Context: an optimization exercise on an open-source flow, tuned for small area, a short achievable clock period and few clock cycles. The choices shown serve that exercise and are no tape-out recipe. At most, simulation tests tie the RTL to the original design; equivalence was not proved. Not every run is shown, and edits may drop behaviour that the tests do not exercise. The RTL of runs 29, 35 and 36 was laid out without a check of its function.

==> flow/config.mk <==
export PLATFORM = sky130hd
export DESIGN_NAME = proc
export DESIGN_NICKNAME = proc
export VERILOG_FILES = /design/flow/design.v
export SDC_FILE = /design/flow/constraint.sdc
export NUM_CORES = 4
export LEC_CHECK = 0
export CAP_MARGIN = 20
export CORE_MARGIN = 2
export CORE_UTILIZATION = 40
export PLACE_DENSITY = 0.6
export SLEW_MARGIN = 20
==> flow/constraint.sdc <==
create_clock -name core_clock -period 12.0 [get_ports {clk}]
set_input_delay 2.4000 -clock core_clock [delete_from_list [all_inputs] [get_ports {clk}]]
set_output_delay 2.4000 -clock core_clock [all_outputs]
set_load 0.01 [all_outputs]
==> flow/design.v <==
module nand2 (in1,in2,out);
    input in1,in2;
    output out;
    assign out = ~(in1 & in2);
endmodule
module nand3 (in1,in2,in3,out);
    input in1,in2,in3;
    output out;
    assign out = ~(in1 & in2 & in3);
endmodule
module nor2 (in1,in2,out);
    input in1,in2;
    output out;
    assign out = ~(in1 | in2);
endmodule
module nor3 (in1,in2,in3,out);
    input  in1,in2,in3;
    output out;
    assign out = ~(in1 | in2 | in3);
endmodule
module not1 (in1,out);
    input in1;
    output out;
    assign out = ~in1;
endmodule
module xor2 (in1,in2,out);
    input in1,in2;
    output out;
    assign out = in1 ^ in2;
endmodule
module xor3 (in1,in2,in3,out);
   input in1,in2,in3;
   output out;
   assign out = in1 ^ in2 ^ in3;
endmodule
module fullAdder_1b(A, B, C_in, p, g, S, C_out);
    input  A, B;
    input  C_in;
    output p;
    output g;
    output S;
    output C_out;
    wire g_bar, p_bar, nand2_1_out, nand2_2_out, nand2_3_out;
    nand2 nand2_0(.in1(A), .in2(B), .out(g_bar));
    not1 not1_0(.in1(g_bar), .out(g));
    nor2 nor2_0(.in1(A), .in2(B), .out(p_bar));
    not1 not1_1(.in1(p_bar), .out(p));
    nand2 nand2_1(.in1(A), .in2(B), .out(nand2_1_out));
    nand2 nand2_2(.in1(A), .in2(C_in), .out(nand2_2_out));
    nand2 nand2_3(.in1(B), .in2(C_in), .out(nand2_3_out));
    nand3 nand3_0(.in1(nand2_1_out), .in2(nand2_2_out), 
    	.in3(nand2_3_out), .out(C_out));
    xor3 xor3_0(.in1(A), .in2(B), .in3(C_in), .out(S));
endmodule
module cla_4b(A, B, C_in, P, G, S, C_out);
    parameter   N = 4;
    input [N-1: 0] A, B;
    input          C_in;
    output [N-1:0] S;
    output         P, G, C_out;
    wire c0, c1, c2;
    wire p0, g0, p1, g1, p2, g2, p3, g3;
    wire g0_bar, g1_bar, g2_bar, g3_bar;
    wire nand2_c0_0_out, nand2_c1_0_out, nand2_c2_0_out, nand2_c3_0_out;
    wire nand2_p3_p2, nand2_p1_p0;
    wire nand2_p3g2_out, nand2_p3p2g1_out, nand3_G_0_out, nand2_p1g0_out, nor2_G_0_out;
    wire G_bar;
    not1 not1_c0_0(.in1(g0), .out(g0_bar));
    nand2 nand2_c0_0(.in1(p0), .in2(C_in), .out(nand2_c0_0_out));
    nand2 nand2_c0_1(.in1(g0_bar), .in2(nand2_c0_0_out), .out(c0));
    not1 not1_c1_0(.in1(g1), .out(g1_bar));
    nand2 nand2_c1_0(.in1(p1), .in2(c0), .out(nand2_c1_0_out));
    nand2 nand2_c1_1(.in1(g1_bar), .in2(nand2_c1_0_out), .out(c1));
    not1 not1_c2_0(.in1(g2), .out(g2_bar));
    nand2 nand2_c2_0(.in1(p2), .in2(c1), .out(nand2_c2_0_out));
    nand2 nand2_c2_1(.in1(g2_bar), .in2(nand2_c2_0_out), .out(c2));
    not1 not1_c3_0(.in1(g3), .out(g3_bar));
    nand2 nand2_c3_0(.in1(p3), .in2(c2), .out(nand2_c3_0_out));
    nand2 nand2_c3_1(.in1(g3_bar), .in2(nand2_c3_0_out), .out(C_out));
    nand2 nand2_p32(.in1(p3), .in2(p2), .out(nand2_p3_p2));
    nand2 nand2_p10(.in1(p1), .in2(p0), .out(nand2_p1_p0));
    nor2 nor2_P(.in1(nand2_p3_p2), .in2(nand2_p1_p0), .out(P));
    nand2 nand2_p3g2(.in1(p3), .in2(g2), .out(nand2_p3g2_out));
    nand3 nand2_p3p2g1(.in1(p3), .in2(p2), .in3(g1), .out(nand2_p3p2g1_out));
    nand3 nand3_G_0(.in1(g3_bar), .in2(nand2_p3g2_out), .in3(nand2_p3p2g1_out), .out(nand3_G_0_out));
    nand2 nand2_p1g0(.in1(p1), .in2(g0), .out(nand2_p1g0_out));
    nor2 nor2_G_0(.in1(nand2_p3_p2), .in2(nand2_p1g0_out), .out(nor2_G_0_out));
    nor2 nor2_G(.in1(nand3_G_0_out), .in2(nor2_G_0_out), .out(G_bar));
    not1 not1_G(.in1(G_bar), .out(G)); 
    fullAdder_1b fulladder_0(.A(A[0]), .B(B[0]), .C_in(C_in), .p(p0), .g(g0),
     .S(S[0]), .C_out());
    fullAdder_1b fulladder_1(.A(A[1]), .B(B[1]), .C_in(c0), .p(p1), .g(g1),
     .S(S[1]), .C_out());
    fullAdder_1b fulladder_2(.A(A[2]), .B(B[2]), .C_in(c1), .p(p2), .g(g2),
     .S(S[2]), .C_out());
    fullAdder_1b fulladder_3(.A(A[3]), .B(B[3]), .C_in(c2), .p(p3), .g(g3),
     .S(S[3]), .C_out());
endmodule
module cla_16b(A, B, C_in, S, C_out);
    parameter   N = 16;
    input [N-1: 0] A, B;
    input          C_in;
    output [N-1:0] S;
    output         C_out;
    wire C0, C1, C2;
    wire P0, P0_bar, P1, P1_bar, P2, P2_bar, P3, P3_bar;
    wire G0, G0_bar, G1, G1_bar, G2, G2_bar, G3, G3_bar;
    wire nand2_c0_0_out, nand2_c1_0_out, nand2_c2_0_out, nand2_c3_0_out;
    cla_4b cla4_0(.A(A[3:0]), .B(B[3:0]), .C_in(C_in), 
        .S(S[3:0]), .P(P0), .G(G0), .C_out());
    cla_4b cla4_1(.A(A[7:4]), .B(B[7:4]), .C_in(C0), 
        .S(S[7:4]), .P(P1), .G(G1), .C_out());
    cla_4b cla4_2(.A(A[11:8]), .B(B[11:8]), .C_in(C1), 
        .S(S[11:8]), .P(P2), .G(G2), .C_out());
    cla_4b cla4_3(.A(A[15:12]), .B(B[15:12]), .C_in(C2), 
        .S(S[15:12]), .P(P3), .G(G3), .C_out());
    not1 not1_c0_0(.in1(G0), .out(G0_bar));
    nand2 nand2_c0_0(.in1(P0), .in2(C_in), .out(nand2_c0_0_out));
    nand2 nand2_c0_1(.in1(G0_bar), .in2(nand2_c0_0_out), .out(C0));
    not1 not1_c1_0(.in1(G1), .out(G1_bar));
    nand2 nand2_c1_0(.in1(P1), .in2(C0), .out(nand2_c1_0_out));
    nand2 nand2_c1_1(.in1(G1_bar), .in2(nand2_c1_0_out), .out(C1));
    not1 not1_c2_0(.in1(G2), .out(G2_bar));
    nand2 nand2_c2_0(.in1(P2), .in2(C1), .out(nand2_c2_0_out));
    nand2 nand2_c2_1(.in1(G2_bar), .in2(nand2_c2_0_out), .out(C2));
    not1 not1_c3_0(.in1(G3), .out(G3_bar));
    nand2 nand2_c3_0(.in1(P3), .in2(C2), .out(nand2_c3_0_out));
    nand2 nand2_c3_1(.in1(G3_bar), .in2(nand2_c3_0_out), .out(C_out));
endmodule
module dff (q, d, clk, rst);
    output         q;
    input          d;
    input          clk;
    input          rst;
    reg            state;
    assign q = state;
    always @(posedge clk) begin
      state <= rst? 1'b0 : d;
    end
endmodule
module reg16 (D, clk, rst, en, Q);	
	input	clk, rst, en;	
	input	[15:0]	D;	
	output	[15:0]	Q;	
	wire 	[15:0]	in, out;	
	assign in = (en)? D[15:0] : out[15:0];	
	assign Q = out[15:0];	
	dff dff_0(.d(in[0]), .clk(clk), .rst(rst), .q(out[0]));	
	dff dff_1(.d(in[1]), .clk(clk), .rst(rst), .q(out[1]));	
	dff dff_2(.d(in[2]), .clk(clk), .rst(rst), .q(out[2]));	
	dff dff_3(.d(in[3]), .clk(clk), .rst(rst), .q(out[3]));	
	dff dff_4(.d(in[4]), .clk(clk), .rst(rst), .q(out[4]));	
	dff dff_5(.d(in[5]), .clk(clk), .rst(rst), .q(out[5]));	
	dff dff_6(.d(in[6]), .clk(clk), .rst(rst), .q(out[6]));	
	dff dff_7(.d(in[7]), .clk(clk), .rst(rst), .q(out[7]));	
	dff dff_8(.d(in[8]), .clk(clk), .rst(rst), .q(out[8]));	
	dff dff_9(.d(in[9]), .clk(clk), .rst(rst), .q(out[9]));	
	dff dff_10(.d(in[10]), .clk(clk), .rst(rst), .q(out[10]));	
	dff dff_11(.d(in[11]), .clk(clk), .rst(rst), .q(out[11]));	
	dff dff_12(.d(in[12]), .clk(clk), .rst(rst), .q(out[12]));	
	dff dff_13(.d(in[13]), .clk(clk), .rst(rst), .q(out[13]));	
	dff dff_14(.d(in[14]), .clk(clk), .rst(rst), .q(out[14]));	
	dff dff_15(.d(in[15]), .clk(clk), .rst(rst), .q(out[15]));	
endmodule
module dec3to8 (in, out);
	input	[2:0]	in;
	output	[7:0]	out;
	assign out[0] = ~in[0]&~in[1]&~in[2];
	assign out[1] = in[0]&~in[1]&~in[2];
	assign out[2] = ~in[0]&in[1]&~in[2];
	assign out[3] = in[0]&in[1]&~in[2];
	assign out[4] = ~in[0]&~in[1]&in[2];
	assign out[5] = in[0]&~in[1]&in[2];
	assign out[6] = ~in[0]&in[1]&in[2];
	assign out[7] = in[0]&in[1]&in[2];
endmodule
module mux8_16 (sel, in0, in1, in2, in3, in4, in5, in6, in7, out);
	input	[2:0]	sel;
	input 	[15:0]	in0, in1, in2, in3, in4, in5, in6, in7;
	output	reg [15:0]	out;
	always @(*) begin 
		case (sel)
			3'b000: out <= in0;
			3'b001: out <= in1;
			3'b010: out <= in2;
			3'b011: out <= in3;
			3'b100: out <= in4;
			3'b101: out <= in5;
			3'b110: out <= in6;
			3'b111: out <= in7;
		endcase  
	end
endmodule
module regFile (
                read1Data, read2Data, err,
                clk, rst, read1RegSel, read2RegSel, writeRegSel, writeData, writeEn
                );
  input        clk, rst;
  input [2:0]  read1RegSel;
  input [2:0]  read2RegSel;
  input [2:0]  writeRegSel;
  input [15:0] writeData;
  input        writeEn;
  output [15:0] read1Data;
  output [15:0] read2Data;
  output        err;
  assign err = 1'b0;
  parameter N = 16;
  wire [7:0] writedec_out, writeRegSel_dec;
  wire [N-1:0] R0_out, R1_out, R2_out, R3_out, R4_out, R5_out, R6_out, R7_out;
  wire en0, en1, en2, en3, en4, en5, en6, en7;
  assign en0 = writeRegSel_dec[0] & writeEn;
  assign en1 = writeRegSel_dec[1] & writeEn;
  assign en2 = writeRegSel_dec[2] & writeEn;
  assign en3 = writeRegSel_dec[3] & writeEn;
  assign en4 = writeRegSel_dec[4] & writeEn;
  assign en5 = writeRegSel_dec[5] & writeEn;
  assign en6 = writeRegSel_dec[6] & writeEn;
  assign en7 = writeRegSel_dec[7] & writeEn;
  reg16 R0(.D(writeData), .clk(clk), .rst(rst), .en(en0), .Q(R0_out));
  reg16 R1(.D(writeData), .clk(clk), .rst(rst), .en(en1), .Q(R1_out));
  reg16 R2(.D(writeData), .clk(clk), .rst(rst), .en(en2), .Q(R2_out));
  reg16 R3(.D(writeData), .clk(clk), .rst(rst), .en(en3), .Q(R3_out));
  reg16 R4(.D(writeData), .clk(clk), .rst(rst), .en(en4), .Q(R4_out));
  reg16 R5(.D(writeData), .clk(clk), .rst(rst), .en(en5), .Q(R5_out));
  reg16 R6(.D(writeData), .clk(clk), .rst(rst), .en(en6), .Q(R6_out));
  reg16 R7(.D(writeData), .clk(clk), .rst(rst), .en(en7), .Q(R7_out));
  dec3to8 decoder_write(.in(writeRegSel), .out(writeRegSel_dec));
  mux8_16 read1mux(.sel(read1RegSel), .in0(R0_out), .in1(R1_out), .in2(R2_out),
    .in3(R3_out), .in4(R4_out), .in5(R5_out), .in6(R6_out), .in7(R7_out), .out(read1Data));
  mux8_16 read2mux(.sel(read2RegSel), .in0(R0_out), .in1(R1_out), .in2(R2_out),
    .in3(R3_out), .in4(R4_out), .in5(R5_out), .in6(R6_out), .in7(R7_out), .out(read2Data));
endmodule
module shifter (In, Cnt, Op, Out);
   parameter   N = 16;
   parameter   C = 4;
   parameter   O = 2;
   input [N-1:0]   In;
   input [C-1:0]   Cnt;
   input [O-1:0]   Op;
   output [N-1:0]  Out;
    wire [N-1:0] out_stage1, out_stage2, out_stage3;
    assign out_stage1 = (Cnt[0] == 1)? (Op[1] == 0)? {In[N-2:0], (Op[0] == 0)? In[N-1]:1'b0}:
                                                     {(Op[0] == 0)? In[N-1]:1'b0, In[N-1:1]}:In;
    assign out_stage2 = (Cnt[1] == 1)? (Op[1] == 0)? {out_stage1[N-3:0], (Op[0] == 0)? out_stage1[N-1:N-2]:2'b0}: 
                                                     {(Op[0] == 0)? {out_stage1[N-1], out_stage1[N-1]}:2'b00, out_stage1[N-1:2]}:out_stage1;
    assign out_stage3 = (Cnt[2] == 1)? (Op[1] == 0)? {out_stage2[N-5:0], (Op[0] == 0)? out_stage2[N-1:N-4]:4'b0}: 
                                                     {(Op[0] == 0)? {out_stage2[N-1], out_stage2[N-1], out_stage2[N-1], out_stage2[N-1]}:4'b0000, out_stage2[N-1:4]}:out_stage2;
    assign Out = (Cnt[3] == 1)? (Op[1] == 0)? {out_stage3[7:0], (Op[0] == 0)? out_stage3[N-1:N-8]:8'b0}: 
                                              {(Op[0] == 0)? {out_stage3[N-1], out_stage3[N-1], out_stage3[N-1], out_stage3[N-1],out_stage3[N-1], out_stage3[N-1], out_stage3[N-1], out_stage3[N-1]}:
                                                             8'b0, out_stage3[N-1:8]}:out_stage3;
endmodule
module shifter32 (In, Cnt, shft_left, log_right);
   parameter   N = 32;
   parameter   C = 5;
   parameter   O = 2;
   input [N-1:0]   In;
   input [C-1:0]   Cnt;
   output reg [N-1:0] shft_left, log_right;
   wire [N-1:0] rot_left;
   wire [N-1:0] int_arith_right, arith_right;
always @ (*)
 begin
   case (Cnt[C-1:0])
	   5'b00000: begin shft_left[31:0] <= In; log_right[31:0] <= In; end
	   5'b00001: begin shft_left[31:0]  <= {In[30:0], 1'b0}; log_right[31:0] <= {1'b0, In[31:1]}; end
	5'b00010: begin shft_left[31:0]  <= {In[29:0], {2{1'b0}}}; log_right[31:0] <= {{2{1'b0}}, In[31:2]}; end
	5'b00011: begin shft_left[31:0]  <= {In[28:0], {3{1'b0}}}; log_right[31:0] <= {{3{1'b0}}, In[31:3]}; end
	5'b00100: begin shft_left[31:0] <= {In[27:0], {4{1'b0}}}; log_right[31:0] <= {{4{1'b0}}, In[31:4]}; end
	5'b00101: begin shft_left[31:0] <= {In[26:0], {5{1'b0}}}; log_right[31:0] <= {{5{1'b0}}, In[31:5]}; end
	5'b00110: begin shft_left[31:0] <= {In[25:0], {6{1'b0}}}; log_right[31:0] <= {{6{1'b0}}, In[31:6]}; end
	5'b00111: begin shft_left[31:0] <= {In[24:0], {7{1'b0}}}; log_right[31:0] <= {{7{1'b0}}, In[31:7]}; end
	5'b01000: begin shft_left[31:0] <= {In[23:0], {8{1'b0}}}; log_right[31:0] <= {{8{1'b0}}, In[31:8]}; end
	5'b01001: begin shft_left[31:0] <= {In[22:0], {9{1'b0}}}; log_right[31:0] <= {{9{1'b0}}, In[31:9]}; end
	5'b01010: begin shft_left[31:0] <= {In[21:0], {10{1'b0}}}; log_right[31:0] <= {{10{1'b0}}, In[31:10]}; end
	5'b01011: begin shft_left[31:0] <= {In[20:0], {11{1'b0}}}; log_right[31:0] <= {{11{1'b0}}, In[31:11]}; end
	5'b01100: begin shft_left[31:0] <= {In[19:0], {12{1'b0}}}; log_right[31:0] <= {{12{1'b0}}, In[31:12]}; end
	5'b01101: begin shft_left[31:0] <= {In[18:0], {13{1'b0}}}; log_right[31:0] <= {{13{1'b0}}, In[31:13]}; end
	5'b01110: begin shft_left[31:0] <= {In[17:0], {14{1'b0}}}; log_right[31:0] <= {{14{1'b0}}, In[31:14]}; end
	5'b01111: begin shft_left[31:0] <= {In[16:0], {15{1'b0}}}; log_right[31:0] <= {{15{1'b0}}, In[31:15]}; end
        5'b10000: begin shft_left[31:0] <= {In[15:0], {16{1'b0}}}; log_right[31:0] <= {{16{1'b0}}, In[31:16]}; end
	default: begin shft_left[31:0] <= 4'hF; log_right[31:0] <= 4'hF; end
  endcase
end
endmodule
module alu (slbi, InA, InB, Cin, Op, invA, invB, sign, Out, Zero, Ofl, cout);
   parameter    N = 16;
   parameter    O = 3;
   input [N-1:0] InA;  
   input [N-1:0] InB;  
   input         Cin;  
   input [O-1:0] Op;   
   input         invA; 
   input         invB; 
   input         sign; 
   input	 slbi;
   output [N-1:0] Out;
   output         Ofl; 
   output         Zero; 
   output 	  cout;
  wire [15:0] rotate;
  wire [31:0] tmp, tmp2, tmp3;
  wire [N-1:0] shifter_out, ror_check;
  wire [N-1:0] AND_RESULT, OR_RESULT, XOR_RESULT, ADD_RESULT, LOGIC_RESULT, SUB_RESULT;
  wire [N-1:0] A, B;
  wire Overflow;
  assign A = (invA==1'b1)? ~InA : InA;
  assign B = (invB==1'b1)? ~InB : InB;
  shifter shift(.In(A), .Cnt(B[3:0]), .Op(Op[1:0]), .Out(shifter_out));
  cla_16b adder(.A(A), .B(B), .C_in(Cin), .S(ADD_RESULT), .C_out(Overflow));
  assign cout = Overflow;
  assign Ofl = (sign==1'b1)? (~A[15]&~B[15]&ADD_RESULT[15])|(A[15]&B[15]&~ADD_RESULT[15]):Overflow;
  cla_16b BminusA(.A(B), .B(~A), .C_in(1'b1), .S(SUB_RESULT), .C_out());
  assign AND_RESULT = A & ~B;
  assign OR_RESULT = A | B;
  assign XOR_RESULT = A ^ B;
  assign LOGIC_RESULT = slbi ? OR_RESULT:
			(Op == 3'b100)? ADD_RESULT: 
                        (Op == 3'b101)? SUB_RESULT: 
                        (Op == 3'b110)? XOR_RESULT:
                        AND_RESULT;
  assign Zero = (LOGIC_RESULT == 16'b0)?1:(shifter_out == 16'b00)?1:0;
  assign ror_check = (Op[1:0] == 2'b10) ? rotate : shifter_out;
  assign Out = (Op[2] == 1)? LOGIC_RESULT:ror_check;
  wire [4:0] leftShiftAmount;
  assign leftShiftAmount = 5'b10000;
  shifter32 left_shift(.In({{16{A[15]}}, A[15:0]}), .Cnt(leftShiftAmount), .shft_left(tmp), .log_right() );
  shifter32 right_shift(.In({tmp[31:16], A[15:0]}), .Cnt({1'b0, B[3:0]}), .shft_left(), .log_right(tmp3));
  assign rotate = tmp3[15:0];
endmodule
module control(instr, clk, rst, ldOrSt, sl, sco, seq, regWrite, aluSrc, aluCtl, memWrite, memRead, memToReg, branchCtl, jumpCtl, invA, invB, halt, noOp, immCtl, stu, slbi, immPres, lbi, btr);
   input clk, rst;
   input [15:0] instr;
   output reg regWrite, aluSrc, btr, memWrite, memRead, memToReg, branchCtl, jumpCtl, invA, invB, halt, noOp, immCtl, stu, slbi, immPres, lbi;
   output reg seq, sl, sco, ldOrSt;
   output reg [1:0] aluCtl;
always @ (*)
begin
	regWrite <= 0; aluSrc <= 0; memWrite <= 0; memRead <= 0; memToReg <= 0; branchCtl <= 0; jumpCtl <= 0;
	invA <= 0; invB <= 0; immCtl <= 0; slbi <= 0; immPres <= 0; lbi <= 0; aluCtl <= 0;
	stu <= 0;
	halt <= 0;
	noOp <= 0;
	ldOrSt <= 0;
	btr <= 0;
	sco <= 0;
	sl <= 0;
	seq <= 0;
	case (instr[15:11])
        5'b00000: begin
        	regWrite <= 0; aluSrc <= 0; memWrite <= 0; memRead <= 0; memToReg <= 0; branchCtl <= 0; jumpCtl <= 0;
            invA <= 0; invB <= 0; halt <= 1; noOp <= 0; immCtl <= 0; stu <= 0; slbi <= 0; immPres <= 0; lbi <= 0;	  
            aluCtl <= 0;
        end
        5'b00001: begin noOp <= 1; 
			regWrite <= 0; aluSrc <= 0; memWrite <= 0; memRead <= 0; memToReg <= 0; branchCtl <= 0; jumpCtl <= 0;
            invA <= 0; invB <= 0; halt <= 0; noOp <= 0; immCtl <= 0; stu <= 0; slbi <= 0; immPres <= 0; lbi <= 0;	  
            aluCtl <= 0;
		  end
		5'b01000: begin
			regWrite <= 1; aluSrc <= 1; memWrite <= 0; memRead <= 0; memToReg <= 0; branchCtl <= 0; jumpCtl <= 0;
            invA <= 0; invB <= 0; halt <= 0; noOp <= 0; immCtl <= 0; stu <= 0; slbi <= 0; immPres <= 1; lbi <= 0;	  
            aluCtl <= 0;
	  	end
		5'b01001: begin
			regWrite <= 1; aluSrc <= 1; memWrite <= 0; memRead <= 0; memToReg <= 0; branchCtl <= 0; jumpCtl <= 0;
            invA <= 0; invB <= 0; halt <= 0; noOp <= 0; immCtl <= 0; stu <= 0; slbi <= 0; immPres <= 1; lbi <= 0;
            aluCtl <= 1;
	  end
	5'b01010: begin
		  	regWrite <= 1; aluSrc <= 1; memWrite <= 0; memRead <= 0; memToReg <= 0; branchCtl <= 0; jumpCtl <= 0;
                  invA <= 0; invB <= 0; halt <= 0; noOp <= 0; immCtl <= 0; stu <= 0; slbi <= 0; immPres <= 1; lbi <= 0;
                  aluCtl <= 2;
	  end
	5'b01011: begin
		  regWrite <= 1; aluSrc <= 1; memWrite <= 0; memRead <= 0; memToReg <= 0; branchCtl <= 0; jumpCtl <= 0;
                  invA <= 0; invB <= 0; halt <= 0; noOp <= 0; immCtl <= 0; stu <= 0; slbi <= 0; immPres <= 1; lbi <= 0;
                  aluCtl <= 0;
	  end
	5'b10100: begin
		  regWrite <= 1; aluSrc <= 1; memWrite <= 0; memRead <= 0; memToReg <= 0; branchCtl <= 0; jumpCtl <= 0;
                  invA <= 0; invB <= 0; halt <= 0; noOp <= 0; immCtl <= 0; stu <= 0; slbi <= 0; immPres <= 1; lbi <= 0;
                  aluCtl <= 0;
	  end
	5'b10101: begin
		  regWrite <= 1; aluSrc <= 1; memWrite <= 0; memRead <= 0; memToReg <= 0; branchCtl <= 0; jumpCtl <= 0;
                  invA <= 0; invB <= 0; halt <= 0; noOp <= 0; immCtl <= 0; stu <= 0; slbi <= 0; immPres <= 1; lbi <= 0;
                  aluCtl <= 0;
	  end
	5'b10110: begin
		  regWrite <= 1; aluSrc <= 1; memWrite <= 0; memRead <= 0; memToReg <= 0; branchCtl <= 0; jumpCtl <= 0;
                  invA <= 0; invB <= 0; halt <= 0; noOp <= 0; immCtl <= 0; stu <= 0; slbi <= 0; immPres <= 1; lbi <= 0;
                  aluCtl <= 0;
	  end
	5'b10111: begin
		  regWrite <= 1; aluSrc <= 1; memWrite <= 0; memRead <= 0; memToReg <= 0; branchCtl <= 0; jumpCtl <= 0;
                  invA <= 0; invB <= 0; halt <= 0; noOp <= 0; immCtl <= 0; stu <= 0; slbi <= 0; immPres <= 1; lbi <= 0;
                  aluCtl <= 0;
	  end
	5'b10000: begin
		  regWrite <= 0; aluSrc <= 1; memWrite <= 1; memRead <= 0; memToReg <= 1; branchCtl <= 0; jumpCtl <= 0;
                  invA <= 0; invB <= 0; halt <= 0; noOp <= 0; immCtl <= 0; stu <= 0; slbi <= 0; immPres <= 1; lbi <= 0;
                  aluCtl <= 0; ldOrSt <= 1;
	  end
	5'b10001: begin
		  regWrite <= 1; aluSrc <= 1; memWrite <= 0; memRead <= 1; memToReg <= 1; branchCtl <= 0; jumpCtl <= 0;
                  invA <= 0; invB <= 0; halt <= 0; noOp <= 0; immCtl <= 0; stu <= 0; slbi <= 0; immPres <= 1; lbi <= 0;
                  aluCtl <= 0; ldOrSt <= 1;
	  end
	5'b10011: begin
		  regWrite <= 1; aluSrc <= 1; memWrite <= 1; memRead <= 0; memToReg <= 1; branchCtl <= 0; jumpCtl <= 0;
                  invA <= 0; invB <= 0; halt <= 0; noOp <= 0; immCtl <= 0; stu <= 1; slbi <= 0; immPres <= 1; lbi <= 0;
                  aluCtl <= 0; ldOrSt <= 1;
	  end
	5'b11001: begin 
	          regWrite <= 1; aluSrc <= 0; memWrite <= 0; memRead <= 0; memToReg <= 0; branchCtl <= 0; jumpCtl <= 0;
                  invA <= 0; invB <= 0; halt <= 0; noOp <= 0; immCtl <= 0; stu <= 0; slbi <= 0; immPres <= 0; lbi <= 0;
                  aluCtl <= 0;
		  btr <= 1;
	  end
	5'b11011: begin 
	          regWrite <= 1; aluSrc <= 0; memWrite <= 0; memRead <= 0; memToReg <= 0; branchCtl <= 0; jumpCtl <= 0;
                  invA <= 0; invB <= 0; halt <= 0; noOp <= 0; immCtl <= 0; stu <= 0; slbi <= 0; immPres <= 0; lbi <= 0;
                  aluCtl <= 0;
	  end
	5'b11010: begin
		  regWrite <= 1; aluSrc <= 0; memWrite <= 0; memRead <= 0; memToReg <= 0; branchCtl <= 0; jumpCtl <= 0;
                  invA <= 0; invB <= 0; halt <= 0; noOp <= 0; immCtl <= 0; stu <= 0; slbi <= 0; immPres <= 0; lbi <= 0;
                  aluCtl <= 0;
	  end
	5'b11100: begin 
		  regWrite <= 1; aluSrc <= 0; memWrite <= 0; memRead <= 0; memToReg <= 0; branchCtl <= 0; jumpCtl <= 0;
                  invA <= 0; invB <= 0; halt <= 0; noOp <= 0; immCtl <= 0; stu <= 0; slbi <= 0; immPres <= 0; lbi <= 0;
                  aluCtl <= 0;
		  seq <= 1;
	  end
	5'b11101: begin
		  regWrite <= 1; aluSrc <= 0; memWrite <= 0; memRead <= 0; memToReg <= 0; branchCtl <= 0; jumpCtl <= 0;
                  invA <= 0; invB <= 0; halt <= 0; noOp <= 0; immCtl <= 0; stu <= 0; slbi <= 0; immPres <= 0; lbi <= 0;
                  aluCtl <= 0;
		  sl <= 1;
	  end
	5'b11110: begin
		  regWrite <= 1; aluSrc <= 0; memWrite <= 0; memRead <= 0; memToReg <= 0; branchCtl <= 0; jumpCtl <= 0;
                  invA <= 0; invB <= 0; halt <= 0; noOp <= 0; immCtl <= 0; stu <= 0; slbi <= 0; immPres <= 0; lbi <= 0;
                  aluCtl <= 0;
		  sl <= 1;
	  end
	5'b11111: begin
		  regWrite <= 1; aluSrc <= 0; memWrite <= 0; memRead <= 0; memToReg <= 0; branchCtl <= 0; jumpCtl <= 0;
                  invA <= 0; invB <= 0; halt <= 0; noOp <= 0; immCtl <= 0; stu <= 0; slbi <= 0; immPres <= 0; lbi <= 0;
                  aluCtl <= 0;
		  sco <= 1;
	  end
	5'b01100: begin
		  regWrite <= 0; aluSrc <= 1; memWrite <= 0; memRead <= 0; memToReg <= 0; branchCtl <= 1; jumpCtl <= 0;
                  invA <= 0; invB <= 0; halt <= 0; noOp <= 0; immCtl <= 1; stu <= 0; slbi <= 0; immPres <= 0; lbi <= 0;
                  aluCtl <= 0;
	  end
	5'b01101: begin
		  regWrite <= 0; aluSrc <= 1; memWrite <= 0; memRead <= 0; memToReg <= 0; branchCtl <= 1; jumpCtl <= 0;
                  invA <= 0; invB <= 0; halt <= 0; noOp <= 0; immCtl <= 1; stu <= 0; slbi <= 0; immPres <= 0; lbi <= 0;
                  aluCtl <= 0;
	  end
	5'b01110: begin
		  regWrite <= 0; aluSrc <= 1; memWrite <= 0; memRead <= 0; memToReg <= 0; branchCtl <= 1; jumpCtl <= 0;
                  invA <= 0; invB <= 0; halt <= 0; noOp <= 0; immCtl <= 1; stu <= 0; slbi <= 0; immPres <= 0; lbi <= 0;
                  aluCtl <= 0;
	  end
	5'b01111: begin
		  regWrite <= 0; aluSrc <= 1; memWrite <= 0; memRead <= 0; memToReg <= 0; branchCtl <= 1; jumpCtl <= 0;
                  invA <= 0; invB <= 0; halt <= 0; noOp <= 0; immCtl <= 1; stu <= 0; slbi <= 0; immPres <= 0; lbi <= 0;
                  aluCtl <= 0;
	  end
	5'b11000: begin
		  regWrite <= 1; aluSrc <= 1; memWrite <= 0; memRead <= 0; memToReg <= 0; branchCtl <= 0; jumpCtl <= 0;
                  invA <= 0; invB <= 0; halt <= 0; noOp <= 0; immCtl <= 1; stu <= 0; slbi <= 0; immPres <= 1; lbi <= 1;
                  aluCtl <= 0;
	  end
	5'b10010: begin
		  regWrite <= 1; aluSrc <= 1; memWrite <= 0; memRead <= 0; memToReg <= 0; branchCtl <= 0; jumpCtl <= 0;
                  invA <= 0; invB <= 0; halt <= 0; noOp <= 0; immCtl <= 1; stu <= 0; slbi <= 1; immPres <= 1; lbi <= 0;
                  aluCtl <= 0;
	  end
	5'b00100: begin
		  regWrite <= 0; aluSrc <= 1; memWrite <= 0; memRead <= 0; memToReg <= 0; branchCtl <= 0; jumpCtl <= 1;
                  invA <= 0; invB <= 0; halt <= 0; noOp <= 0; immCtl <= 0; stu <= 0; slbi <= 0; immPres <= 0; lbi <= 0;
                  aluCtl <= 0;
	  end
	5'b00101: begin
		  regWrite <= 0; aluSrc <= 1; memWrite <= 0; memRead <= 0; memToReg <= 0; branchCtl <= 0; jumpCtl <= 1;
                  invA <= 0; invB <= 0; halt <= 0; noOp <= 0; immCtl <= 1; stu <= 0; slbi <= 0; immPres <= 0; lbi <= 0;
                  aluCtl <= 0;
	  end
	5'b00110: begin
		  regWrite <= 1; aluSrc <= 1; memWrite <= 0; memRead <= 0; memToReg <= 0; branchCtl <= 0; jumpCtl <= 1;
                  invA <= 0; invB <= 0; halt <= 0; noOp <= 0; immCtl <= 0; stu <= 0; slbi <= 0; immPres <= 0; lbi <= 0;
                  aluCtl <= 0;
	  end
	5'b00111: begin
		  regWrite <= 1; aluSrc <= 1; memWrite <= 0; memRead <= 0; memToReg <= 0; branchCtl <= 0; jumpCtl <= 1;
                  invA <= 0; invB <= 0; halt <= 0; noOp <= 0; immCtl <= 1; stu <= 0; slbi <= 0; immPres <= 0; lbi <= 0;
                  aluCtl <= 0;
	  end
	  5'b00010:begin end  
	  5'b00011: begin end  
	  default: begin end  
   endcase
end
endmodule
module fetch (imem_data, jumpCtl, pc, wr, enable, clk, rst, lbi, halt, noOp, immPres,  immCtl, readReg1, readReg2, writeReg1, immVal, branch, jump, new_pc, instr);
   input wr, enable, clk, rst, halt, noOp, immPres, immCtl, lbi, jumpCtl;
   input [15:0] pc;
   input [15:0] imem_data;
   output [2:0] readReg1, readReg2, writeReg1;
   output [15:0] immVal, branch, jump, new_pc, instr;
   wire   [15:0]  pc_inc, noOp_or_inc;
   assign instr = imem_data;
  cla_16b incPC(.A(pc), .B(16'h0002), .C_in(0), .S(pc_inc), .C_out());
  assign readReg1 = instr[10:8];
  assign readReg2 = instr[7:5];
  assign writeReg1 = jumpCtl ? 3'b111 : (immPres ? immCtl ? instr[10:8] : instr[7:5] : instr[4:2]);
  assign immVal = immCtl ? instr[7:0] : instr[4:0];
  assign noOp_or_inc = noOp ? pc : pc_inc;
  assign branch = instr[7:0];
  assign jump = instr[11] ? instr[7:0] : instr[10:0];
  assign new_pc = halt ? pc : noOp_or_inc;
endmodule
module decode (slbi, stu, aluOut, writeEn, writeData, writeRegSel, read2RegSel, read1RegSel, immCtl, immVal, rst, clk, jump, regRs, read1Data, read2Data, signedImmVal, err);
    input writeEn, jump, immCtl, clk, rst, slbi, stu;
    input [2:0] writeRegSel, read1RegSel, read2RegSel;
    input [15:0] writeData, aluOut;
    input [15:0] immVal;
    output err;
    output [15:0]  read1Data, read2Data;
    output [2:0] regRs;
    output [15:0] signedImmVal;
    wire [15:0] read1Out, read2Out;
    regFile decodeRegisters(
                .read1Data(read1Out), .read2Data(read2Out), .err(err),
                .clk(clk), .rst(rst), .read1RegSel(read1RegSel), .read2RegSel(read2RegSel), .writeRegSel(writeRegSel), .writeData(writeData), .writeEn(writeEn)
                );
    assign regRs = read1RegSel;
    assign signedImmVal = slbi ? immVal : immCtl ? { {8{immVal[7]}}, immVal[7:0]} : { {11{immVal[4]}} , immVal[4:0]};
    assign read1Data = read1Out;
    assign read2Data = read2Out;
endmodule
module execute (ldOrSt, sl, sco, seq, immPres, slbi, btr, aluSrc, regData1, regData2, immVal, immCtl, jump, branch, jumpVal, branchVal, pc, instr, invA, invB, next_pc, Out, wrData, Zero, Ofl, pc_modified);
   input sl, sco, seq, ldOrSt;
   input slbi, jump, branch, immCtl, invA, invB, aluSrc, immPres, btr;
   input [15:0] regData1, regData2, immVal, branchVal, jumpVal, instr, pc;
   wire [15:0] almost_newPc, newPc, InA, InB, immValShifted, jumpValSigned, branchValSigned, pc_or_rs, aluOut;
   wire [2:0] opCode;
   wire sign, setOutput, cout, doWeBranch;
   output [15:0] next_pc, Out, wrData;
   output Zero, Ofl, pc_modified;
   wire [15:0] InAminusInB, InAminusInBsgned, InB_positive;
   wire InAlessInB;
   cla_16b Twos_complementB(.A(~InB), .B(1), .C_in(0), .S(InB_positive), .C_out());
   cla_16b InA_minus_InB_Signed(.A(InA), .B(InB_positive), .C_in(0), .S(InAminusInBsgned), .C_out());
	cla_16b InA_minus_InB(.A(InA), .B(InB_positive), .C_in(0), .S(InAminusInB), .C_out());
   assign InAlessInB = (InA[15] == 1'b1 & InB[15] == 1'b0) ? 1'b1 : 
	   (InA[15] == 1'b0 & InB[15] == 1'b1) ? 1'b0 :
	   (InA[15] == 1'b1 & InB[15] == 1'b1) ? InAminusInBsgned[15] : InAminusInB[15];
   assign setOutput = sco ? cout : seq ? (InA == InB) : (sl & instr[11]) ? InAlessInB : (InAlessInB | (InA == InB));
   assign InA = slbi ? (regData1 << 8) : regData1;
   assign InB = aluSrc ? immVal : regData2;
   assign wrData = regData2;
   assign opCode = ldOrSt ? instr[15:13] : (immPres ? {~instr[13], instr[12:11]} : {instr[11],instr[1:0]});
   assign sign = (regData1[15] | regData2[15]);
   alu executeALU(.slbi(slbi), .InA(InA), .InB(InB), .Cin(1'b0), .Op(opCode), .invA(invA), .invB(invB), .sign(sign), .Out(aluOut), .Zero(Zero), .Ofl(Ofl), .cout(cout));  
   assign Out = (sl | seq | sco) ? setOutput : btr ? {InA[0],InA[1],InA[2],InA[3],InA[4],InA[5],InA[6],InA[7],InA[8],InA[9],InA[10],InA[11],InA[12],InA[13],InA[14],InA[15]} : aluOut;
   assign immValShifted = immVal << 1;
   assign jumpValSigned = instr[11] ? {{8{jumpVal[10]}}, jumpVal[7:0]} : {{5{jumpVal[10]}}, jumpVal[10:0]};
   assign branchValSigned = { {8{branchVal[7]}}, branchVal[7:0]};
   assign pc_or_rs = (jump & immCtl) ? regData1 : pc;
   assign almost_newPc = jump ? jumpValSigned : branch ? branchValSigned : immVal;
   cla_16b incPC(.A(almost_newPc), .B(pc_or_rs), .C_in(0), .S(newPc), .C_out());
   assign doWeBranch = (instr[12:11] == 2'b00 & branch) ? (regData1[15:0] == 0) :
	   (instr[12:11] == 2'b01 & branch) ? (regData1[15:0] != 0):
	   (instr[12:11] == 2'b10 & branch) ? (regData1[15]) :
	   (instr[12:11] == 2'b11 & branch) ? (~regData1[15]): 1'b0;
   assign next_pc = (jump | doWeBranch) ? newPc : pc;
   assign pc_modified = (jump | doWeBranch);
endmodule
module wb (currInstr, writeReg1, readReg1, stu, pc, jumpCtl, memToReg, memData, aluOut, lbi, immVal, writeData, writeRegSel);
   input memToReg, lbi, jumpCtl, stu;
   input [15:0] memData, aluOut, immVal, pc, currInstr;
   input [2:0] writeReg1, readReg1;
   output [15:0] writeData; 
   output [2:0] writeRegSel;
   wire [15:0] inter_writeData;
   assign inter_writeData = memToReg ? memData : aluOut;  
   assign writeData = jumpCtl ? pc : (lbi ? immVal : (stu ? aluOut : inter_writeData));
   assign writeRegSel = (currInstr[15:11] == 5'b10011) ? readReg1 : writeReg1;
endmodule
module proc (
   imem_addr, dmem_addr, dmem_wdata, dmem_we, halted,
   clk, rst, imem_data, dmem_rdata
   );
   input clk;
   input rst;
   input [15:0] imem_data;
   input [15:0] dmem_rdata;
   output [15:0] imem_addr;
   output [15:0] dmem_addr;
   output [15:0] dmem_wdata;
   output dmem_we;
   output halted;
   wire regWrite, btr, aluSrc, memWrite, memRead, memToReg, branchCtl, jumpCtl, invA, invB, halt, noOp, immCtl, stu, slbi, immPres, lbi;
   wire decode_err, sl, sco, seq, ldOrSt;
   wire [1:0] aluCtl;
   wire Zero, Ofl, pc_modified;
   wire [2:0] regRs, readReg1, readReg2, writeReg1, writeRegSel;
   wire [15:0] immVal;
   wire [15:0] currInstr, next_pc, signedImmVal, branch, jump, new_pc, Out, wrData;
   wire [15:0] read1Data, read2Data, writeData, memoryOut;
   wire [15:0] nextpc, pc;
   assign nextpc = rst ? 16'h0000 : next_pc;
   reg16 pcreg(.clk(clk), .rst(rst), .en(1'b1), .D(nextpc), .Q(pc));
   control ctlSignals(.instr(currInstr), .clk(clk), .rst(rst), .regWrite(regWrite), .aluSrc(aluSrc), .aluCtl(aluCtl), .memWrite(memWrite), .memRead(memRead), .memToReg(memToReg), .branchCtl(branchCtl),
	   .ldOrSt(ldOrSt), .jumpCtl(jumpCtl), .invA(invA), .invB(invB), .halt(halt), .noOp(noOp), .immCtl(immCtl), .stu(stu), .slbi(slbi), .immPres(immPres), .lbi(lbi), .btr(btr), .sl(sl), .sco(sco), .seq(seq));
   fetch fetchStage(.imem_data(imem_data), .jumpCtl(jumpCtl), .pc(pc), .wr(1'b0), .enable(1'b1), .clk(clk), .rst(rst), .lbi(lbi), .halt(halt), .noOp(noOp), .immPres(immPres), .immCtl(immCtl), .readReg1(readReg1), .readReg2(readReg2), .writeReg1(writeReg1), .immVal(immVal), .branch(branch), .jump(jump), .new_pc(new_pc), .instr(currInstr));
   decode decodeStage(.slbi(slbi), .writeEn(regWrite), .writeData(writeData), .writeRegSel(writeRegSel), .read2RegSel(readReg2), .read1RegSel(readReg1), .stu(stu), .aluOut(Out), .immCtl(immCtl), .immVal(immVal), .rst(rst), .clk(clk), .jump(jumpCtl), .regRs(regRs), .read1Data(read1Data), .read2Data(read2Data), .signedImmVal(signedImmVal), .err(decode_err));
   execute executeStage(.ldOrSt(ldOrSt), .sl(sl), .sco(sco), .seq(seq), .immPres(immPres), .btr(btr), .slbi(slbi), .aluSrc(aluSrc), .regData1(read1Data), .regData2(read2Data), .immVal(signedImmVal), .immCtl(immCtl), .jump(jumpCtl), .branch(branchCtl), .jumpVal(jump), .branchVal(branch), .pc(new_pc), .instr(currInstr), .invA(invA), .invB(invB), .next_pc(next_pc), .Out(Out), .wrData(wrData), .Zero(Zero), .Ofl(Ofl), .pc_modified(pc_modified));
   assign dmem_addr = Out;
   assign dmem_wdata = wrData;
   assign dmem_we = memWrite;
   assign memoryOut = dmem_rdata;
   wb wbStage(.currInstr(currInstr), .writeReg1(writeReg1), .readReg1(readReg1), .stu(stu), .pc(new_pc), .jumpCtl(jumpCtl), .memToReg(memToReg), .memData(memoryOut), .aluOut(Out), .lbi(lbi), .immVal(signedImmVal), .writeData(writeData), .writeRegSel(writeRegSel));
   assign imem_addr = pc;
   assign halted = halt;
endmodule  
==> flow/run.sh <==
#!/bin/bash
# synth_recipe.tcl (not shown) runs the flow's synth.tcl, then flattens the netlist and writes it again
# the make line also repeats each setting of config.mk as NAME=value (left out here)
make -C /OpenROAD-flow-scripts/flow DESIGN_CONFIG=/design/flow/config.mk WORK_HOME=/design/flow/orfs CLKGATE_MAP_FILE= SYNTH_SCRIPT=/design/flow/synth_recipe.tcl finish
Figure 1. Cells coloured by class (run 1).
Drawn at 2 px/µm.
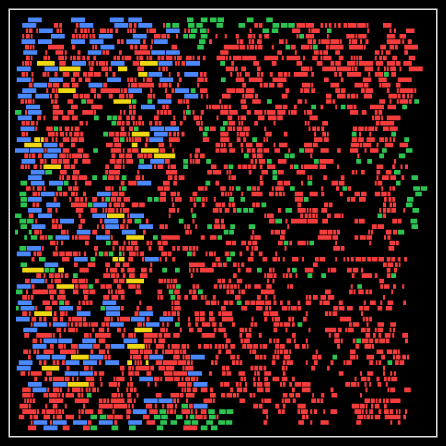
[blue] sequential cells | cells: 144 | share of their area: 15%
[yellow] clock drivers and dummy loads | cells: 31 | share of their area: 3.4%
[green] remaining buffers and delay cells | cells: 207 | share of their area: 9.2%
[red] combinational and other logic | cells: 1972 | share of their area: 72%
standard cell core area: 43100 µm²
final instance area: 19500 µm²
# rows: 76
Final Util: 45.3%

Figure 2. Sizing map (run 1).
Drawn at 3 px/µm.
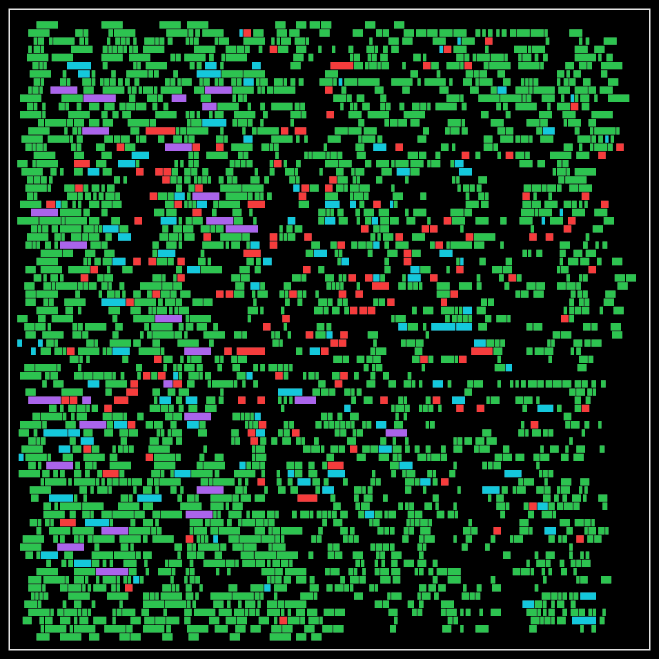
[green] _0 and _1 cells | cells: 2073
[cyan] _2 cells | cells: 110
[red] _3 and _4 cells | cells: 144
[purple] _6 and larger | cells: 27

Figure 3. Routing congestion map (run 1).
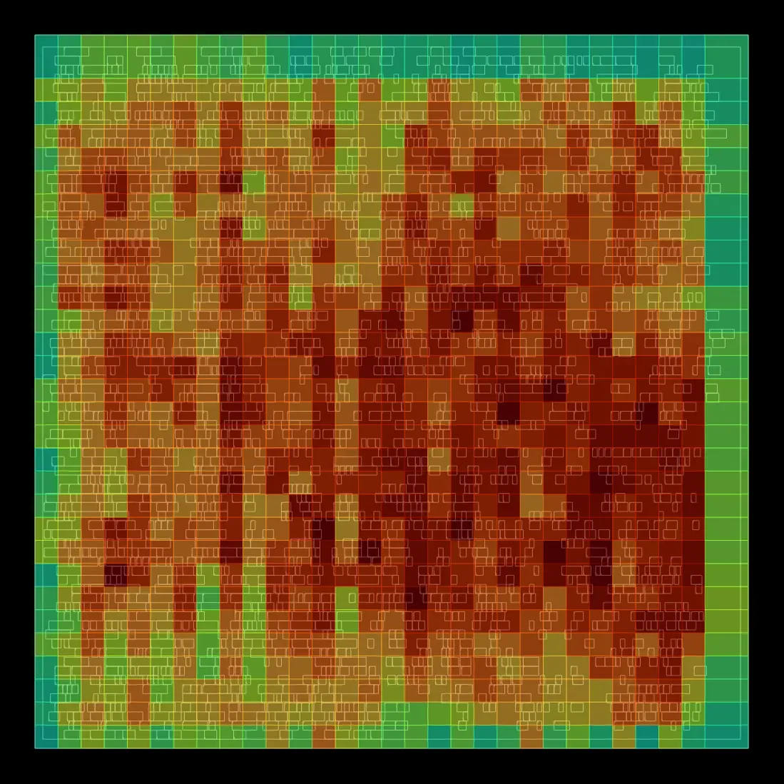
GR Util met1: 53.8%
DR WL/cell: 33.3 µm
met2 Usage GRT: 66.4%

==> metrics.cfg, run 1 <==
[run_status]
status=finished clean

[final_layout]
num_antenna_cells=0
inverters=118
multi_input_area_um2=13100
final_cells=2939
multi_input_area_share_pct=67.0
layout_commonest_cell=nand2_1
seqCellArea_um2=2880
buffer_area_share_pct=8.90

[logic_synthesis]
synth_simple_gate_area_share_pct=20.2
synth_common_cells=nand2_1, nor2_1, dfxtp_1
ys_ff_latch=144
synth_top_family_by_area=compound AO/OA/AOI/OAI gates

[cts]
cts.htree.levels=4
post_cts_resized=0
path_clk_slew_ps=70
clock-sinks=144
tritoncts=done

[setup_path]
rr_endpoint=decodeStage.decodeRegisters.R7.dff_10.state$_SDFFE_PP0P_
worstReg2RegStart=decodeStage.decodeRegisters.R6.dff_0.state$_SDFFE_PP0P_
endpoint=dmem_addr[9]
slowest_delay_ps=670

[routing]
dr_wl_met3_um=9310
routed.top_layer=met5

[pwr]
p_comb_share_pct=51.3
seq-power_mw=0.543
p_switching_mw=1.06

[grt]
grt_pass1_vias=19202
grt_max_degree=76
grt_first_pass_wirelength_um=140000
gr-total-overflow=0

[min_path]
hold_class=reg2reg
hold_start=decodeStage.decodeRegisters.R3.dff_13.state$_SDFFE_PP0P_
holdPathEnd=decodeStage.decodeRegisters.R3.dff_13.state$_SDFFE_PP0P_
worstHoldPathCells=2

[floorplan]
dieArea_um2=45400

[sta]
worst_slew_pin_slew_ps=1240
slew_headroom_pct=17.6
whs_ps=479
setup_slack_ps=273
setup_violations=0

[placement]
dp_cells=2906

Testbench counts for the RTL of run 1, summed over its fixed seeds: cycles 36,021.
Figure 4. M4 wires (run 1).
Drawn at 2 px/µm. Supply wires on this layer in grey.
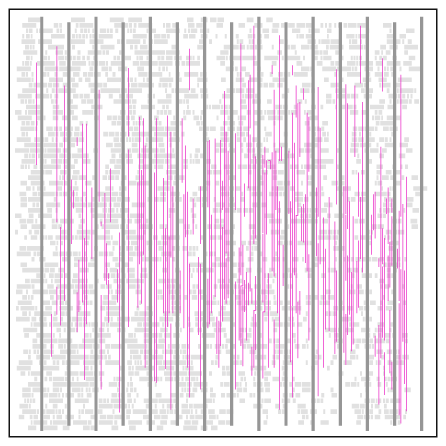

--- run 2 (changed files replaced; the others as in run 1) ---
==> flow/design.v <==
module proc (
   imem_addr, dmem_addr, dmem_wdata, dmem_we, halted,
   clk, rst, imem_data, dmem_rdata
   );
   input clk;
   input rst;
   input [15:0] imem_data;
   input [15:0] dmem_rdata;
   output [15:0] imem_addr;
   output [15:0] dmem_addr;
   output [15:0] dmem_wdata;
   output dmem_we;
   output halted;
   reg [15:0] ir;       
   reg        v;        
   reg [15:0] pcn;      
   reg [15:0] r0, r1, r2, r3, r4, r5, r6, r7;
   wire [4:0] op = ir[15:11];
   wire [2:0] rs = ir[10:8];
   wire [2:0] rt = ir[7:5];
   wire [2:0] rd = ir[4:2];
   wire is_halt  = (op == 5'b00000);
   wire is_jr    = (op == 5'b00101) | (op == 5'b00111);    
   wire is_jd    = (op == 5'b00100) | (op == 5'b00110);    
   wire is_link  = (op[4:1] == 4'b0011);                   
   wire is_br    = (op[4:2] == 3'b011);
   wire is_alui  = (op[4:2] == 3'b010);                    
   wire is_shi   = (op[4:2] == 3'b101);                    
   wire is_st    = (op == 5'b10000);
   wire is_ld    = (op == 5'b10001);
   wire is_slbi  = (op == 5'b10010);
   wire is_stu   = (op == 5'b10011);
   wire is_lbi   = (op == 5'b11000);
   wire is_btr   = (op == 5'b11001);
   wire is_shr   = (op == 5'b11010);
   wire is_arr   = (op == 5'b11011);
   wire is_set   = (op[4:2] == 3'b111);
   reg [15:0] a, b;
   always @(*) begin
      case (rs)
        3'd0: a = r0; 3'd1: a = r1; 3'd2: a = r2; 3'd3: a = r3;
        3'd4: a = r4; 3'd5: a = r5; 3'd6: a = r6; default: a = r7;
      endcase
      case (rt)
        3'd0: b = r0; 3'd1: b = r1; 3'd2: b = r2; 3'd3: b = r3;
        3'd4: b = r4; 3'd5: b = r5; 3'd6: b = r6; default: b = r7;
      endcase
   end
   wire [15:0] sext5 = {{11{ir[4]}}, ir[4:0]};
   wire [15:0] sext8 = {{8{ir[7]}}, ir[7:0]};
   wire [15:0] zext8 = {8'h00, ir[7:0]};
   wire use_imm5 = is_alui | is_st | is_ld | is_stu;
   wire sub = (is_alui & (op[1:0] == 2'b01)) | (is_arr & (ir[1:0] == 2'b01)) | (is_set & (op[1:0] != 2'b11));
   wire [15:0] y = use_imm5 ? sext5 : (is_jr ? zext8 : b);
   wire [15:0] x = sub ? ~a : a;
   wire [16:0] sum17 = {1'b0, x} + {1'b0, y} + {16'h0000, sub};
   wire [15:0] sum = sum17[15:0];
   wire cout = sum17[16];
   wire [15:0] lop = is_alui ? sext5 : b;
   wire lxor = is_alui ? (op[1:0] == 2'b10) : (ir[1:0] == 2'b10);
   wire [15:0] logic_r = lxor ? (a ^ lop) : (a & ~lop);
   wire eq  = (a == b);
   wire ovf = (a[15] ^ b[15]) & (sum[15] ^ b[15]);      
   wire le  = ~(sum[15] ^ ovf);                          
   reg set_r;
   always @(*) begin
      case (op[1:0])
        2'b00: set_r = eq;
        2'b01: set_r = le & ~eq;
        2'b10: set_r = le;
        default: set_r = cout;
      endcase
   end
   wire [1:0] shop = is_shi ? op[1:0] : ir[1:0];        
   wire [3:0] amt  = is_shi ? ir[3:0] : b[3:0];
   wire left = ~shop[1];
   wire [15:0] arev;
   genvar gi;
   generate for (gi = 0; gi < 16; gi = gi + 1) begin : g_rev
      assign arev[gi] = a[15 - gi];
   end endgenerate
   wire [15:0] sx = left ? arev : a;
   wire [15:0] s1 = amt[0] ? {sx[0], sx[15:1]} : sx;
   wire [15:0] s2 = amt[1] ? {s1[1:0], s1[15:2]} : s1;
   wire [15:0] s3 = amt[2] ? {s2[3:0], s2[15:4]} : s2;
   wire [15:0] s4 = amt[3] ? {s3[7:0], s3[15:8]} : s3;
   wire [15:0] mask = 16'hFFFF >> amt;
   wire [15:0] sm = shop[0] ? (s4 & mask) : s4;
   wire [15:0] smrev;
   generate for (gi = 0; gi < 16; gi = gi + 1) begin : g_rev2
      assign smrev[gi] = sm[15 - gi];
   end endgenerate
   wire [15:0] shift_r = left ? smrev : sm;
   wire sel_sum = (is_alui & ~op[1]) | is_stu | (is_arr & ~ir[1]);
   wire sel_log = (is_alui & op[1]) | (is_arr & ir[1]);
   wire sel_sh  = is_shi | is_shr;
   reg [15:0] wdata;
   always @(*) begin
      wdata = 16'h0000;
      if (sel_sum) wdata = sum;
      if (sel_log) wdata = logic_r;
      if (sel_sh)  wdata = shift_r;
      if (is_set)  wdata = {15'h0000, set_r};
      if (is_btr)  wdata = arev;
      if (is_slbi) wdata = {a[7:0], ir[7:0]};
      if (is_lbi)  wdata = sext8;
      if (is_ld)   wdata = dmem_rdata;
      if (is_link) wdata = pcn;
   end
   wire wen = v & (is_alui | is_shi | is_ld | is_slbi | is_stu | op[4:3] == 2'b11 | is_link);
   reg [2:0] wsel;
   always @(*) begin
      if (is_link) wsel = 3'd7;
      else if (is_alui | is_shi | is_ld) wsel = rt;
      else if (is_stu | is_slbi | is_lbi) wsel = rs;
      else wsel = rd;
   end
   wire [15:0] wd = rst ? 16'h0000 : wdata;
   wire [7:0] wdec = 8'b1 << wsel;
   wire [7:0] we = {8{rst}} | ({8{wen}} & wdec);
   always @(posedge clk) begin
      if (we[0]) r0 <= wd;
      if (we[1]) r1 <= wd;
      if (we[2]) r2 <= wd;
      if (we[3]) r3 <= wd;
      if (we[4]) r4 <= wd;
      if (we[5]) r5 <= wd;
      if (we[6]) r6 <= wd;
      if (we[7]) r7 <= wd;
   end
   assign dmem_addr  = sum;
   assign dmem_wdata = b;
   assign dmem_we    = v & (is_st | is_stu);
   wire [15:0] joff = is_br ? sext8 : {{5{ir[10]}}, ir[10:0]};
   wire [15:0] jtgt = pcn + joff;
   reg bcond;
   always @(*) begin
      case (op[1:0])
        2'b00: bcond = (a == 16'h0000);
        2'b01: bcond = (a != 16'h0000);
        2'b10: bcond = a[15];
        default: bcond = ~a[15];
      endcase
   end
   wire take_j  = v & (is_jd | (is_br & bcond));
   wire take_jr = v & is_jr;
   assign imem_addr = take_jr ? sum : (take_j ? jtgt : pcn);
   wire hold = v & is_halt;
   always @(posedge clk) begin
      if (rst) begin
         v   <= 1'b0;
         pcn <= 16'h0000;
      end else if (!hold) begin
         v   <= 1'b1;
         pcn <= imem_addr + 16'd2;
      end
   end
   always @(posedge clk) begin
      if (!hold) ir <= imem_data;
   end
   assign halted = hold;
endmodule
Figure 5. M4 wires (run 2).
Drawn at 2 px/µm. Supply wires on this layer in grey.
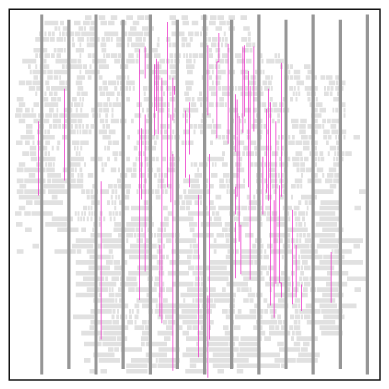
share of all routed wire: 4.9%
longest straight run: 125 µm
main direction: vertical

Figure 6. Sizing map (run 2).
Drawn at 3 px/µm.
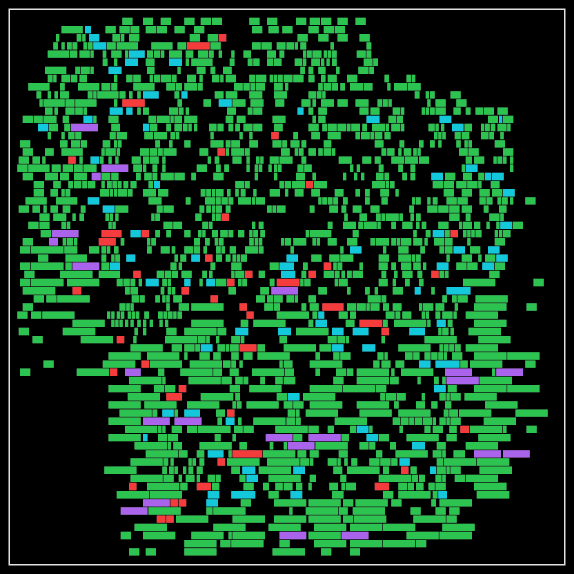
[green] _0 and _1 cells | cells: 1306
[purple] _6 and larger | cells: 22
[cyan] _2 cells | cells: 82
[red] _3 and _4 cells | cells: 46
Buffers, non-clock: 113
area growth from synthesis to layout: 13.7%
final instance area: 14800 µm²

==> metrics.cfg, run 2 <==
[run_status]
status=finished clean

[setup_path]
endpoint=imem_addr[15]
slowest_delay_ps=870
worstRegToRegCells=19
worstReg2RegStart=ir[7]$_DFFE_PN_
rr_endpoint=r1[13]$_DFFE_PP_

[cts]
cts.htree.levels=4
clock-sinks=161
tritoncts=done
post_cts_resized=0
path_clk_slew_ps=70

[floorplan]
dieArea_um2=34100
core-area_um2=32400

[grt]
grt_usage_pct=29.5
grt_util_met2_pct=44.5
use_met1_pct=40.7
grt_first_pass_wirelength_um=73600
gr-total-overflow=0
grt_max_degree=53
grt_pass1_vias=11521

[logic_synthesis]
ys_ff_latch=161
synth_simple_gate_area_share_pct=16.1
synth_top_family_by_area=compound AO/OA/AOI/OAI gates
syn_nets=1481
synth_common_cells=edfxtp_1, nand2_1, nor2_1
synthAdderAreaFrac_pct=4.89

[routing]
vias_per_cell=6.34
routedWlPerCell_um=26.2
dr_wl_met3_um=4690
routed.top_layer=met4

[pwr]
p_switching_mw=0.857
p_leak_nw=5.67
seq-power_mw=0.731

[min_path]
holdPathEnd=pcn[14]$_SDFFE_PP0N_
hold_class=reg2reg
hold_start=pcn[14]$_SDFFE_PP0N_

[sta]
setup_violations=0
worst_slew_pin_slew_ps=1210
slew_viol_final=0
whs_ps=533
slew_headroom_pct=18.6
setup_slack_ps=3700

[final_layout]
seq_cell_count=161
inverters=37
utilization_pct=45.9
nFillCells=3169
multi_input_area_um2=7860
seqCellArea_um2=4660
multi_input_area_share_pct=52.9
buffer_area_share_pct=7.16

[placement]
dp_cells=1865

Testbench counts for the RTL of run 2, summed over its fixed seeds: cycles 36,069.
Figure 7. Routing congestion map (run 2).
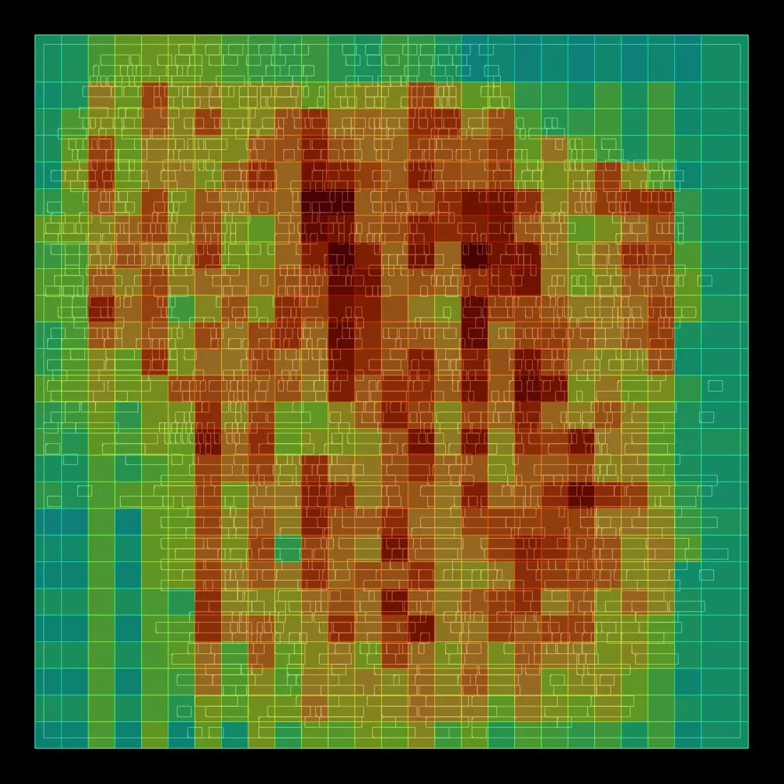

--- run 3 (changed files replaced; the others as in run 2) ---
removed: flow/run.sh
==> flow/design.v <==
module proc (
   imem_addr, dmem_addr, dmem_wdata, dmem_we, halted,
   clk, rst, imem_data, dmem_rdata
   );
   input clk;
   input rst;
   input [15:0] imem_data;
   input [15:0] dmem_rdata;
   output [15:0] imem_addr;
   output [15:0] dmem_addr;
   output [15:0] dmem_wdata;
   output dmem_we;
   output halted;
   reg [15:0] ir;       
   reg [7:0]  sa, sb;   
   reg        v;        
   reg        hf;       
   reg        sub;      
   reg        use_b;    
   reg [15:0] pcn;      
   reg [15:0] r0, r1, r2, r3, r4, r5, r6, r7;
   wire [4:0] op = ir[15:11];
   wire [2:0] rs = ir[10:8];
   wire [2:0] rt = ir[7:5];
   wire [2:0] rd = ir[4:2];
   wire is_halt  = (op == 5'b00000);
   wire is_jr    = (op[4:2] == 3'b001) & op[0];            
   wire is_jd    = (op[4:2] == 3'b001) & ~op[0];           
   wire is_link  = (op[4:1] == 4'b0011);                   
   wire is_br    = (op[4:2] == 3'b011);
   wire is_alui  = (op[4:2] == 3'b010);                    
   wire is_shi   = (op[4:2] == 3'b101);                    
   wire is_st    = (op == 5'b10000);
   wire is_ld    = (op == 5'b10001);
   wire is_slbi  = (op == 5'b10010);
   wire is_stu   = (op == 5'b10011);
   wire is_lbi   = (op == 5'b11000);
   wire is_btr   = (op == 5'b11001);
   wire is_shr   = (op == 5'b11010);
   wire is_arr   = (op == 5'b11011);
   wire is_set   = (op[4:2] == 3'b111);
   wire [15:0] a = ({16{sa[0]}} & r0) | ({16{sa[1]}} & r1) | ({16{sa[2]}} & r2) | ({16{sa[3]}} & r3)
                 | ({16{sa[4]}} & r4) | ({16{sa[5]}} & r5) | ({16{sa[6]}} & r6) | ({16{sa[7]}} & r7);
   wire [15:0] b = ({16{sb[0]}} & r0) | ({16{sb[1]}} & r1) | ({16{sb[2]}} & r2) | ({16{sb[3]}} & r3)
                 | ({16{sb[4]}} & r4) | ({16{sb[5]}} & r5) | ({16{sb[6]}} & r6) | ({16{sb[7]}} & r7);
   wire [15:0] sext5 = {{11{ir[4]}}, ir[4:0]};
   wire [15:0] sext8 = {{8{ir[7]}}, ir[7:0]};
   wire [15:0] imm = (op[4:2] == 3'b001) ? {8'h00, ir[7:0]} : sext5;
   wire [15:0] y = use_b ? b : imm;
   wire [15:0] x = a ^ {16{sub}};
   wire [15:0] p = x ^ y;
   wire [15:0] g = x & y;
   wire [15:0] g0 = {g[15:1], g[0] | (p[0] & sub)};
   wire [15:0] p0 = p;
   wire [15:0] g1, p1, g2, p2, g3, p3, g4, p4;
   genvar gi;
   generate for (gi = 0; gi < 16; gi = gi + 1) begin : g_pfx
      if (gi % 2 == 1) begin : l1a
         assign g1[gi] = g0[gi] | (p0[gi] & g0[gi - 1]);
         assign p1[gi] = p0[gi] & p0[gi - 1];
      end else begin : l1b
         assign g1[gi] = g0[gi]; assign p1[gi] = p0[gi];
      end
      if (gi % 4 >= 2) begin : l2a
         assign g2[gi] = g1[gi] | (p1[gi] & g1[gi - (gi % 4) + 1]);
         assign p2[gi] = p1[gi] & p1[gi - (gi % 4) + 1];
      end else begin : l2b
         assign g2[gi] = g1[gi]; assign p2[gi] = p1[gi];
      end
      if (gi % 8 >= 4) begin : l3a
         assign g3[gi] = g2[gi] | (p2[gi] & g2[gi - (gi % 8) + 3]);
         assign p3[gi] = p2[gi] & p2[gi - (gi % 8) + 3];
      end else begin : l3b
         assign g3[gi] = g2[gi]; assign p3[gi] = p2[gi];
      end
      if (gi >= 8) begin : l4a
         assign g4[gi] = g3[gi] | (p3[gi] & g3[7]);
         assign p4[gi] = p3[gi] & p3[7];
      end else begin : l4b
         assign g4[gi] = g3[gi]; assign p4[gi] = p3[gi];
      end
   end endgenerate
   wire [15:0] carry = {g4[14:0], sub};                    
   wire [15:0] sum = p ^ carry;
   wire cout = g4[15];
   wire eq  = &p;                                          
   wire ovf = (a[15] ^ b[15]) & (sum[15] ^ b[15]);         
   wire le  = ~(sum[15] ^ ovf);                            
   reg set_r;
   always @(*) begin
      case (op[1:0])
        2'b00: set_r = eq;
        2'b01: set_r = le & ~eq;
        2'b10: set_r = le;
        default: set_r = cout;
      endcase
   end
   wire [1:0] shop = is_shi ? op[1:0] : ir[1:0];          
   wire [3:0] amt  = is_shi ? ir[3:0] : b[3:0];
   wire left = ~shop[1];
   wire [3:0] ramt = left ? (4'd0 - amt) : amt;
   wire [15:0] s1 = ramt[0] ? {a[0], a[15:1]} : a;
   wire [15:0] s2 = ramt[1] ? {s1[1:0], s1[15:2]} : s1;
   wire [15:0] s3 = ramt[2] ? {s2[3:0], s2[15:4]} : s2;
   wire [15:0] s4 = ramt[3] ? {s3[7:0], s3[15:8]} : s3;
   wire [15:0] mask_r = 16'hFFFF >> amt;
   wire [15:0] mask_l = 16'hFFFF << amt;
   wire [15:0] mask = ~shop[0] ? 16'hFFFF : (left ? mask_l : mask_r);
   wire [15:0] shift_r = s4 & mask;
   wire [15:0] arev;
   generate for (gi = 0; gi < 16; gi = gi + 1) begin : g_rev
      assign arev[gi] = a[15 - gi];
   end endgenerate
   wire lxor = is_alui ? ~op[0] : ~ir[0];
   wire [15:0] logic_r = lxor ? p : (p & a);
   wire sel_sum = (is_alui & ~op[1]) | is_stu | (is_arr & ~ir[1]);
   wire sel_log = (is_alui & op[1]) | (is_arr & ir[1]);
   wire sel_sh  = is_shi | is_shr;
   wire [15:0] wdata = ({16{sel_sum}} & sum)
                     | ({16{sel_log}} & logic_r)
                     | ({16{sel_sh}}  & shift_r)
                     | {15'h0000, is_set & set_r}
                     | ({16{is_btr}}  & arev)
                     | ({16{is_slbi}} & {a[7:0], ir[7:0]})
                     | ({16{is_lbi}}  & sext8)
                     | ({16{is_ld}}   & dmem_rdata)
                     | ({16{is_link}} & pcn);
   wire act = v & ~hf;
   wire wen = act & (is_alui | is_shi | is_ld | is_slbi | is_stu | op[4:3] == 2'b11 | is_link);
   reg [2:0] wsel;
   always @(*) begin
      if (is_link) wsel = 3'd7;
      else if (is_alui | is_shi | is_ld) wsel = rt;
      else if (is_stu | is_slbi | is_lbi) wsel = rs;
      else wsel = rd;
   end
   wire [15:0] wd = rst ? 16'h0000 : wdata;
   wire [7:0] wdec = 8'b1 << wsel;
   wire [7:0] we = {8{rst}} | ({8{wen}} & wdec);
   always @(posedge clk) begin
      if (we[0]) r0 <= wd;
      if (we[1]) r1 <= wd;
      if (we[2]) r2 <= wd;
      if (we[3]) r3 <= wd;
      if (we[4]) r4 <= wd;
      if (we[5]) r5 <= wd;
      if (we[6]) r6 <= wd;
      if (we[7]) r7 <= wd;
   end
   assign dmem_addr  = sum;
   assign dmem_wdata = b;
   assign dmem_we    = act & (is_st | is_stu);
   wire [15:0] joff = is_br ? sext8 : {{5{ir[10]}}, ir[10:0]};
   wire [15:0] jtgt = pcn + joff;
   wire az = ~|a;
   reg bcond;
   always @(*) begin
      case (op[1:0])
        2'b00: bcond = az;
        2'b01: bcond = ~az;
        2'b10: bcond = a[15];
        default: bcond = ~a[15];
      endcase
   end
   wire take_j  = v & (is_jd | (is_br & bcond));
   wire take_jr = v & is_jr;
   assign imem_addr = take_jr ? sum : (take_j ? jtgt : pcn);
   always @(posedge clk) begin
      if (rst) begin
         v   <= 1'b0;
         hf  <= 1'b0;
         pcn <= 16'h0000;
      end else begin
         v   <= 1'b1;
         hf  <= hf | (v & is_halt);
         pcn <= imem_addr + 16'd2;
      end
   end
   always @(posedge clk) begin
      ir <= imem_data;
      sa <= 8'b1 << imem_data[10:8];
      sb <= 8'b1 << imem_data[7:5];
      sub <= (imem_data[15:11] == 5'b01001) | (imem_data[15:11] == 5'b11011 && imem_data[1:0] == 2'b01)
           | (imem_data[15:13] == 3'b111 && imem_data[12:11] != 2'b11);
      use_b <= imem_data[15] & imem_data[14];
   end
   assign halted = hf | (v & is_halt);
endmodule
==> flow/flow/run.sh <==
#!/bin/bash
set -euo pipefail
bash standard.sh SETUP_SLACK_MARGIN=8 finish > flow_make.log 2>&1
==> flow/standard.sh <==
#!/bin/bash
# synth_recipe.tcl (not shown) runs the flow's synth.tcl, then flattens the netlist and writes it again
# the make line also repeats each setting of config.mk as NAME=value (left out here)
make -C /OpenROAD-flow-scripts/flow DESIGN_CONFIG=/design/flow/config.mk WORK_HOME=/design/flow/orfs CLKGATE_MAP_FILE= SYNTH_SCRIPT=/design/flow/synth_recipe.tcl "${@:-finish}"
Figure 8. Routing congestion map (run 3).
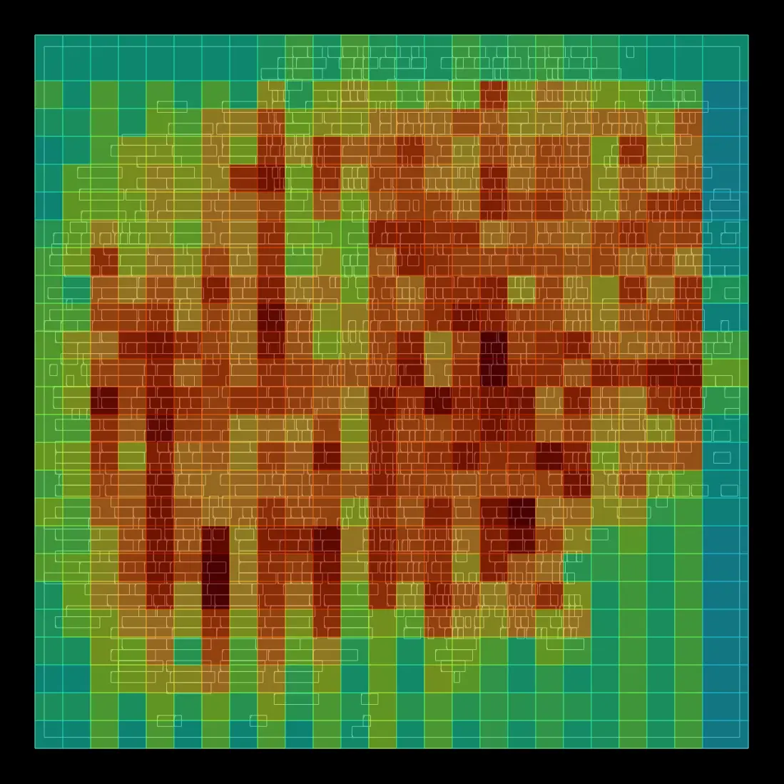
DR WL/cell: 25.8 µm
GR peak layer: met2

Figure 9. Sizing map (run 3).
Drawn at 3 px/µm.
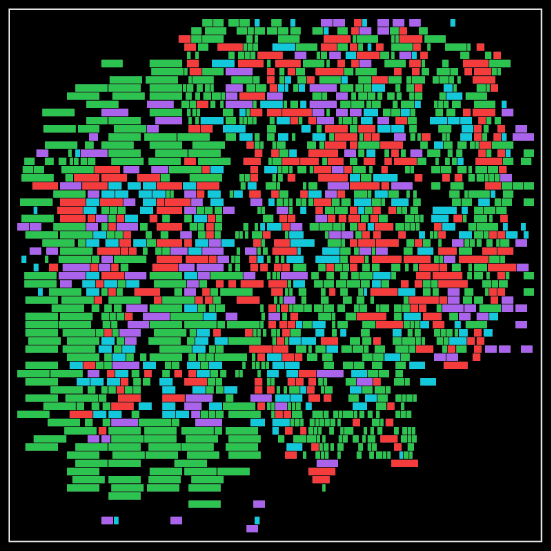
[cyan] _2 cells | cells: 189
[red] _3 and _4 cells | cells: 287
[purple] _6 and larger | cells: 130
[green] _0 and _1 cells | cells: 838

==> metrics.cfg, run 3 <==
[logic_synthesis]
synthArstFlopShare_pct=0
yosysSeqAreaShare_pct=40.8
synth_top_family_by_area=compound AO/OA/AOI/OAI gates
syn_nets=1248
ys_ff_latch=180
synth_common_cells=a22oi_1, edfxtp_1, nor2_1
synthAdderAreaFrac_pct=4.58
synth_simple_gate_area_share_pct=16.9

[min_path]
worstHoldPathCells=2
hold_start=hf$_SDFF_PP0_
hold_class=reg2reg
holdPathEnd=hf$_SDFF_PP0_

[sta]
fmax_mhz=165
slew_viol_final=0
worst_slew_pin_slew_ps=718
setup_slack_ps=5950
slew_headroom_pct=52.2
setup_violations=0
whs_ps=700
rsz0062_at_grt=yes

[routing]
vias_per_cell=6.34
drt_pre_antenna_iters=6

[placement]
dp_hpwl_um=31200

[final_layout]
multi_input_area_share_pct=46.2
utilization_pct=57.0
buffers=310
seq_cell_count=180
multi_input_area_um2=7790
fin_area_um2=16900
seqCellArea_um2=4970
buffer_area_share_pct=17.0
final_cells=1834
nFillCells=2443
layout_commonest_cell=buf_4
inverters=34

[pwr]
p_switching_mw=0.976
p_comb_share_pct=46.6
p_leak_nw=6.58
seq-power_mw=0.818

[grt]
grt_pass1_vias=10999
use_met1_pct=37.9
grt_util_met2_pct=48.1
grt_usage_pct=29.4
grt_first_pass_wirelength_um=68200
gr-total-overflow=0

[setup_path]
rr_endpoint=pcn[15]$_SDFF_PP0_
slowest_delay_ps=560
endpoint=imem_addr[8]
worstRegToRegCells=21

[run_status]
status=finished clean

[cts]
clock-sinks=180
tritoncts=done
post_cts_resized=419
cts.htree.levels=4
path_clk_slew_ps=70

[floorplan]
fp-row-count=63
core-area_um2=29600

Testbench counts for the RTL of run 3, summed over its fixed seeds: cycles 36,069.
Figure 10. Cells coloured by class (run 3).
Drawn at 2 px/µm.
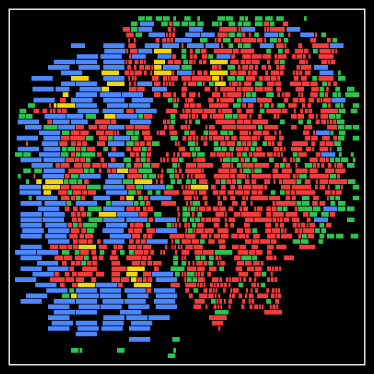

==> run 4: changes to the inputs <==
==> flow/run.sh (new file) <==
#!/bin/bash
# synth_recipe.tcl (not shown) runs the flow's synth.tcl, then flattens the netlist and writes it again
# the make line also repeats each setting of config.mk as NAME=value (left out here)
make -C /OpenROAD-flow-scripts/flow DESIGN_CONFIG=/design/flow/config.mk WORK_HOME=/design/flow/orfs CLKGATE_MAP_FILE= SYNTH_SCRIPT=/design/flow/synth_recipe.tcl finish
removed: flow/flow/run.sh
removed: flow/standard.sh
Figure 11. Cells coloured by class (run 4).
Drawn at 2 px/µm.
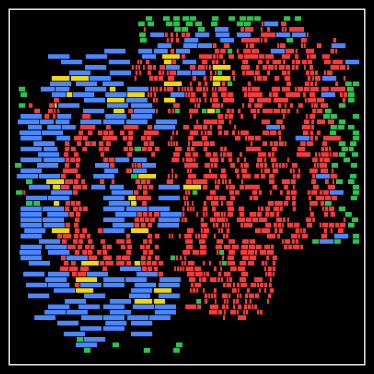
[red] combinational and other logic | cells: 922 | share of their area: 51%
[yellow] clock drivers and dummy loads | cells: 32 | share of their area: 4.7%
[green] remaining buffers and delay cells | cells: 95 | share of their area: 7.1%
[blue] sequential cells | cells: 180 | share of their area: 37%
final instance area: 13500 µm²
Final Util: 45.8%
standard cell core area: 29600 µm²
# rows: 63
Seq/total area: 36.1%

Figure 12. Routing congestion map (run 4).
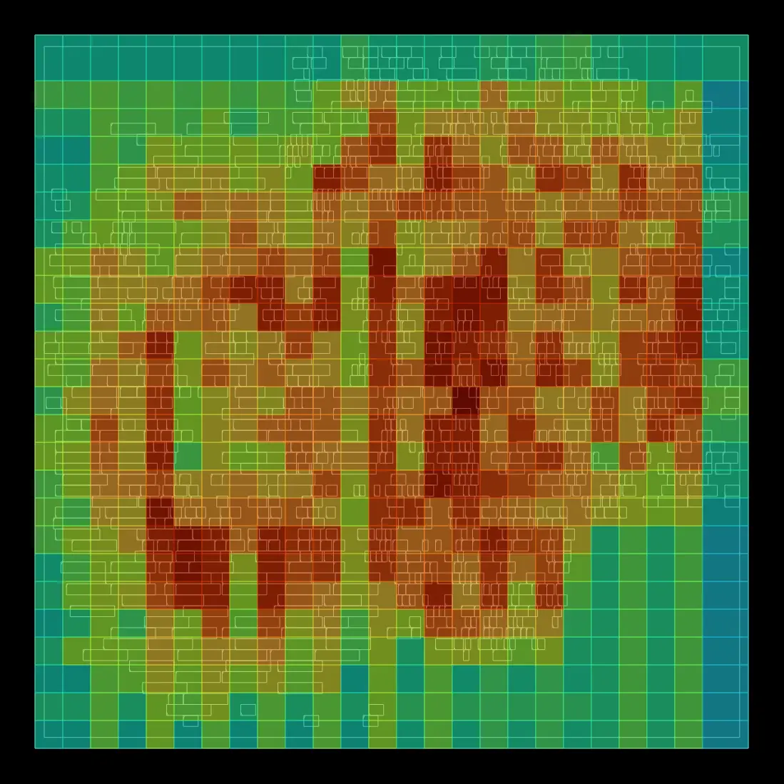
GR Util met1: 35.2%
DR WL/cell: 25.9 µm
GRT Total Usage: 26.5%
met3 usage: 5.20%

==> metrics.cfg, run 4 <==
[run_status]
status=finished clean

[sta]
rsz0062_at_grt=no
whs_ps=629
fmax_mhz=132
finClkSkew_ps=22.0
slew_headroom_pct=27.0
setup_slack_ps=4440
setup_violations=0
slew_viol_final=0

[cts]
path_clk_slew_ps=70
clock-sinks=180
cts-root-buf=clkbuf_16
post_cts_resized=0
tritoncts=done

[pwr]
p_switching_mw=0.809
seq-power_mw=0.814
p_leak_nw=5.05

[setup_path]
rr_endpoint=r2[0]$_DFFE_PP_
worstReg2RegStart=ir[14]$_DFF_P_
slowest_delay_ps=900
worstRegToRegCells=12
path_buf_inv=2
endpoint=imem_addr[14]
path_class=reg2out

[grt]
grt_max_degree=33
busiest_layer=met2
grt_pass1_vias=9716
gr-total-overflow=0
grt_util_met2_pct=43.1

[logic_synthesis]
synth_cell_types=97
yosysSeqAreaShare_pct=40.8
synth_simple_gate_area_share_pct=16.9
synth_xor_area_share_pct=3.66
synth_top_family_by_area=compound AO/OA/AOI/OAI gates
synthAdderAreaFrac_pct=4.58
synth_common_cells=a22oi_1, edfxtp_1, nor2_1
synthArstFlopShare_pct=0

[routing]
vias_per_cell=6.38
dr_wl_met3_um=3770
drt_iter0_markers=1422
routed.top_layer=met4

[min_path]
holdPathEnd=hf$_SDFF_PP0_
hold_start=hf$_SDFF_PP0_
hold_class=reg2reg

[floorplan]
dieArea_um2=31300

[final_layout]
multi_input_area_um2=6500
buffers=95
layout_commonest_cell=a22oi_1
nFillCells=2796
buffer_area_share_pct=6.81
seq_cell_count=180
multi_input_area_share_pct=48.0
syn_to_final_growth_pct=13.1
inverters=34

[placement]
dp_cells=1587

Figure 13. M4 wires (run 4).
Drawn at 3 px/µm. Supply wires on this layer in grey.
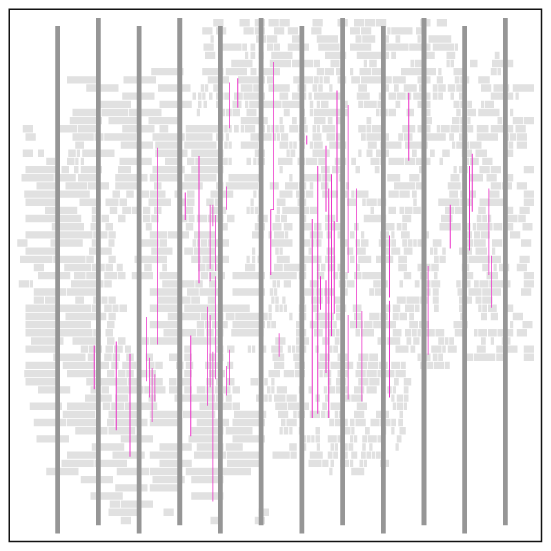

==> run 5: changes to the inputs <==
--- a/flow/config.mk
+++ b/flow/config.mk
@@ -9,4 +9,5 @@
 export CORE_MARGIN = 2
 export CORE_UTILIZATION = 40
 export PLACE_DENSITY = 0.6
+export SETUP_SLACK_MARGIN = 5
 export SLEW_MARGIN = 20
Figure 14. M4 wires (run 5).
Drawn at 3 px/µm. Supply wires on this layer in grey.
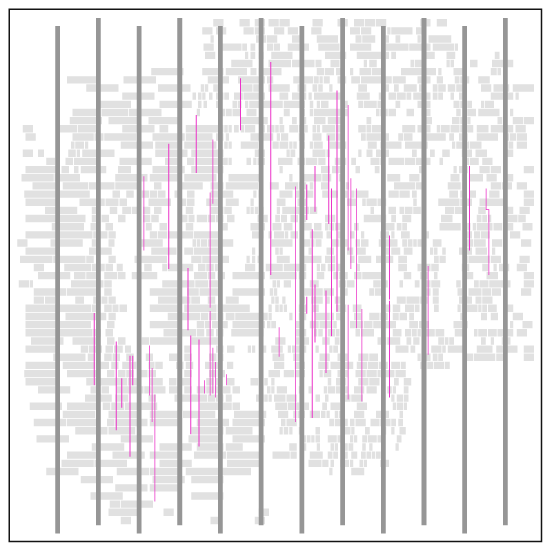
main direction: vertical
share of all routed wire: 3.0%
wire length on this layer: 1260 µm
longest straight run: 78.2 µm
nets with wire on the layer: 39
Via Count: 10.4k
DRT Wirelength: 42000 µm

Figure 15. Routing congestion map (run 5).
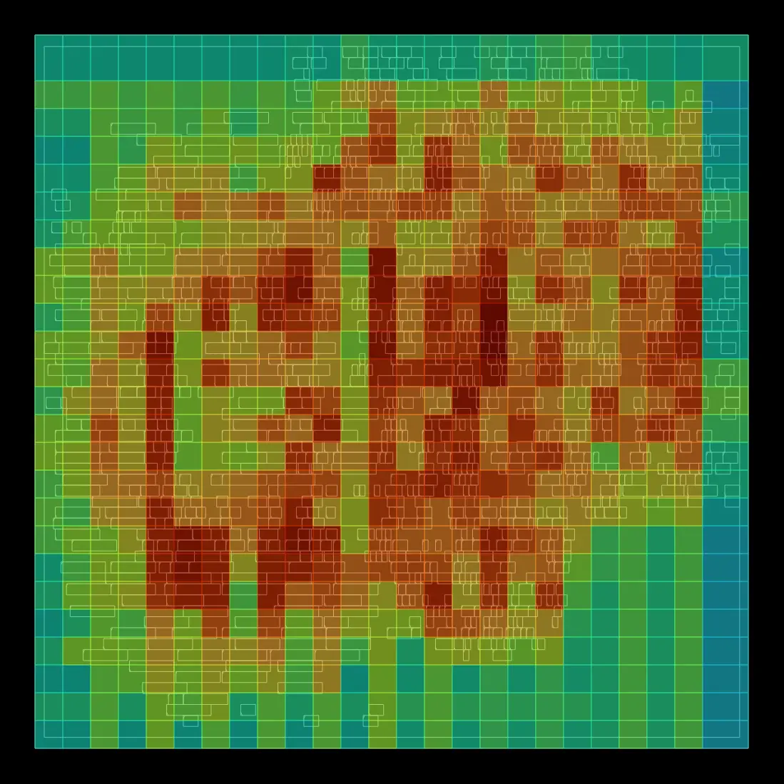
met2 Usage GRT: 43.8%
GRT Total Usage: 26.6%

==> metrics.cfg, run 5 <==
[floorplan]
fp-row-count=63
core-area_um2=29600

[min_path]
worstHoldPathCells=2
holdPathEnd=hf$_SDFF_PP0_
hold_class=reg2reg

[grt]
grt_first_pass_wirelength_um=61600
grt_max_degree=33
grt_pass1_vias=9698

[final_layout]
buffers=100
layout_commonest_cell=edfxtp_1
fin_area_um2=13700
buffer_area_share_pct=6.98
syn_to_final_growth_pct=14.7

[pwr]
seq-power_mw=0.814
p_leak_nw=5.10
p_switching_mw=0.814
p_comb_share_pct=35.8

[run_status]
status=finished clean

[placement]
dp_hpwl_um=30800
dp_cells=1587

[logic_synthesis]
synth_simple_gate_area_share_pct=16.9
yosysSeqAreaShare_pct=40.8
synthAdderAreaFrac_pct=4.58
syn_nets=1248
synth_top_family_by_area=compound AO/OA/AOI/OAI gates
synthArstFlopShare_pct=0
synth_common_cells=a22oi_1, edfxtp_1, nor2_1

[routing]
routedWlPerCell_um=25.8
drt_iter0_markers=1329
drt_pre_antenna_iters=8
dr_wl_met3_um=3540

[cts]
path_clk_slew_ps=80
clock-sinks=180

[sta]
setup_violations=0

[setup_path]
endpoint=imem_addr[9]

Figure 16. Sizing map (run 5).
Drawn at 3 px/µm.
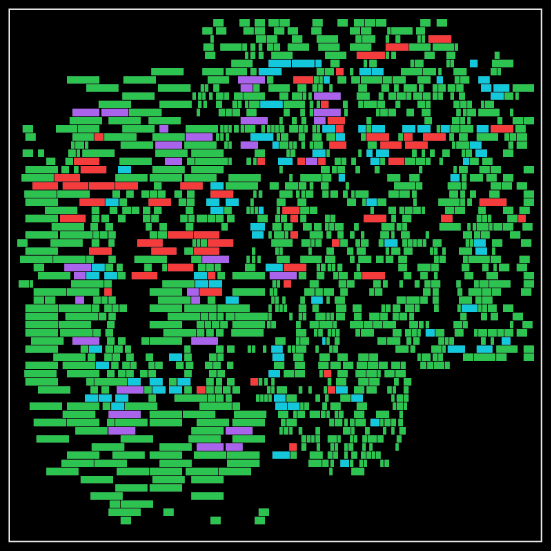

==> run 6: changes to the inputs <==
--- a/flow/design.v
+++ b/flow/design.v
@@ -13,6 +13,7 @@
    output halted;
    reg [15:0] ir;       
    reg [7:0]  sa, sb;   
+   reg        spc;      
    reg        v;        
    reg        hf;       
    reg        sub;      
@@ -24,8 +25,6 @@
    wire [2:0] rt = ir[7:5];
    wire [2:0] rd = ir[4:2];
    wire is_halt  = (op == 5'b00000);
-   wire is_jr    = (op[4:2] == 3'b001) & op[0];            
-   wire is_jd    = (op[4:2] == 3'b001) & ~op[0];           
    wire is_link  = (op[4:1] == 4'b0011);                   
    wire is_br    = (op[4:2] == 3'b011);
    wire is_alui  = (op[4:2] == 3'b010);                    
@@ -39,13 +38,14 @@
    wire is_shr   = (op == 5'b11010);
    wire is_arr   = (op == 5'b11011);
    wire is_set   = (op[4:2] == 3'b111);
-   wire [15:0] a = ({16{sa[0]}} & r0) | ({16{sa[1]}} & r1) | ({16{sa[2]}} & r2) | ({16{sa[3]}} & r3)
+   wire [15:0] a = ({16{spc}} & pcn) | ({16{sa[0]}} & r0) | ({16{sa[1]}} & r1) | ({16{sa[2]}} & r2) | ({16{sa[3]}} & r3)
                  | ({16{sa[4]}} & r4) | ({16{sa[5]}} & r5) | ({16{sa[6]}} & r6) | ({16{sa[7]}} & r7);
    wire [15:0] b = ({16{sb[0]}} & r0) | ({16{sb[1]}} & r1) | ({16{sb[2]}} & r2) | ({16{sb[3]}} & r3)
                  | ({16{sb[4]}} & r4) | ({16{sb[5]}} & r5) | ({16{sb[6]}} & r6) | ({16{sb[7]}} & r7);
    wire [15:0] sext5 = {{11{ir[4]}}, ir[4:0]};
    wire [15:0] sext8 = {{8{ir[7]}}, ir[7:0]};
-   wire [15:0] imm = (op[4:2] == 3'b001) ? {8'h00, ir[7:0]} : sext5;
+   wire [15:0] imm = (op[4:2] == 3'b001) ? (op[0] ? {8'h00, ir[7:0]} : {{5{ir[10]}}, ir[10:0]})
+                   : (op[4:2] == 3'b011) ? sext8 : sext5;
    wire [15:0] y = use_b ? b : imm;
    wire [15:0] x = a ^ {16{sub}};
    wire [15:0] p = x ^ y;
@@ -150,21 +150,18 @@
    assign dmem_addr  = sum;
    assign dmem_wdata = b;
    assign dmem_we    = act & (is_st | is_stu);
-   wire [15:0] joff = is_br ? sext8 : {{5{ir[10]}}, ir[10:0]};
-   wire [15:0] jtgt = pcn + joff;
-   wire az = ~|a;
+   wire bz = ~|b;
    reg bcond;
    always @(*) begin
       case (op[1:0])
-        2'b00: bcond = az;
-        2'b01: bcond = ~az;
-        2'b10: bcond = a[15];
-        default: bcond = ~a[15];
+        2'b00: bcond = bz;
+        2'b01: bcond = ~bz;
+        2'b10: bcond = b[15];
+        default: bcond = ~b[15];
       endcase
    end
-   wire take_j  = v & (is_jd | (is_br & bcond));
-   wire take_jr = v & is_jr;
-   assign imem_addr = take_jr ? sum : (take_j ? jtgt : pcn);
+   wire take = v & ((op[4:2] == 3'b001) | (is_br & bcond));
+   assign imem_addr = take ? sum : pcn;
    always @(posedge clk) begin
       if (rst) begin
          v   <= 1'b0;
@@ -178,8 +175,9 @@
    end
    always @(posedge clk) begin
       ir <= imem_data;
-      sa <= 8'b1 << imem_data[10:8];
-      sb <= 8'b1 << imem_data[7:5];
+      spc <= (imem_data[15:13] == 3'b011) | (imem_data[15:13] == 3'b001 && !imem_data[11]);
+      sa <= ((imem_data[15:13] == 3'b011) | (imem_data[15:13] == 3'b001 && !imem_data[11])) ? 8'h00 : 8'b1 << imem_data[10:8];
+      sb <= 8'b1 << ((imem_data[15:13] == 3'b011) ? imem_data[10:8] : imem_data[7:5]);
       sub <= (imem_data[15:11] == 5'b01001) | (imem_data[15:11] == 5'b11011 && imem_data[1:0] == 2'b01)
            | (imem_data[15:13] == 3'b111 && imem_data[12:11] != 2'b11);
       use_b <= imem_data[15] & imem_data[14];
--- a/flow/config.mk
+++ b/flow/config.mk
@@ -11,3 +11,4 @@
 export PLACE_DENSITY = 0.6
 export SETUP_SLACK_MARGIN = 5
 export SLEW_MARGIN = 20
+export TNS_END_PERCENT = 0
Figure 17. Sizing map (run 6).
Drawn at 3 px/µm.
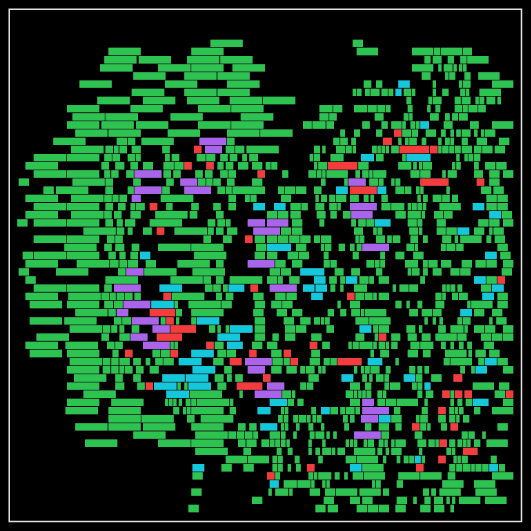
[cyan] _2 cells | cells: 59
[red] _3 and _4 cells | cells: 50
[green] _0 and _1 cells | cells: 1023
[purple] _6 and larger | cells: 32
area growth from synthesis to layout: 18.1%
final worst setup slack: 5050 ps
final instance area: 13100 µm²

==> metrics.cfg, run 6 <==
[setup_path]
worstReg2RegStart=ir[14]$_DFF_P_
slowest_delay_ps=530
worstRegToRegCells=12
endpoint=imem_addr[15]
rr_endpoint=r1[11]$_DFFE_PP_

[routing]
drt_pre_antenna_iters=9
vias=10272
dr_wl_met3_um=4720
routed.top_layer=met4
vias_per_cell=6.82

[placement]
dp_cells=1462

[min_path]
hold_class=reg2reg
worstHoldPathCells=2

[logic_synthesis]
synth_common_cells=edfxtp_1, a22oi_1, nand2_1
ys_ff_latch=181
synth_top_family_by_area=compound AO/OA/AOI/OAI gates
syn_nets=1150
synth_cell_types=71

[cts]
clock-sinks=181
cts-root-buf=clkbuf_16

[floorplan]
fp-row-count=60
core-area_um2=27000
dieArea_um2=29000

[pwr]
p_comb_share_pct=36.9
p_leak_nw=4.75

[sta]
whs_ps=572
worst_slew_pin_slew_ps=1050
setup_violations=0
finClkSkew_ps=14.8
slew_viol_final=0
rsz0062_at_grt=yes
slew_headroom_pct=27.9

[final_layout]
buffer_area_share_pct=8.49
multi_input_area_um2=5820
utilization_pct=48.3
layout_commonest_cell=edfxtp_1
nFillCells=2491
seq_cell_count=181
final_cells=1506
inverters=29
buffers=120

[grt]
gr-total-overflow=0
use_met3_pct=5.79
grt_first_pass_wirelength_um=63400
use_met1_pct=39.9
grt_pass1_vias=9619
grt_usage_pct=30.2
grt_util_met2_pct=47.8

[run_status]
status=finished clean

Testbench counts for the RTL of run 6, summed over its fixed seeds: cycles 36,069.
Figure 18. Cells coloured by class (run 6).
Drawn at 2 px/µm.
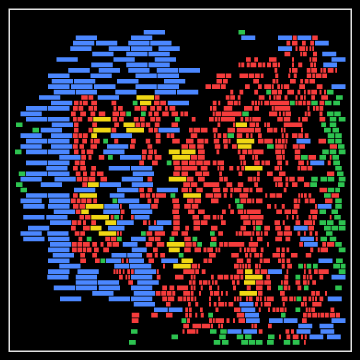
[blue] sequential cells | cells: 181 | share of their area: 39%
[green] remaining buffers and delay cells | cells: 120 | share of their area: 8.8%
[yellow] clock drivers and dummy loads | cells: 32 | share of their area: 5.2%
[red] combinational and other logic | cells: 831 | share of their area: 47%

Figure 19. M2 wires (run 6).
Drawn at 2 px/µm.
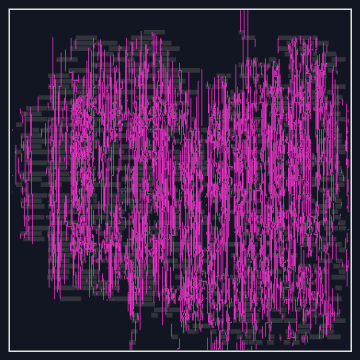

==> run 7: changes to the inputs <==
--- a/flow/config.mk
+++ b/flow/config.mk
@@ -11,4 +11,3 @@
 export PLACE_DENSITY = 0.6
 export SETUP_SLACK_MARGIN = 5
 export SLEW_MARGIN = 20
-export TNS_END_PERCENT = 0
Figure 20. M2 wires (run 7).
Drawn at 2 px/µm.
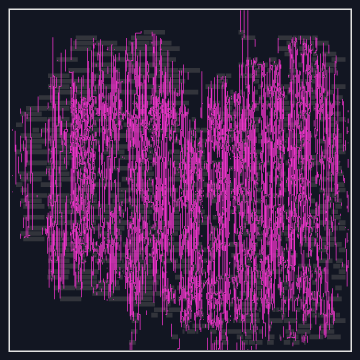
nets with wire on the layer: 1035
share of all routed wire: 44%
wire length on this layer: 19400 µm

==> metrics.cfg, run 7 <==
[routing]
drt_pre_antenna_iters=9
routed.top_layer=met4
wirelength_um=44200
vias=10294

[grt]
grt_usage_pct=30.2
busiest_layer=met2
grt_first_pass_wirelength_um=63500
grt_util_met2_pct=48.0
grt_pass1_vias=9603

[floorplan]
dieArea_um2=29000
core-area_um2=27000

[min_path]
worstHoldPathCells=2
hold_class=reg2reg
holdPathEnd=hf$_SDFF_PP0_
hold_start=hf$_SDFF_PP0_

[logic_synthesis]
synth_common_cells=edfxtp_1, a22oi_1, nand2_1
synth_cell_types=71

[setup_path]
path_class=reg2out
rr_endpoint=r1[11]$_DFFE_PP_
worstRegToRegCells=12

[pwr]
p_switching_mw=0.906

[final_layout]
multi_input_area_um2=5820
seq_cell_count=181
utilization_pct=48.6
final_cells=1513

[run_status]
status=finished clean

Figure 21. Cells coloured by class (run 7).
Drawn at 2 px/µm.
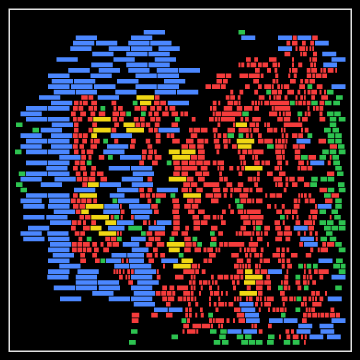
[blue] sequential cells | cells: 181 | share of their area: 39%
[red] combinational and other logic | cells: 831 | share of their area: 47%
[green] remaining buffers and delay cells | cells: 127 | share of their area: 9.2%
[yellow] clock drivers and dummy loads | cells: 32 | share of their area: 5.2%

Figure 22. Routing congestion map (run 7).
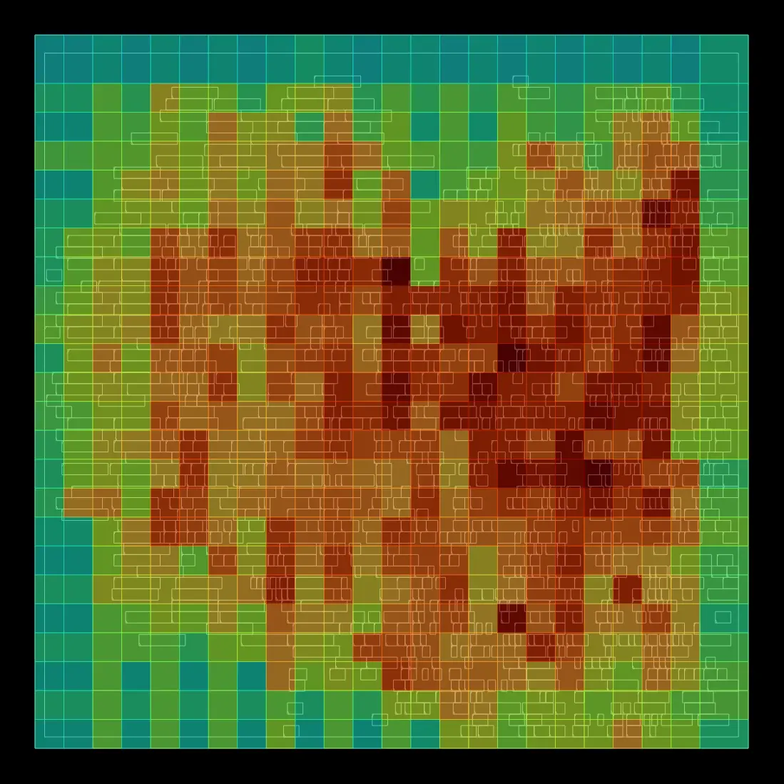

==> run 8: changes to the inputs <==
==> flow/flow/run.sh (new file) <==
#!/bin/bash
set -euo pipefail
bash standard.sh SETUP_SLACK_MARGIN=7 finish > flow_make.log 2>&1
==> flow/standard.sh (new file) <==
#!/bin/bash
# synth_recipe.tcl (not shown) runs the flow's synth.tcl, then flattens the netlist and writes it again
# the make line also repeats each setting of config.mk as NAME=value (left out here)
make -C /OpenROAD-flow-scripts/flow DESIGN_CONFIG=/design/flow/config.mk WORK_HOME=/design/flow/orfs CLKGATE_MAP_FILE= SYNTH_SCRIPT=/design/flow/synth_recipe.tcl "${@:-finish}"
--- a/flow/config.mk
+++ b/flow/config.mk
@@ -9,5 +9,5 @@
 export CORE_MARGIN = 2
 export CORE_UTILIZATION = 40
 export PLACE_DENSITY = 0.6
-export SETUP_SLACK_MARGIN = 5
 export SLEW_MARGIN = 20
+export TNS_END_PERCENT = 0
removed: flow/run.sh
Figure 23. Routing congestion map (run 8).
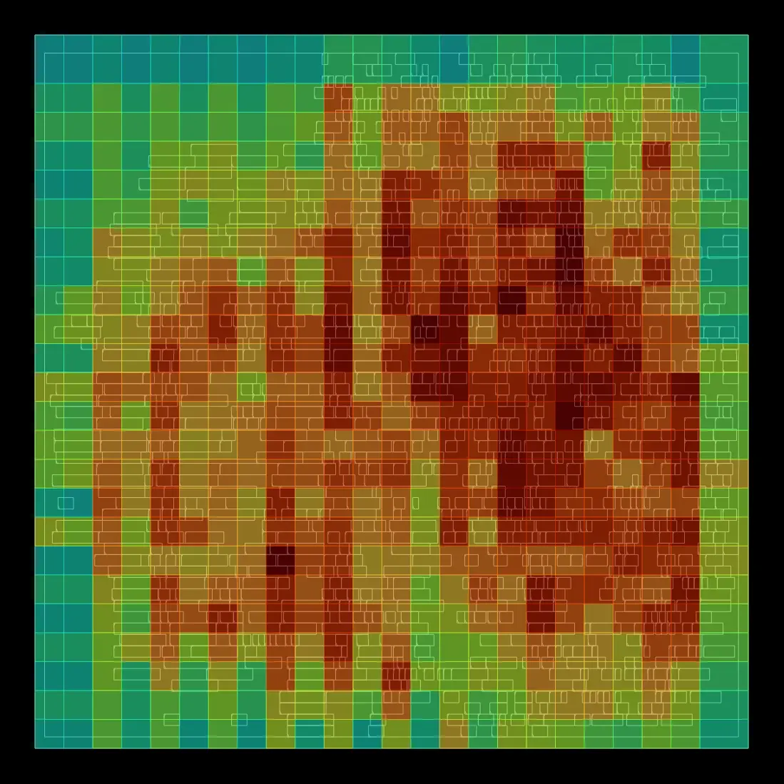
met3 usage: 7.56%
DR WL/cell: 30.5 µm

Figure 24. Sizing map (run 8).
Drawn at 3 px/µm.
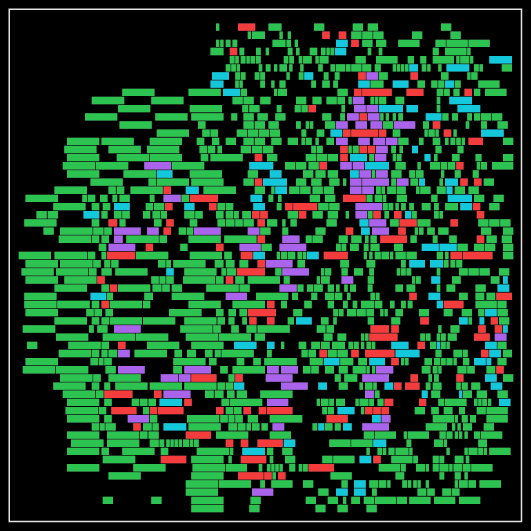
[green] _0 and _1 cells | cells: 962
[purple] _6 and larger | cells: 66
[cyan] _2 cells | cells: 93
[red] _3 and _4 cells | cells: 124
Buffers, non-clock: 201
final worst setup slack: 5440 ps

==> metrics.cfg, run 8 <==
[run_status]
status=finished clean

[setup_path]
worstReg2RegStart=sa[0]$_SDFF_PP0_
worstRegToRegCells=44
path_class=reg2out
rr_endpoint=r4[0]$_DFFE_PP_

[logic_synthesis]
synthArstFlopShare_pct=0
synthAdderAreaFrac_pct=2.99
yosysSeqAreaShare_pct=44.4
synth_cell_types=71
synth_top_family_by_area=compound AO/OA/AOI/OAI gates

[routing]
drt_pre_antenna_iters=10
dr_wl_met3_um=5270
vias_per_cell=6.85
drt_iter0_markers=1922

[grt]
use_met1_pct=42.9
grt_max_degree=38
busiest_layer=met2
grt_pass1_vias=10020
grt_usage_pct=32.9

[floorplan]
dieArea_um2=29000
core-area_um2=27000

[pwr]
p_leak_nw=5.33
p_comb_share_pct=42.6

[min_path]
holdPathEnd=hf$_SDFF_PP0_
hold_class=reg2reg
worstHoldPathCells=2

[final_layout]
multi_input_area_share_pct=43.7
utilization_pct=52.4
final_cells=1587
inverters=29
nFillCells=2406
fin_area_um2=14200

[sta]
slew_viol_final=0
worst_slew_pin_slew_ps=1140
finClkSkew_ps=14.3

[cts]
cts-root-buf=clkbuf_16
post_cts_resized=135

Figure 25. Cells coloured by class (run 8).
Drawn at 2 px/µm.
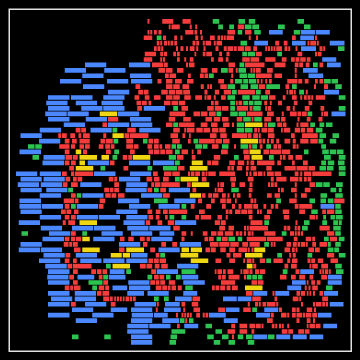

==> run 9: changes to the inputs <==
==> flow/flow/run.sh (replaced) <==
#!/bin/bash
# The standard layout (standard.sh: standard synthesis, ORFS floorplan to finish)
# with two choices of cells changed:
#  - every input and output port still gets its own buffer, but a plain buf_2 instead of
#    the delay cell (clkdlybuf4s50_1) that buffer_ports picks by default;
#  - clock tree synthesis as ORFS runs it, without dummy loads.
set -euo pipefail
bash standard.sh \
  "BUFFER_PORTS_ARGS=-buffer_cell sky130_fd_sc_hd__buf_2" \
  "CTS_ARGS=-sink_clustering_enable -repair_clock_nets -dont_use_dummy_load" \
  finish > flow_make.log 2>&1
--- a/flow/config.mk
+++ b/flow/config.mk
@@ -9,5 +9,5 @@
 export CORE_MARGIN = 2
 export CORE_UTILIZATION = 40
 export PLACE_DENSITY = 0.6
+export SETUP_SLACK_MARGIN = 5
 export SLEW_MARGIN = 20
-export TNS_END_PERCENT = 0
Figure 26. Cells coloured by class (run 9).
Drawn at 2 px/µm.
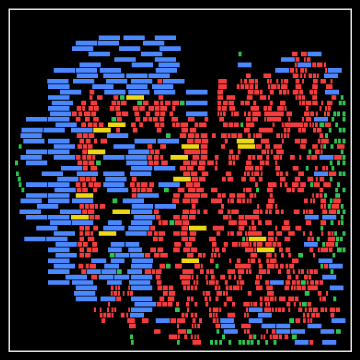
[yellow] clock drivers | cells: 17 | share of their area: 3.6%
[red] combinational and other logic | cells: 831 | share of their area: 50%
[blue] sequential cells | cells: 181 | share of their area: 42%
[green] remaining buffers and delay cells | cells: 107 | share of their area: 5.0%
# rows: 60
Final Util: 45.3%
standard cell core area: 27000 µm²
Seq/total area: 40.2%
final instance area: 12200 µm²

Figure 27. Sizing map (run 9).
Drawn at 3 px/µm.
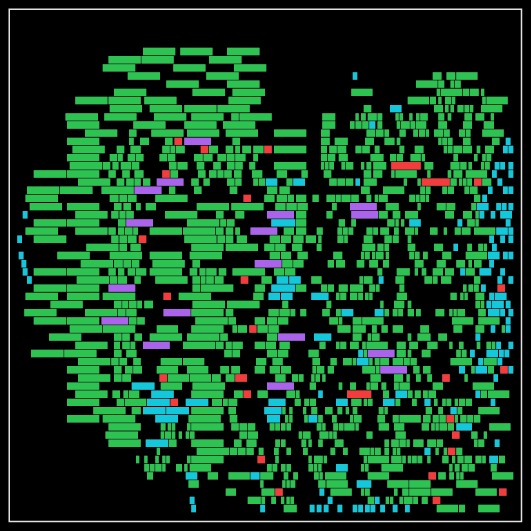
[purple] _6 and larger | cells: 17
[green] _0 and _1 cells | cells: 957
[red] _3 and _4 cells | cells: 28
[cyan] _2 cells | cells: 134

==> metrics.cfg, run 9 <==
[sta]
finClkSkew_ps=27.7
slew_headroom_pct=26.0
setup_violations=0
rsz0062_at_grt=yes
setup_slack_ps=5030
fmax_mhz=144
worst_slew_pin_slew_ps=1110

[setup_path]
rr_endpoint=r4[11]$_DFFE_PP_
endpoint=imem_addr[9]
slowest_delay_ps=570
path_class=reg2out
path_buf_inv=3

[logic_synthesis]
synth_simple_gate_area_share_pct=13.1
synth_cell_types=71
synthArstFlopShare_pct=0
synth_common_cells=edfxtp_1, a22oi_1, nand2_1
synthAdderAreaFrac_pct=2.99

[final_layout]
buffers=107
multi_input_area_um2=5760
inverters=29
buffer_area_share_pct=4.87
multi_input_area_share_pct=47.1
seq_cell_count=181
seqCellArea_um2=4910

[min_path]
holdPathEnd=hf$_SDFF_PP0_
hold_start=hf$_SDFF_PP0_
hold_class=reg2reg

[grt]
grt_pass1_vias=9386
busiest_layer=met2
grt_first_pass_wirelength_um=61900

[pwr]
p_switching_mw=0.785
p_leak_nw=4.60

[routing]
vias=10100
drt_pre_antenna_iters=10
routed.top_layer=met5
dr_wl_met3_um=4870

[run_status]
status=finished clean

[cts]
tritoncts=done
clock-sinks=181
path_clk_slew_ps=70

[floorplan]
dieArea_um2=29000

Figure 28. M4 wires (run 9).
Drawn at 3 px/µm. Supply wires on this layer in grey.
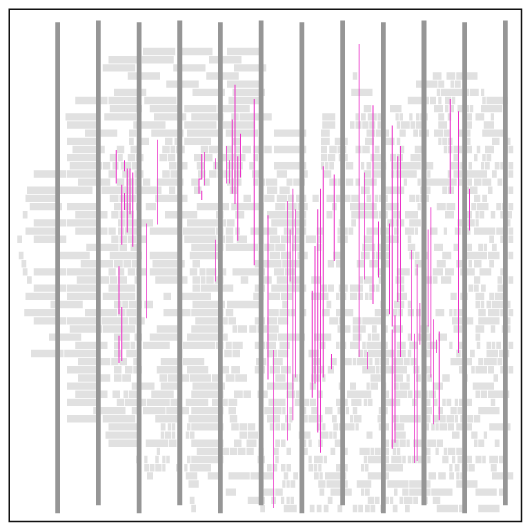

==> run 10: changes to the inputs <==
--- a/flow/flow/run.sh
+++ b/flow/flow/run.sh
@@ -5,7 +5,7 @@
 #    the delay cell (clkdlybuf4s50_1) that buffer_ports picks by default;
 #  - clock tree synthesis as ORFS runs it, without dummy loads.
 set -euo pipefail
-bash standard.sh \
+bash standard.sh SETUP_SLACK_MARGIN=6.5 \
   "BUFFER_PORTS_ARGS=-buffer_cell sky130_fd_sc_hd__buf_2" \
   "CTS_ARGS=-sink_clustering_enable -repair_clock_nets -dont_use_dummy_load" \
   finish > flow_make.log 2>&1
--- a/flow/config.mk
+++ b/flow/config.mk
@@ -9,5 +9,4 @@
 export CORE_MARGIN = 2
 export CORE_UTILIZATION = 40
 export PLACE_DENSITY = 0.6
-export SETUP_SLACK_MARGIN = 5
 export SLEW_MARGIN = 20
Figure 29. M4 wires (run 10).
Drawn at 3 px/µm. Supply wires on this layer in grey.
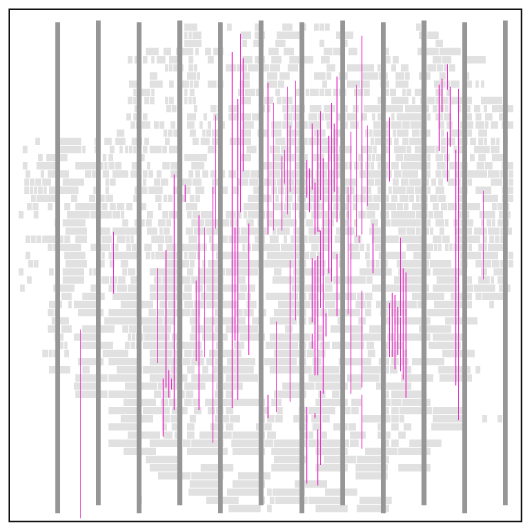
main direction: vertical
longest straight run: 118 µm
share of all routed wire: 6.1%
DRT Wirelength: 44900 µm
Via Count: 10.8k

Figure 30. Routing congestion map (run 10).
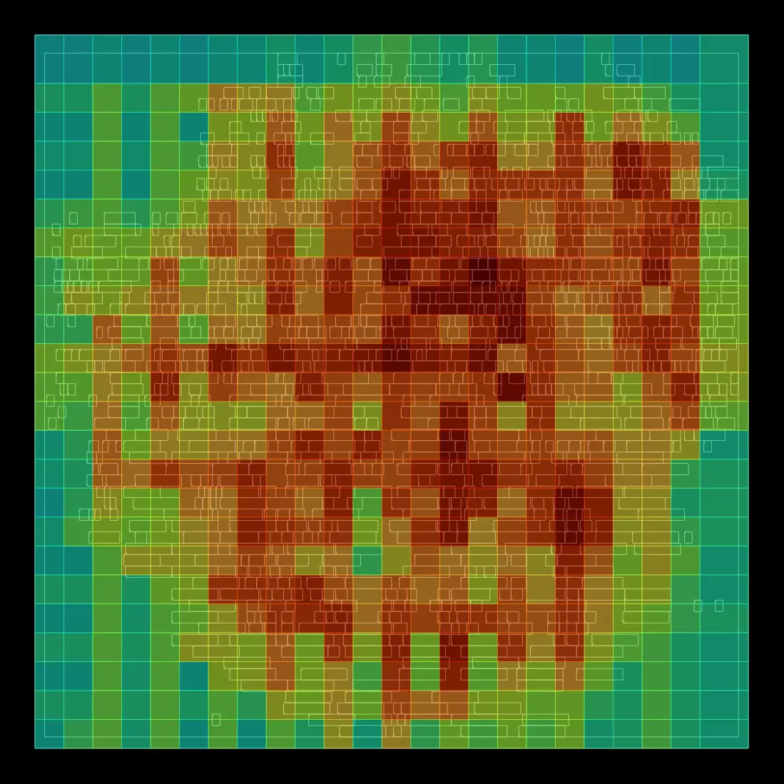
Final Util: 51.3%
GR Util met1: 41.3%
GRT Total Usage: 30.5%
met3 usage: 9.40%

==> metrics.cfg, run 10 <==
[final_layout]
syn_to_final_growth_pct=25.4
multi_input_area_share_pct=45.6
buffers=211
seqCellArea_um2=4960
inverters=29
seq_area_share_pct=35.8
layout_commonest_cell=edfxtp_1
final_cells=1583
multi_input_area_um2=6320
nFillCells=2412

[grt]
busiest_layer=met2
grt_util_met2_pct=44.3
grt_first_pass_wirelength_um=64500
grt_max_degree=38
grt_pass1_vias=10007
gr-total-overflow=0

[floorplan]
core-area_um2=27000
fp-row-count=60
dieArea_um2=29000

[logic_synthesis]
synth_cell_types=71
ys_ff_latch=181
syn_nets=1150
synth_simple_gate_area_share_pct=13.1
synth_common_cells=edfxtp_1, a22oi_1, nand2_1
synthAdderAreaFrac_pct=2.99
yosysSeqAreaShare_pct=44.4
synthArstFlopShare_pct=0
synth_xor_area_share_pct=3.78
synth_top_family_by_area=compound AO/OA/AOI/OAI gates

[routing]
vias_per_cell=6.81
dr_wl_met3_um=6090
drt_pre_antenna_iters=9
routed.top_layer=met4

[sta]
setup_slack_ps=5630
whs_ps=573
setup_violations=0
rsz0062_at_grt=yes
finClkSkew_ps=23.1
fmax_mhz=157
worst_slew_pin_slew_ps=1150

[pwr]
seq-power_mw=0.822
p_switching_mw=0.854
p_leak_nw=5.35
p_comb_share_pct=44.9
p_comb_mw=1.03

[setup_path]
rr_endpoint=r0[0]$_DFFE_PP_
worstReg2RegStart=sa[0]$_SDFF_PP0_
path_buf_inv=3
slowest_delay_ps=430
endpoint=imem_addr[9]

[cts]
cts-root-buf=clkbuf_16
path_clk_slew_ps=70
tritoncts=done

[placement]
dp_hpwl_um=30600
dp_cells=1453

[run_status]
status=finished clean

[min_path]
worstHoldPathCells=2
hold_start=hf$_SDFF_PP0_
hold_class=reg2reg

Figure 31. Cells coloured by class (run 10).
Drawn at 2 px/µm.
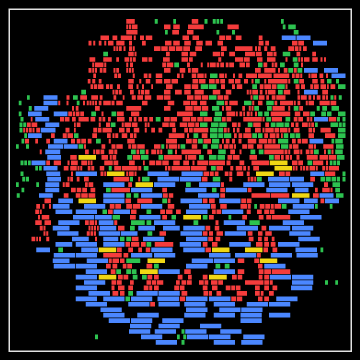

==> run 11: changes to the inputs <==
--- a/flow/flow/run.sh
+++ b/flow/flow/run.sh
@@ -5,7 +5,7 @@
 #    the delay cell (clkdlybuf4s50_1) that buffer_ports picks by default;
 #  - clock tree synthesis as ORFS runs it, without dummy loads.
 set -euo pipefail
-bash standard.sh SETUP_SLACK_MARGIN=6.5 \
+bash standard.sh SETUP_SLACK_MARGIN=7.5 \
   "BUFFER_PORTS_ARGS=-buffer_cell sky130_fd_sc_hd__buf_2" \
   "CTS_ARGS=-sink_clustering_enable -repair_clock_nets -dont_use_dummy_load" \
   finish > flow_make.log 2>&1
Figure 32. Cells coloured by class (run 11).
Drawn at 2 px/µm.
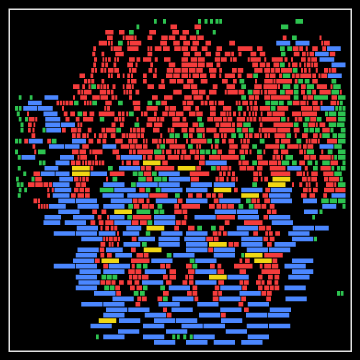
[blue] sequential cells | cells: 181 | share of their area: 36%
[yellow] clock drivers | cells: 17 | share of their area: 3.1%
[red] combinational and other logic | cells: 833 | share of their area: 49%
[green] remaining buffers and delay cells | cells: 214 | share of their area: 12%
Final Util: 52.1%
final instance area: 14100 µm²

Figure 33. M4 wires (run 11).
Drawn at 3 px/µm. Supply wires on this layer in grey.
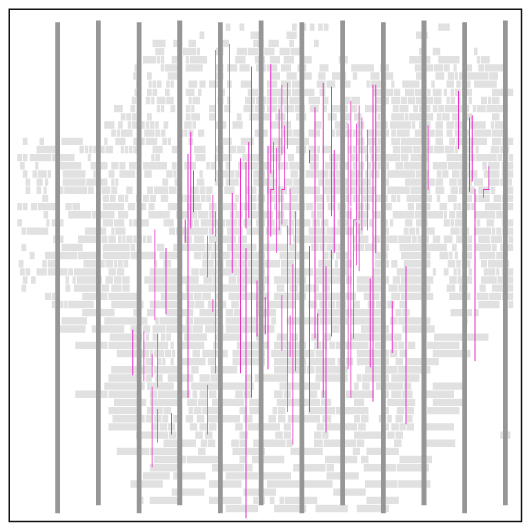
longest straight run: 110 µm
wire length on this layer: 2590 µm
main direction: vertical
share of all routed wire: 5.8%

==> metrics.cfg, run 11 <==
[grt]
grt_max_degree=38
use_met1_pct=42.3
grt_pass1_vias=9855

[routing]
routedWlPerCell_um=28.2
routed.top_layer=met4

[logic_synthesis]
synth_simple_gate_area_share_pct=13.1
syn_nets=1150
synthAdderAreaFrac_pct=2.99
yosysSeqAreaShare_pct=44.4
synthArstFlopShare_pct=0
synth_xor_area_share_pct=3.78
ys_ff_latch=181

[final_layout]
syn_to_final_growth_pct=27.3
seqCellArea_um2=4970
layout_commonest_cell=edfxtp_1
final_cells=1586

[cts]
post_cts_resized=108
cts-root-buf=clkbuf_16

[setup_path]
worstReg2RegStart=r7[0]$_DFFE_PP_
worstRegToRegCells=18
path_class=reg2out
path_buf_inv=3
rr_endpoint=pcn[15]$_SDFF_PP0_

[sta]
slew_headroom_pct=29.1
setup_violations=0
finClkSkew_ps=31.0

[run_status]
status=finished clean

[pwr]
seq-power_mw=0.822
p_leak_nw=5.40

[min_path]
hold_class=reg2reg

[floorplan]
fp-row-count=60

Figure 34. M2 wires (run 11).
Drawn at 2 px/µm.
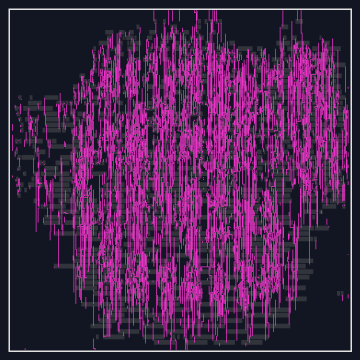

==> run 12: changes to the inputs <==
--- a/flow/flow/run.sh
+++ b/flow/flow/run.sh
@@ -5,7 +5,7 @@
 #    the delay cell (clkdlybuf4s50_1) that buffer_ports picks by default;
 #  - clock tree synthesis as ORFS runs it, without dummy loads.
 set -euo pipefail
-bash standard.sh SETUP_SLACK_MARGIN=7.5 \
+bash standard.sh \
   "BUFFER_PORTS_ARGS=-buffer_cell sky130_fd_sc_hd__buf_2" \
   "CTS_ARGS=-sink_clustering_enable -repair_clock_nets -dont_use_dummy_load" \
   finish > flow_make.log 2>&1
--- a/flow/config.mk
+++ b/flow/config.mk
@@ -7,6 +7,7 @@
 export LEC_CHECK = 0
 export CAP_MARGIN = 20
 export CORE_MARGIN = 2
-export CORE_UTILIZATION = 40
-export PLACE_DENSITY = 0.6
+export CORE_UTILIZATION = 65
+export PLACE_DENSITY = 0.75
+export SETUP_SLACK_MARGIN = 5
 export SLEW_MARGIN = 20
Figure 35. M2 wires (run 12).
Drawn at 3 px/µm.
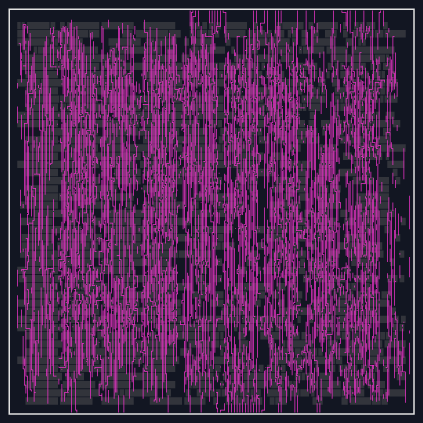
nets with wire on the layer: 1048
longest straight run: 79.9 µm
wire length on this layer: 17300 µm
share of all routed wire: 43%
main direction: vertical

==> metrics.cfg, run 12 <==
[logic_synthesis]
synth_xor_area_share_pct=3.78
yosysSeqAreaShare_pct=44.4
synthAdderAreaFrac_pct=2.99
synthArstFlopShare_pct=0
ys_ff_latch=181
synth_simple_gate_area_share_pct=13.1

[final_layout]
buffer_area_share_pct=4.65
buffers=103
seq_cell_count=181
nFillCells=1217

[floorplan]
dieArea_um2=18100
fp-row-count=47
core-area_um2=16600

[run_status]
status=finished clean

[placement]
dp_cells=1332

[sta]
slew_viol_final=0
fmax_mhz=146

[grt]
use_met3_pct=13.5
grt_first_pass_wirelength_um=58400
grt_pass1_vias=9628
grt_util_met2_pct=65.9

[min_path]
hold_class=reg2reg

[cts]
tritoncts=done
cts.htree.levels=4

[pwr]
p_switching_mw=0.754
p_comb_share_pct=36.6
p_comb_mw=0.739

[setup_path]
path_class=reg2out
worstRegToRegCells=13
rr_endpoint=r5[11]$_DFFE_PP_
worstReg2RegStart=sb[2]$_SDFF_PP0_
endpoint=imem_addr[9]
slowest_delay_ps=550

[routing]
vias_per_cell=7.70
wirelength_um=40000
vias=10413

Figure 36. Cells coloured by class (run 12).
Drawn at 3 px/µm.
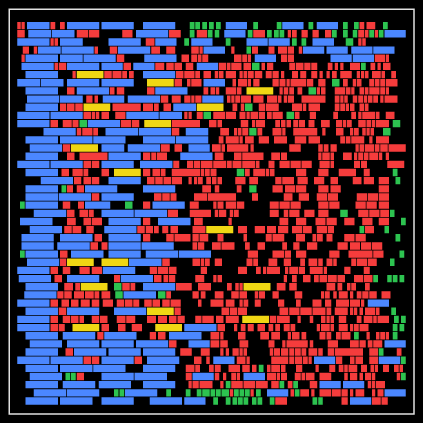
[blue] sequential cells | cells: 181 | share of their area: 41%
[yellow] clock drivers | cells: 17 | share of their area: 3.6%
[green] remaining buffers and delay cells | cells: 103 | share of their area: 4.8%
[red] combinational and other logic | cells: 831 | share of their area: 50%

Figure 37. Sizing map (run 12).
Drawn at 4 px/µm.
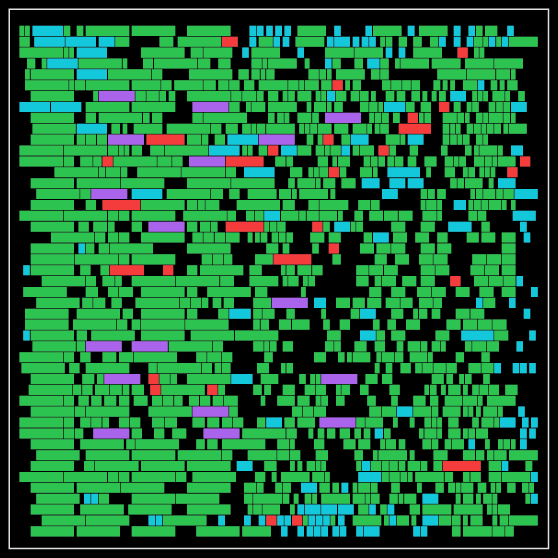

==> run 13: changes to the inputs <==
--- a/flow/flow/run.sh
+++ b/flow/flow/run.sh
@@ -7,5 +7,5 @@
 set -euo pipefail
 bash standard.sh \
   "BUFFER_PORTS_ARGS=-buffer_cell sky130_fd_sc_hd__buf_2" \
-  "CTS_ARGS=-sink_clustering_enable -repair_clock_nets -dont_use_dummy_load" \
+  "CTS_ARGS=-sink_clustering_enable -repair_clock_nets -dont_use_dummy_load -buf_list sky130_fd_sc_hd__clkbuf_8 -sink_clustering_size 30" \
   finish > flow_make.log 2>&1
--- a/flow/config.mk
+++ b/flow/config.mk
@@ -7,7 +7,7 @@
 export LEC_CHECK = 0
 export CAP_MARGIN = 20
 export CORE_MARGIN = 2
-export CORE_UTILIZATION = 65
-export PLACE_DENSITY = 0.75
+export CORE_UTILIZATION = 40
+export PLACE_DENSITY = 0.6
 export SETUP_SLACK_MARGIN = 5
 export SLEW_MARGIN = 20
Figure 38. Sizing map (run 13).
Drawn at 3 px/µm.
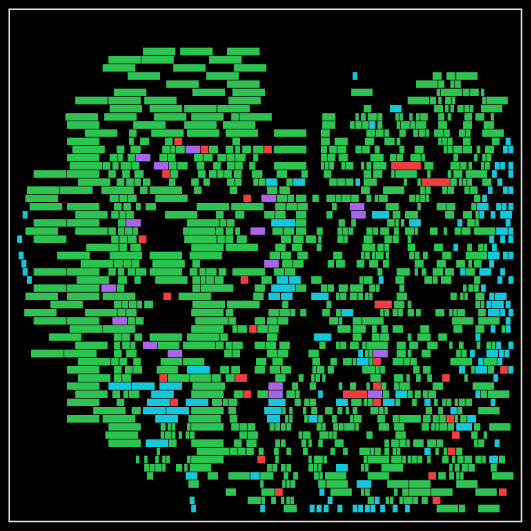
[green] _0 and _1 cells | cells: 952
[red] _3 and _4 cells | cells: 30
[purple] _6 and larger | cells: 17
[cyan] _2 cells | cells: 138

==> metrics.cfg, run 13 <==
[logic_synthesis]
synth_common_cells=edfxtp_1, a22oi_1, nand2_1
syn_nets=1150
ys_ff_latch=181
yosysSeqAreaShare_pct=44.4

[placement]
dp_cells=1458
dp_hpwl_um=31000

[sta]
slew_headroom_pct=29.3
fmax_mhz=144
rsz0062_at_grt=yes
worst_slew_pin_slew_ps=1040
setup_slack_ps=5060
setup_violations=0

[cts]
clock-sinks=181
tritoncts=done
cts.htree.levels=4
cts-root-buf=clkbuf_8
path_clk_slew_ps=100

[setup_path]
path_class=reg2out
worstRegToRegCells=13
worstReg2RegStart=sb[3]$_SDFF_PP0_
rr_endpoint=r4[11]$_DFFE_PP_
endpoint=imem_addr[9]
slowest_delay_ps=840

[pwr]
p_comb_share_pct=39.8
p_switching_mw=0.769
p_leak_nw=4.52
seq-power_mw=0.822

[grt]
use_met3_pct=6.42
grt_first_pass_wirelength_um=61700
use_met1_pct=39.5
grt_max_degree=38
grt_util_met2_pct=45.2

[min_path]
holdPathEnd=hf$_SDFF_PP0_
worstHoldPathCells=2
hold_start=hf$_SDFF_PP0_

[final_layout]
seq_area_share_pct=40.7
buffers=108
syn_to_final_growth_pct=9.18
utilization_pct=44.7
inverters=29
nFillCells=2595
multi_input_area_um2=5780
buffer_area_share_pct=5.00

[routing]
drt_iter0_markers=1819
drt_pre_antenna_iters=10
dr_wl_met3_um=5100
vias_per_cell=6.84

[floorplan]
dieArea_um2=29000
core-area_um2=27000

[run_status]
status=finished clean

Figure 39. Routing congestion map (run 13).
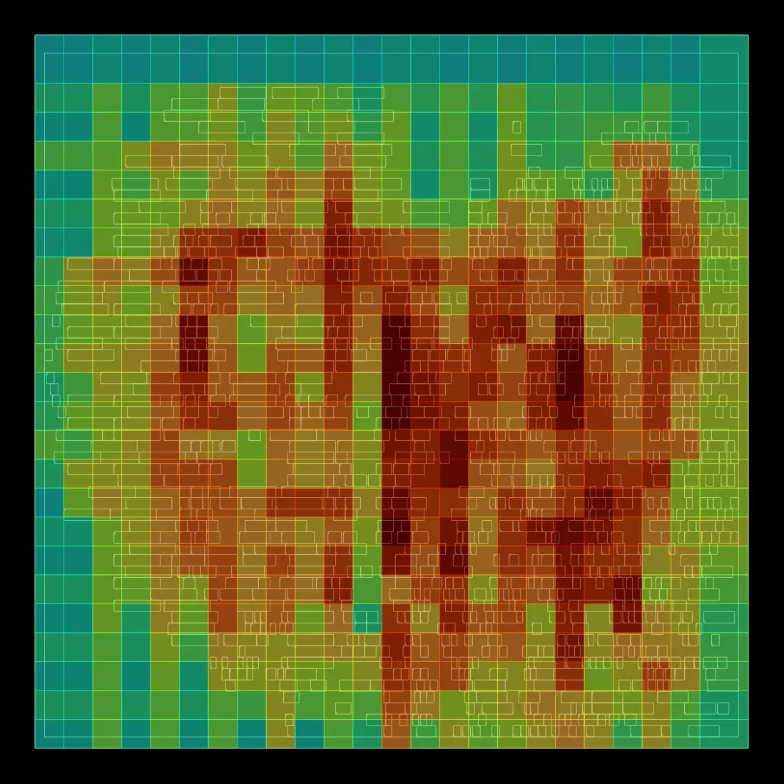
DR WL/cell: 28.9 µm
GRT Total Usage: 29.3%

Figure 40. Cells coloured by class (run 13).
Drawn at 2 px/µm.
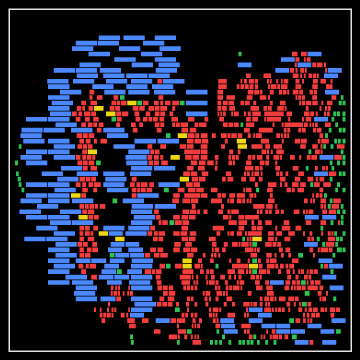

==> run 14: changes to the inputs <==
--- a/flow/flow/run.sh
+++ b/flow/flow/run.sh
@@ -7,5 +7,5 @@
 set -euo pipefail
 bash standard.sh \
   "BUFFER_PORTS_ARGS=-buffer_cell sky130_fd_sc_hd__buf_2" \
-  "CTS_ARGS=-sink_clustering_enable -repair_clock_nets -dont_use_dummy_load -buf_list sky130_fd_sc_hd__clkbuf_8 -sink_clustering_size 30" \
+  "CTS_ARGS=-sink_clustering_enable -repair_clock_nets -dont_use_dummy_load -buf_list sky130_fd_sc_hd__clkbuf_8 -sink_clustering_size 20" \
   finish > flow_make.log 2>&1
--- a/flow/config.mk
+++ b/flow/config.mk
@@ -5,6 +5,7 @@
 export SDC_FILE = /design/flow/constraint.sdc
 export NUM_CORES = 4
 export LEC_CHECK = 0
+export ABC_AREA = 1
 export CAP_MARGIN = 20
 export CORE_MARGIN = 2
 export CORE_UTILIZATION = 40
Figure 41. Cells coloured by class (run 14).
Drawn at 2 px/µm.
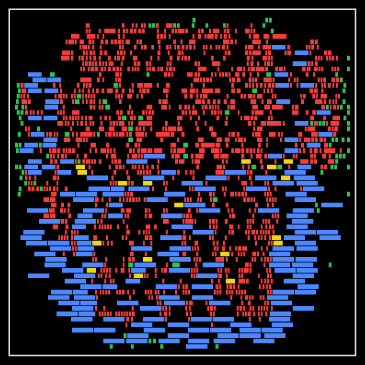
[blue] sequential cells | cells: 181 | share of their area: 41%
[red] combinational and other logic | cells: 1262 | share of their area: 52%
[yellow] clock drivers | cells: 17 | share of their area: 2.0%
[green] remaining buffers and delay cells | cells: 104 | share of their area: 4.9%

==> metrics.cfg, run 14 <==
[cts]
path_clk_slew_ps=100
post_cts_resized=10
cts-root-buf=clkbuf_8
cts.htree.levels=4
tritoncts=done
clock-sinks=181

[floorplan]
core-area_um2=27900

[final_layout]
syn_to_final_growth_pct=9.05
multi_input_area_share_pct=45.4
inverters=143

[routing]
vias=11050
wirelength_um=44000

[sta]
whs_ps=493
setup_slack_ps=5190
setup_violations=0
rsz0062_at_grt=yes

[setup_path]
worstReg2RegStart=r4[0]$_DFFE_PP_
path_buf_inv=2

[grt]
gr-total-overflow=0
use_met3_pct=6.82
grt_first_pass_wirelength_um=63400
grt_pass1_vias=10057
use_met1_pct=41.4

[pwr]
p_comb_mw=0.711
p_leak_nw=5.44

[logic_synthesis]
synth_cell_types=57
syn_nets=1557

[run_status]
status=finished clean

Figure 42. Sizing map (run 14).
Drawn at 3 px/µm.
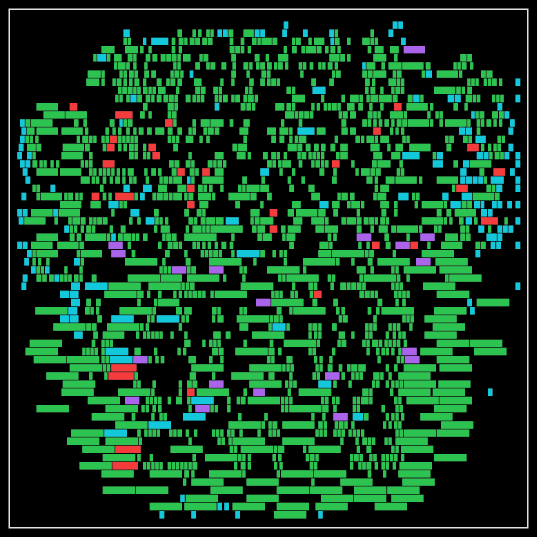
[purple] _6 and larger | cells: 19
[green] _0 and _1 cells | cells: 1362
[cyan] _2 cells | cells: 152
[red] _3 and _4 cells | cells: 31

Figure 43. M4 wires (run 14).
Drawn at 3 px/µm. Supply wires on this layer in grey.
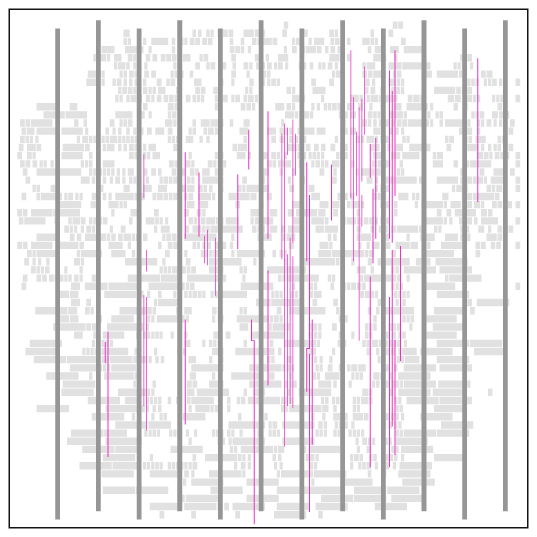

==> run 15: changes to the inputs <==
--- a/flow/config.mk
+++ b/flow/config.mk
@@ -5,7 +5,6 @@
 export SDC_FILE = /design/flow/constraint.sdc
 export NUM_CORES = 4
 export LEC_CHECK = 0
-export ABC_AREA = 1
 export CAP_MARGIN = 20
 export CORE_MARGIN = 2
 export CORE_UTILIZATION = 40
Figure 44. M4 wires (run 15).
Drawn at 3 px/µm. Supply wires on this layer in grey.
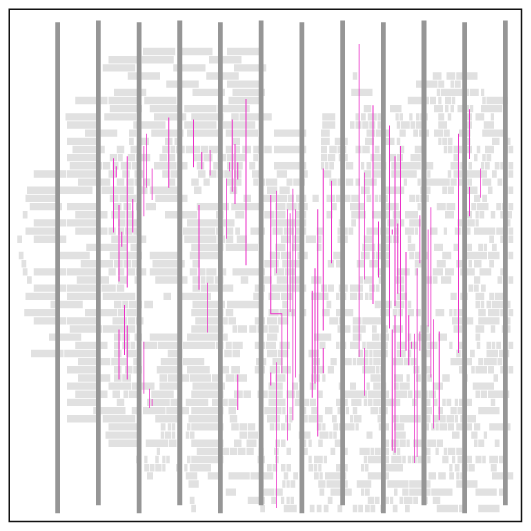
share of all routed wire: 4.8%
nets with wire on the layer: 58
main direction: vertical
longest straight run: 104 µm
wire length on this layer: 2070 µm
DRT Wirelength: 42800 µm
Via Count: 10.1k

Figure 45. M2 wires (run 15).
Drawn at 2 px/µm.
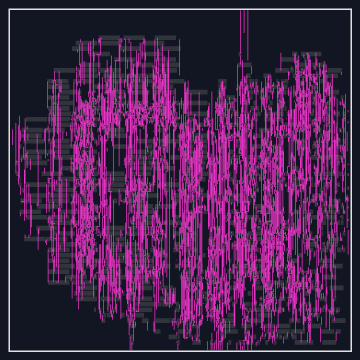
wire length on this layer: 18600 µm
nets with wire on the layer: 994
main direction: vertical
longest straight run: 114 µm

==> metrics.cfg, run 15 <==
[run_status]
status=finished clean

[cts]
tritoncts=done
path_clk_slew_ps=100
cts-root-buf=clkbuf_8

[setup_path]
rr_endpoint=r4[11]$_DFFE_PP_
slowest_delay_ps=840
path_class=reg2out
path_buf_inv=3

[grt]
grt_util_met2_pct=45.2
use_met1_pct=39.5
use_met3_pct=6.42
grt_pass1_vias=9355
grt_usage_pct=29.3

[logic_synthesis]
syn_nets=1150
synth_top_family_by_area=compound AO/OA/AOI/OAI gates
synth_common_cells=edfxtp_1, a22oi_1, nand2_1
synth_simple_gate_area_share_pct=13.1

[min_path]
worstHoldPathCells=2
hold_start=hf$_SDFF_PP0_

[final_layout]
nFillCells=2595
seq_area_share_pct=40.7
buffers=108

[routing]
drt_iter0_markers=1819
drt_pre_antenna_iters=10
vias_per_cell=6.84

[sta]
slew_headroom_pct=29.3

[floorplan]
fp-row-count=60

[pwr]
p_switching_mw=0.769

==> run 16: changes to the inputs <==
--- a/flow/flow/run.sh
+++ b/flow/flow/run.sh
@@ -5,7 +5,7 @@
 #    the delay cell (clkdlybuf4s50_1) that buffer_ports picks by default;
 #  - clock tree synthesis as ORFS runs it, without dummy loads.
 set -euo pipefail
-bash standard.sh \
+bash standard.sh SETUP_SLACK_MARGIN=6.5 SKIP_LAST_GASP=1 \
   "BUFFER_PORTS_ARGS=-buffer_cell sky130_fd_sc_hd__buf_2" \
   "CTS_ARGS=-sink_clustering_enable -repair_clock_nets -dont_use_dummy_load -buf_list sky130_fd_sc_hd__clkbuf_8 -sink_clustering_size 20" \
   finish > flow_make.log 2>&1
--- a/flow/config.mk
+++ b/flow/config.mk
@@ -9,5 +9,4 @@
 export CORE_MARGIN = 2
 export CORE_UTILIZATION = 40
 export PLACE_DENSITY = 0.6
-export SETUP_SLACK_MARGIN = 5
 export SLEW_MARGIN = 20
Figure 46. Sizing map (run 16).
Drawn at 3 px/µm.
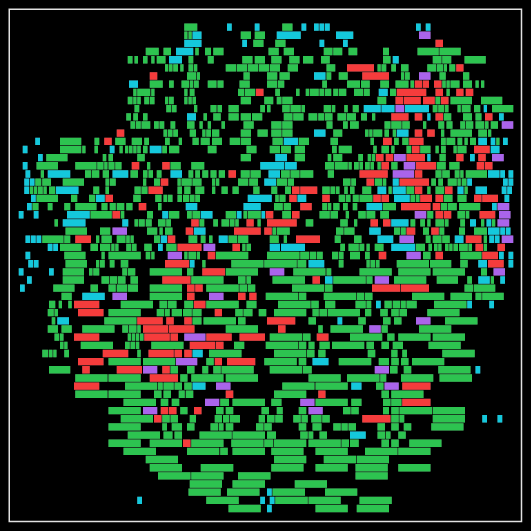
[purple] _6 and larger | cells: 35
[cyan] _2 cells | cells: 147
[green] _0 and _1 cells | cells: 882
[red] _3 and _4 cells | cells: 145
final instance area: 13300 µm²
Buffers, non-clock: 177
area growth from synthesis to layout: 20.3%

Figure 47. Routing congestion map (run 16).
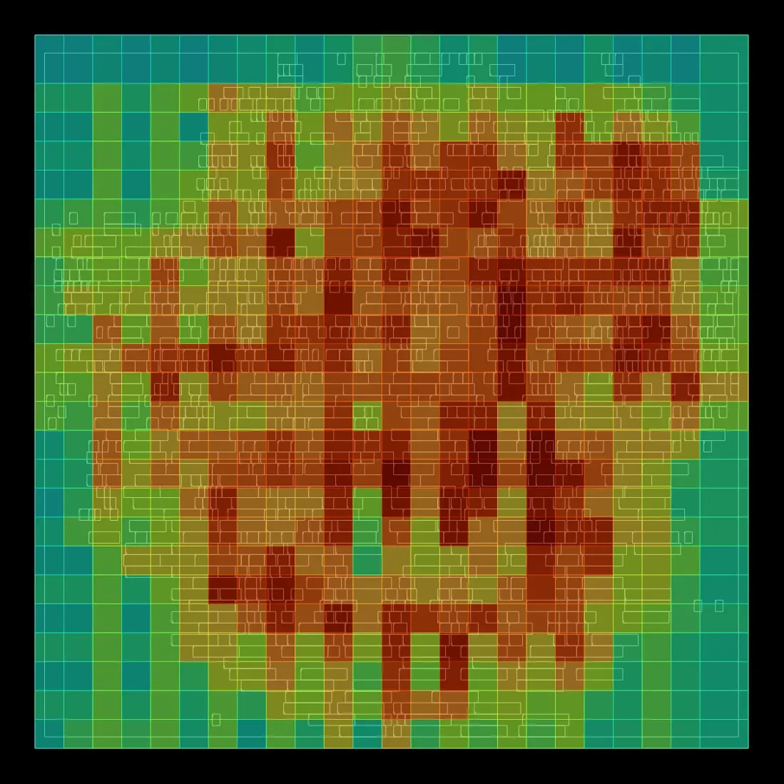
DR WL/cell: 28.4 µm
Final Util: 49.2%
GRT Total Usage: 29.6%
met2 Usage GRT: 42.8%
met3 usage: 8.49%

==> metrics.cfg, run 16 <==
[cts]
cts-root-buf=clkbuf_8
path_clk_slew_ps=100
tritoncts=done
post_cts_resized=66
clock-sinks=181
cts.htree.levels=4

[routing]
dr_wl_met3_um=5840
vias=10562
drt_pre_antenna_iters=12
vias_per_cell=6.81
routed.top_layer=met4
drt_iter0_markers=1988

[setup_path]
worstRegToRegCells=12
slowest_delay_ps=440
endpoint=imem_addr[9]
path_buf_inv=3
rr_endpoint=r7[11]$_DFFE_PP_

[logic_synthesis]
synth_simple_gate_area_share_pct=13.1
synth_xor_area_share_pct=3.78
synthArstFlopShare_pct=0
yosysSeqAreaShare_pct=44.4
synth_top_family_by_area=compound AO/OA/AOI/OAI gates
synth_common_cells=edfxtp_1, a22oi_1, nand2_1
synthAdderAreaFrac_pct=2.99
syn_nets=1150
ys_ff_latch=181

[sta]
setup_slack_ps=5580
fmax_mhz=156
finClkSkew_ps=41.4
whs_ps=582
worst_slew_pin_slew_ps=1140
slew_viol_final=0

[pwr]
p_comb_share_pct=46.7
seq-power_mw=0.819

[final_layout]
seq_area_share_pct=37.4
seqCellArea_um2=4970
nFillCells=2492
buffer_area_share_pct=9.30
multi_input_area_share_pct=47.5
final_cells=1550
layout_commonest_cell=edfxtp_1

[floorplan]
dieArea_um2=29000
core-area_um2=27000

[min_path]
hold_start=hf$_SDFF_PP0_
worstHoldPathCells=2
hold_class=reg2reg

[grt]
gr-total-overflow=0
grt_first_pass_wirelength_um=62400
grt_pass1_vias=9689
grt_max_degree=38
use_met1_pct=40.5

[run_status]
status=finished clean

Figure 48. Cells coloured by class (run 16).
Drawn at 2 px/µm.
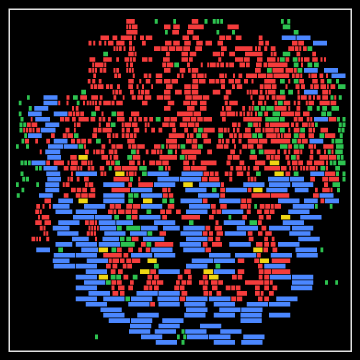

==> run 17: changes to the inputs <==
==> flow/flow/run.sh (replaced) <==
#!/bin/bash
# The standard layout (standard.sh: standard synthesis, ORFS floorplan to finish)
# with these changes:
#  - repair_timing aims at a larger setup slack (SETUP_SLACK_MARGIN) at the design's
#    unchanged clock period;
#  - every input and output port still gets its own buffer, a plain buf_2 instead of
#    the delay cell (clkdlybuf4s50_1) that buffer_ports picks by default;
#  - clock tree synthesis as ORFS runs it, without dummy loads.
set -euo pipefail
bash standard.sh SETUP_SLACK_MARGIN=7 ADDER_MAP_FILE= \
  "BUFFER_PORTS_ARGS=-buffer_cell sky130_fd_sc_hd__buf_2" \
  "CTS_ARGS=-sink_clustering_enable -repair_clock_nets -dont_use_dummy_load" \
  finish > flow_make.log 2>&1
--- a/flow/config.mk
+++ b/flow/config.mk
@@ -5,8 +5,10 @@
 export SDC_FILE = /design/flow/constraint.sdc
 export NUM_CORES = 4
 export LEC_CHECK = 0
+export ABC_AREA = 1
 export CAP_MARGIN = 20
 export CORE_MARGIN = 2
 export CORE_UTILIZATION = 40
 export PLACE_DENSITY = 0.6
 export SLEW_MARGIN = 20
+export TNS_END_PERCENT = 0
Figure 49. Cells coloured by class (run 17).
Drawn at 2 px/µm.
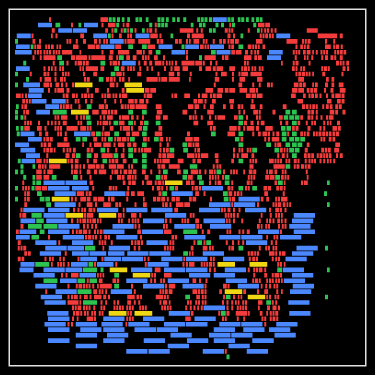
[green] remaining buffers and delay cells | cells: 213 | share of their area: 11%
[blue] sequential cells | cells: 181 | share of their area: 35%
[yellow] clock drivers | cells: 17 | share of their area: 3.0%
[red] combinational and other logic | cells: 1417 | share of their area: 51%
Final Util: 49.4%
standard cell core area: 29600 µm²

==> metrics.cfg, run 17 <==
[final_layout]
fin_area_um2=14600
num_antenna_cells=0
multi_input_area_um2=6600
layout_commonest_cell=nand2_1
seqCellArea_um2=4970
buffers=213
nFillCells=2968
final_cells=2218
seq_cell_count=181

[grt]
grt_pass1_vias=11459
use_met3_pct=5.40
busiest_layer=met2
grt_usage_pct=30.3
gr-total-overflow=0

[sta]
worst_slew_pin_slew_ps=1090
slew_headroom_pct=26.1
slew_viol_final=0
finClkSkew_ps=20.1
whs_ps=486

[cts]
tritoncts=done
cts.htree.levels=4
path_clk_slew_ps=60
cts-root-buf=clkbuf_16

[setup_path]
rr_endpoint=r6[12]$_DFFE_PP_
endpoint=imem_addr[15]
path_class=reg2out

[pwr]
p_comb_share_pct=40.4
p_comb_mw=0.856
seq-power_mw=0.799

[min_path]
hold_class=reg2reg
hold_start=hf$_SDFF_PP0_

[logic_synthesis]
syn_nets=1694
synth_xor_area_share_pct=0.873
synth_common_cells=nand2_1, nand3_1, inv_1
yosysSeqAreaShare_pct=40.7
ys_ff_latch=181
synthAdderAreaFrac_pct=0

[routing]
drt_pre_antenna_iters=8
routed.top_layer=met4
vias_per_cell=5.70
drt_iter0_markers=1456
routedWlPerCell_um=22.2

[run_status]
status=finished clean

Figure 50. M2 wires (run 17).
Drawn at 2 px/µm.
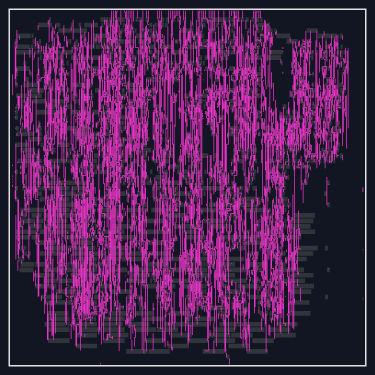
share of all routed wire: 45%
main direction: vertical
nets with wire on the layer: 1556
wire length on this layer: 22.2 mm
Via Count: 12.6k
met2 Usage GRT: 48.2%
DRT Wirelength: 49300 µm

Figure 51. M4 wires (run 17).
Drawn at 3 px/µm. Supply wires on this layer in grey.
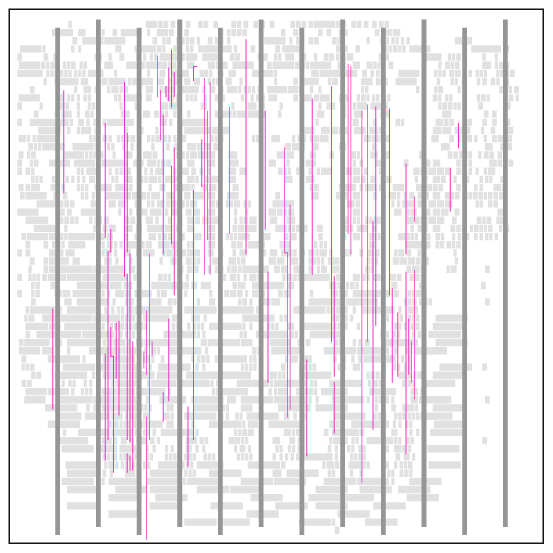

==> run 18: changes to the inputs <==
==> flow/flow/run.sh (replaced) <==
#!/bin/bash
# The standard layout (standard.sh: standard synthesis, ORFS floorplan to finish)
# with these changes:
#  - ABC maps the logic with flow/abc_area.script (ABC_AREA is 1) instead of ORFS's
#    abc_area.script; ORFS's scripts are copied into the work folder for that, nothing
#    else in them changes, and the registers are those of the standard synthesis;
#  - repair_timing aims at a larger setup slack (SETUP_SLACK_MARGIN) at the design's
#    unchanged clock period;
#  - every input and output port still gets its own buffer, a plain buf_2 instead of
#    the delay cell (clkdlybuf4s50_1) that buffer_ports picks by default;
#  - clock tree synthesis with clkbuf_8 and without dummy loads.
set -euo pipefail
rm -rf orfs_scripts
cp -r "$FLOW_HOME/scripts" orfs_scripts
cp flow/abc_area.script orfs_scripts/abc_area.script
bash standard.sh SCRIPTS_DIR="$PWD/orfs_scripts" SETUP_SLACK_MARGIN=5 \
  "BUFFER_PORTS_ARGS=-buffer_cell sky130_fd_sc_hd__buf_2" \
  "CTS_ARGS=-sink_clustering_enable -repair_clock_nets -dont_use_dummy_load -buf_list sky130_fd_sc_hd__clkbuf_8 -sink_clustering_size 20" \
  finish > flow_make.log 2>&1
==> flow/flow/abc_area.script (new file) <==
strash
dch
map -a
topo
stime -c
buffer -c
upsize -c
dnsize -c
--- a/flow/config.mk
+++ b/flow/config.mk
@@ -11,4 +11,3 @@
 export CORE_UTILIZATION = 40
 export PLACE_DENSITY = 0.6
 export SLEW_MARGIN = 20
-export TNS_END_PERCENT = 0
Figure 52. M4 wires (run 18).
Drawn at 3 px/µm. Supply wires on this layer in grey.
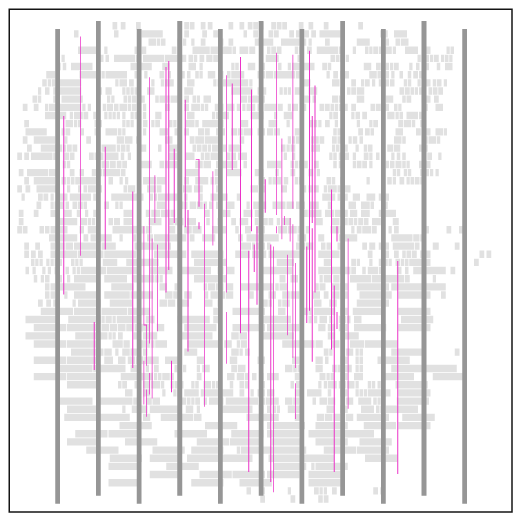
longest straight run: 91.8 µm
main direction: vertical
wire length on this layer: 2200 µm
share of all routed wire: 5.3%
nets with wire on the layer: 50

Figure 53. M2 wires (run 18).
Drawn at 2 px/µm.
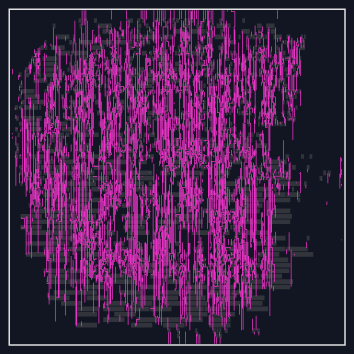
share of all routed wire: 42%
main direction: vertical
wire length on this layer: 17200 µm
met2 Usage GRT: 42.5%
Via Count: 10.1k
DRT Wirelength: 41200 µm

==> metrics.cfg, run 18 <==
[floorplan]
fp-row-count=59
core-area_um2=26100

[pwr]
p_comb_share_pct=36.0
p_leak_nw=4.91
p_switching_mw=0.705
seq-power_mw=0.812

[final_layout]
layout_commonest_cell=nand2_1
inverters=167
fin_area_um2=11800
multi_input_area_um2=5040
seq_area_share_pct=41.8
seqCellArea_um2=4950
final_cells=1652
nFillCells=2532

[sta]
setup_violations=0
fmax_mhz=147
whs_ps=489
slew_viol_final=0
finClkSkew_ps=33.9
rsz0062_at_grt=no
worst_slew_pin_slew_ps=1060
slew_headroom_pct=29.5

[grt]
busiest_layer=met2
use_met3_pct=7.06
grt_usage_pct=29.3
grt_pass1_vias=9492
grt_first_pass_wirelength_um=61000

[logic_synthesis]
synthArstFlopShare_pct=0
synth_simple_gate_area_share_pct=16.6
synth_cell_types=59
yosysSeqAreaShare_pct=46.1

[routing]
drt_iter0_markers=1372
routed.top_layer=met4
routedWlPerCell_um=24.9
drt_pre_antenna_iters=6

[min_path]
hold_class=reg2reg
holdPathEnd=hf$_SDFF_PP0_
worstHoldPathCells=2

[setup_path]
worstRegToRegCells=19
path_class=reg2out
worstReg2RegStart=ir[13]$_DFF_P_
endpoint=imem_addr[15]

[cts]
cts.htree.levels=4
path_clk_slew_ps=110
tritoncts=done

[run_status]
status=finished clean

[placement]
dp_cells=1629

Figure 54. Sizing map (run 18).
Drawn at 3 px/µm.
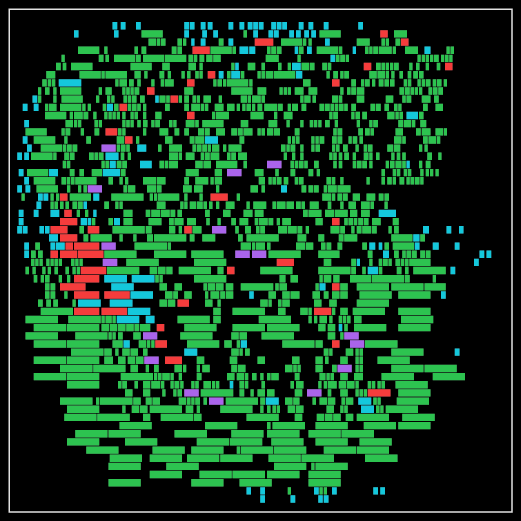

## Run 19: files that changed since run 18, shown whole
removed: flow/flow/abc_area.script
==> flow/design.v <==
module proc (
   imem_addr, dmem_addr, dmem_wdata, dmem_we, halted,
   clk, rst, imem_data, dmem_rdata
   );
   input clk;
   input rst;
   input [15:0] imem_data;
   input [15:0] dmem_rdata;
   output [15:0] imem_addr;
   output [15:0] dmem_addr;
   output [15:0] dmem_wdata;
   output dmem_we;
   output halted;
   reg [15:0] ir;       
   reg        v;        
   reg        hf;       
   reg [15:0] pcn;      
   reg [15:0] ra;       
   reg [15:0] rb;       
   reg [15:0] rw;       
   reg        sub;      
   reg [15:0] r0, r1, r2, r3, r4, r5, r6, r7;
   wire [4:0] op = ir[15:11];
   wire [2:0] rs = ir[10:8];
   wire [2:0] rt = ir[7:5];
   wire [2:0] rd = ir[4:2];
   wire is_halt  = (op == 5'b00000);
   wire is_j     = (op[4:2] == 3'b001);                    
   wire is_link  = (op[4:1] == 4'b0011);                   
   wire is_br    = (op[4:2] == 3'b011);
   wire is_alui  = (op[4:2] == 3'b010);                    
   wire is_shi   = (op[4:2] == 3'b101);                    
   wire is_st    = (op == 5'b10000);
   wire is_ld    = (op == 5'b10001);
   wire is_slbi  = (op == 5'b10010);
   wire is_stu   = (op == 5'b10011);
   wire is_lbi   = (op == 5'b11000);
   wire is_btr   = (op == 5'b11001);
   wire is_shr   = (op == 5'b11010);
   wire is_arr   = (op == 5'b11011);
   wire is_set   = (op[4:2] == 3'b111);
   wire [16:0] s17 = {1'b0, ra} + {1'b0, rb};
   wire [15:0] sum = s17[15:0];
   wire cout = s17[16];
   wire [15:0] p = ra ^ rb;
   wire eq = &p;                                           
   wire le = (ra[15] ^ rb[15]) ? sum[15] : ra[15];         
   reg set_r;
   always @(*) begin
      case (op[1:0])
        2'b00: set_r = eq;
        2'b01: set_r = le & ~eq;
        2'b10: set_r = le;
        default: set_r = cout;
      endcase
   end
   wire [1:0] shop = is_shi ? op[1:0] : ir[1:0];          
   wire [3:0] amt  = rb[3:0];
   wire left = ~shop[1];
   wire [15:0] arev;
   genvar gi;
   generate for (gi = 0; gi < 16; gi = gi + 1) begin : g_rev
      assign arev[gi] = ra[15 - gi];
   end endgenerate
   wire [15:0] sx = left ? arev : ra;
   wire [15:0] s1 = amt[0] ? {sx[0], sx[15:1]} : sx;
   wire [15:0] s2 = amt[1] ? {s1[1:0], s1[15:2]} : s1;
   wire [15:0] s3 = amt[2] ? {s2[3:0], s2[15:4]} : s2;
   wire [15:0] s4 = amt[3] ? {s3[7:0], s3[15:8]} : s3;
   wire [15:0] mask = 16'hFFFF >> amt;
   wire [15:0] sm = shop[0] ? (s4 & mask) : s4;
   wire [15:0] smrev;
   generate for (gi = 0; gi < 16; gi = gi + 1) begin : g_rev2
      assign smrev[gi] = sm[15 - gi];
   end endgenerate
   wire [15:0] shift_r = left ? smrev : sm;
   wire lxor = is_alui ? ~op[0] : ~ir[0];
   wire [15:0] logic_r = lxor ? p : (p & ra);
   wire sel_sum = (is_alui & ~op[1]) | is_stu | (is_arr & ~ir[1]);
   wire sel_log = (is_alui & op[1]) | (is_arr & ir[1]);
   wire sel_sh  = is_shi | is_shr;
   wire [15:0] wdata = ({16{sel_sum}} & (sum ^ {16{sub}}))
                     | ({16{sel_log}} & logic_r)
                     | ({16{sel_sh}}  & shift_r)
                     | {15'h0000, is_set & set_r}
                     | ({16{is_btr}}  & arev)
                     | ({16{is_slbi}} & {ra[7:0], ir[7:0]})
                     | ({16{is_lbi}}  & {{8{ir[7]}}, ir[7:0]})
                     | ({16{is_ld}}   & dmem_rdata)
                     | ({16{is_link}} & pcn);
   wire act = v & ~hf;
   wire wen = act & (is_alui | is_shi | is_ld | is_slbi | is_stu | op[4:3] == 2'b11 | is_link);
   reg [2:0] wsel;
   always @(*) begin
      if (is_link) wsel = 3'd7;
      else if (is_alui | is_shi | is_ld) wsel = rt;
      else if (is_stu | is_slbi | is_lbi) wsel = rs;
      else wsel = rd;
   end
   wire [15:0] wd = rst ? 16'h0000 : wdata;
   wire [7:0] wdec = 8'b1 << wsel;
   wire [7:0] we = {8{rst}} | ({8{wen}} & wdec);
   always @(posedge clk) begin
      if (we[0]) r0 <= wd;
      if (we[1]) r1 <= wd;
      if (we[2]) r2 <= wd;
      if (we[3]) r3 <= wd;
      if (we[4]) r4 <= wd;
      if (we[5]) r5 <= wd;
      if (we[6]) r6 <= wd;
      if (we[7]) r7 <= wd;
   end
   assign dmem_addr  = sum;
   assign dmem_wdata = rw;
   assign dmem_we    = act & (is_st | is_stu);
   wire wz = ~|rw;
   reg bcond;
   always @(*) begin
      case (op[1:0])
        2'b00: bcond = wz;
        2'b01: bcond = ~wz;
        2'b10: bcond = rw[15];
        default: bcond = ~rw[15];
      endcase
   end
   wire take = v & (is_j | (is_br & bcond));
   assign imem_addr = take ? sum : pcn;
   wire [15:0] pcn_next = imem_addr + 16'd2;
   wire [15:0] fi = imem_data;
   wire [4:0] fop = fi[15:11];
   wire f_br  = (fop[4:2] == 3'b011);
   wire f_pc  = f_br | (fop[4:2] == 3'b001 && !fop[0]);    
   wire [2:0] fa = fi[10:8];
   wire [2:0] fb = f_br ? fi[10:8] : fi[7:5];
   wire [7:0] fa1 = 8'b1 << fa;
   wire [7:0] fb1 = 8'b1 << fb;
   wire [15:0] rda = ({16{fa1[0]}} & r0) | ({16{fa1[1]}} & r1) | ({16{fa1[2]}} & r2) | ({16{fa1[3]}} & r3)
                   | ({16{fa1[4]}} & r4) | ({16{fa1[5]}} & r5) | ({16{fa1[6]}} & r6) | ({16{fa1[7]}} & r7);
   wire [15:0] rdb = ({16{fb1[0]}} & r0) | ({16{fb1[1]}} & r1) | ({16{fb1[2]}} & r2) | ({16{fb1[3]}} & r3)
                   | ({16{fb1[4]}} & r4) | ({16{fb1[5]}} & r5) | ({16{fb1[6]}} & r6) | ({16{fb1[7]}} & r7);
   wire fwa = wen & (wsel == fa);
   wire fwb = wen & (wsel == fb);
   wire [15:0] opa = fwa ? wdata : rda;
   wire [15:0] opb = fwb ? wdata : rdb;
   wire f_sub = (fop == 5'b01001) | (fop == 5'b11011 && fi[1:0] == 2'b01)
              | (fop[4:2] == 3'b111 && fop[1:0] != 2'b11);
   reg [15:0] fimm;
   always @(*) begin
      if (fop[4:2] == 3'b001) fimm = fop[0] ? {8'h00, fi[7:0]} : {{5{fi[10]}}, fi[10:0]};
      else if (f_br) fimm = {{8{fi[7]}}, fi[7:0]};
      else fimm = {{11{fi[4]}}, fi[4:0]};
   end
   wire [15:0] fb_val = (fop[4] & fop[3]) ? opb : fimm;
   always @(posedge clk) begin
      ir  <= fi;
      ra  <= f_pc ? pcn_next : opa;
      rb  <= fb_val ^ {16{f_sub}};
      rw  <= opb;
      sub <= f_sub;
   end
   always @(posedge clk) begin
      if (rst) begin
         v   <= 1'b0;
         hf  <= 1'b0;
         pcn <= 16'h0000;
      end else begin
         v   <= 1'b1;
         hf  <= hf | (v & is_halt);
         pcn <= pcn_next;
      end
   end
   assign halted = hf | (v & is_halt);
endmodule
==> flow/flow/run.sh <==
#!/bin/bash
# The standard layout (standard.sh: standard synthesis, ORFS floorplan to finish)
# with two choices of cells changed:
#  - every input and output port still gets its own buffer, but a plain buf_2 instead of
#    the delay cell (clkdlybuf4s50_1) that buffer_ports picks by default;
#  - clock tree synthesis as ORFS runs it, without dummy loads.
set -euo pipefail
bash standard.sh \
  "BUFFER_PORTS_ARGS=-buffer_cell sky130_fd_sc_hd__buf_2" \
  "CTS_ARGS=-sink_clustering_enable -repair_clock_nets -dont_use_dummy_load" \
  finish > flow_make.log 2>&1
==> flow/config.mk <==
export PLATFORM = sky130hd
export DESIGN_NAME = proc
export DESIGN_NICKNAME = proc
export VERILOG_FILES = /design/flow/design.v
export SDC_FILE = /design/flow/constraint.sdc
export NUM_CORES = 4
export LEC_CHECK = 0
export ABC_AREA = 1
export CAP_MARGIN = 20
export CORE_MARGIN = 2
export CORE_UTILIZATION = 40
export PLACE_DENSITY = 0.6
export SETUP_SLACK_MARGIN = 5
export SLEW_MARGIN = 20
Figure 55. Sizing map (run 19).
Drawn at 3 px/µm.
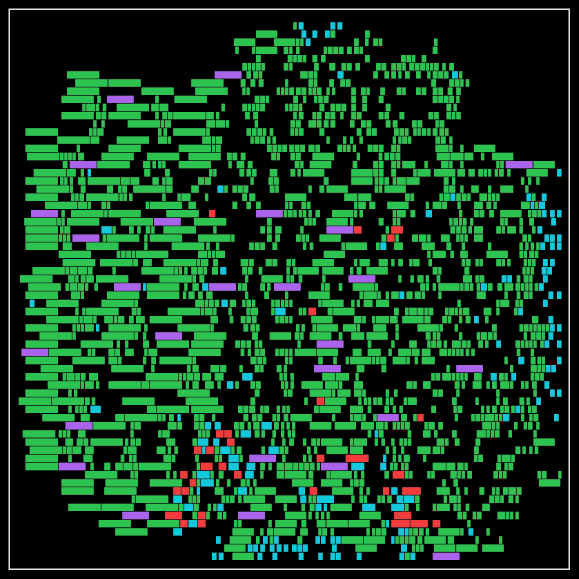
[purple] _6 and larger | cells: 26
[cyan] _2 cells | cells: 147
[green] _0 and _1 cells | cells: 1610
[red] _3 and _4 cells | cells: 33

==> metrics.cfg, run 19 <==
[cts]
tritoncts=done
clock-sinks=211
path_clk_slew_ps=50
post_cts_resized=0

[sta]
finClkSkew_ps=66.6
whs_ps=527
setup_violations=0
worst_slew_pin_slew_ps=1090
fmax_mhz=149

[final_layout]
inverters=217
syn_to_final_growth_pct=11.1
fin_area_um2=14800
multi_input_area_um2=6680
buffers=103
num_antenna_cells=1
nFillCells=3290
final_cells=2259

[min_path]
hold_class=reg2reg
hold_start=v$_DFF_P_

[run_status]
status=finished clean

[floorplan]
dieArea_um2=34700

[logic_synthesis]
yosysSeqAreaShare_pct=41.5
synth_xor_area_share_pct=1.25
synthArstFlopShare_pct=0
synth_cell_types=59

[placement]
dp_cells=2233
dp_hpwl_um=39800

[routing]
vias=13178
drt_pre_antenna_iters=8

[setup_path]
endpoint=imem_addr[15]
worstRegToRegCells=14
slowest_delay_ps=870

[grt]
use_met3_pct=4.34

Testbench counts for the RTL of run 19, summed over its fixed seeds: cycles 36,069.
Figure 56. Routing congestion map (run 19).
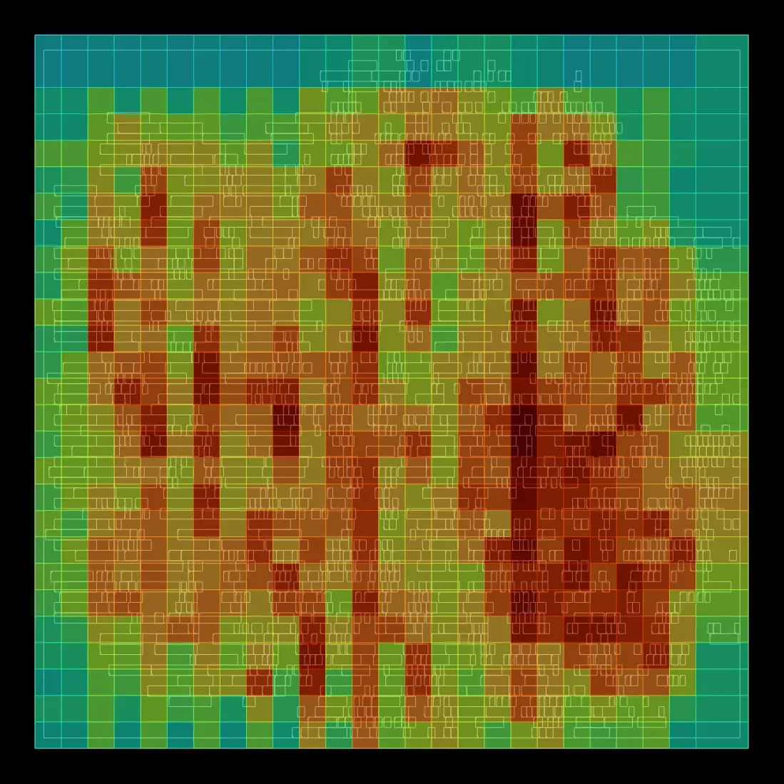
GRT Total Usage: 30.2%
Final Util: 45.2%

Figure 57. M2 wires (run 19).
Drawn at 2 px/µm.
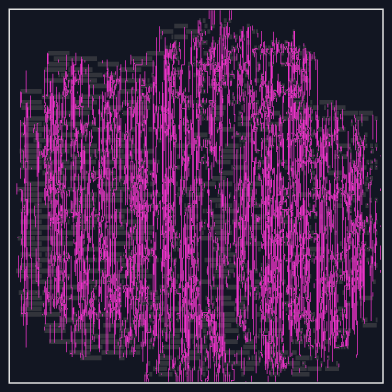

==> run 20: changes to the inputs <==
--- a/flow/flow/run.sh
+++ b/flow/flow/run.sh
@@ -5,7 +5,7 @@
 #    the delay cell (clkdlybuf4s50_1) that buffer_ports picks by default;
 #  - clock tree synthesis as ORFS runs it, without dummy loads.
 set -euo pipefail
-bash standard.sh \
+bash standard.sh SETUP_SLACK_MARGIN=7 \
   "BUFFER_PORTS_ARGS=-buffer_cell sky130_fd_sc_hd__buf_2" \
   "CTS_ARGS=-sink_clustering_enable -repair_clock_nets -dont_use_dummy_load" \
   finish > flow_make.log 2>&1
--- a/flow/config.mk
+++ b/flow/config.mk
@@ -10,5 +10,4 @@
 export CORE_MARGIN = 2
 export CORE_UTILIZATION = 40
 export PLACE_DENSITY = 0.6
-export SETUP_SLACK_MARGIN = 5
 export SLEW_MARGIN = 20
Figure 58. M2 wires (run 20).
Drawn at 2 px/µm.
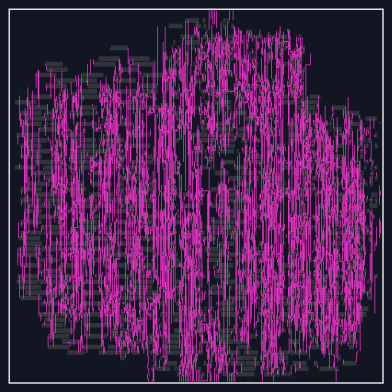
nets with wire on the layer: 1553
main direction: vertical
share of all routed wire: 46%
met2 Usage GRT: 50.1%
DRT Wirelength: 53600 µm
Via Count: 13.6k

==> metrics.cfg, run 20 <==
[setup_path]
worstReg2RegStart=ir[15]$_DFF_P_
slowest_delay_ps=380
worstRegToRegCells=9
path_buf_inv=4
endpoint=imem_addr[15]

[cts]
path_clk_slew_ps=50

[final_layout]
buffers=146
multi_input_area_share_pct=45.7
layout_commonest_cell=nand2_1
nFillCells=3181
final_cells=2302
inverters=218
fin_area_um2=15800
utilization_pct=48.3
seq_cell_count=211

[sta]
whs_ps=524
slew_headroom_pct=22.9
slew_viol_final=0
setup_slack_ps=6990
worst_slew_pin_slew_ps=1160

[pwr]
p_switching_mw=0.953
p_comb_share_pct=37.5

[grt]
grt_first_pass_wirelength_um=77400
grt_pass1_vias=12363
use_met1_pct=39.2

[min_path]
holdPathEnd=hf$_SDFF_PP0_
worstHoldPathCells=2

[floorplan]
dieArea_um2=34700
core-area_um2=32600
fp-row-count=66

[placement]
dp_cells=2231
dp_hpwl_um=39600

[logic_synthesis]
synth_xor_area_share_pct=1.25
synth_common_cells=nand2_1, nand3_1, inv_1
synth_simple_gate_area_share_pct=31.4
synthAdderAreaFrac_pct=3.26
ys_ff_latch=211
synthArstFlopShare_pct=0

[routing]
dr_wl_met3_um=4580
drt_pre_antenna_iters=6

[run_status]
status=finished clean

Figure 59. Cells coloured by class (run 20).
Drawn at 2 px/µm.
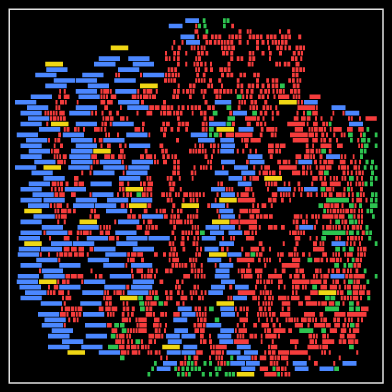
[blue] sequential cells | cells: 211 | share of their area: 36%
[red] combinational and other logic | cells: 1478 | share of their area: 53%
[green] remaining buffers and delay cells | cells: 146 | share of their area: 6.5%
[yellow] clock drivers | cells: 25 | share of their area: 4.1%

Figure 60. Sizing map (run 20).
Drawn at 3 px/µm.
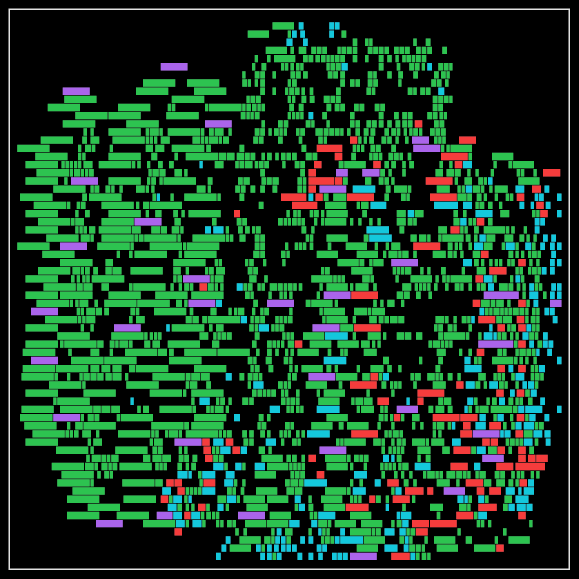

==> run 21: changes to the inputs <==
==> flow/flow/run.sh (replaced) <==
#!/bin/bash
# The standard layout (standard.sh: standard synthesis, ORFS floorplan to finish)
# with these changes:
#  - repair_timing aims at a larger setup slack (SETUP_SLACK_MARGIN) at the design's
#    unchanged clock period;
#  - every input and output port still gets its own buffer, a plain buf_2 instead of
#    the delay cell (clkdlybuf4s50_1) that buffer_ports picks by default;
#  - clock tree synthesis as ORFS runs it, without dummy loads.
set -euo pipefail
bash standard.sh SETUP_SLACK_MARGIN=7 MATCH_CELL_FOOTPRINT=0 \
  "BUFFER_PORTS_ARGS=-buffer_cell sky130_fd_sc_hd__buf_2" \
  "CTS_ARGS=-sink_clustering_enable -repair_clock_nets -dont_use_dummy_load" \
  finish > flow_make.log 2>&1
Figure 61. Sizing map (run 21).
Drawn at 3 px/µm.
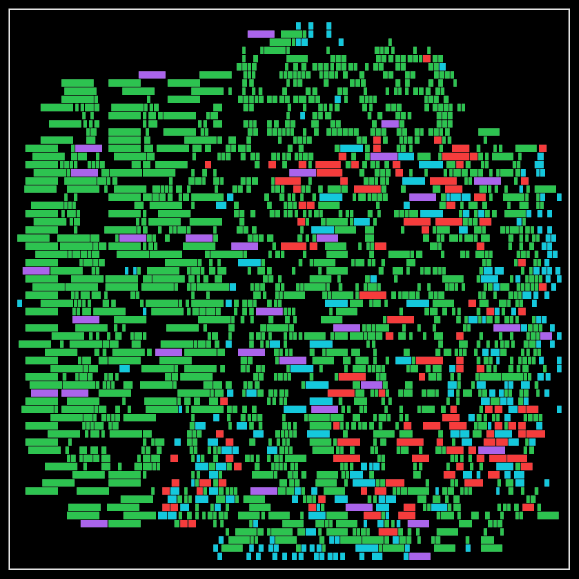
[green] _0 and _1 cells | cells: 1495
[red] _3 and _4 cells | cells: 113
[cyan] _2 cells | cells: 217
[purple] _6 and larger | cells: 32

Figure 62. M4 wires (run 21).
Drawn at 2 px/µm. Supply wires on this layer in grey.
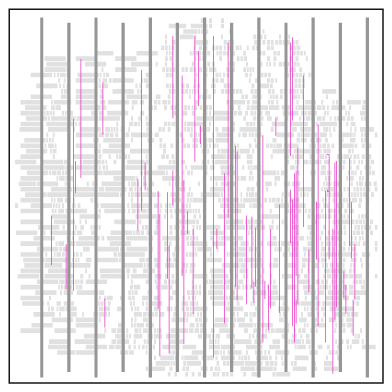
longest straight run: 161 µm
share of all routed wire: 5.5%
wire length on this layer: 2940 µm
nets with wire on the layer: 53
main direction: vertical
Via Count: 13.5k
DRT Wirelength: 53800 µm

==> metrics.cfg, run 21 <==
[run_status]
status=finished clean

[placement]
dp_cells=2234

[setup_path]
endpoint=imem_addr[14]
path_class=reg2out
slowest_delay_ps=360
worstRegToRegCells=9
path_buf_inv=3
rr_endpoint=r1[3]$_DFFE_PP_

[sta]
finClkSkew_ps=35.8
rsz0062_at_grt=yes
worst_slew_pin_slew_ps=1160
whs_ps=529

[final_layout]
final_cells=2299
buffer_area_share_pct=6.07
fin_area_um2=15700
utilization_pct=48.1
inverters=218
num_antenna_cells=0
seq_area_share_pct=35.3
buffers=144
nFillCells=3237
seqCellArea_um2=5540

[routing]
routed.top_layer=met4
drt_iter0_markers=1626
drt_pre_antenna_iters=6
routedWlPerCell_um=23.4

[cts]
cts-root-buf=clkbuf_16
path_clk_slew_ps=70
cts.htree.levels=1

[floorplan]
dieArea_um2=34700
core-area_um2=32600

[grt]
use_met3_pct=3.70
grt_util_met2_pct=49.6
grt_max_degree=34
gr-total-overflow=0

[pwr]
seq-power_mw=0.935
p_comb_mw=0.926
p_switching_mw=0.956

[logic_synthesis]
ys_ff_latch=211
synth_common_cells=nand2_1, nand3_1, inv_1
synthArstFlopShare_pct=0
synth_simple_gate_area_share_pct=31.4
synth_xor_area_share_pct=1.25

[min_path]
hold_class=reg2reg
worstHoldPathCells=2

Figure 63. M2 wires (run 21).
Drawn at 2 px/µm.
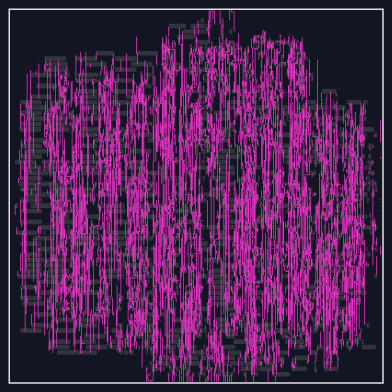

==> run 22: changes to the inputs <==
--- a/flow/flow/run.sh
+++ b/flow/flow/run.sh
@@ -7,7 +7,7 @@
 #    the delay cell (clkdlybuf4s50_1) that buffer_ports picks by default;
 #  - clock tree synthesis as ORFS runs it, without dummy loads.
 set -euo pipefail
-bash standard.sh SETUP_SLACK_MARGIN=7 MATCH_CELL_FOOTPRINT=0 \
+bash standard.sh SETUP_SLACK_MARGIN=7.5 \
   "BUFFER_PORTS_ARGS=-buffer_cell sky130_fd_sc_hd__buf_2" \
   "CTS_ARGS=-sink_clustering_enable -repair_clock_nets -dont_use_dummy_load" \
   finish > flow_make.log 2>&1
--- a/flow/config.mk
+++ b/flow/config.mk
@@ -5,7 +5,6 @@
 export SDC_FILE = /design/flow/constraint.sdc
 export NUM_CORES = 4
 export LEC_CHECK = 0
-export ABC_AREA = 1
 export CAP_MARGIN = 20
 export CORE_MARGIN = 2
 export CORE_UTILIZATION = 40
Figure 64. M2 wires (run 22).
Drawn at 2 px/µm.
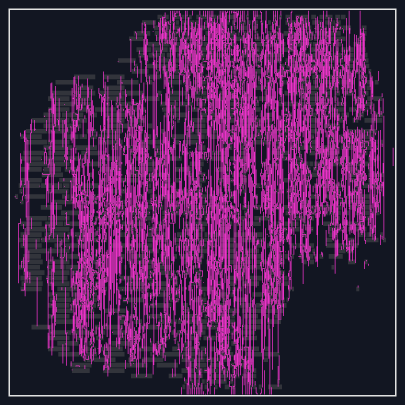
wire length on this layer: 26.4 mm
main direction: vertical
nets with wire on the layer: 1494

==> metrics.cfg, run 22 <==
[final_layout]
fin_area_um2=18100
multi_input_area_share_pct=50.3
final_cells=2116
syn_to_final_growth_pct=27.6
seq_cell_count=211
buffer_area_share_pct=11.5
seqCellArea_um2=5590
inverters=59
buffers=254
layout_commonest_cell=nand2_1
utilization_pct=51.4
seq_area_share_pct=30.8

[routing]
routedWlPerCell_um=28.0
dr_wl_met3_um=5530
drt_iter0_markers=1741
wirelength_um=59200
drt_pre_antenna_iters=6
vias_per_cell=6.62

[setup_path]
slowest_delay_ps=520
path_class=reg2out
worstReg2RegStart=ir[1]$_DFF_P_
path_buf_inv=3
rr_endpoint=r1[12]$_DFFE_PP_
worstRegToRegCells=9

[placement]
dp_cells=1947
dp_hpwl_um=39800

[grt]
grt_usage_pct=30.5
busiest_layer=met2
grt_first_pass_wirelength_um=84000

[logic_synthesis]
ys_ff_latch=211
syn_nets=1548
synth_top_family_by_area=compound AO/OA/AOI/OAI gates
synthAdderAreaFrac_pct=3.04
synth_common_cells=nand2_1, edfxtp_1, nor2_1

[sta]
fmax_mhz=188
finClkSkew_ps=21.8
whs_ps=567
setup_slack_ps=6690
setup_violations=0

[cts]
cts-root-buf=clkbuf_16
clock-sinks=211
cts.htree.levels=1
path_clk_slew_ps=60
post_cts_resized=176

[pwr]
seq-power_mw=1.00
p_comb_share_pct=46.9
p_switching_mw=1.14
p_comb_mw=1.38

[run_status]
status=finished clean

[floorplan]
fp-row-count=69

Figure 65. Routing congestion map (run 22).
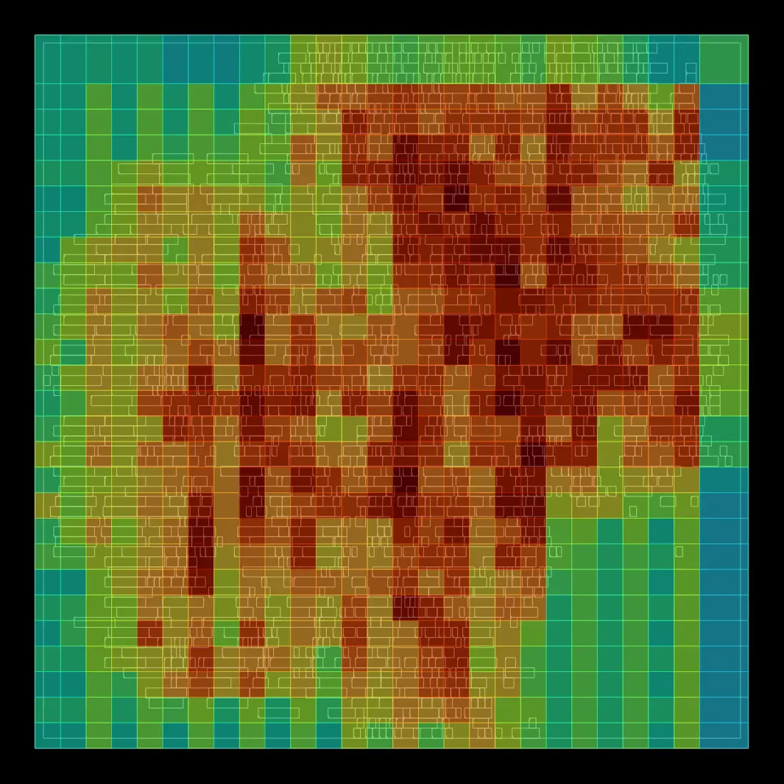
met3 usage: 4.46%
met2 Usage GRT: 48.4%
GR Util met1: 40.0%

Figure 66. Sizing map (run 22).
Drawn at 3 px/µm.
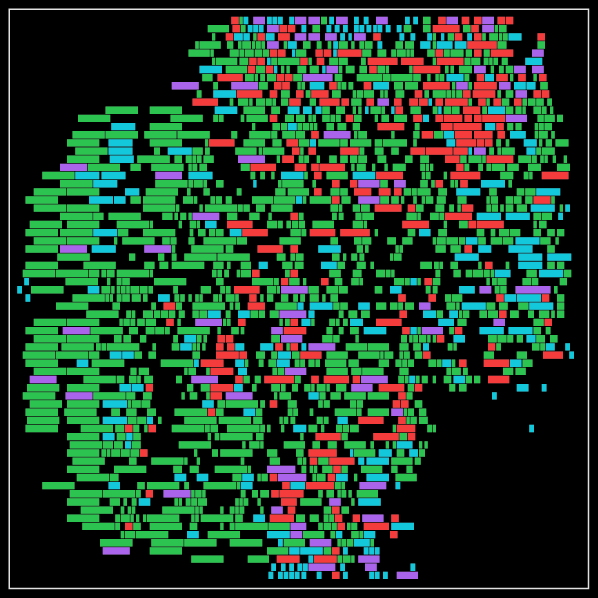

==> run 23: changes to the inputs <==
--- a/flow/flow/run.sh
+++ b/flow/flow/run.sh
@@ -7,7 +7,7 @@
 #    the delay cell (clkdlybuf4s50_1) that buffer_ports picks by default;
 #  - clock tree synthesis as ORFS runs it, without dummy loads.
 set -euo pipefail
-bash standard.sh SETUP_SLACK_MARGIN=7.5 \
+bash standard.sh SETUP_SLACK_MARGIN=7 \
   "BUFFER_PORTS_ARGS=-buffer_cell sky130_fd_sc_hd__buf_2" \
   "CTS_ARGS=-sink_clustering_enable -repair_clock_nets -dont_use_dummy_load" \
   finish > flow_make.log 2>&1
--- a/flow/config.mk
+++ b/flow/config.mk
@@ -5,8 +5,10 @@
 export SDC_FILE = /design/flow/constraint.sdc
 export NUM_CORES = 4
 export LEC_CHECK = 0
+export ABC_AREA = 1
 export CAP_MARGIN = 20
 export CORE_MARGIN = 2
 export CORE_UTILIZATION = 40
 export PLACE_DENSITY = 0.6
 export SLEW_MARGIN = 20
+export TNS_END_PERCENT = 0
Figure 67. Sizing map (run 23).
Drawn at 3 px/µm.
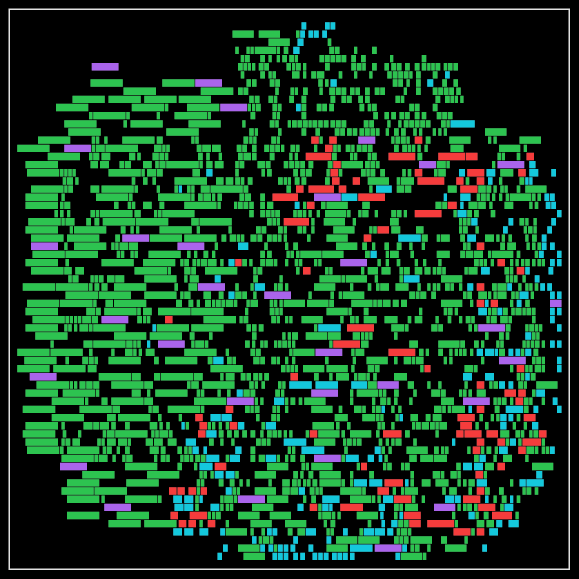
[green] _0 and _1 cells | cells: 1512
[red] _3 and _4 cells | cells: 97
[purple] _6 and larger | cells: 31
[cyan] _2 cells | cells: 214
final instance area: 15600 µm²
Buffers, non-clock: 141
final worst setup slack: 6970 ps

Figure 68. Routing congestion map (run 23).
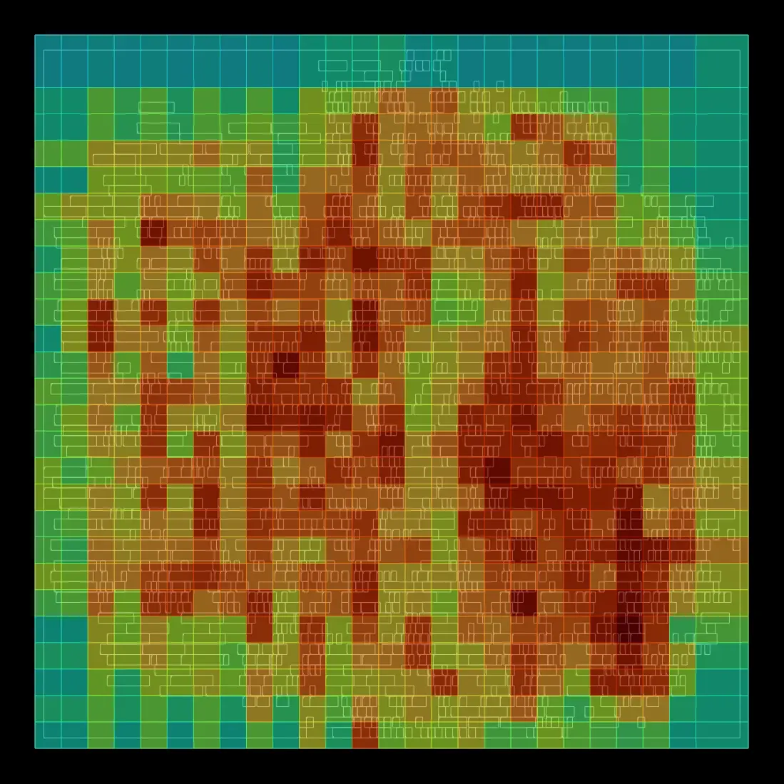
GR Util met1: 39.2%
DR WL/cell: 23.3 µm

==> metrics.cfg, run 23 <==
[run_status]
status=finished clean

[logic_synthesis]
synth_simple_gate_area_share_pct=31.4
ys_ff_latch=211
synthArstFlopShare_pct=0
synth_cell_types=59

[sta]
slew_headroom_pct=26.7
slew_viol_final=0
setup_violations=0
fmax_mhz=199
worst_slew_pin_slew_ps=1090

[final_layout]
nFillCells=3257
seqCellArea_um2=5530
num_antenna_cells=0
buffer_area_share_pct=5.80
multi_input_area_um2=7110
final_cells=2296
utilization_pct=47.7
seq_cell_count=211
inverters=218

[setup_path]
endpoint=imem_addr[7]
worstRegToRegCells=9
path_buf_inv=3
worstReg2RegStart=ir[15]$_DFF_P_
rr_endpoint=r0[5]$_DFFE_PP_

[min_path]
worstHoldPathCells=2
hold_class=reg2reg
holdPathEnd=hf$_SDFF_PP0_

[grt]
grt_usage_pct=30.1
grt_max_degree=34
busiest_layer=met2
grt_first_pass_wirelength_um=76700
gr-total-overflow=0
use_met3_pct=3.41

[cts]
cts.htree.levels=1
clock-sinks=211
cts-root-buf=clkbuf_16
post_cts_resized=52
path_clk_slew_ps=60

[routing]
wirelength_um=53500
vias_per_cell=5.87
drt_pre_antenna_iters=5
vias=13469

[floorplan]
fp-row-count=66

[pwr]
seq-power_mw=0.932
p_leak_nw=6.84
p_comb_share_pct=37.0
p_switching_mw=0.949

Figure 69. M4 wires (run 23).
Drawn at 2 px/µm. Supply wires on this layer in grey.
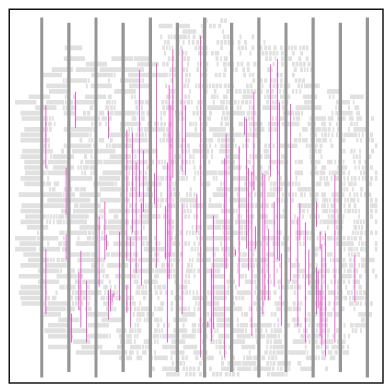

==> run 24: changes to the inputs <==
--- a/flow/config.mk
+++ b/flow/config.mk
@@ -11,4 +11,3 @@
 export CORE_UTILIZATION = 40
 export PLACE_DENSITY = 0.6
 export SLEW_MARGIN = 20
-export TNS_END_PERCENT = 0
Figure 70. M4 wires (run 24).
Drawn at 2 px/µm. Supply wires on this layer in grey.
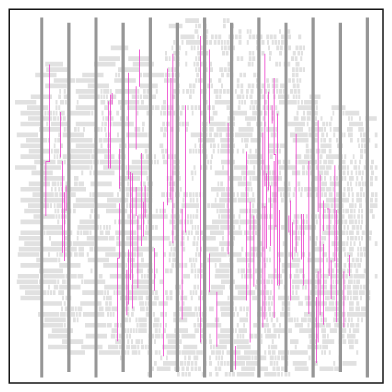
longest straight run: 153 µm
nets with wire on the layer: 55
share of all routed wire: 5.6%
main direction: vertical
wire length on this layer: 3010 µm

Figure 71. Routing congestion map (run 24).
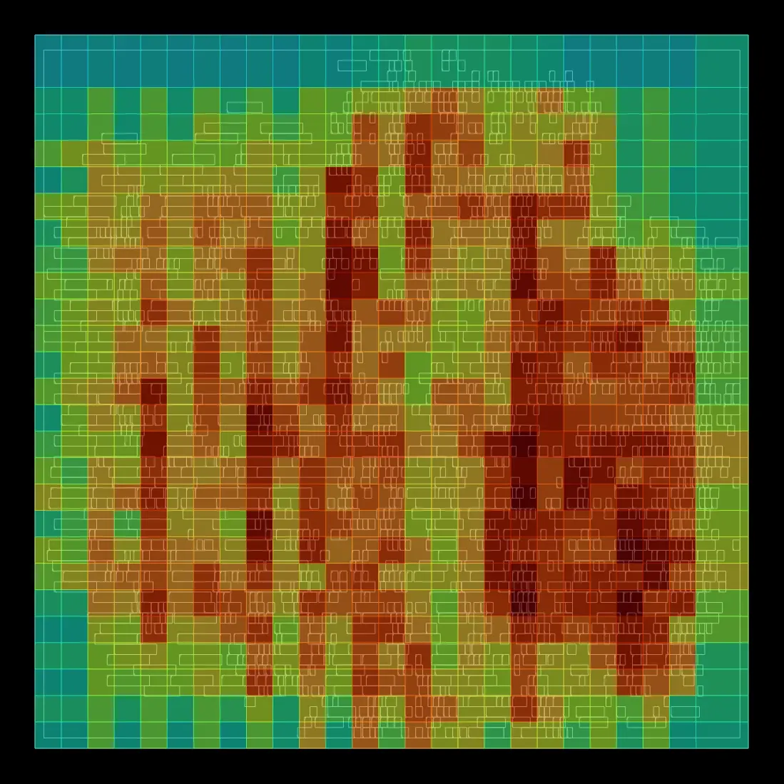
Final Util: 48.3%
met2 Usage GRT: 50.1%
GRT Total Usage: 30.3%

==> metrics.cfg, run 24 <==
[logic_synthesis]
synthAdderAreaFrac_pct=3.26
synth_cell_types=59
yosysSeqAreaShare_pct=41.5
syn_nets=1817
synth_xor_area_share_pct=1.25

[placement]
dp_cells=2231
dp_hpwl_um=39600

[run_status]
status=finished clean

[final_layout]
fin_area_um2=15800
num_antenna_cells=0
buffer_area_share_pct=6.23
seqCellArea_um2=5530
multi_input_area_um2=7200
multi_input_area_share_pct=45.7
final_cells=2302
inverters=218

[sta]
fmax_mhz=200
finClkSkew_ps=56.2
worst_slew_pin_slew_ps=1160
setup_slack_ps=6990

[grt]
use_met3_pct=3.66

[min_path]
worstHoldPathCells=2

[routing]
routedWlPerCell_um=23.3
vias=13569
drt_pre_antenna_iters=6

[floorplan]
core-area_um2=32600

[setup_path]
endpoint=imem_addr[15]

[cts]
clock-sinks=211

==> run 25: changes to the inputs <==
--- a/flow/config.mk
+++ b/flow/config.mk
@@ -8,6 +8,6 @@
 export ABC_AREA = 1
 export CAP_MARGIN = 20
 export CORE_MARGIN = 2
-export CORE_UTILIZATION = 40
-export PLACE_DENSITY = 0.6
+export CORE_UTILIZATION = 50
+export PLACE_DENSITY = 0.7
 export SLEW_MARGIN = 20
Figure 72. Routing congestion map (run 25).
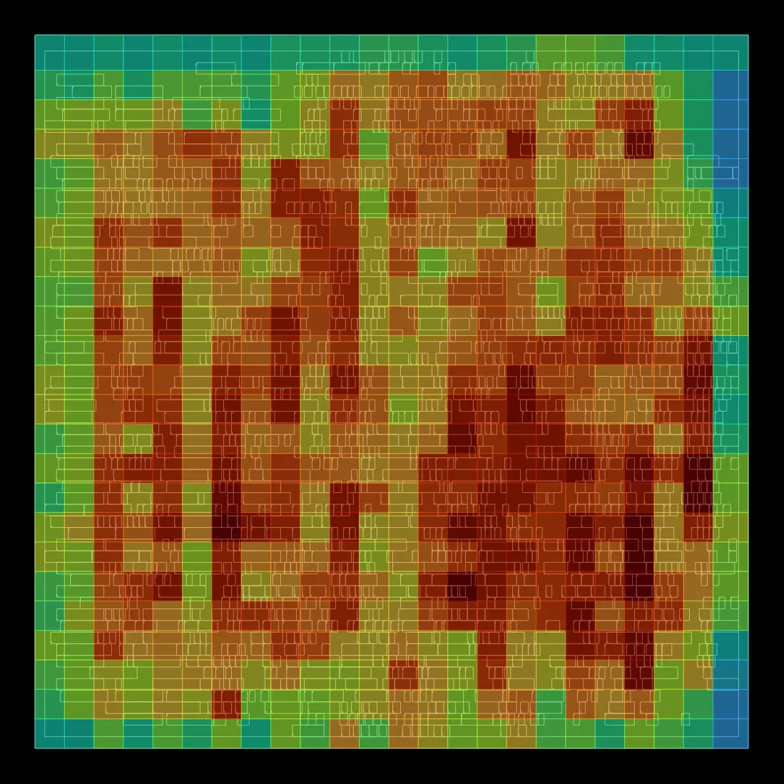
met3 usage: 5.85%
met2 Usage GRT: 58.0%
GR Util met1: 47.1%
GRT Total Usage: 36.3%

Figure 73. M4 wires (run 25).
Drawn at 3 px/µm. Supply wires on this layer in grey.
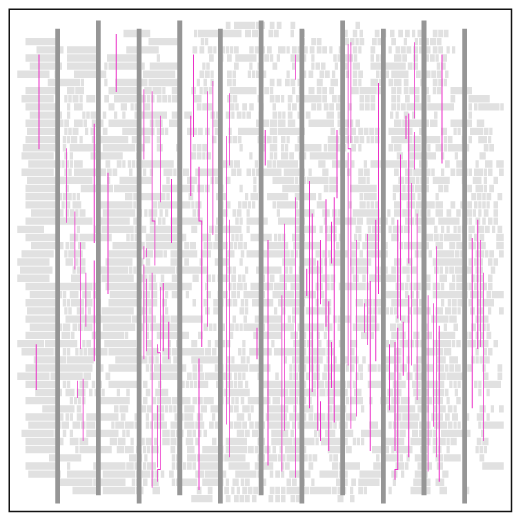
share of all routed wire: 6.5%
main direction: vertical
longest straight run: 95.9 µm
wire length on this layer: 3390 µm

==> metrics.cfg, run 25 <==
[run_status]
status=finished clean

[final_layout]
nFillCells=2379
inverters=218
num_antenna_cells=0
buffers=167
seq_area_share_pct=34.9
syn_to_final_growth_pct=19.5
multi_input_area_share_pct=46.0
buffer_area_share_pct=7.23
seqCellArea_um2=5530
multi_input_area_um2=7290
utilization_pct=60.9
fin_area_um2=15900

[grt]
grt_max_degree=34
grt_pass1_vias=12789
busiest_layer=met2
grt_first_pass_wirelength_um=77000

[cts]
path_clk_slew_ps=60
post_cts_resized=103

[setup_path]
path_class=reg2out
endpoint=imem_addr[15]
worstRegToRegCells=9
slowest_delay_ps=400
path_buf_inv=3

[pwr]
seq-power_mw=0.934
p_leak_nw=7.00
p_switching_mw=0.968
p_comb_mw=0.974

[routing]
dr_wl_met3_um=5210
routed.top_layer=met4
drt_pre_antenna_iters=8
vias_per_cell=6.19
wirelength_um=52400

[min_path]
worstHoldPathCells=2
hold_start=v$_DFF_P_

[sta]
whs_ps=514
fmax_mhz=199
rsz0062_at_grt=yes
finClkSkew_ps=20.5
slew_viol_final=0
setup_violations=0
worst_slew_pin_slew_ps=1050

[floorplan]
dieArea_um2=27900
core-area_um2=26100
fp-row-count=59

[logic_synthesis]
ys_ff_latch=211
synthArstFlopShare_pct=0
syn_nets=1817
synth_simple_gate_area_share_pct=31.4
synth_common_cells=nand2_1, nand3_1, inv_1
yosysSeqAreaShare_pct=41.5

[placement]
dp_cells=2129
dp_hpwl_um=38700

Figure 74. Cells coloured by class (run 25).
Drawn at 2 px/µm.
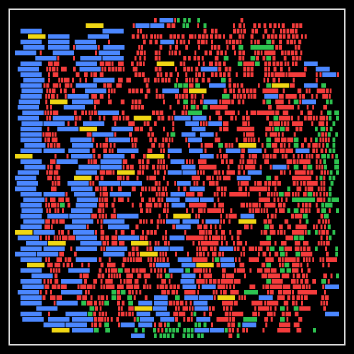

==> run 26: changes to the inputs <==
--- a/flow/flow/run.sh
+++ b/flow/flow/run.sh
@@ -7,7 +7,7 @@
 #    the delay cell (clkdlybuf4s50_1) that buffer_ports picks by default;
 #  - clock tree synthesis as ORFS runs it, without dummy loads.
 set -euo pipefail
-bash standard.sh SETUP_SLACK_MARGIN=7 \
+bash standard.sh SETUP_SLACK_MARGIN=7.5 ADDER_MAP_FILE= \
   "BUFFER_PORTS_ARGS=-buffer_cell sky130_fd_sc_hd__buf_2" \
   "CTS_ARGS=-sink_clustering_enable -repair_clock_nets -dont_use_dummy_load" \
   finish > flow_make.log 2>&1
--- a/flow/config.mk
+++ b/flow/config.mk
@@ -8,6 +8,7 @@
 export ABC_AREA = 1
 export CAP_MARGIN = 20
 export CORE_MARGIN = 2
-export CORE_UTILIZATION = 50
-export PLACE_DENSITY = 0.7
+export CORE_UTILIZATION = 40
+export PLACE_DENSITY = 0.6
 export SLEW_MARGIN = 20
+export TNS_END_PERCENT = 0
Figure 75. Cells coloured by class (run 26).
Drawn at 2 px/µm.
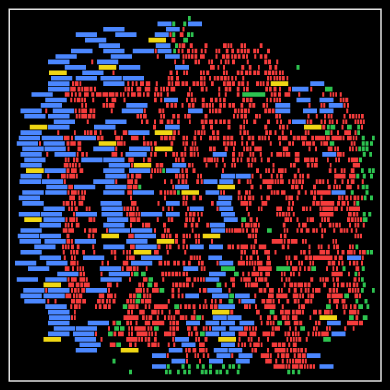
[yellow] clock drivers | cells: 24 | share of their area: 4.1%
[red] combinational and other logic | cells: 1522 | share of their area: 52%
[green] remaining buffers and delay cells | cells: 124 | share of their area: 5.4%
[blue] sequential cells | cells: 211 | share of their area: 38%
Seq/total area: 36.7%
final instance area: 15100 µm²
standard cell core area: 32400 µm²
# rows: 66

==> metrics.cfg, run 26 <==
[pwr]
p_comb_mw=0.774
p_switching_mw=0.880

[grt]
busiest_layer=met2
use_met1_pct=39.6

[final_layout]
seqCellArea_um2=5540
multi_input_area_um2=6810
nFillCells=3309
buffer_area_share_pct=5.21
num_antenna_cells=0
layout_commonest_cell=nand2_1
inverters=210
final_cells=2323

[setup_path]
slowest_delay_ps=320
worstReg2RegStart=ir[15]$_DFF_P_
rr_endpoint=r4[1]$_DFFE_PP_
path_class=reg2out
worstRegToRegCells=10
path_buf_inv=1

[routing]
drt_pre_antenna_iters=7
vias=13575
dr_wl_met3_um=4810
wirelength_um=52800
vias_per_cell=5.84
drt_iter0_markers=1891

[min_path]
holdPathEnd=hf$_SDFF_PP0_
hold_start=hf$_SDFF_PP0_
hold_class=reg2reg

[run_status]
status=finished clean

[logic_synthesis]
synth_cell_types=62
synth_xor_area_share_pct=1.11
synthArstFlopShare_pct=0
syn_nets=1832

[sta]
slew_viol_final=0
slew_headroom_pct=20.9

[placement]
dp_hpwl_um=39500
dp_cells=2278

[cts]
post_cts_resized=76
cts.htree.levels=1

Figure 76. Routing congestion map (run 26).
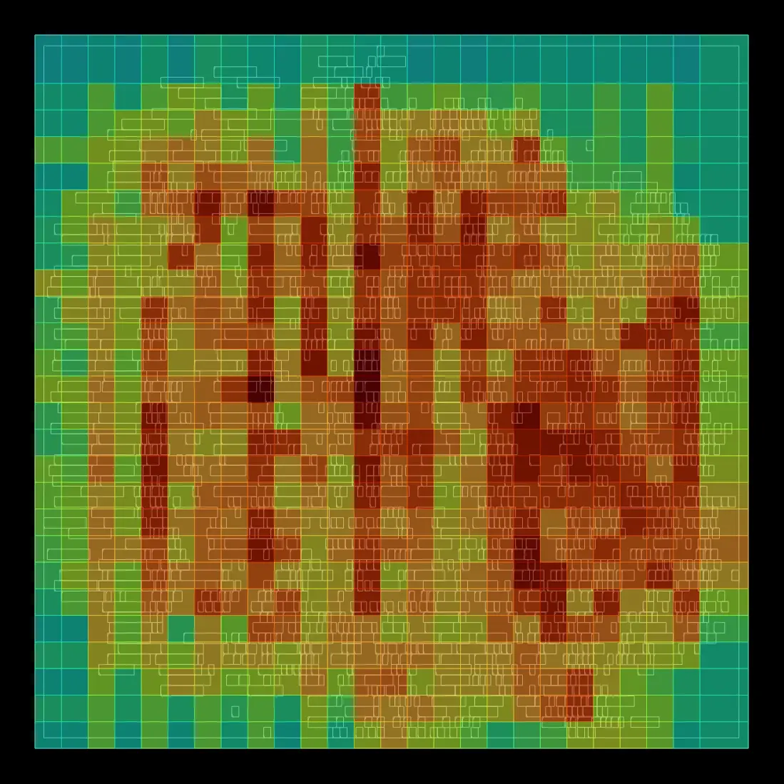
met2 Usage GRT: 50.0%
GRT Total Usage: 30.5%
DR WL/cell: 22.7 µm
met3 usage: 4.23%

Figure 77. M4 wires (run 26).
Drawn at 2 px/µm. Supply wires on this layer in grey.
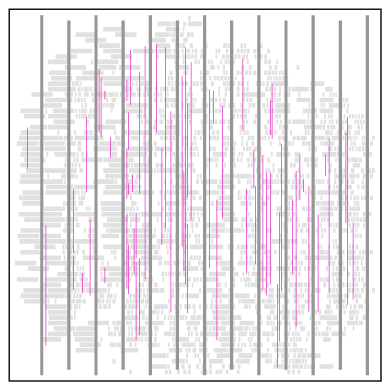

==> run 27: changes to the inputs <==
==> flow/flow/run.sh (replaced) <==
#!/bin/bash
# The standard layout (standard.sh: standard synthesis, ORFS floorplan to finish)
# with these changes:
#  - ABC maps the logic with flow/abc_area.script (ABC_AREA is 1) instead of ORFS's
#    abc_area.script; ORFS's scripts are copied into the work folder for that, nothing
#    else in them changes, and the registers are those of the standard synthesis;
#  - repair_timing aims at a larger setup slack (SETUP_SLACK_MARGIN) at the design's
#    unchanged clock period;
#  - every input and output port still gets its own buffer, a plain buf_2 instead of
#    the delay cell (clkdlybuf4s50_1) that buffer_ports picks by default;
#  - clock tree synthesis without dummy loads.
set -euo pipefail
rm -rf orfs_scripts
cp -r "$FLOW_HOME/scripts" orfs_scripts
cp flow/abc_area.script orfs_scripts/abc_area.script
bash standard.sh SCRIPTS_DIR="$PWD/orfs_scripts" SETUP_SLACK_MARGIN=7 \
  "BUFFER_PORTS_ARGS=-buffer_cell sky130_fd_sc_hd__buf_2" \
  "CTS_ARGS=-sink_clustering_enable -repair_clock_nets -dont_use_dummy_load " \
  finish > flow_make.log 2>&1
==> flow/flow/abc_area.script (new file) <==
strash
dch
map -D 1800
topo
stime -c
buffer -c
upsize -c
dnsize -c
--- a/flow/config.mk
+++ b/flow/config.mk
@@ -11,4 +11,3 @@
 export CORE_UTILIZATION = 40
 export PLACE_DENSITY = 0.6
 export SLEW_MARGIN = 20
-export TNS_END_PERCENT = 0
Figure 78. M4 wires (run 27).
Drawn at 2 px/µm. Supply wires on this layer in grey.
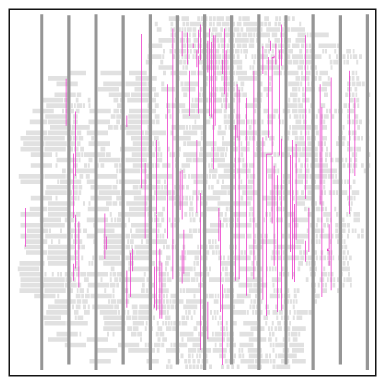
longest straight run: 125 µm
share of all routed wire: 6.1%
nets with wire on the layer: 65

==> metrics.cfg, run 27 <==
[cts]
cts-root-buf=clkbuf_16
clock-sinks=211
post_cts_resized=113
path_clk_slew_ps=60

[pwr]
p_leak_nw=6.23
p_comb_mw=1.03

[routing]
vias_per_cell=6.04
drt_pre_antenna_iters=7
drt_iter0_markers=1502
routedWlPerCell_um=24.8

[final_layout]
multi_input_area_um2=6850
utilization_pct=49.2
nFillCells=2985
fin_area_um2=15500
final_cells=2086
inverters=192
seq_area_share_pct=35.8
buffers=180
multi_input_area_share_pct=44.2

[logic_synthesis]
synth_top_family_by_area=compound AO/OA/AOI/OAI gates
synth_cell_types=72
yosysSeqAreaShare_pct=43.2
synth_xor_area_share_pct=2.12
synthArstFlopShare_pct=0

[grt]
grt_usage_pct=30.2
grt_pass1_vias=11717
grt_max_degree=66
busiest_layer=met2
gr-total-overflow=0

[run_status]
status=finished clean

[sta]
whs_ps=486
slew_viol_final=0

[floorplan]
core-area_um2=31500

[setup_path]
slowest_delay_ps=360
path_class=reg2out
path_buf_inv=4
worstReg2RegStart=rb[0]$_DFF_P_
endpoint=imem_addr[13]
worstRegToRegCells=15

[min_path]
holdPathEnd=hf$_SDFF_PP0_

[placement]
dp_hpwl_um=37100
dp_cells=1986

Figure 79. M2 wires (run 27).
Drawn at 2 px/µm.
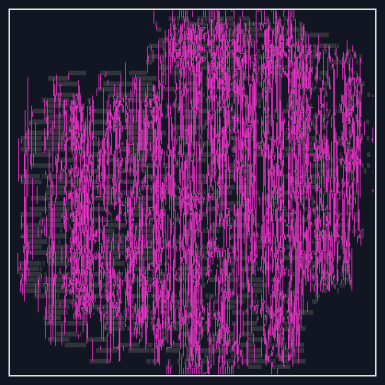
longest straight run: 78.7 µm
wire length on this layer: 24.4 mm
share of all routed wire: 47%
Via Count: 12.6k
DRT Wirelength: 51700 µm
met2 Usage GRT: 50.7%

Figure 80. Sizing map (run 27).
Drawn at 3 px/µm.
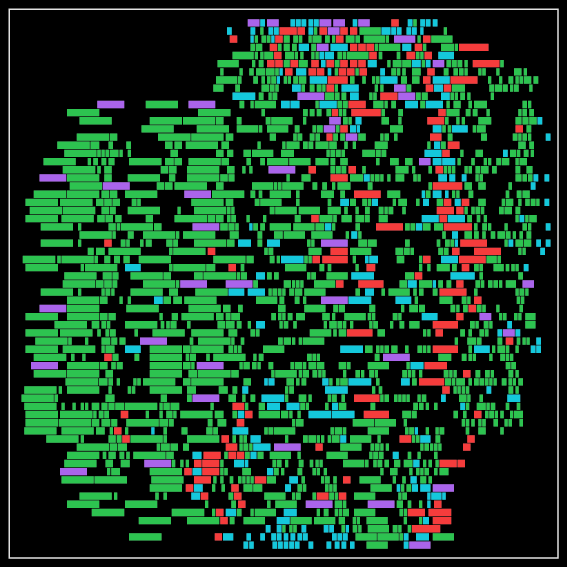

==> run 28: changes to the inputs <==
==> flow/flow/abc_area.script (replaced) <==
strash
dc2
balance
dch
map -B 0.9
topo
stime -c
buffer -c
upsize -c
dnsize -c
--- a/flow/config.mk
+++ b/flow/config.mk
@@ -11,3 +11,4 @@
 export CORE_UTILIZATION = 40
 export PLACE_DENSITY = 0.6
 export SLEW_MARGIN = 20
+export TNS_END_PERCENT = 0
Figure 81. Sizing map (run 28).
Drawn at 3 px/µm.
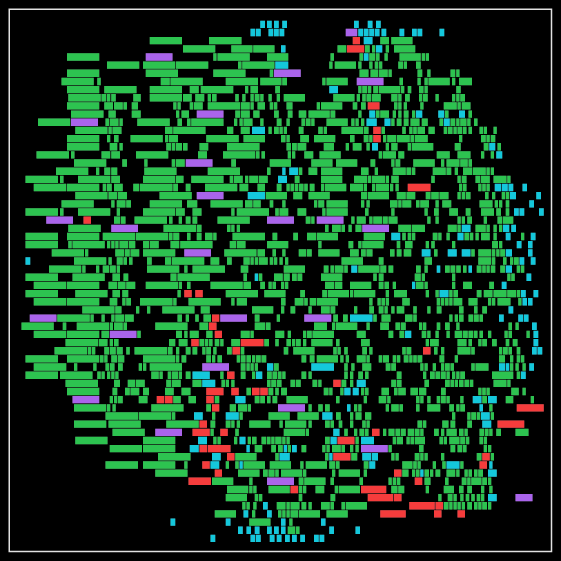
[green] _0 and _1 cells | cells: 1362
[red] _3 and _4 cells | cells: 53
[purple] _6 and larger | cells: 25
[cyan] _2 cells | cells: 162

Figure 82. Cells coloured by class (run 28).
Drawn at 2 px/µm.
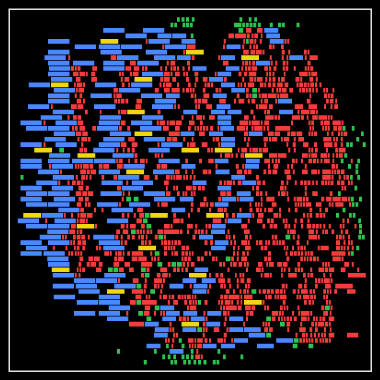
[red] combinational and other logic | cells: 1249 | share of their area: 50%
[yellow] clock drivers | cells: 23 | share of their area: 4.2%
[blue] sequential cells | cells: 211 | share of their area: 41%
[green] remaining buffers and delay cells | cells: 119 | share of their area: 5.1%

==> metrics.cfg, run 28 <==
[final_layout]
seqCellArea_um2=5520
buffer_area_share_pct=4.90
utilization_pct=46.1
fin_area_um2=14100
nFillCells=3053
layout_commonest_cell=nand2_1
buffers=119
multi_input_area_share_pct=42.3

[sta]
rsz0062_at_grt=yes
finClkSkew_ps=37.8
slew_headroom_pct=33.2
whs_ps=494
worst_slew_pin_slew_ps=999

[routing]
dr_wl_met3_um=4460
vias=11827
vias_per_cell=5.92

[placement]
dp_hpwl_um=35300
dp_cells=1965

[grt]
gr-total-overflow=0
use_met3_pct=4.67
busiest_layer=met2
grt_first_pass_wirelength_um=70000
use_met1_pct=35.9
grt_pass1_vias=11339

[run_status]
status=finished clean

[cts]
path_clk_slew_ps=60
cts-root-buf=clkbuf_16
cts.htree.levels=1

[logic_synthesis]
synthAdderAreaFrac_pct=3.49
syn_nets=1586
ys_ff_latch=211
synth_xor_area_share_pct=2.61

[pwr]
p_leak_nw=5.96
p_comb_share_pct=33.3

[setup_path]
worstReg2RegStart=ir[11]$_DFF_P_
endpoint=imem_addr[15]
worstRegToRegCells=13

[min_path]
hold_class=reg2reg

Figure 83. M4 wires (run 28).
Drawn at 2 px/µm. Supply wires on this layer in grey.
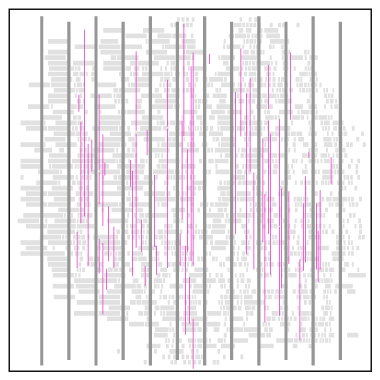

==> run 29: changes to the inputs <==
--- a/flow/design.v
+++ b/flow/design.v
@@ -132,16 +132,14 @@
    wire f_pc  = f_br | (fop[4:2] == 3'b001 && !fop[0]);    
    wire [2:0] fa = fi[10:8];
    wire [2:0] fb = f_br ? fi[10:8] : fi[7:5];
-   wire [7:0] fa1 = 8'b1 << fa;
-   wire [7:0] fb1 = 8'b1 << fb;
-   wire [15:0] rda = ({16{fa1[0]}} & r0) | ({16{fa1[1]}} & r1) | ({16{fa1[2]}} & r2) | ({16{fa1[3]}} & r3)
-                   | ({16{fa1[4]}} & r4) | ({16{fa1[5]}} & r5) | ({16{fa1[6]}} & r6) | ({16{fa1[7]}} & r7);
-   wire [15:0] rdb = ({16{fb1[0]}} & r0) | ({16{fb1[1]}} & r1) | ({16{fb1[2]}} & r2) | ({16{fb1[3]}} & r3)
-                   | ({16{fb1[4]}} & r4) | ({16{fb1[5]}} & r5) | ({16{fb1[6]}} & r6) | ({16{fb1[7]}} & r7);
    wire fwa = wen & (wsel == fa);
    wire fwb = wen & (wsel == fb);
-   wire [15:0] opa = fwa ? wdata : rda;
-   wire [15:0] opb = fwb ? wdata : rdb;
+   wire [7:0] fa1 = (8'b1 << fa) & {8{~fwa}};
+   wire [7:0] fb1 = (8'b1 << fb) & {8{~fwb}};
+   wire [15:0] opa = ({16{fwa}} & wdata) | ({16{fa1[0]}} & r0) | ({16{fa1[1]}} & r1) | ({16{fa1[2]}} & r2) | ({16{fa1[3]}} & r3)
+                   | ({16{fa1[4]}} & r4) | ({16{fa1[5]}} & r5) | ({16{fa1[6]}} & r6) | ({16{fa1[7]}} & r7);
+   wire [15:0] opb = ({16{fwb}} & wdata) | ({16{fb1[0]}} & r0) | ({16{fb1[1]}} & r1) | ({16{fb1[2]}} & r2) | ({16{fb1[3]}} & r3)
+                   | ({16{fb1[4]}} & r4) | ({16{fb1[5]}} & r5) | ({16{fb1[6]}} & r6) | ({16{fb1[7]}} & r7);
    wire f_sub = (fop == 5'b01001) | (fop == 5'b11011 && fi[1:0] == 2'b01)
               | (fop[4:2] == 3'b111 && fop[1:0] != 2'b11);
    reg [15:0] fimm;
==> flow/flow/run.sh (replaced) <==
#!/bin/bash
# The standard layout (standard.sh: standard synthesis, ORFS floorplan to finish)
# with these changes:
#  - repair_timing aims at a larger setup slack (SETUP_SLACK_MARGIN) at the design's
#    unchanged clock period;
#  - every input and output port still gets its own buffer, a plain buf_2 instead of
#    the delay cell (clkdlybuf4s50_1) that buffer_ports picks by default;
#  - clock tree synthesis as ORFS runs it, without dummy loads.
set -euo pipefail
bash standard.sh SETUP_SLACK_MARGIN=7 \
  "BUFFER_PORTS_ARGS=-buffer_cell sky130_fd_sc_hd__buf_2" \
  "CTS_ARGS=-sink_clustering_enable -repair_clock_nets -dont_use_dummy_load" \
  finish > flow_make.log 2>&1
--- a/flow/config.mk
+++ b/flow/config.mk
@@ -11,4 +11,3 @@
 export CORE_UTILIZATION = 40
 export PLACE_DENSITY = 0.6
 export SLEW_MARGIN = 20
-export TNS_END_PERCENT = 0
removed: flow/flow/abc_area.script
Figure 84. M4 wires (run 29).
Drawn at 2 px/µm. Supply wires on this layer in grey.
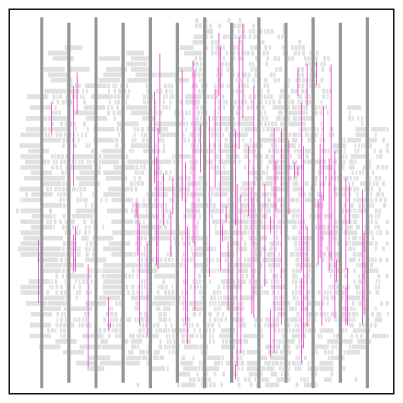
longest straight run: 120 µm
share of all routed wire: 5.8%
main direction: vertical
Via Count: 14.6k
DRT Wirelength: 56600 µm

Figure 85. Cells coloured by class (run 29).
Drawn at 2 px/µm.
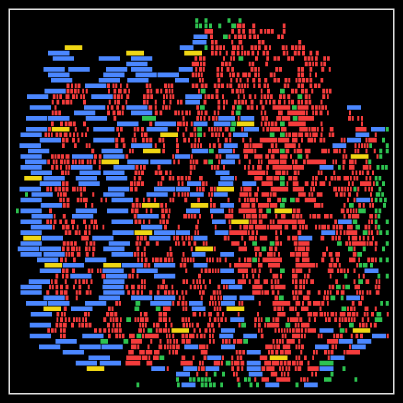
[red] combinational and other logic | cells: 1690 | share of their area: 55%
[yellow] clock drivers | cells: 26 | share of their area: 4.1%
[green] remaining buffers and delay cells | cells: 151 | share of their area: 6.0%
[blue] sequential cells | cells: 211 | share of their area: 34%

==> metrics.cfg, run 29 <==
[routing]
dr_wl_met3_um=4760
drt_pre_antenna_iters=8
vias_per_cell=5.78
drt_iter0_markers=1824
routedWlPerCell_um=22.4

[logic_synthesis]
synth_top_family_by_area=simple AND/OR/NAND/NOR gates
synth_xor_area_share_pct=1.36
synthArstFlopShare_pct=0

[sta]
slew_viol_final=0
fmax_mhz=201
worst_slew_pin_slew_ps=1110
finClkSkew_ps=81.6
setup_violations=0
rsz0062_at_grt=yes
whs_ps=479

[placement]
dp_cells=2450
dp_hpwl_um=40300

[final_layout]
multi_input_area_um2=8090
seq_area_share_pct=33.2
buffers=151
nFillCells=3438
buffer_area_share_pct=5.84
layout_commonest_cell=nand2_1

[pwr]
p_switching_mw=1.04
p_comb_share_pct=38.9

[setup_path]
endpoint=dmem_addr[10]
path_class=reg2out
worstReg2RegStart=ir[14]$_DFF_P_
path_buf_inv=3

[grt]
gr-total-overflow=0
grt_util_met2_pct=50.0
use_met3_pct=3.87
grt_pass1_vias=13360

[run_status]
status=finished clean

[cts]
cts-root-buf=clkbuf_16
clock-sinks=211

[min_path]
hold_start=hf$_SDFF_PP0_
holdPathEnd=hf$_SDFF_PP0_
hold_class=reg2reg

[floorplan]
fp-row-count=68
core-area_um2=34600

Figure 86. Sizing map (run 29).
Drawn at 3 px/µm.
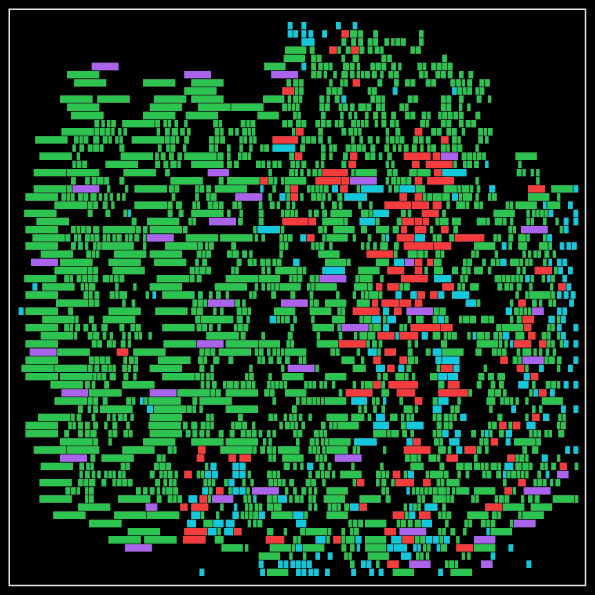

==> run 30: changes to the inputs <==
--- a/flow/design.v
+++ b/flow/design.v
@@ -39,10 +39,37 @@
    wire is_shr   = (op == 5'b11010);
    wire is_arr   = (op == 5'b11011);
    wire is_set   = (op[4:2] == 3'b111);
-   wire [16:0] s17 = {1'b0, ra} + {1'b0, rb};
-   wire [15:0] sum = s17[15:0];
-   wire cout = s17[16];
    wire [15:0] p = ra ^ rb;
+   wire [15:0] g = ra & rb;
+   wire [15:0] g1, p1, g2, p2, g3, p3, g4, p4;
+   genvar gi;
+   generate for (gi = 0; gi < 16; gi = gi + 1) begin : g_pfx
+      if (gi % 2 == 1) begin : l1a
+         assign g1[gi] = g[gi] | (p[gi] & g[gi - 1]);
+         assign p1[gi] = p[gi] & p[gi - 1];
+      end else begin : l1b
+         assign g1[gi] = g[gi]; assign p1[gi] = p[gi];
+      end
+      if (gi % 4 >= 2) begin : l2a
+         assign g2[gi] = g1[gi] | (p1[gi] & g1[gi - (gi % 4) + 1]);
+         assign p2[gi] = p1[gi] & p1[gi - (gi % 4) + 1];
+      end else begin : l2b
+         assign g2[gi] = g1[gi]; assign p2[gi] = p1[gi];
+      end
+      if (gi % 8 >= 4) begin : l3a
+         assign g3[gi] = g2[gi] | (p2[gi] & g2[gi - (gi % 8) + 3]);
+         assign p3[gi] = p2[gi] & p2[gi - (gi % 8) + 3];
+      end else begin : l3b
+         assign g3[gi] = g2[gi]; assign p3[gi] = p2[gi];
+      end
+      if (gi >= 8) begin : l4a
+         assign g4[gi] = g3[gi] | (p3[gi] & g3[7]);
+      end else begin : l4b
+         assign g4[gi] = g3[gi];
+      end
+   end endgenerate
+   wire [15:0] sum = p ^ {g4[14:0], 1'b0};
+   wire cout = g4[15];
    wire eq = &p;                                           
    wire le = (ra[15] ^ rb[15]) ? sum[15] : ra[15];         
    reg set_r;
@@ -58,7 +85,6 @@
    wire [3:0] amt  = rb[3:0];
    wire left = ~shop[1];
    wire [15:0] arev;
-   genvar gi;
    generate for (gi = 0; gi < 16; gi = gi + 1) begin : g_rev
       assign arev[gi] = ra[15 - gi];
    end endgenerate
@@ -132,14 +158,16 @@
    wire f_pc  = f_br | (fop[4:2] == 3'b001 && !fop[0]);    
    wire [2:0] fa = fi[10:8];
    wire [2:0] fb = f_br ? fi[10:8] : fi[7:5];
+   wire [7:0] fa1 = 8'b1 << fa;
+   wire [7:0] fb1 = 8'b1 << fb;
+   wire [15:0] rda = ({16{fa1[0]}} & r0) | ({16{fa1[1]}} & r1) | ({16{fa1[2]}} & r2) | ({16{fa1[3]}} & r3)
+                   | ({16{fa1[4]}} & r4) | ({16{fa1[5]}} & r5) | ({16{fa1[6]}} & r6) | ({16{fa1[7]}} & r7);
+   wire [15:0] rdb = ({16{fb1[0]}} & r0) | ({16{fb1[1]}} & r1) | ({16{fb1[2]}} & r2) | ({16{fb1[3]}} & r3)
+                   | ({16{fb1[4]}} & r4) | ({16{fb1[5]}} & r5) | ({16{fb1[6]}} & r6) | ({16{fb1[7]}} & r7);
    wire fwa = wen & (wsel == fa);
    wire fwb = wen & (wsel == fb);
-   wire [7:0] fa1 = (8'b1 << fa) & {8{~fwa}};
-   wire [7:0] fb1 = (8'b1 << fb) & {8{~fwb}};
-   wire [15:0] opa = ({16{fwa}} & wdata) | ({16{fa1[0]}} & r0) | ({16{fa1[1]}} & r1) | ({16{fa1[2]}} & r2) | ({16{fa1[3]}} & r3)
-                   | ({16{fa1[4]}} & r4) | ({16{fa1[5]}} & r5) | ({16{fa1[6]}} & r6) | ({16{fa1[7]}} & r7);
-   wire [15:0] opb = ({16{fwb}} & wdata) | ({16{fb1[0]}} & r0) | ({16{fb1[1]}} & r1) | ({16{fb1[2]}} & r2) | ({16{fb1[3]}} & r3)
-                   | ({16{fb1[4]}} & r4) | ({16{fb1[5]}} & r5) | ({16{fb1[6]}} & r6) | ({16{fb1[7]}} & r7);
+   wire [15:0] opa = fwa ? wdata : rda;
+   wire [15:0] opb = fwb ? wdata : rdb;
    wire f_sub = (fop == 5'b01001) | (fop == 5'b11011 && fi[1:0] == 2'b01)
               | (fop[4:2] == 3'b111 && fop[1:0] != 2'b11);
    reg [15:0] fimm;
==> flow/flow/run.sh (replaced) <==
#!/bin/bash
# The standard layout (standard.sh: standard synthesis, ORFS floorplan to finish)
# with two choices of cells changed:
#  - every input and output port still gets its own buffer, but a plain buf_2 instead of
#    the delay cell (clkdlybuf4s50_1) that buffer_ports picks by default;
#  - clock tree synthesis as ORFS runs it, without dummy loads.
set -euo pipefail
bash standard.sh SETUP_SLACK_MARGIN=7 SKIP_LAST_GASP=1 \
  "BUFFER_PORTS_ARGS=-buffer_cell sky130_fd_sc_hd__buf_2" \
  "CTS_ARGS=-sink_clustering_enable -repair_clock_nets -dont_use_dummy_load -buf_list sky130_fd_sc_hd__clkbuf_8 -sink_clustering_size 20" \
  finish > flow_make.log 2>&1
Figure 87. Sizing map (run 30).
Drawn at 3 px/µm.
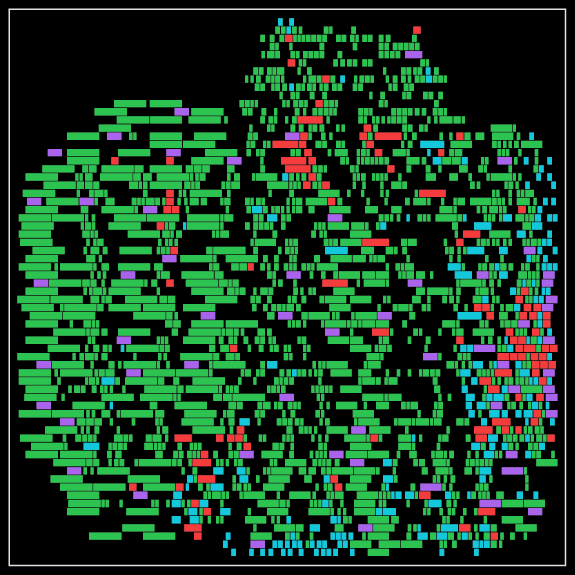
[red] _3 and _4 cells | cells: 108
[green] _0 and _1 cells | cells: 1505
[cyan] _2 cells | cells: 190
[purple] _6 and larger | cells: 58

Figure 88. M4 wires (run 30).
Drawn at 2 px/µm. Supply wires on this layer in grey.
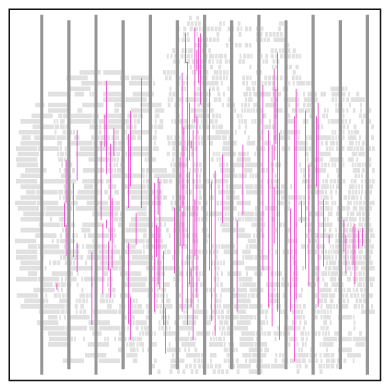
wire length on this layer: 3390 µm
main direction: vertical

==> metrics.cfg, run 30 <==
[sta]
setup_slack_ps=6750
slew_headroom_pct=32.8
worst_slew_pin_slew_ps=983
setup_violations=0
rsz0062_at_grt=yes
fmax_mhz=191
whs_ps=489

[grt]
grt_first_pass_wirelength_um=77000
gr-total-overflow=0
grt_util_met2_pct=49.4
grt_usage_pct=30.5
grt_max_degree=34
use_met3_pct=4.42
use_met1_pct=38.8

[setup_path]
path_buf_inv=2
path_class=reg2out
endpoint=imem_addr[1]
worstRegToRegCells=40
worstReg2RegStart=ra[0]$_DFF_P_

[logic_synthesis]
synth_xor_area_share_pct=0.803
yosysSeqAreaShare_pct=42.1
synth_common_cells=nand2_1, nand3_1, inv_1
synth_simple_gate_area_share_pct=30.7
syn_nets=1794
synth_cell_types=66
ys_ff_latch=211

[cts]
cts-root-buf=clkbuf_8
tritoncts=done
path_clk_slew_ps=50
post_cts_resized=80

[min_path]
holdPathEnd=hf$_SDFF_PP0_
hold_class=reg2reg

[placement]
dp_hpwl_um=38700
dp_cells=2202

[pwr]
p_switching_mw=0.904
seq-power_mw=0.934
p_leak_nw=6.82

[final_layout]
fin_area_um2=15400
seq_area_share_pct=35.9
num_antenna_cells=0
seq_cell_count=211
layout_commonest_cell=nand2_1
buffers=164
syn_to_final_growth_pct=17.7
buffer_area_share_pct=7.29
utilization_pct=47.6
final_cells=2303
inverters=225
multi_input_area_share_pct=44.2

[routing]
drt_iter0_markers=1692
routed.top_layer=met4
vias=13323
dr_wl_met3_um=4230

[floorplan]
dieArea_um2=34200
core-area_um2=32400

[run_status]
status=finished clean

Testbench counts for the RTL of run 30, summed over its fixed seeds: cycles 36,069.
==> run 31: changes to the inputs <==
--- a/flow/flow/run.sh
+++ b/flow/flow/run.sh
@@ -5,7 +5,7 @@
 #    the delay cell (clkdlybuf4s50_1) that buffer_ports picks by default;
 #  - clock tree synthesis as ORFS runs it, without dummy loads.
 set -euo pipefail
-bash standard.sh SETUP_SLACK_MARGIN=7 SKIP_LAST_GASP=1 \
+bash standard.sh SETUP_SLACK_MARGIN=7 \
   "BUFFER_PORTS_ARGS=-buffer_cell sky130_fd_sc_hd__buf_2" \
   "CTS_ARGS=-sink_clustering_enable -repair_clock_nets -dont_use_dummy_load -buf_list sky130_fd_sc_hd__clkbuf_8 -sink_clustering_size 20" \
   finish > flow_make.log 2>&1
Figure 89. M2 wires (run 31).
Drawn at 2 px/µm.
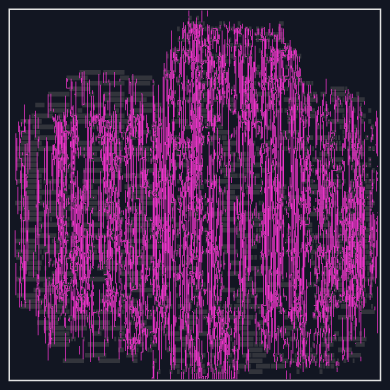
main direction: vertical
longest straight run: 111 µm
met2 Usage GRT: 49.4%
Via Count: 13.3k

==> metrics.cfg, run 31 <==
[sta]
finClkSkew_ps=51.8
whs_ps=489
setup_violations=0
rsz0062_at_grt=yes
slew_viol_final=0
slew_headroom_pct=32.8

[cts]
post_cts_resized=80
clock-sinks=211
cts-root-buf=clkbuf_8
tritoncts=done
path_clk_slew_ps=50
cts.htree.levels=2

[final_layout]
utilization_pct=47.6
seq_cell_count=211
layout_commonest_cell=nand2_1
seqCellArea_um2=5530
buffer_area_share_pct=7.29
inverters=225
num_antenna_cells=0

[min_path]
holdPathEnd=hf$_SDFF_PP0_
hold_start=hf$_SDFF_PP0_

[run_status]
status=finished clean

[grt]
grt_first_pass_wirelength_um=77000
use_met1_pct=38.8
grt_max_degree=34
busiest_layer=met2
grt_pass1_vias=12521

[logic_synthesis]
synth_simple_gate_area_share_pct=30.7
syn_nets=1794
synthAdderAreaFrac_pct=3.67
synth_cell_types=66
synth_top_family_by_area=simple AND/OR/NAND/NOR gates
synth_xor_area_share_pct=0.803
ys_ff_latch=211

[routing]
vias_per_cell=5.79
routed.top_layer=met4
drt_iter0_markers=1692
routedWlPerCell_um=23.0

[placement]
dp_cells=2202

[pwr]
p_leak_nw=6.82
p_switching_mw=0.904

[setup_path]
path_class=reg2out
path_buf_inv=2
endpoint=imem_addr[1]

[floorplan]
core-area_um2=32400
dieArea_um2=34200

Figure 90. Cells coloured by class (run 31).
Drawn at 2 px/µm.
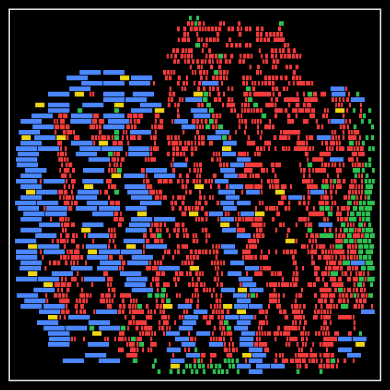
[red] combinational and other logic | cells: 1449 | share of their area: 52%
[yellow] clock drivers | cells: 37 | share of their area: 3.4%
[green] remaining buffers and delay cells | cells: 164 | share of their area: 7.6%
[blue] sequential cells | cells: 211 | share of their area: 37%
final instance area: 15400 µm²
Seq/total area: 35.9%

Figure 91. Routing congestion map (run 31).
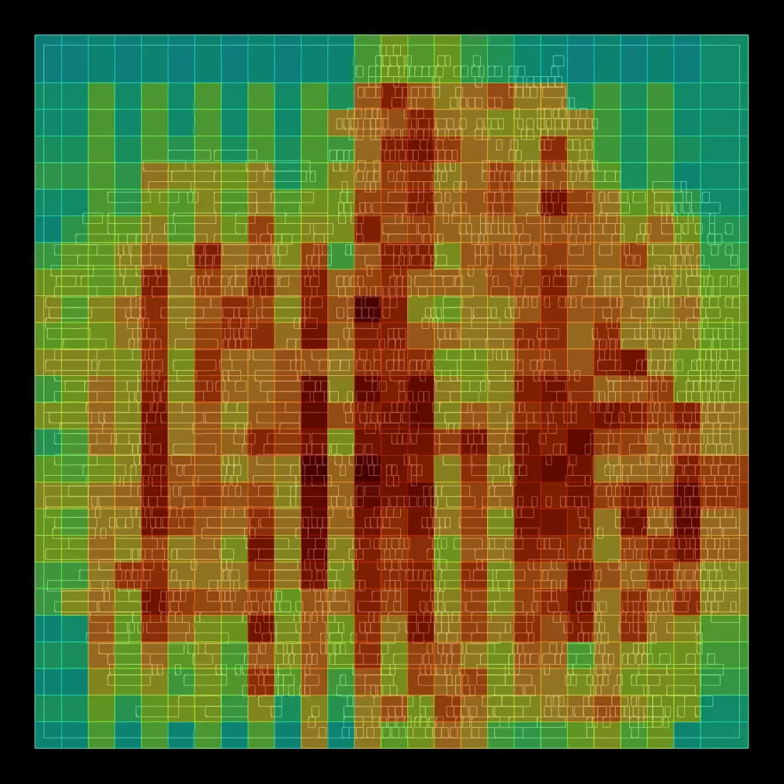

==> run 32: changes to the inputs <==
==> flow/flow/run.sh (replaced) <==
#!/bin/bash
# The standard layout (standard.sh: standard synthesis, ORFS floorplan to finish)
# with these changes:
#  - repair_timing aims at a larger setup slack (SETUP_SLACK_MARGIN) at the design's
#    unchanged clock period;
#  - every input and output port still gets its own buffer, a plain buf_2 instead of
#    the delay cell (clkdlybuf4s50_1) that buffer_ports picks by default;
#  - clock tree synthesis as ORFS runs it, without dummy loads.
set -euo pipefail
bash standard.sh SETUP_SLACK_MARGIN=8 ADDER_MAP_FILE= \
  "BUFFER_PORTS_ARGS=-buffer_cell sky130_fd_sc_hd__buf_2" \
  "CTS_ARGS=-sink_clustering_enable -repair_clock_nets -dont_use_dummy_load" \
  finish > flow_make.log 2>&1
--- a/flow/config.mk
+++ b/flow/config.mk
@@ -11,3 +11,4 @@
 export CORE_UTILIZATION = 40
 export PLACE_DENSITY = 0.6
 export SLEW_MARGIN = 20
+export TNS_END_PERCENT = 0
Figure 92. Routing congestion map (run 32).
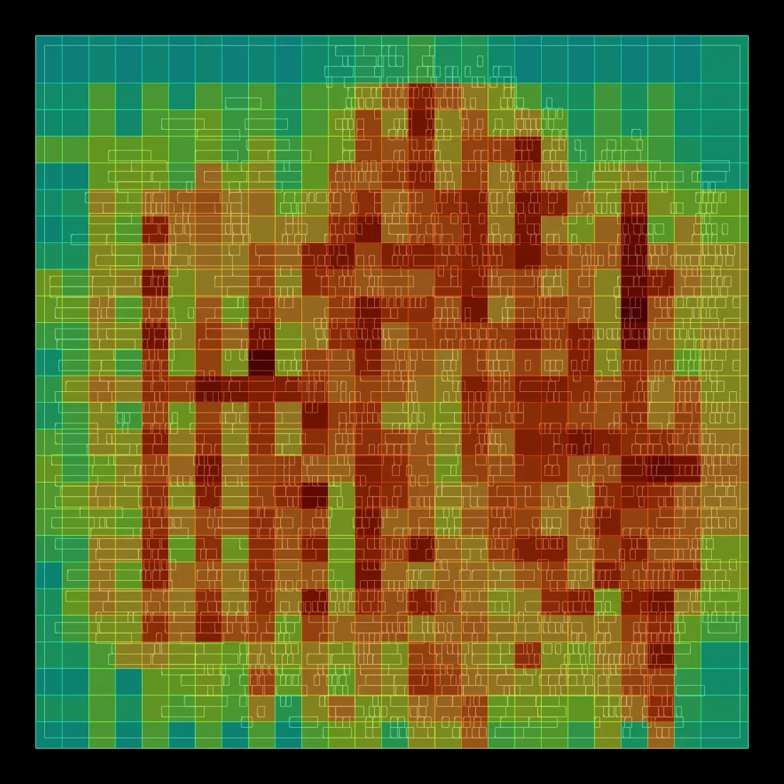
GRT Total Usage: 30.5%
DR WL/cell: 22.8 µm

==> metrics.cfg, run 32 <==
[run_status]
status=finished clean

[final_layout]
layout_commonest_cell=nand2_1
inverters=221
syn_to_final_growth_pct=17.9
num_antenna_cells=0
utilization_pct=47.6
nFillCells=3282
fin_area_um2=15400
seq_cell_count=211
multi_input_area_um2=6890
buffers=139

[setup_path]
worstReg2RegStart=ir[15]$_DFF_P_
endpoint=imem_addr[12]
slowest_delay_ps=340
rr_endpoint=r4[6]$_DFFE_PP_
path_class=reg2out

[logic_synthesis]
synthArstFlopShare_pct=0
ys_ff_latch=211
yosysSeqAreaShare_pct=42.1
synthAdderAreaFrac_pct=0
synth_cell_types=63
synth_simple_gate_area_share_pct=33.4
synth_common_cells=nand2_1, nand3_1, inv_1
synth_top_family_by_area=simple AND/OR/NAND/NOR gates
synth_xor_area_share_pct=1.06

[min_path]
holdPathEnd=hf$_SDFF_PP0_
hold_class=reg2reg
worstHoldPathCells=2

[cts]
tritoncts=done
path_clk_slew_ps=60
post_cts_resized=79
cts-root-buf=clkbuf_16

[grt]
grt_pass1_vias=12585
grt_util_met2_pct=50.1
use_met3_pct=4.07
gr-total-overflow=0
busiest_layer=met2

[sta]
setup_violations=0
setup_slack_ps=7210
finClkSkew_ps=53.8
worst_slew_pin_slew_ps=923
fmax_mhz=209

[routing]
vias_per_cell=5.81
routed.top_layer=met4
drt_iter0_markers=1489

[pwr]
p_comb_share_pct=33.1
p_leak_nw=6.81
p_comb_mw=0.795
seq-power_mw=0.941

[floorplan]
fp-row-count=66

[placement]
dp_hpwl_um=38700

Figure 93. M4 wires (run 32).
Drawn at 2 px/µm. Supply wires on this layer in grey.
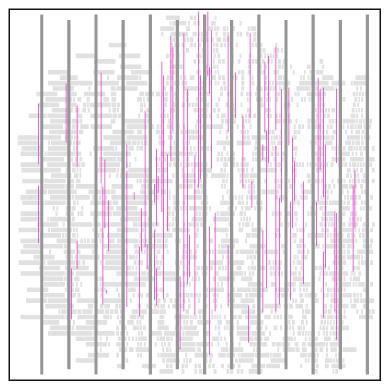
wire length on this layer: 3070 µm
longest straight run: 139 µm
Via Count: 13.3k
DRT Wirelength: 52300 µm

Figure 94. M2 wires (run 32).
Drawn at 2 px/µm.
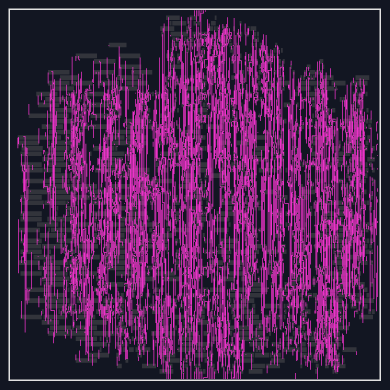

==> run 33: changes to the inputs <==
--- a/flow/flow/run.sh
+++ b/flow/flow/run.sh
@@ -7,7 +7,7 @@
 #    the delay cell (clkdlybuf4s50_1) that buffer_ports picks by default;
 #  - clock tree synthesis as ORFS runs it, without dummy loads.
 set -euo pipefail
-bash standard.sh SETUP_SLACK_MARGIN=8 ADDER_MAP_FILE= \
+bash standard.sh SETUP_SLACK_MARGIN=7 ADDER_MAP_FILE= \
   "BUFFER_PORTS_ARGS=-buffer_cell sky130_fd_sc_hd__buf_2" \
   "CTS_ARGS=-sink_clustering_enable -repair_clock_nets -dont_use_dummy_load" \
   finish > flow_make.log 2>&1
Figure 95. M2 wires (run 33).
Drawn at 2 px/µm.
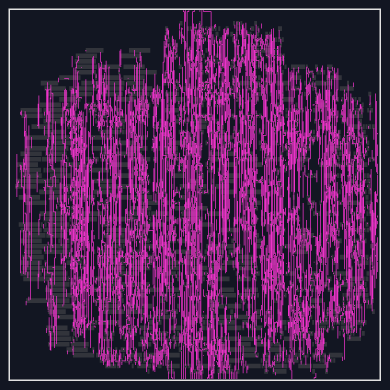
main direction: vertical
wire length on this layer: 25.1 mm
longest straight run: 88.6 µm

==> metrics.cfg, run 33 <==
[final_layout]
seq_area_share_pct=37.1
fin_area_um2=14900
buffers=123
num_antenna_cells=0
seqCellArea_um2=5540

[grt]
grt_util_met2_pct=52.0
use_met3_pct=3.54
grt_usage_pct=30.5

[cts]
clock-sinks=211
tritoncts=done

[min_path]
hold_start=hf$_SDFF_PP0_
holdPathEnd=hf$_SDFF_PP0_

[pwr]
seq-power_mw=0.944
p_comb_mw=0.752

[routing]
dr_wl_met3_um=3810

[logic_synthesis]
syn_nets=1786
synth_xor_area_share_pct=1.06
synth_top_family_by_area=simple AND/OR/NAND/NOR gates
yosysSeqAreaShare_pct=42.1

[sta]
slew_viol_final=0
worst_slew_pin_slew_ps=1100
rsz0062_at_grt=yes
setup_violations=0
slew_headroom_pct=26.2

[floorplan]
core-area_um2=32400
dieArea_um2=34100

[run_status]
status=finished clean

[placement]
dp_cells=2233

[setup_path]
path_buf_inv=1

Figure 96. M4 wires (run 33).
Drawn at 2 px/µm. Supply wires on this layer in grey.
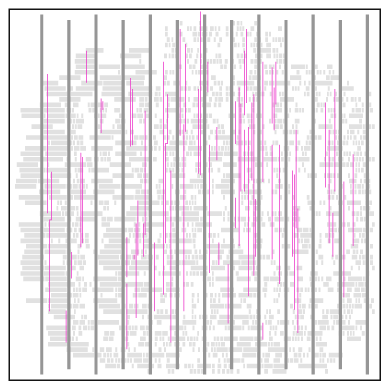
main direction: vertical
longest straight run: 116 µm
nets with wire on the layer: 47
share of all routed wire: 4.9%
DRT Wirelength: 52900 µm
Via Count: 13.2k

Figure 97. Sizing map (run 33).
Drawn at 3 px/µm.
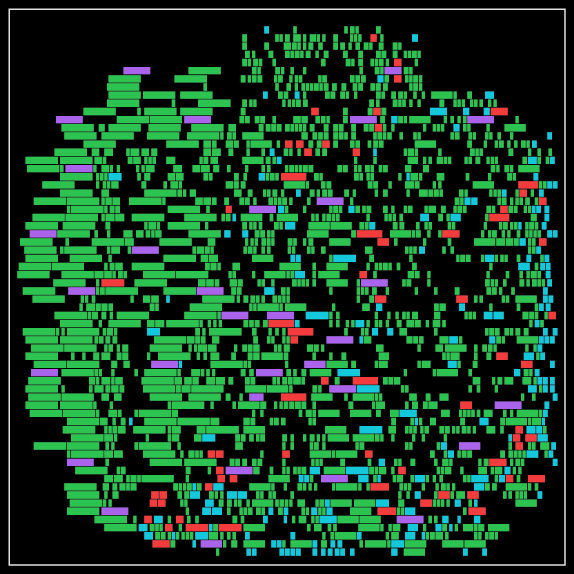

==> run 34: changes to the inputs <==
--- a/flow/flow/run.sh
+++ b/flow/flow/run.sh
@@ -7,7 +7,7 @@
 #    the delay cell (clkdlybuf4s50_1) that buffer_ports picks by default;
 #  - clock tree synthesis as ORFS runs it, without dummy loads.
 set -euo pipefail
-bash standard.sh SETUP_SLACK_MARGIN=7 ADDER_MAP_FILE= \
+bash standard.sh SETUP_SLACK_MARGIN=7.5 ADDER_MAP_FILE= \
   "BUFFER_PORTS_ARGS=-buffer_cell sky130_fd_sc_hd__buf_2" \
   "CTS_ARGS=-sink_clustering_enable -repair_clock_nets -dont_use_dummy_load" \
   finish > flow_make.log 2>&1
Figure 98. Sizing map (run 34).
Drawn at 3 px/µm.
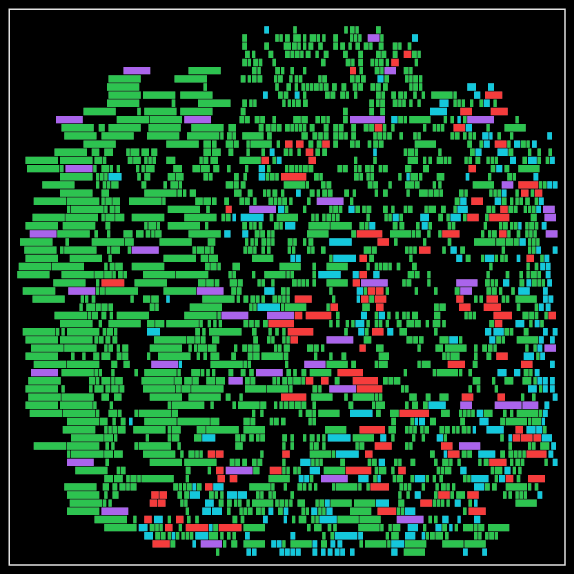
[purple] _6 and larger | cells: 41
[red] _3 and _4 cells | cells: 107
[green] _0 and _1 cells | cells: 1485
[cyan] _2 cells | cells: 222

Figure 99. M4 wires (run 34).
Drawn at 2 px/µm. Supply wires on this layer in grey.
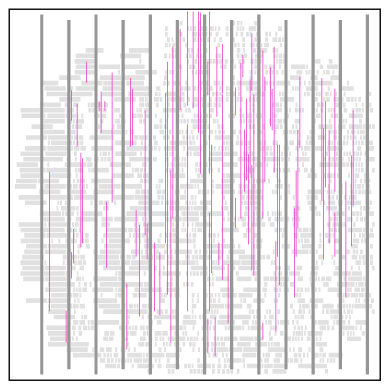
main direction: vertical
wire length on this layer: 3350 µm
longest straight run: 116 µm

==> metrics.cfg, run 34 <==
[routing]
drt_pre_antenna_iters=6
drt_iter0_markers=1607
wirelength_um=53500
vias=13349
routedWlPerCell_um=23.3
vias_per_cell=5.81

[logic_synthesis]
ys_ff_latch=211
synth_cell_types=63
synth_simple_gate_area_share_pct=33.4
yosysSeqAreaShare_pct=42.1
synth_xor_area_share_pct=1.06
synth_common_cells=nand2_1, nand3_1, inv_1

[sta]
slew_headroom_pct=21.9
finClkSkew_ps=43.4
whs_ps=480

[cts]
clock-sinks=211
cts.htree.levels=1
cts-root-buf=clkbuf_16
tritoncts=done

[placement]
dp_cells=2233

[min_path]
hold_start=hf$_SDFF_PP0_
hold_class=reg2reg

[floorplan]
fp-row-count=66
core-area_um2=32400

[run_status]
status=finished clean

[final_layout]
syn_to_final_growth_pct=17.9
layout_commonest_cell=nand2_1
multi_input_area_um2=6890
nFillCells=3290
utilization_pct=47.6
buffers=138
seq_cell_count=211

[grt]
grt_usage_pct=31.1
gr-total-overflow=0
use_met3_pct=3.42
grt_first_pass_wirelength_um=78600

[pwr]
p_switching_mw=0.913

[setup_path]
worstReg2RegStart=ir[14]$_DFF_P_

Figure 100. Routing congestion map (run 34).
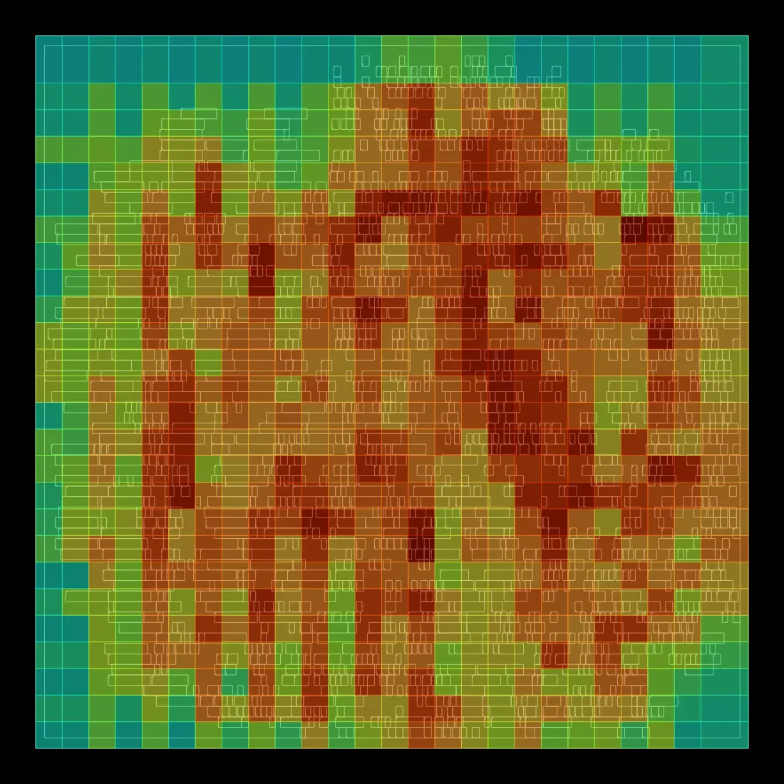

==> run 35: changes to the inputs <==
--- a/flow/design.v
+++ b/flow/design.v
@@ -157,7 +157,7 @@
    wire f_br  = (fop[4:2] == 3'b011);
    wire f_pc  = f_br | (fop[4:2] == 3'b001 && !fop[0]);    
    wire [2:0] fa = fi[10:8];
-   wire [2:0] fb = f_br ? fi[10:8] : fi[7:5];
+   wire [2:0] fb = fi[7:5];
    wire [7:0] fa1 = 8'b1 << fa;
    wire [7:0] fb1 = 8'b1 << fb;
    wire [15:0] rda = ({16{fa1[0]}} & r0) | ({16{fa1[1]}} & r1) | ({16{fa1[2]}} & r2) | ({16{fa1[3]}} & r3)
@@ -181,7 +181,7 @@
       ir  <= fi;
       ra  <= f_pc ? pcn_next : opa;
       rb  <= fb_val ^ {16{f_sub}};
-      rw  <= opb;
+      rw  <= f_br ? opa : opb;
       sub <= f_sub;
    end
    always @(posedge clk) begin
Figure 101. Routing congestion map (run 35).
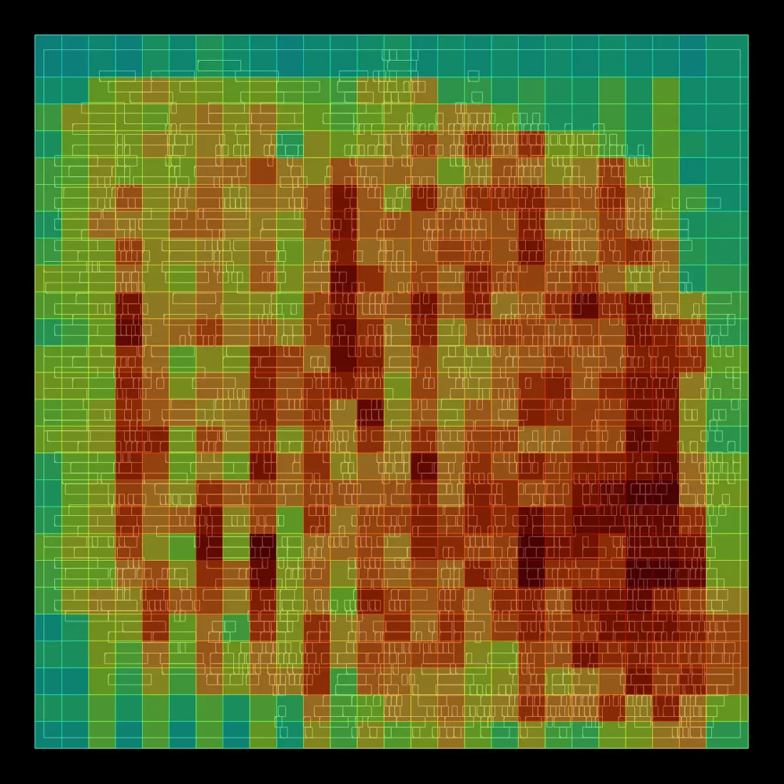
DR WL/cell: 23.4 µm
GRT Total Usage: 32.2%
met3 usage: 5.12%
Final Util: 50.9%

==> metrics.cfg, run 35 <==
[run_status]
status=finished clean

[sta]
setup_slack_ps=7230
rsz0062_at_grt=yes
setup_violations=0
slew_viol_final=0
whs_ps=499
fmax_mhz=209
slew_headroom_pct=26.7
finClkSkew_ps=43.6

[final_layout]
seq_cell_count=211
inverters=179
buffers=221
syn_to_final_growth_pct=25.3
final_cells=2369
num_antenna_cells=0
nFillCells=3046
layout_commonest_cell=nand2_1
seq_area_share_pct=34.5
seqCellArea_um2=5560
fin_area_um2=16100
multi_input_area_share_pct=44.2
multi_input_area_um2=7130

[grt]
busiest_layer=met2
grt_max_degree=34
grt_util_met2_pct=55.1
gr-total-overflow=0
grt_pass1_vias=13357

[setup_path]
rr_endpoint=ra[0]$_DFF_P_
slowest_delay_ps=370
worstReg2RegStart=ra[9]$_DFF_P_
endpoint=dmem_addr[15]
worstRegToRegCells=38
path_buf_inv=5

[floorplan]
dieArea_um2=33600
core-area_um2=31600

[logic_synthesis]
synthAdderAreaFrac_pct=0.0778
yosysSeqAreaShare_pct=42.8
synth_top_family_by_area=simple AND/OR/NAND/NOR gates
ys_ff_latch=211
synth_simple_gate_area_share_pct=35.9
synth_xor_area_share_pct=0.953
synth_common_cells=nand2_1, nand3_1, inv_1

[min_path]
holdPathEnd=hf$_SDFF_PP0_
hold_class=reg2reg
worstHoldPathCells=2

[cts]
clock-sinks=211
tritoncts=done
cts.htree.levels=1

[pwr]
p_comb_share_pct=37.4
p_switching_mw=0.940
p_comb_mw=0.942
p_leak_nw=7.24

[placement]
dp_hpwl_um=38300
dp_cells=2234

[routing]
drt_iter0_markers=1774
vias_per_cell=5.98
vias=14172
routed.top_layer=met4
wirelength_um=55300

Figure 102. M2 wires (run 35).
Drawn at 2 px/µm.
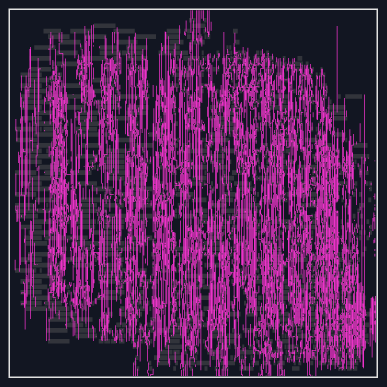
main direction: vertical
wire length on this layer: 25.7 mm
share of all routed wire: 46%

Figure 103. Sizing map (run 35).
Drawn at 3 px/µm.
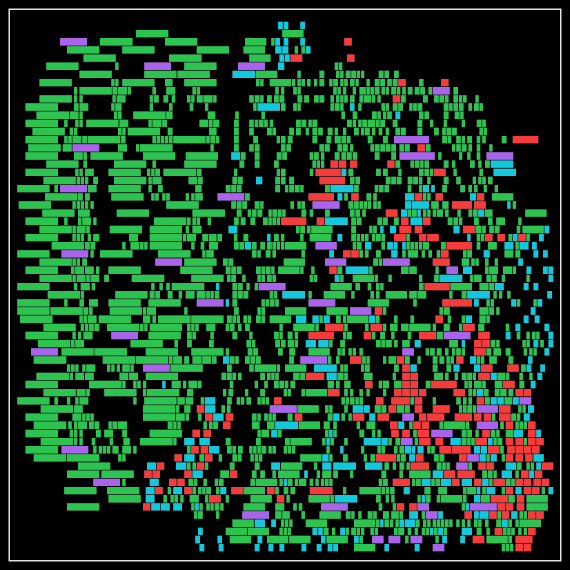

==> run 36: changes to the inputs <==
--- a/flow/flow/run.sh
+++ b/flow/flow/run.sh
@@ -7,7 +7,7 @@
 #    the delay cell (clkdlybuf4s50_1) that buffer_ports picks by default;
 #  - clock tree synthesis as ORFS runs it, without dummy loads.
 set -euo pipefail
-bash standard.sh SETUP_SLACK_MARGIN=7.5 ADDER_MAP_FILE= \
+bash standard.sh SETUP_SLACK_MARGIN=7 ADDER_MAP_FILE= \
   "BUFFER_PORTS_ARGS=-buffer_cell sky130_fd_sc_hd__buf_2" \
   "CTS_ARGS=-sink_clustering_enable -repair_clock_nets -dont_use_dummy_load" \
   finish > flow_make.log 2>&1
Figure 104. Sizing map (run 36).
Drawn at 3 px/µm.
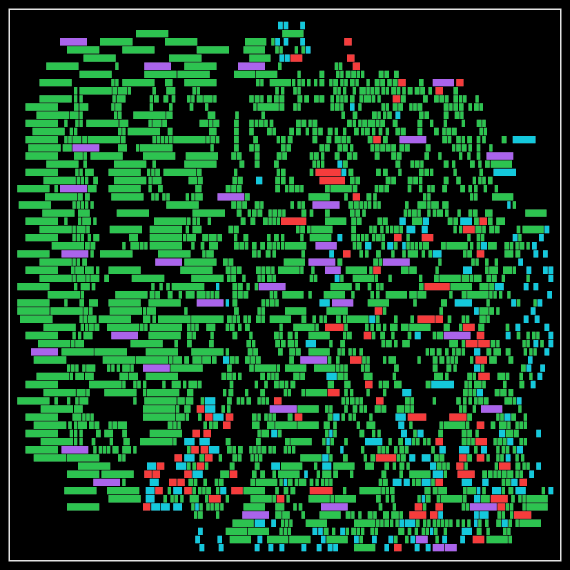
[purple] _6 and larger | cells: 34
[green] _0 and _1 cells | cells: 1590
[cyan] _2 cells | cells: 178
[red] _3 and _4 cells | cells: 85

Figure 105. Routing congestion map (run 36).
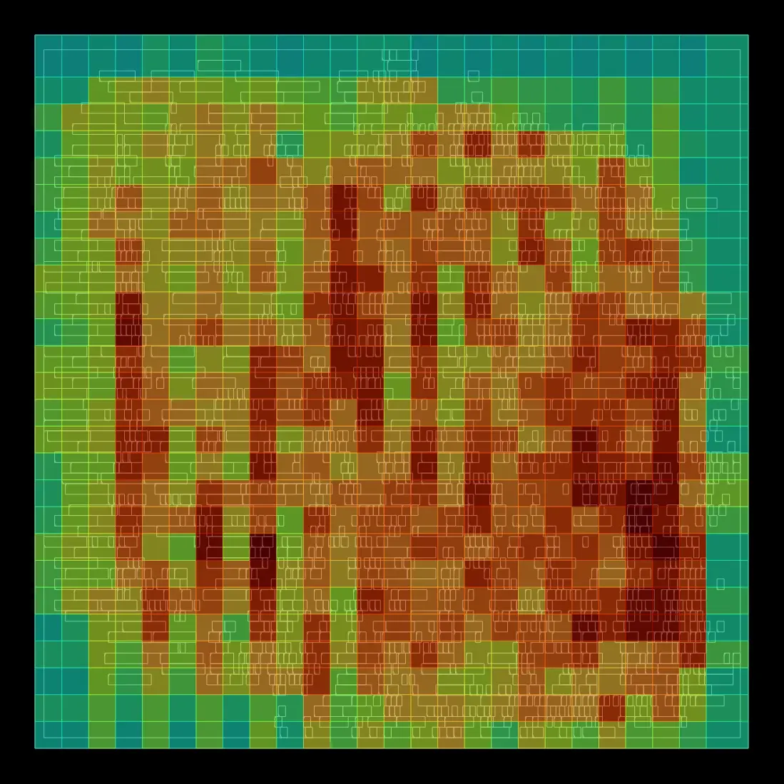
met3 usage: 3.73%
Final Util: 47.5%
met2 Usage GRT: 52.2%
GR Util met1: 39.3%

==> metrics.cfg, run 36 <==
[final_layout]
multi_input_area_um2=6790
layout_commonest_cell=nand2_1
buffers=141
num_antenna_cells=0
seq_cell_count=211
syn_to_final_growth_pct=17.0
seqCellArea_um2=5520
seq_area_share_pct=36.7
multi_input_area_share_pct=45.1
final_cells=2289

[pwr]
p_leak_nw=6.72
seq-power_mw=0.934

[sta]
finClkSkew_ps=52.1
setup_slack_ps=7060
rsz0062_at_grt=yes
fmax_mhz=203
setup_violations=0
slew_headroom_pct=29.3
worst_slew_pin_slew_ps=1060

[routing]
routedWlPerCell_um=23.0
wirelength_um=52700
routed.top_layer=met4
vias_per_cell=5.97
drt_pre_antenna_iters=6
drt_iter0_markers=1666
vias=13662

[setup_path]
worstRegToRegCells=12
rr_endpoint=r4[12]$_DFFE_PP_
path_buf_inv=2
path_class=reg2out
slowest_delay_ps=400

[cts]
cts.htree.levels=1
cts-root-buf=clkbuf_16
clock-sinks=211
path_clk_slew_ps=60
tritoncts=done

[logic_synthesis]
synth_simple_gate_area_share_pct=35.9
synthArstFlopShare_pct=0
ys_ff_latch=211
synth_xor_area_share_pct=0.953

[placement]
dp_hpwl_um=38300

[min_path]
hold_class=reg2reg
holdPathEnd=hf$_SDFF_PP0_

[grt]
grt_pass1_vias=12536

[floorplan]
fp-row-count=65

[run_status]
status=finished clean

Figure 106. M2 wires (run 36).
Drawn at 2 px/µm.
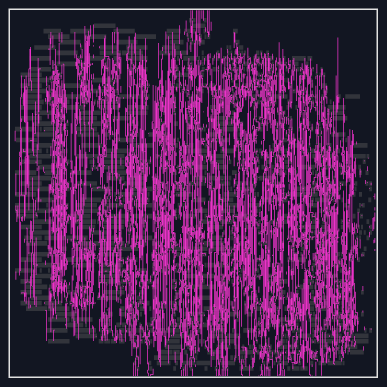

==> run 37: changes to the inputs <==
--- a/flow/design.v
+++ b/flow/design.v
@@ -157,7 +157,7 @@
    wire f_br  = (fop[4:2] == 3'b011);
    wire f_pc  = f_br | (fop[4:2] == 3'b001 && !fop[0]);    
    wire [2:0] fa = fi[10:8];
-   wire [2:0] fb = fi[7:5];
+   wire [2:0] fb = f_br ? fi[10:8] : fi[7:5];
    wire [7:0] fa1 = 8'b1 << fa;
    wire [7:0] fb1 = 8'b1 << fb;
    wire [15:0] rda = ({16{fa1[0]}} & r0) | ({16{fa1[1]}} & r1) | ({16{fa1[2]}} & r2) | ({16{fa1[3]}} & r3)
@@ -181,7 +181,7 @@
       ir  <= fi;
       ra  <= f_pc ? pcn_next : opa;
       rb  <= fb_val ^ {16{f_sub}};
-      rw  <= f_br ? opa : opb;
+      rw  <= opb;
       sub <= f_sub;
    end
    always @(posedge clk) begin
--- a/flow/flow/run.sh
+++ b/flow/flow/run.sh
@@ -7,7 +7,7 @@
 #    the delay cell (clkdlybuf4s50_1) that buffer_ports picks by default;
 #  - clock tree synthesis as ORFS runs it, without dummy loads.
 set -euo pipefail
-bash standard.sh SETUP_SLACK_MARGIN=7 ADDER_MAP_FILE= \
+bash standard.sh SETUP_SLACK_MARGIN=7.5 ADDER_MAP_FILE= \
   "BUFFER_PORTS_ARGS=-buffer_cell sky130_fd_sc_hd__buf_2" \
-  "CTS_ARGS=-sink_clustering_enable -repair_clock_nets -dont_use_dummy_load" \
+  "CTS_ARGS=-sink_clustering_enable -repair_clock_nets -dont_use_dummy_load -buf_list sky130_fd_sc_hd__clkbuf_8" \
   finish > flow_make.log 2>&1
Figure 107. M2 wires (run 37).
Drawn at 2 px/µm.
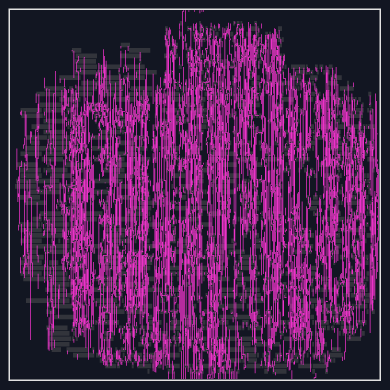
longest straight run: 112 µm
main direction: vertical
wire length on this layer: 25.0 mm
share of all routed wire: 47%
nets with wire on the layer: 1572
DRT Wirelength: 53500 µm
met2 Usage GRT: 52.5%
Via Count: 13.4k

==> metrics.cfg, run 37 <==
[run_status]
status=finished clean

[pwr]
seq-power_mw=0.948
p_comb_mw=0.817
p_leak_nw=6.79

[setup_path]
worstRegToRegCells=10
worstReg2RegStart=ir[13]$_DFF_P_
slowest_delay_ps=400
path_class=reg2out
rr_endpoint=ra[10]$_DFF_P_
endpoint=imem_addr[14]

[grt]
grt_usage_pct=31.2
use_met1_pct=39.4
gr-total-overflow=0
use_met3_pct=3.72
busiest_layer=met2
grt_first_pass_wirelength_um=78600

[min_path]
worstHoldPathCells=2
holdPathEnd=hf$_SDFF_PP0_
hold_start=hf$_SDFF_PP0_

[cts]
post_cts_resized=126
cts.htree.levels=2
path_clk_slew_ps=60
cts-root-buf=clkbuf_8
clock-sinks=211

[final_layout]
fin_area_um2=15300
final_cells=2314
multi_input_area_um2=6880
nFillCells=3311
buffer_area_share_pct=6.15
seqCellArea_um2=5560
seq_cell_count=211
inverters=222
layout_commonest_cell=nand2_1
multi_input_area_share_pct=44.9
num_antenna_cells=0

[sta]
setup_violations=0
fmax_mhz=211
finClkSkew_ps=71.4

[floorplan]
core-area_um2=32400
fp-row-count=66

[routing]
routed.top_layer=met4
drt_iter0_markers=1541

[logic_synthesis]
synth_cell_types=63
syn_nets=1786
ys_ff_latch=211
yosysSeqAreaShare_pct=42.1
synthAdderAreaFrac_pct=0
synth_xor_area_share_pct=1.06

[placement]
dp_hpwl_um=39600

Testbench counts for the RTL of run 37, summed over its fixed seeds: cycles 36,069.
Figure 108. M4 wires (run 37).
Drawn at 2 px/µm. Supply wires on this layer in grey.
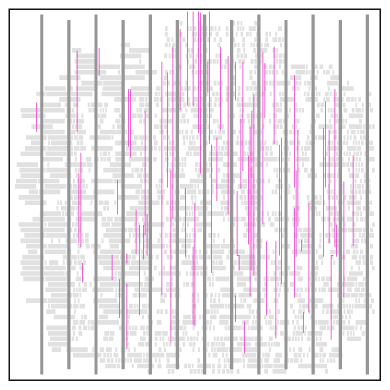
main direction: vertical
longest straight run: 116 µm

==> run 38: changes to the inputs <==
==> flow/flow/run.sh (replaced) <==
#!/bin/bash
# The standard layout (standard.sh: standard synthesis, ORFS floorplan to finish)
# with these changes, all passed to ORFS as make variables:
#  - ADDER_MAP_FILE is empty, so synthesis skips ORFS's adder step (extract_fa and the
#    mapping of adders to the ha/fa cells) and ABC maps the adders as plain logic;
#    the registers are those of the standard synthesis;
#  - repair_timing aims at a larger setup slack (SETUP_SLACK_MARGIN) at the design's
#    unchanged clock period;
#  - every input and output port still gets its own buffer, a plain buf_2 instead of
#    the delay cell (clkdlybuf4s50_1) that buffer_ports picks by default;
#  - clock tree synthesis as ORFS runs it, with clkbuf_8 and without dummy loads.
# make's output goes to flow_make.log; each ORFS step writes its own log under orfs/logs.
set -euo pipefail
bash standard.sh SETUP_SLACK_MARGIN=7.5 ADDER_MAP_FILE= \
  "BUFFER_PORTS_ARGS=-buffer_cell sky130_fd_sc_hd__buf_2" \
  "CTS_ARGS=-sink_clustering_enable -repair_clock_nets -dont_use_dummy_load -buf_list sky130_fd_sc_hd__clkbuf_8" \
  finish > flow_make.log 2>&1
Figure 109. Cells coloured by class (run 38).
Drawn at 2 px/µm.
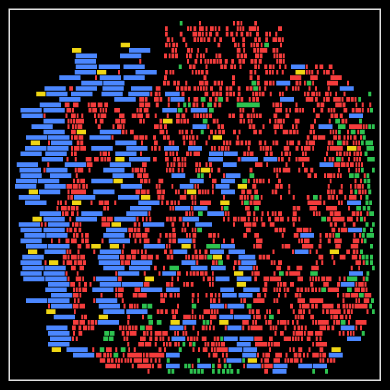
[yellow] clock drivers | cells: 38 | share of their area: 3.5%
[red] combinational and other logic | cells: 1481 | share of their area: 52%
[blue] sequential cells | cells: 211 | share of their area: 38%
[green] remaining buffers and delay cells | cells: 142 | share of their area: 6.4%
final instance area: 15300 µm²
Final Util: 47.4%
Seq/total area: 36.3%

==> metrics.cfg, run 38 <==
[run_status]
status=finished clean

[routing]
vias=13389
routed.top_layer=met4
routedWlPerCell_um=23.1
dr_wl_met3_um=3700

[setup_path]
slowest_delay_ps=400
worstRegToRegCells=10
worstReg2RegStart=ir[13]$_DFF_P_

[final_layout]
buffer_area_share_pct=6.15
seq_cell_count=211
multi_input_area_um2=6880

[min_path]
hold_class=reg2reg
worstHoldPathCells=2
hold_start=hf$_SDFF_PP0_

[placement]
dp_cells=2233

[pwr]
p_leak_nw=6.79
p_comb_share_pct=35.3

[grt]
grt_util_met2_pct=52.5
grt_max_degree=36
use_met3_pct=3.72

[logic_synthesis]
synth_common_cells=nand2_1, nand3_1, inv_1
synthAdderAreaFrac_pct=0
synth_cell_types=63
synth_simple_gate_area_share_pct=33.4
syn_nets=1786

[floorplan]
dieArea_um2=34100

[sta]
worst_slew_pin_slew_ps=1090
whs_ps=479
slew_viol_final=0
slew_headroom_pct=26.7

Figure 110. Sizing map (run 38).
Drawn at 3 px/µm.
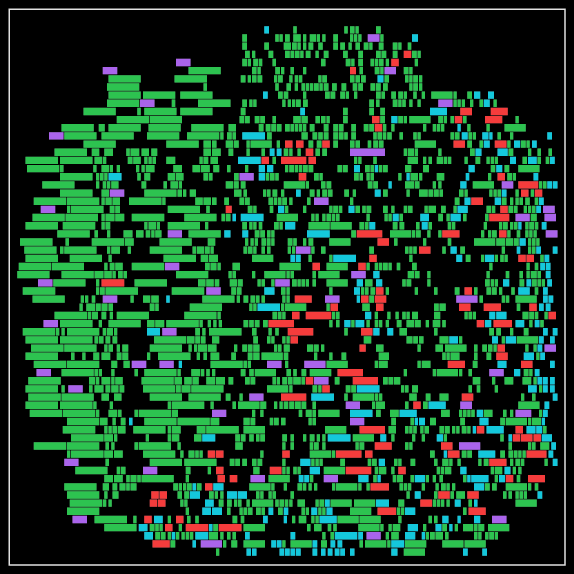
[cyan] _2 cells | cells: 233
[red] _3 and _4 cells | cells: 110
[green] _0 and _1 cells | cells: 1476
[purple] _6 and larger | cells: 53
final worst setup slack: 7260 ps
Buffers, non-clock: 142
area growth from synthesis to layout: 17.3%

## afterwards: timing with drivers on the ports
No port has a modelled driver above. Below, the same layouts with a new extraction and two added sets of constraints.
Step 1 (the two cells are an assumption about what drives the block):
set clk [get_ports {clk}]
set_driving_cell -lib_cell sky130_fd_sc_hd__clkbuf_16 $clk
set_driving_cell -lib_cell sky130_fd_sc_hd__buf_2 [delete_from_list [all_inputs] $clk]
Step 2 adds t to the input delays and takes it off the output delays; t is the mean of the earliest and latest rising clock arrival at the registers after step 1. Input paths then give back, and output paths get back, about the clock's delay inside the block.
Three values: ideal, step 1, step 2; two values: the first two.
| run | shift t [ns] | setup slack, ns | clock arrival spread, ns | worst register clock-pin slew, ns | worst slew at a driven data input, ns |
|---|---|---|---|---|---|
| run 1 | 0.493 | 0.273 / 0.160 / 0.160 | 0.012 / 0.012 | 0.07 / 0.07 | 0.11 |
| run 2 | 0.502 | 3.704 / 3.651 / 4.153 | 0.014 / 0.014 | 0.07 / 0.07 | 0.04 |
| run 3 | 0.494 | 5.951 / 5.899 / 6.394 | 0.021 / 0.021 | 0.09 / 0.09 | 0.05 |
| run 4 | 0.499 | 4.439 / 4.390 / 4.889 | 0.022 / 0.022 | 0.09 / 0.09 | 0.05 |
| run 5 | 0.495 | 5.199 / 5.151 / 5.646 | 0.019 / 0.019 | 0.09 / 0.09 | 0.05 |
| run 6 | 0.494 | 5.050 / 5.001 / 5.495 | 0.014 / 0.015 | 0.09 / 0.09 | 0.05 |
| run 7 | 0.494 | 5.138 / 5.087 / 5.582 | 0.016 / 0.017 | 0.09 / 0.09 | 0.05 |
| run 8 | 0.490 | 5.443 / 5.395 / 5.484 | 0.014 / 0.014 | 0.08 / 0.08 | 0.04 |
| run 9 | 0.477 | 5.033 / 4.986 / 5.463 | 0.028 / 0.028 | 0.08 / 0.08 | 0.04 |
| run 10 | 0.470 | 5.627 / 5.579 / 6.048 | 0.023 / 0.023 | 0.07 / 0.07 | 0.04 |
| run 11 | 0.471 | 5.729 / 5.681 / 6.151 | 0.031 / 0.031 | 0.07 / 0.07 | 0.04 |
| run 12 | 0.476 | 5.134 / 5.085 / 5.561 | 0.028 / 0.028 | 0.08 / 0.08 | 0.04 |
| run 13 | 0.520 | 5.060 / 5.017 / 5.536 | 0.046 / 0.047 | 0.12 / 0.12 | 0.04 |
| run 14 | 0.494 | 5.188 / 5.150 / 5.644 | 0.045 / 0.045 | 0.11 / 0.11 | 0.04 |
| run 15 | 0.520 | 5.060 / 5.017 / 5.536 | 0.046 / 0.047 | 0.12 / 0.12 | 0.04 |
| run 16 | 0.502 | 5.583 / 5.536 / 6.038 | 0.042 / 0.041 | 0.10 / 0.10 | 0.04 |
| run 17 | 0.479 | 6.619 / 6.568 / 6.621 | 0.021 / 0.021 | 0.07 / 0.07 | 0.04 |
| run 18 | 0.503 | 5.179 / 5.133 / 5.636 | 0.034 / 0.034 | 0.11 / 0.11 | 0.04 |
| run 19 | 0.567 | 5.269 / 5.217 / 5.783 | 0.067 / 0.067 | 0.06 / 0.06 | 0.08 |
| run 20 | 0.564 | 6.992 / 6.943 / 6.720 | 0.057 / 0.056 | 0.06 / 0.06 | 0.04 |
| run 21 | 0.562 | 6.968 / 6.916 / 6.689 | 0.036 / 0.036 | 0.07 / 0.07 | 0.05 |
| run 22 | 0.541 | 6.687 / 6.637 / 7.031 | 0.022 / 0.022 | 0.07 / 0.07 | 0.07 |
| run 23 | 0.566 | 6.970 / 6.920 / 6.753 | 0.073 / 0.073 | 0.07 / 0.07 | 0.05 |
| run 24 | 0.564 | 6.992 / 6.943 / 6.720 | 0.057 / 0.056 | 0.06 / 0.06 | 0.04 |
| run 25 | 0.564 | 6.986 / 6.939 / 6.827 | 0.020 / 0.020 | 0.06 / 0.06 | 0.05 |
| run 26 | 0.565 | 7.018 / 6.968 / 6.865 | 0.023 / 0.023 | 0.07 / 0.07 | 0.05 |
| run 27 | 0.551 | 6.721 / 6.674 / 6.615 | 0.046 / 0.045 | 0.07 / 0.07 | 0.04 |
| run 28 | 0.551 | 6.083 / 6.031 / 5.941 | 0.038 / 0.038 | 0.06 / 0.06 | 0.03 |
| run 29 | 0.577 | 7.022 / 6.971 / 6.648 | 0.081 / 0.082 | 0.06 / 0.06 | 0.03 |
| run 30 | 0.579 | 6.754 / 6.708 / 6.569 | 0.051 / 0.052 | 0.06 / 0.06 | 0.06 |
| run 31 | 0.579 | 6.754 / 6.708 / 6.569 | 0.051 / 0.052 | 0.06 / 0.06 | 0.06 |
| run 32 | 0.578 | 7.206 / 7.156 / 6.988 | 0.054 / 0.053 | 0.06 / 0.06 | 0.04 |
| run 33 | 0.567 | 7.067 / 7.016 / 6.744 | 0.045 / 0.045 | 0.06 / 0.06 | 0.06 |
| run 34 | 0.570 | 7.240 / 7.189 / 6.772 | 0.043 / 0.043 | 0.06 / 0.06 | 0.05 |
| run 35 | 0.565 | 7.226 / 7.176 / 7.006 | 0.044 / 0.044 | 0.06 / 0.06 | 0.04 |
| run 36 | 0.563 | 7.065 / 7.015 / 6.876 | 0.052 / 0.052 | 0.06 / 0.06 | 0.04 |
| run 37 | 0.559 | 7.258 / 7.213 / 6.832 | 0.072 / 0.072 | 0.06 / 0.06 | 0.05 |
| run 38 | 0.559 | 7.258 / 7.213 / 6.832 | 0.072 / 0.072 | 0.06 / 0.06 | 0.05 |
After both steps setup and hold are still met in every run listed. The setup slack of run 34, which loses most, moves by -0.051 ns with the drivers and by -0.468 ns with both steps.
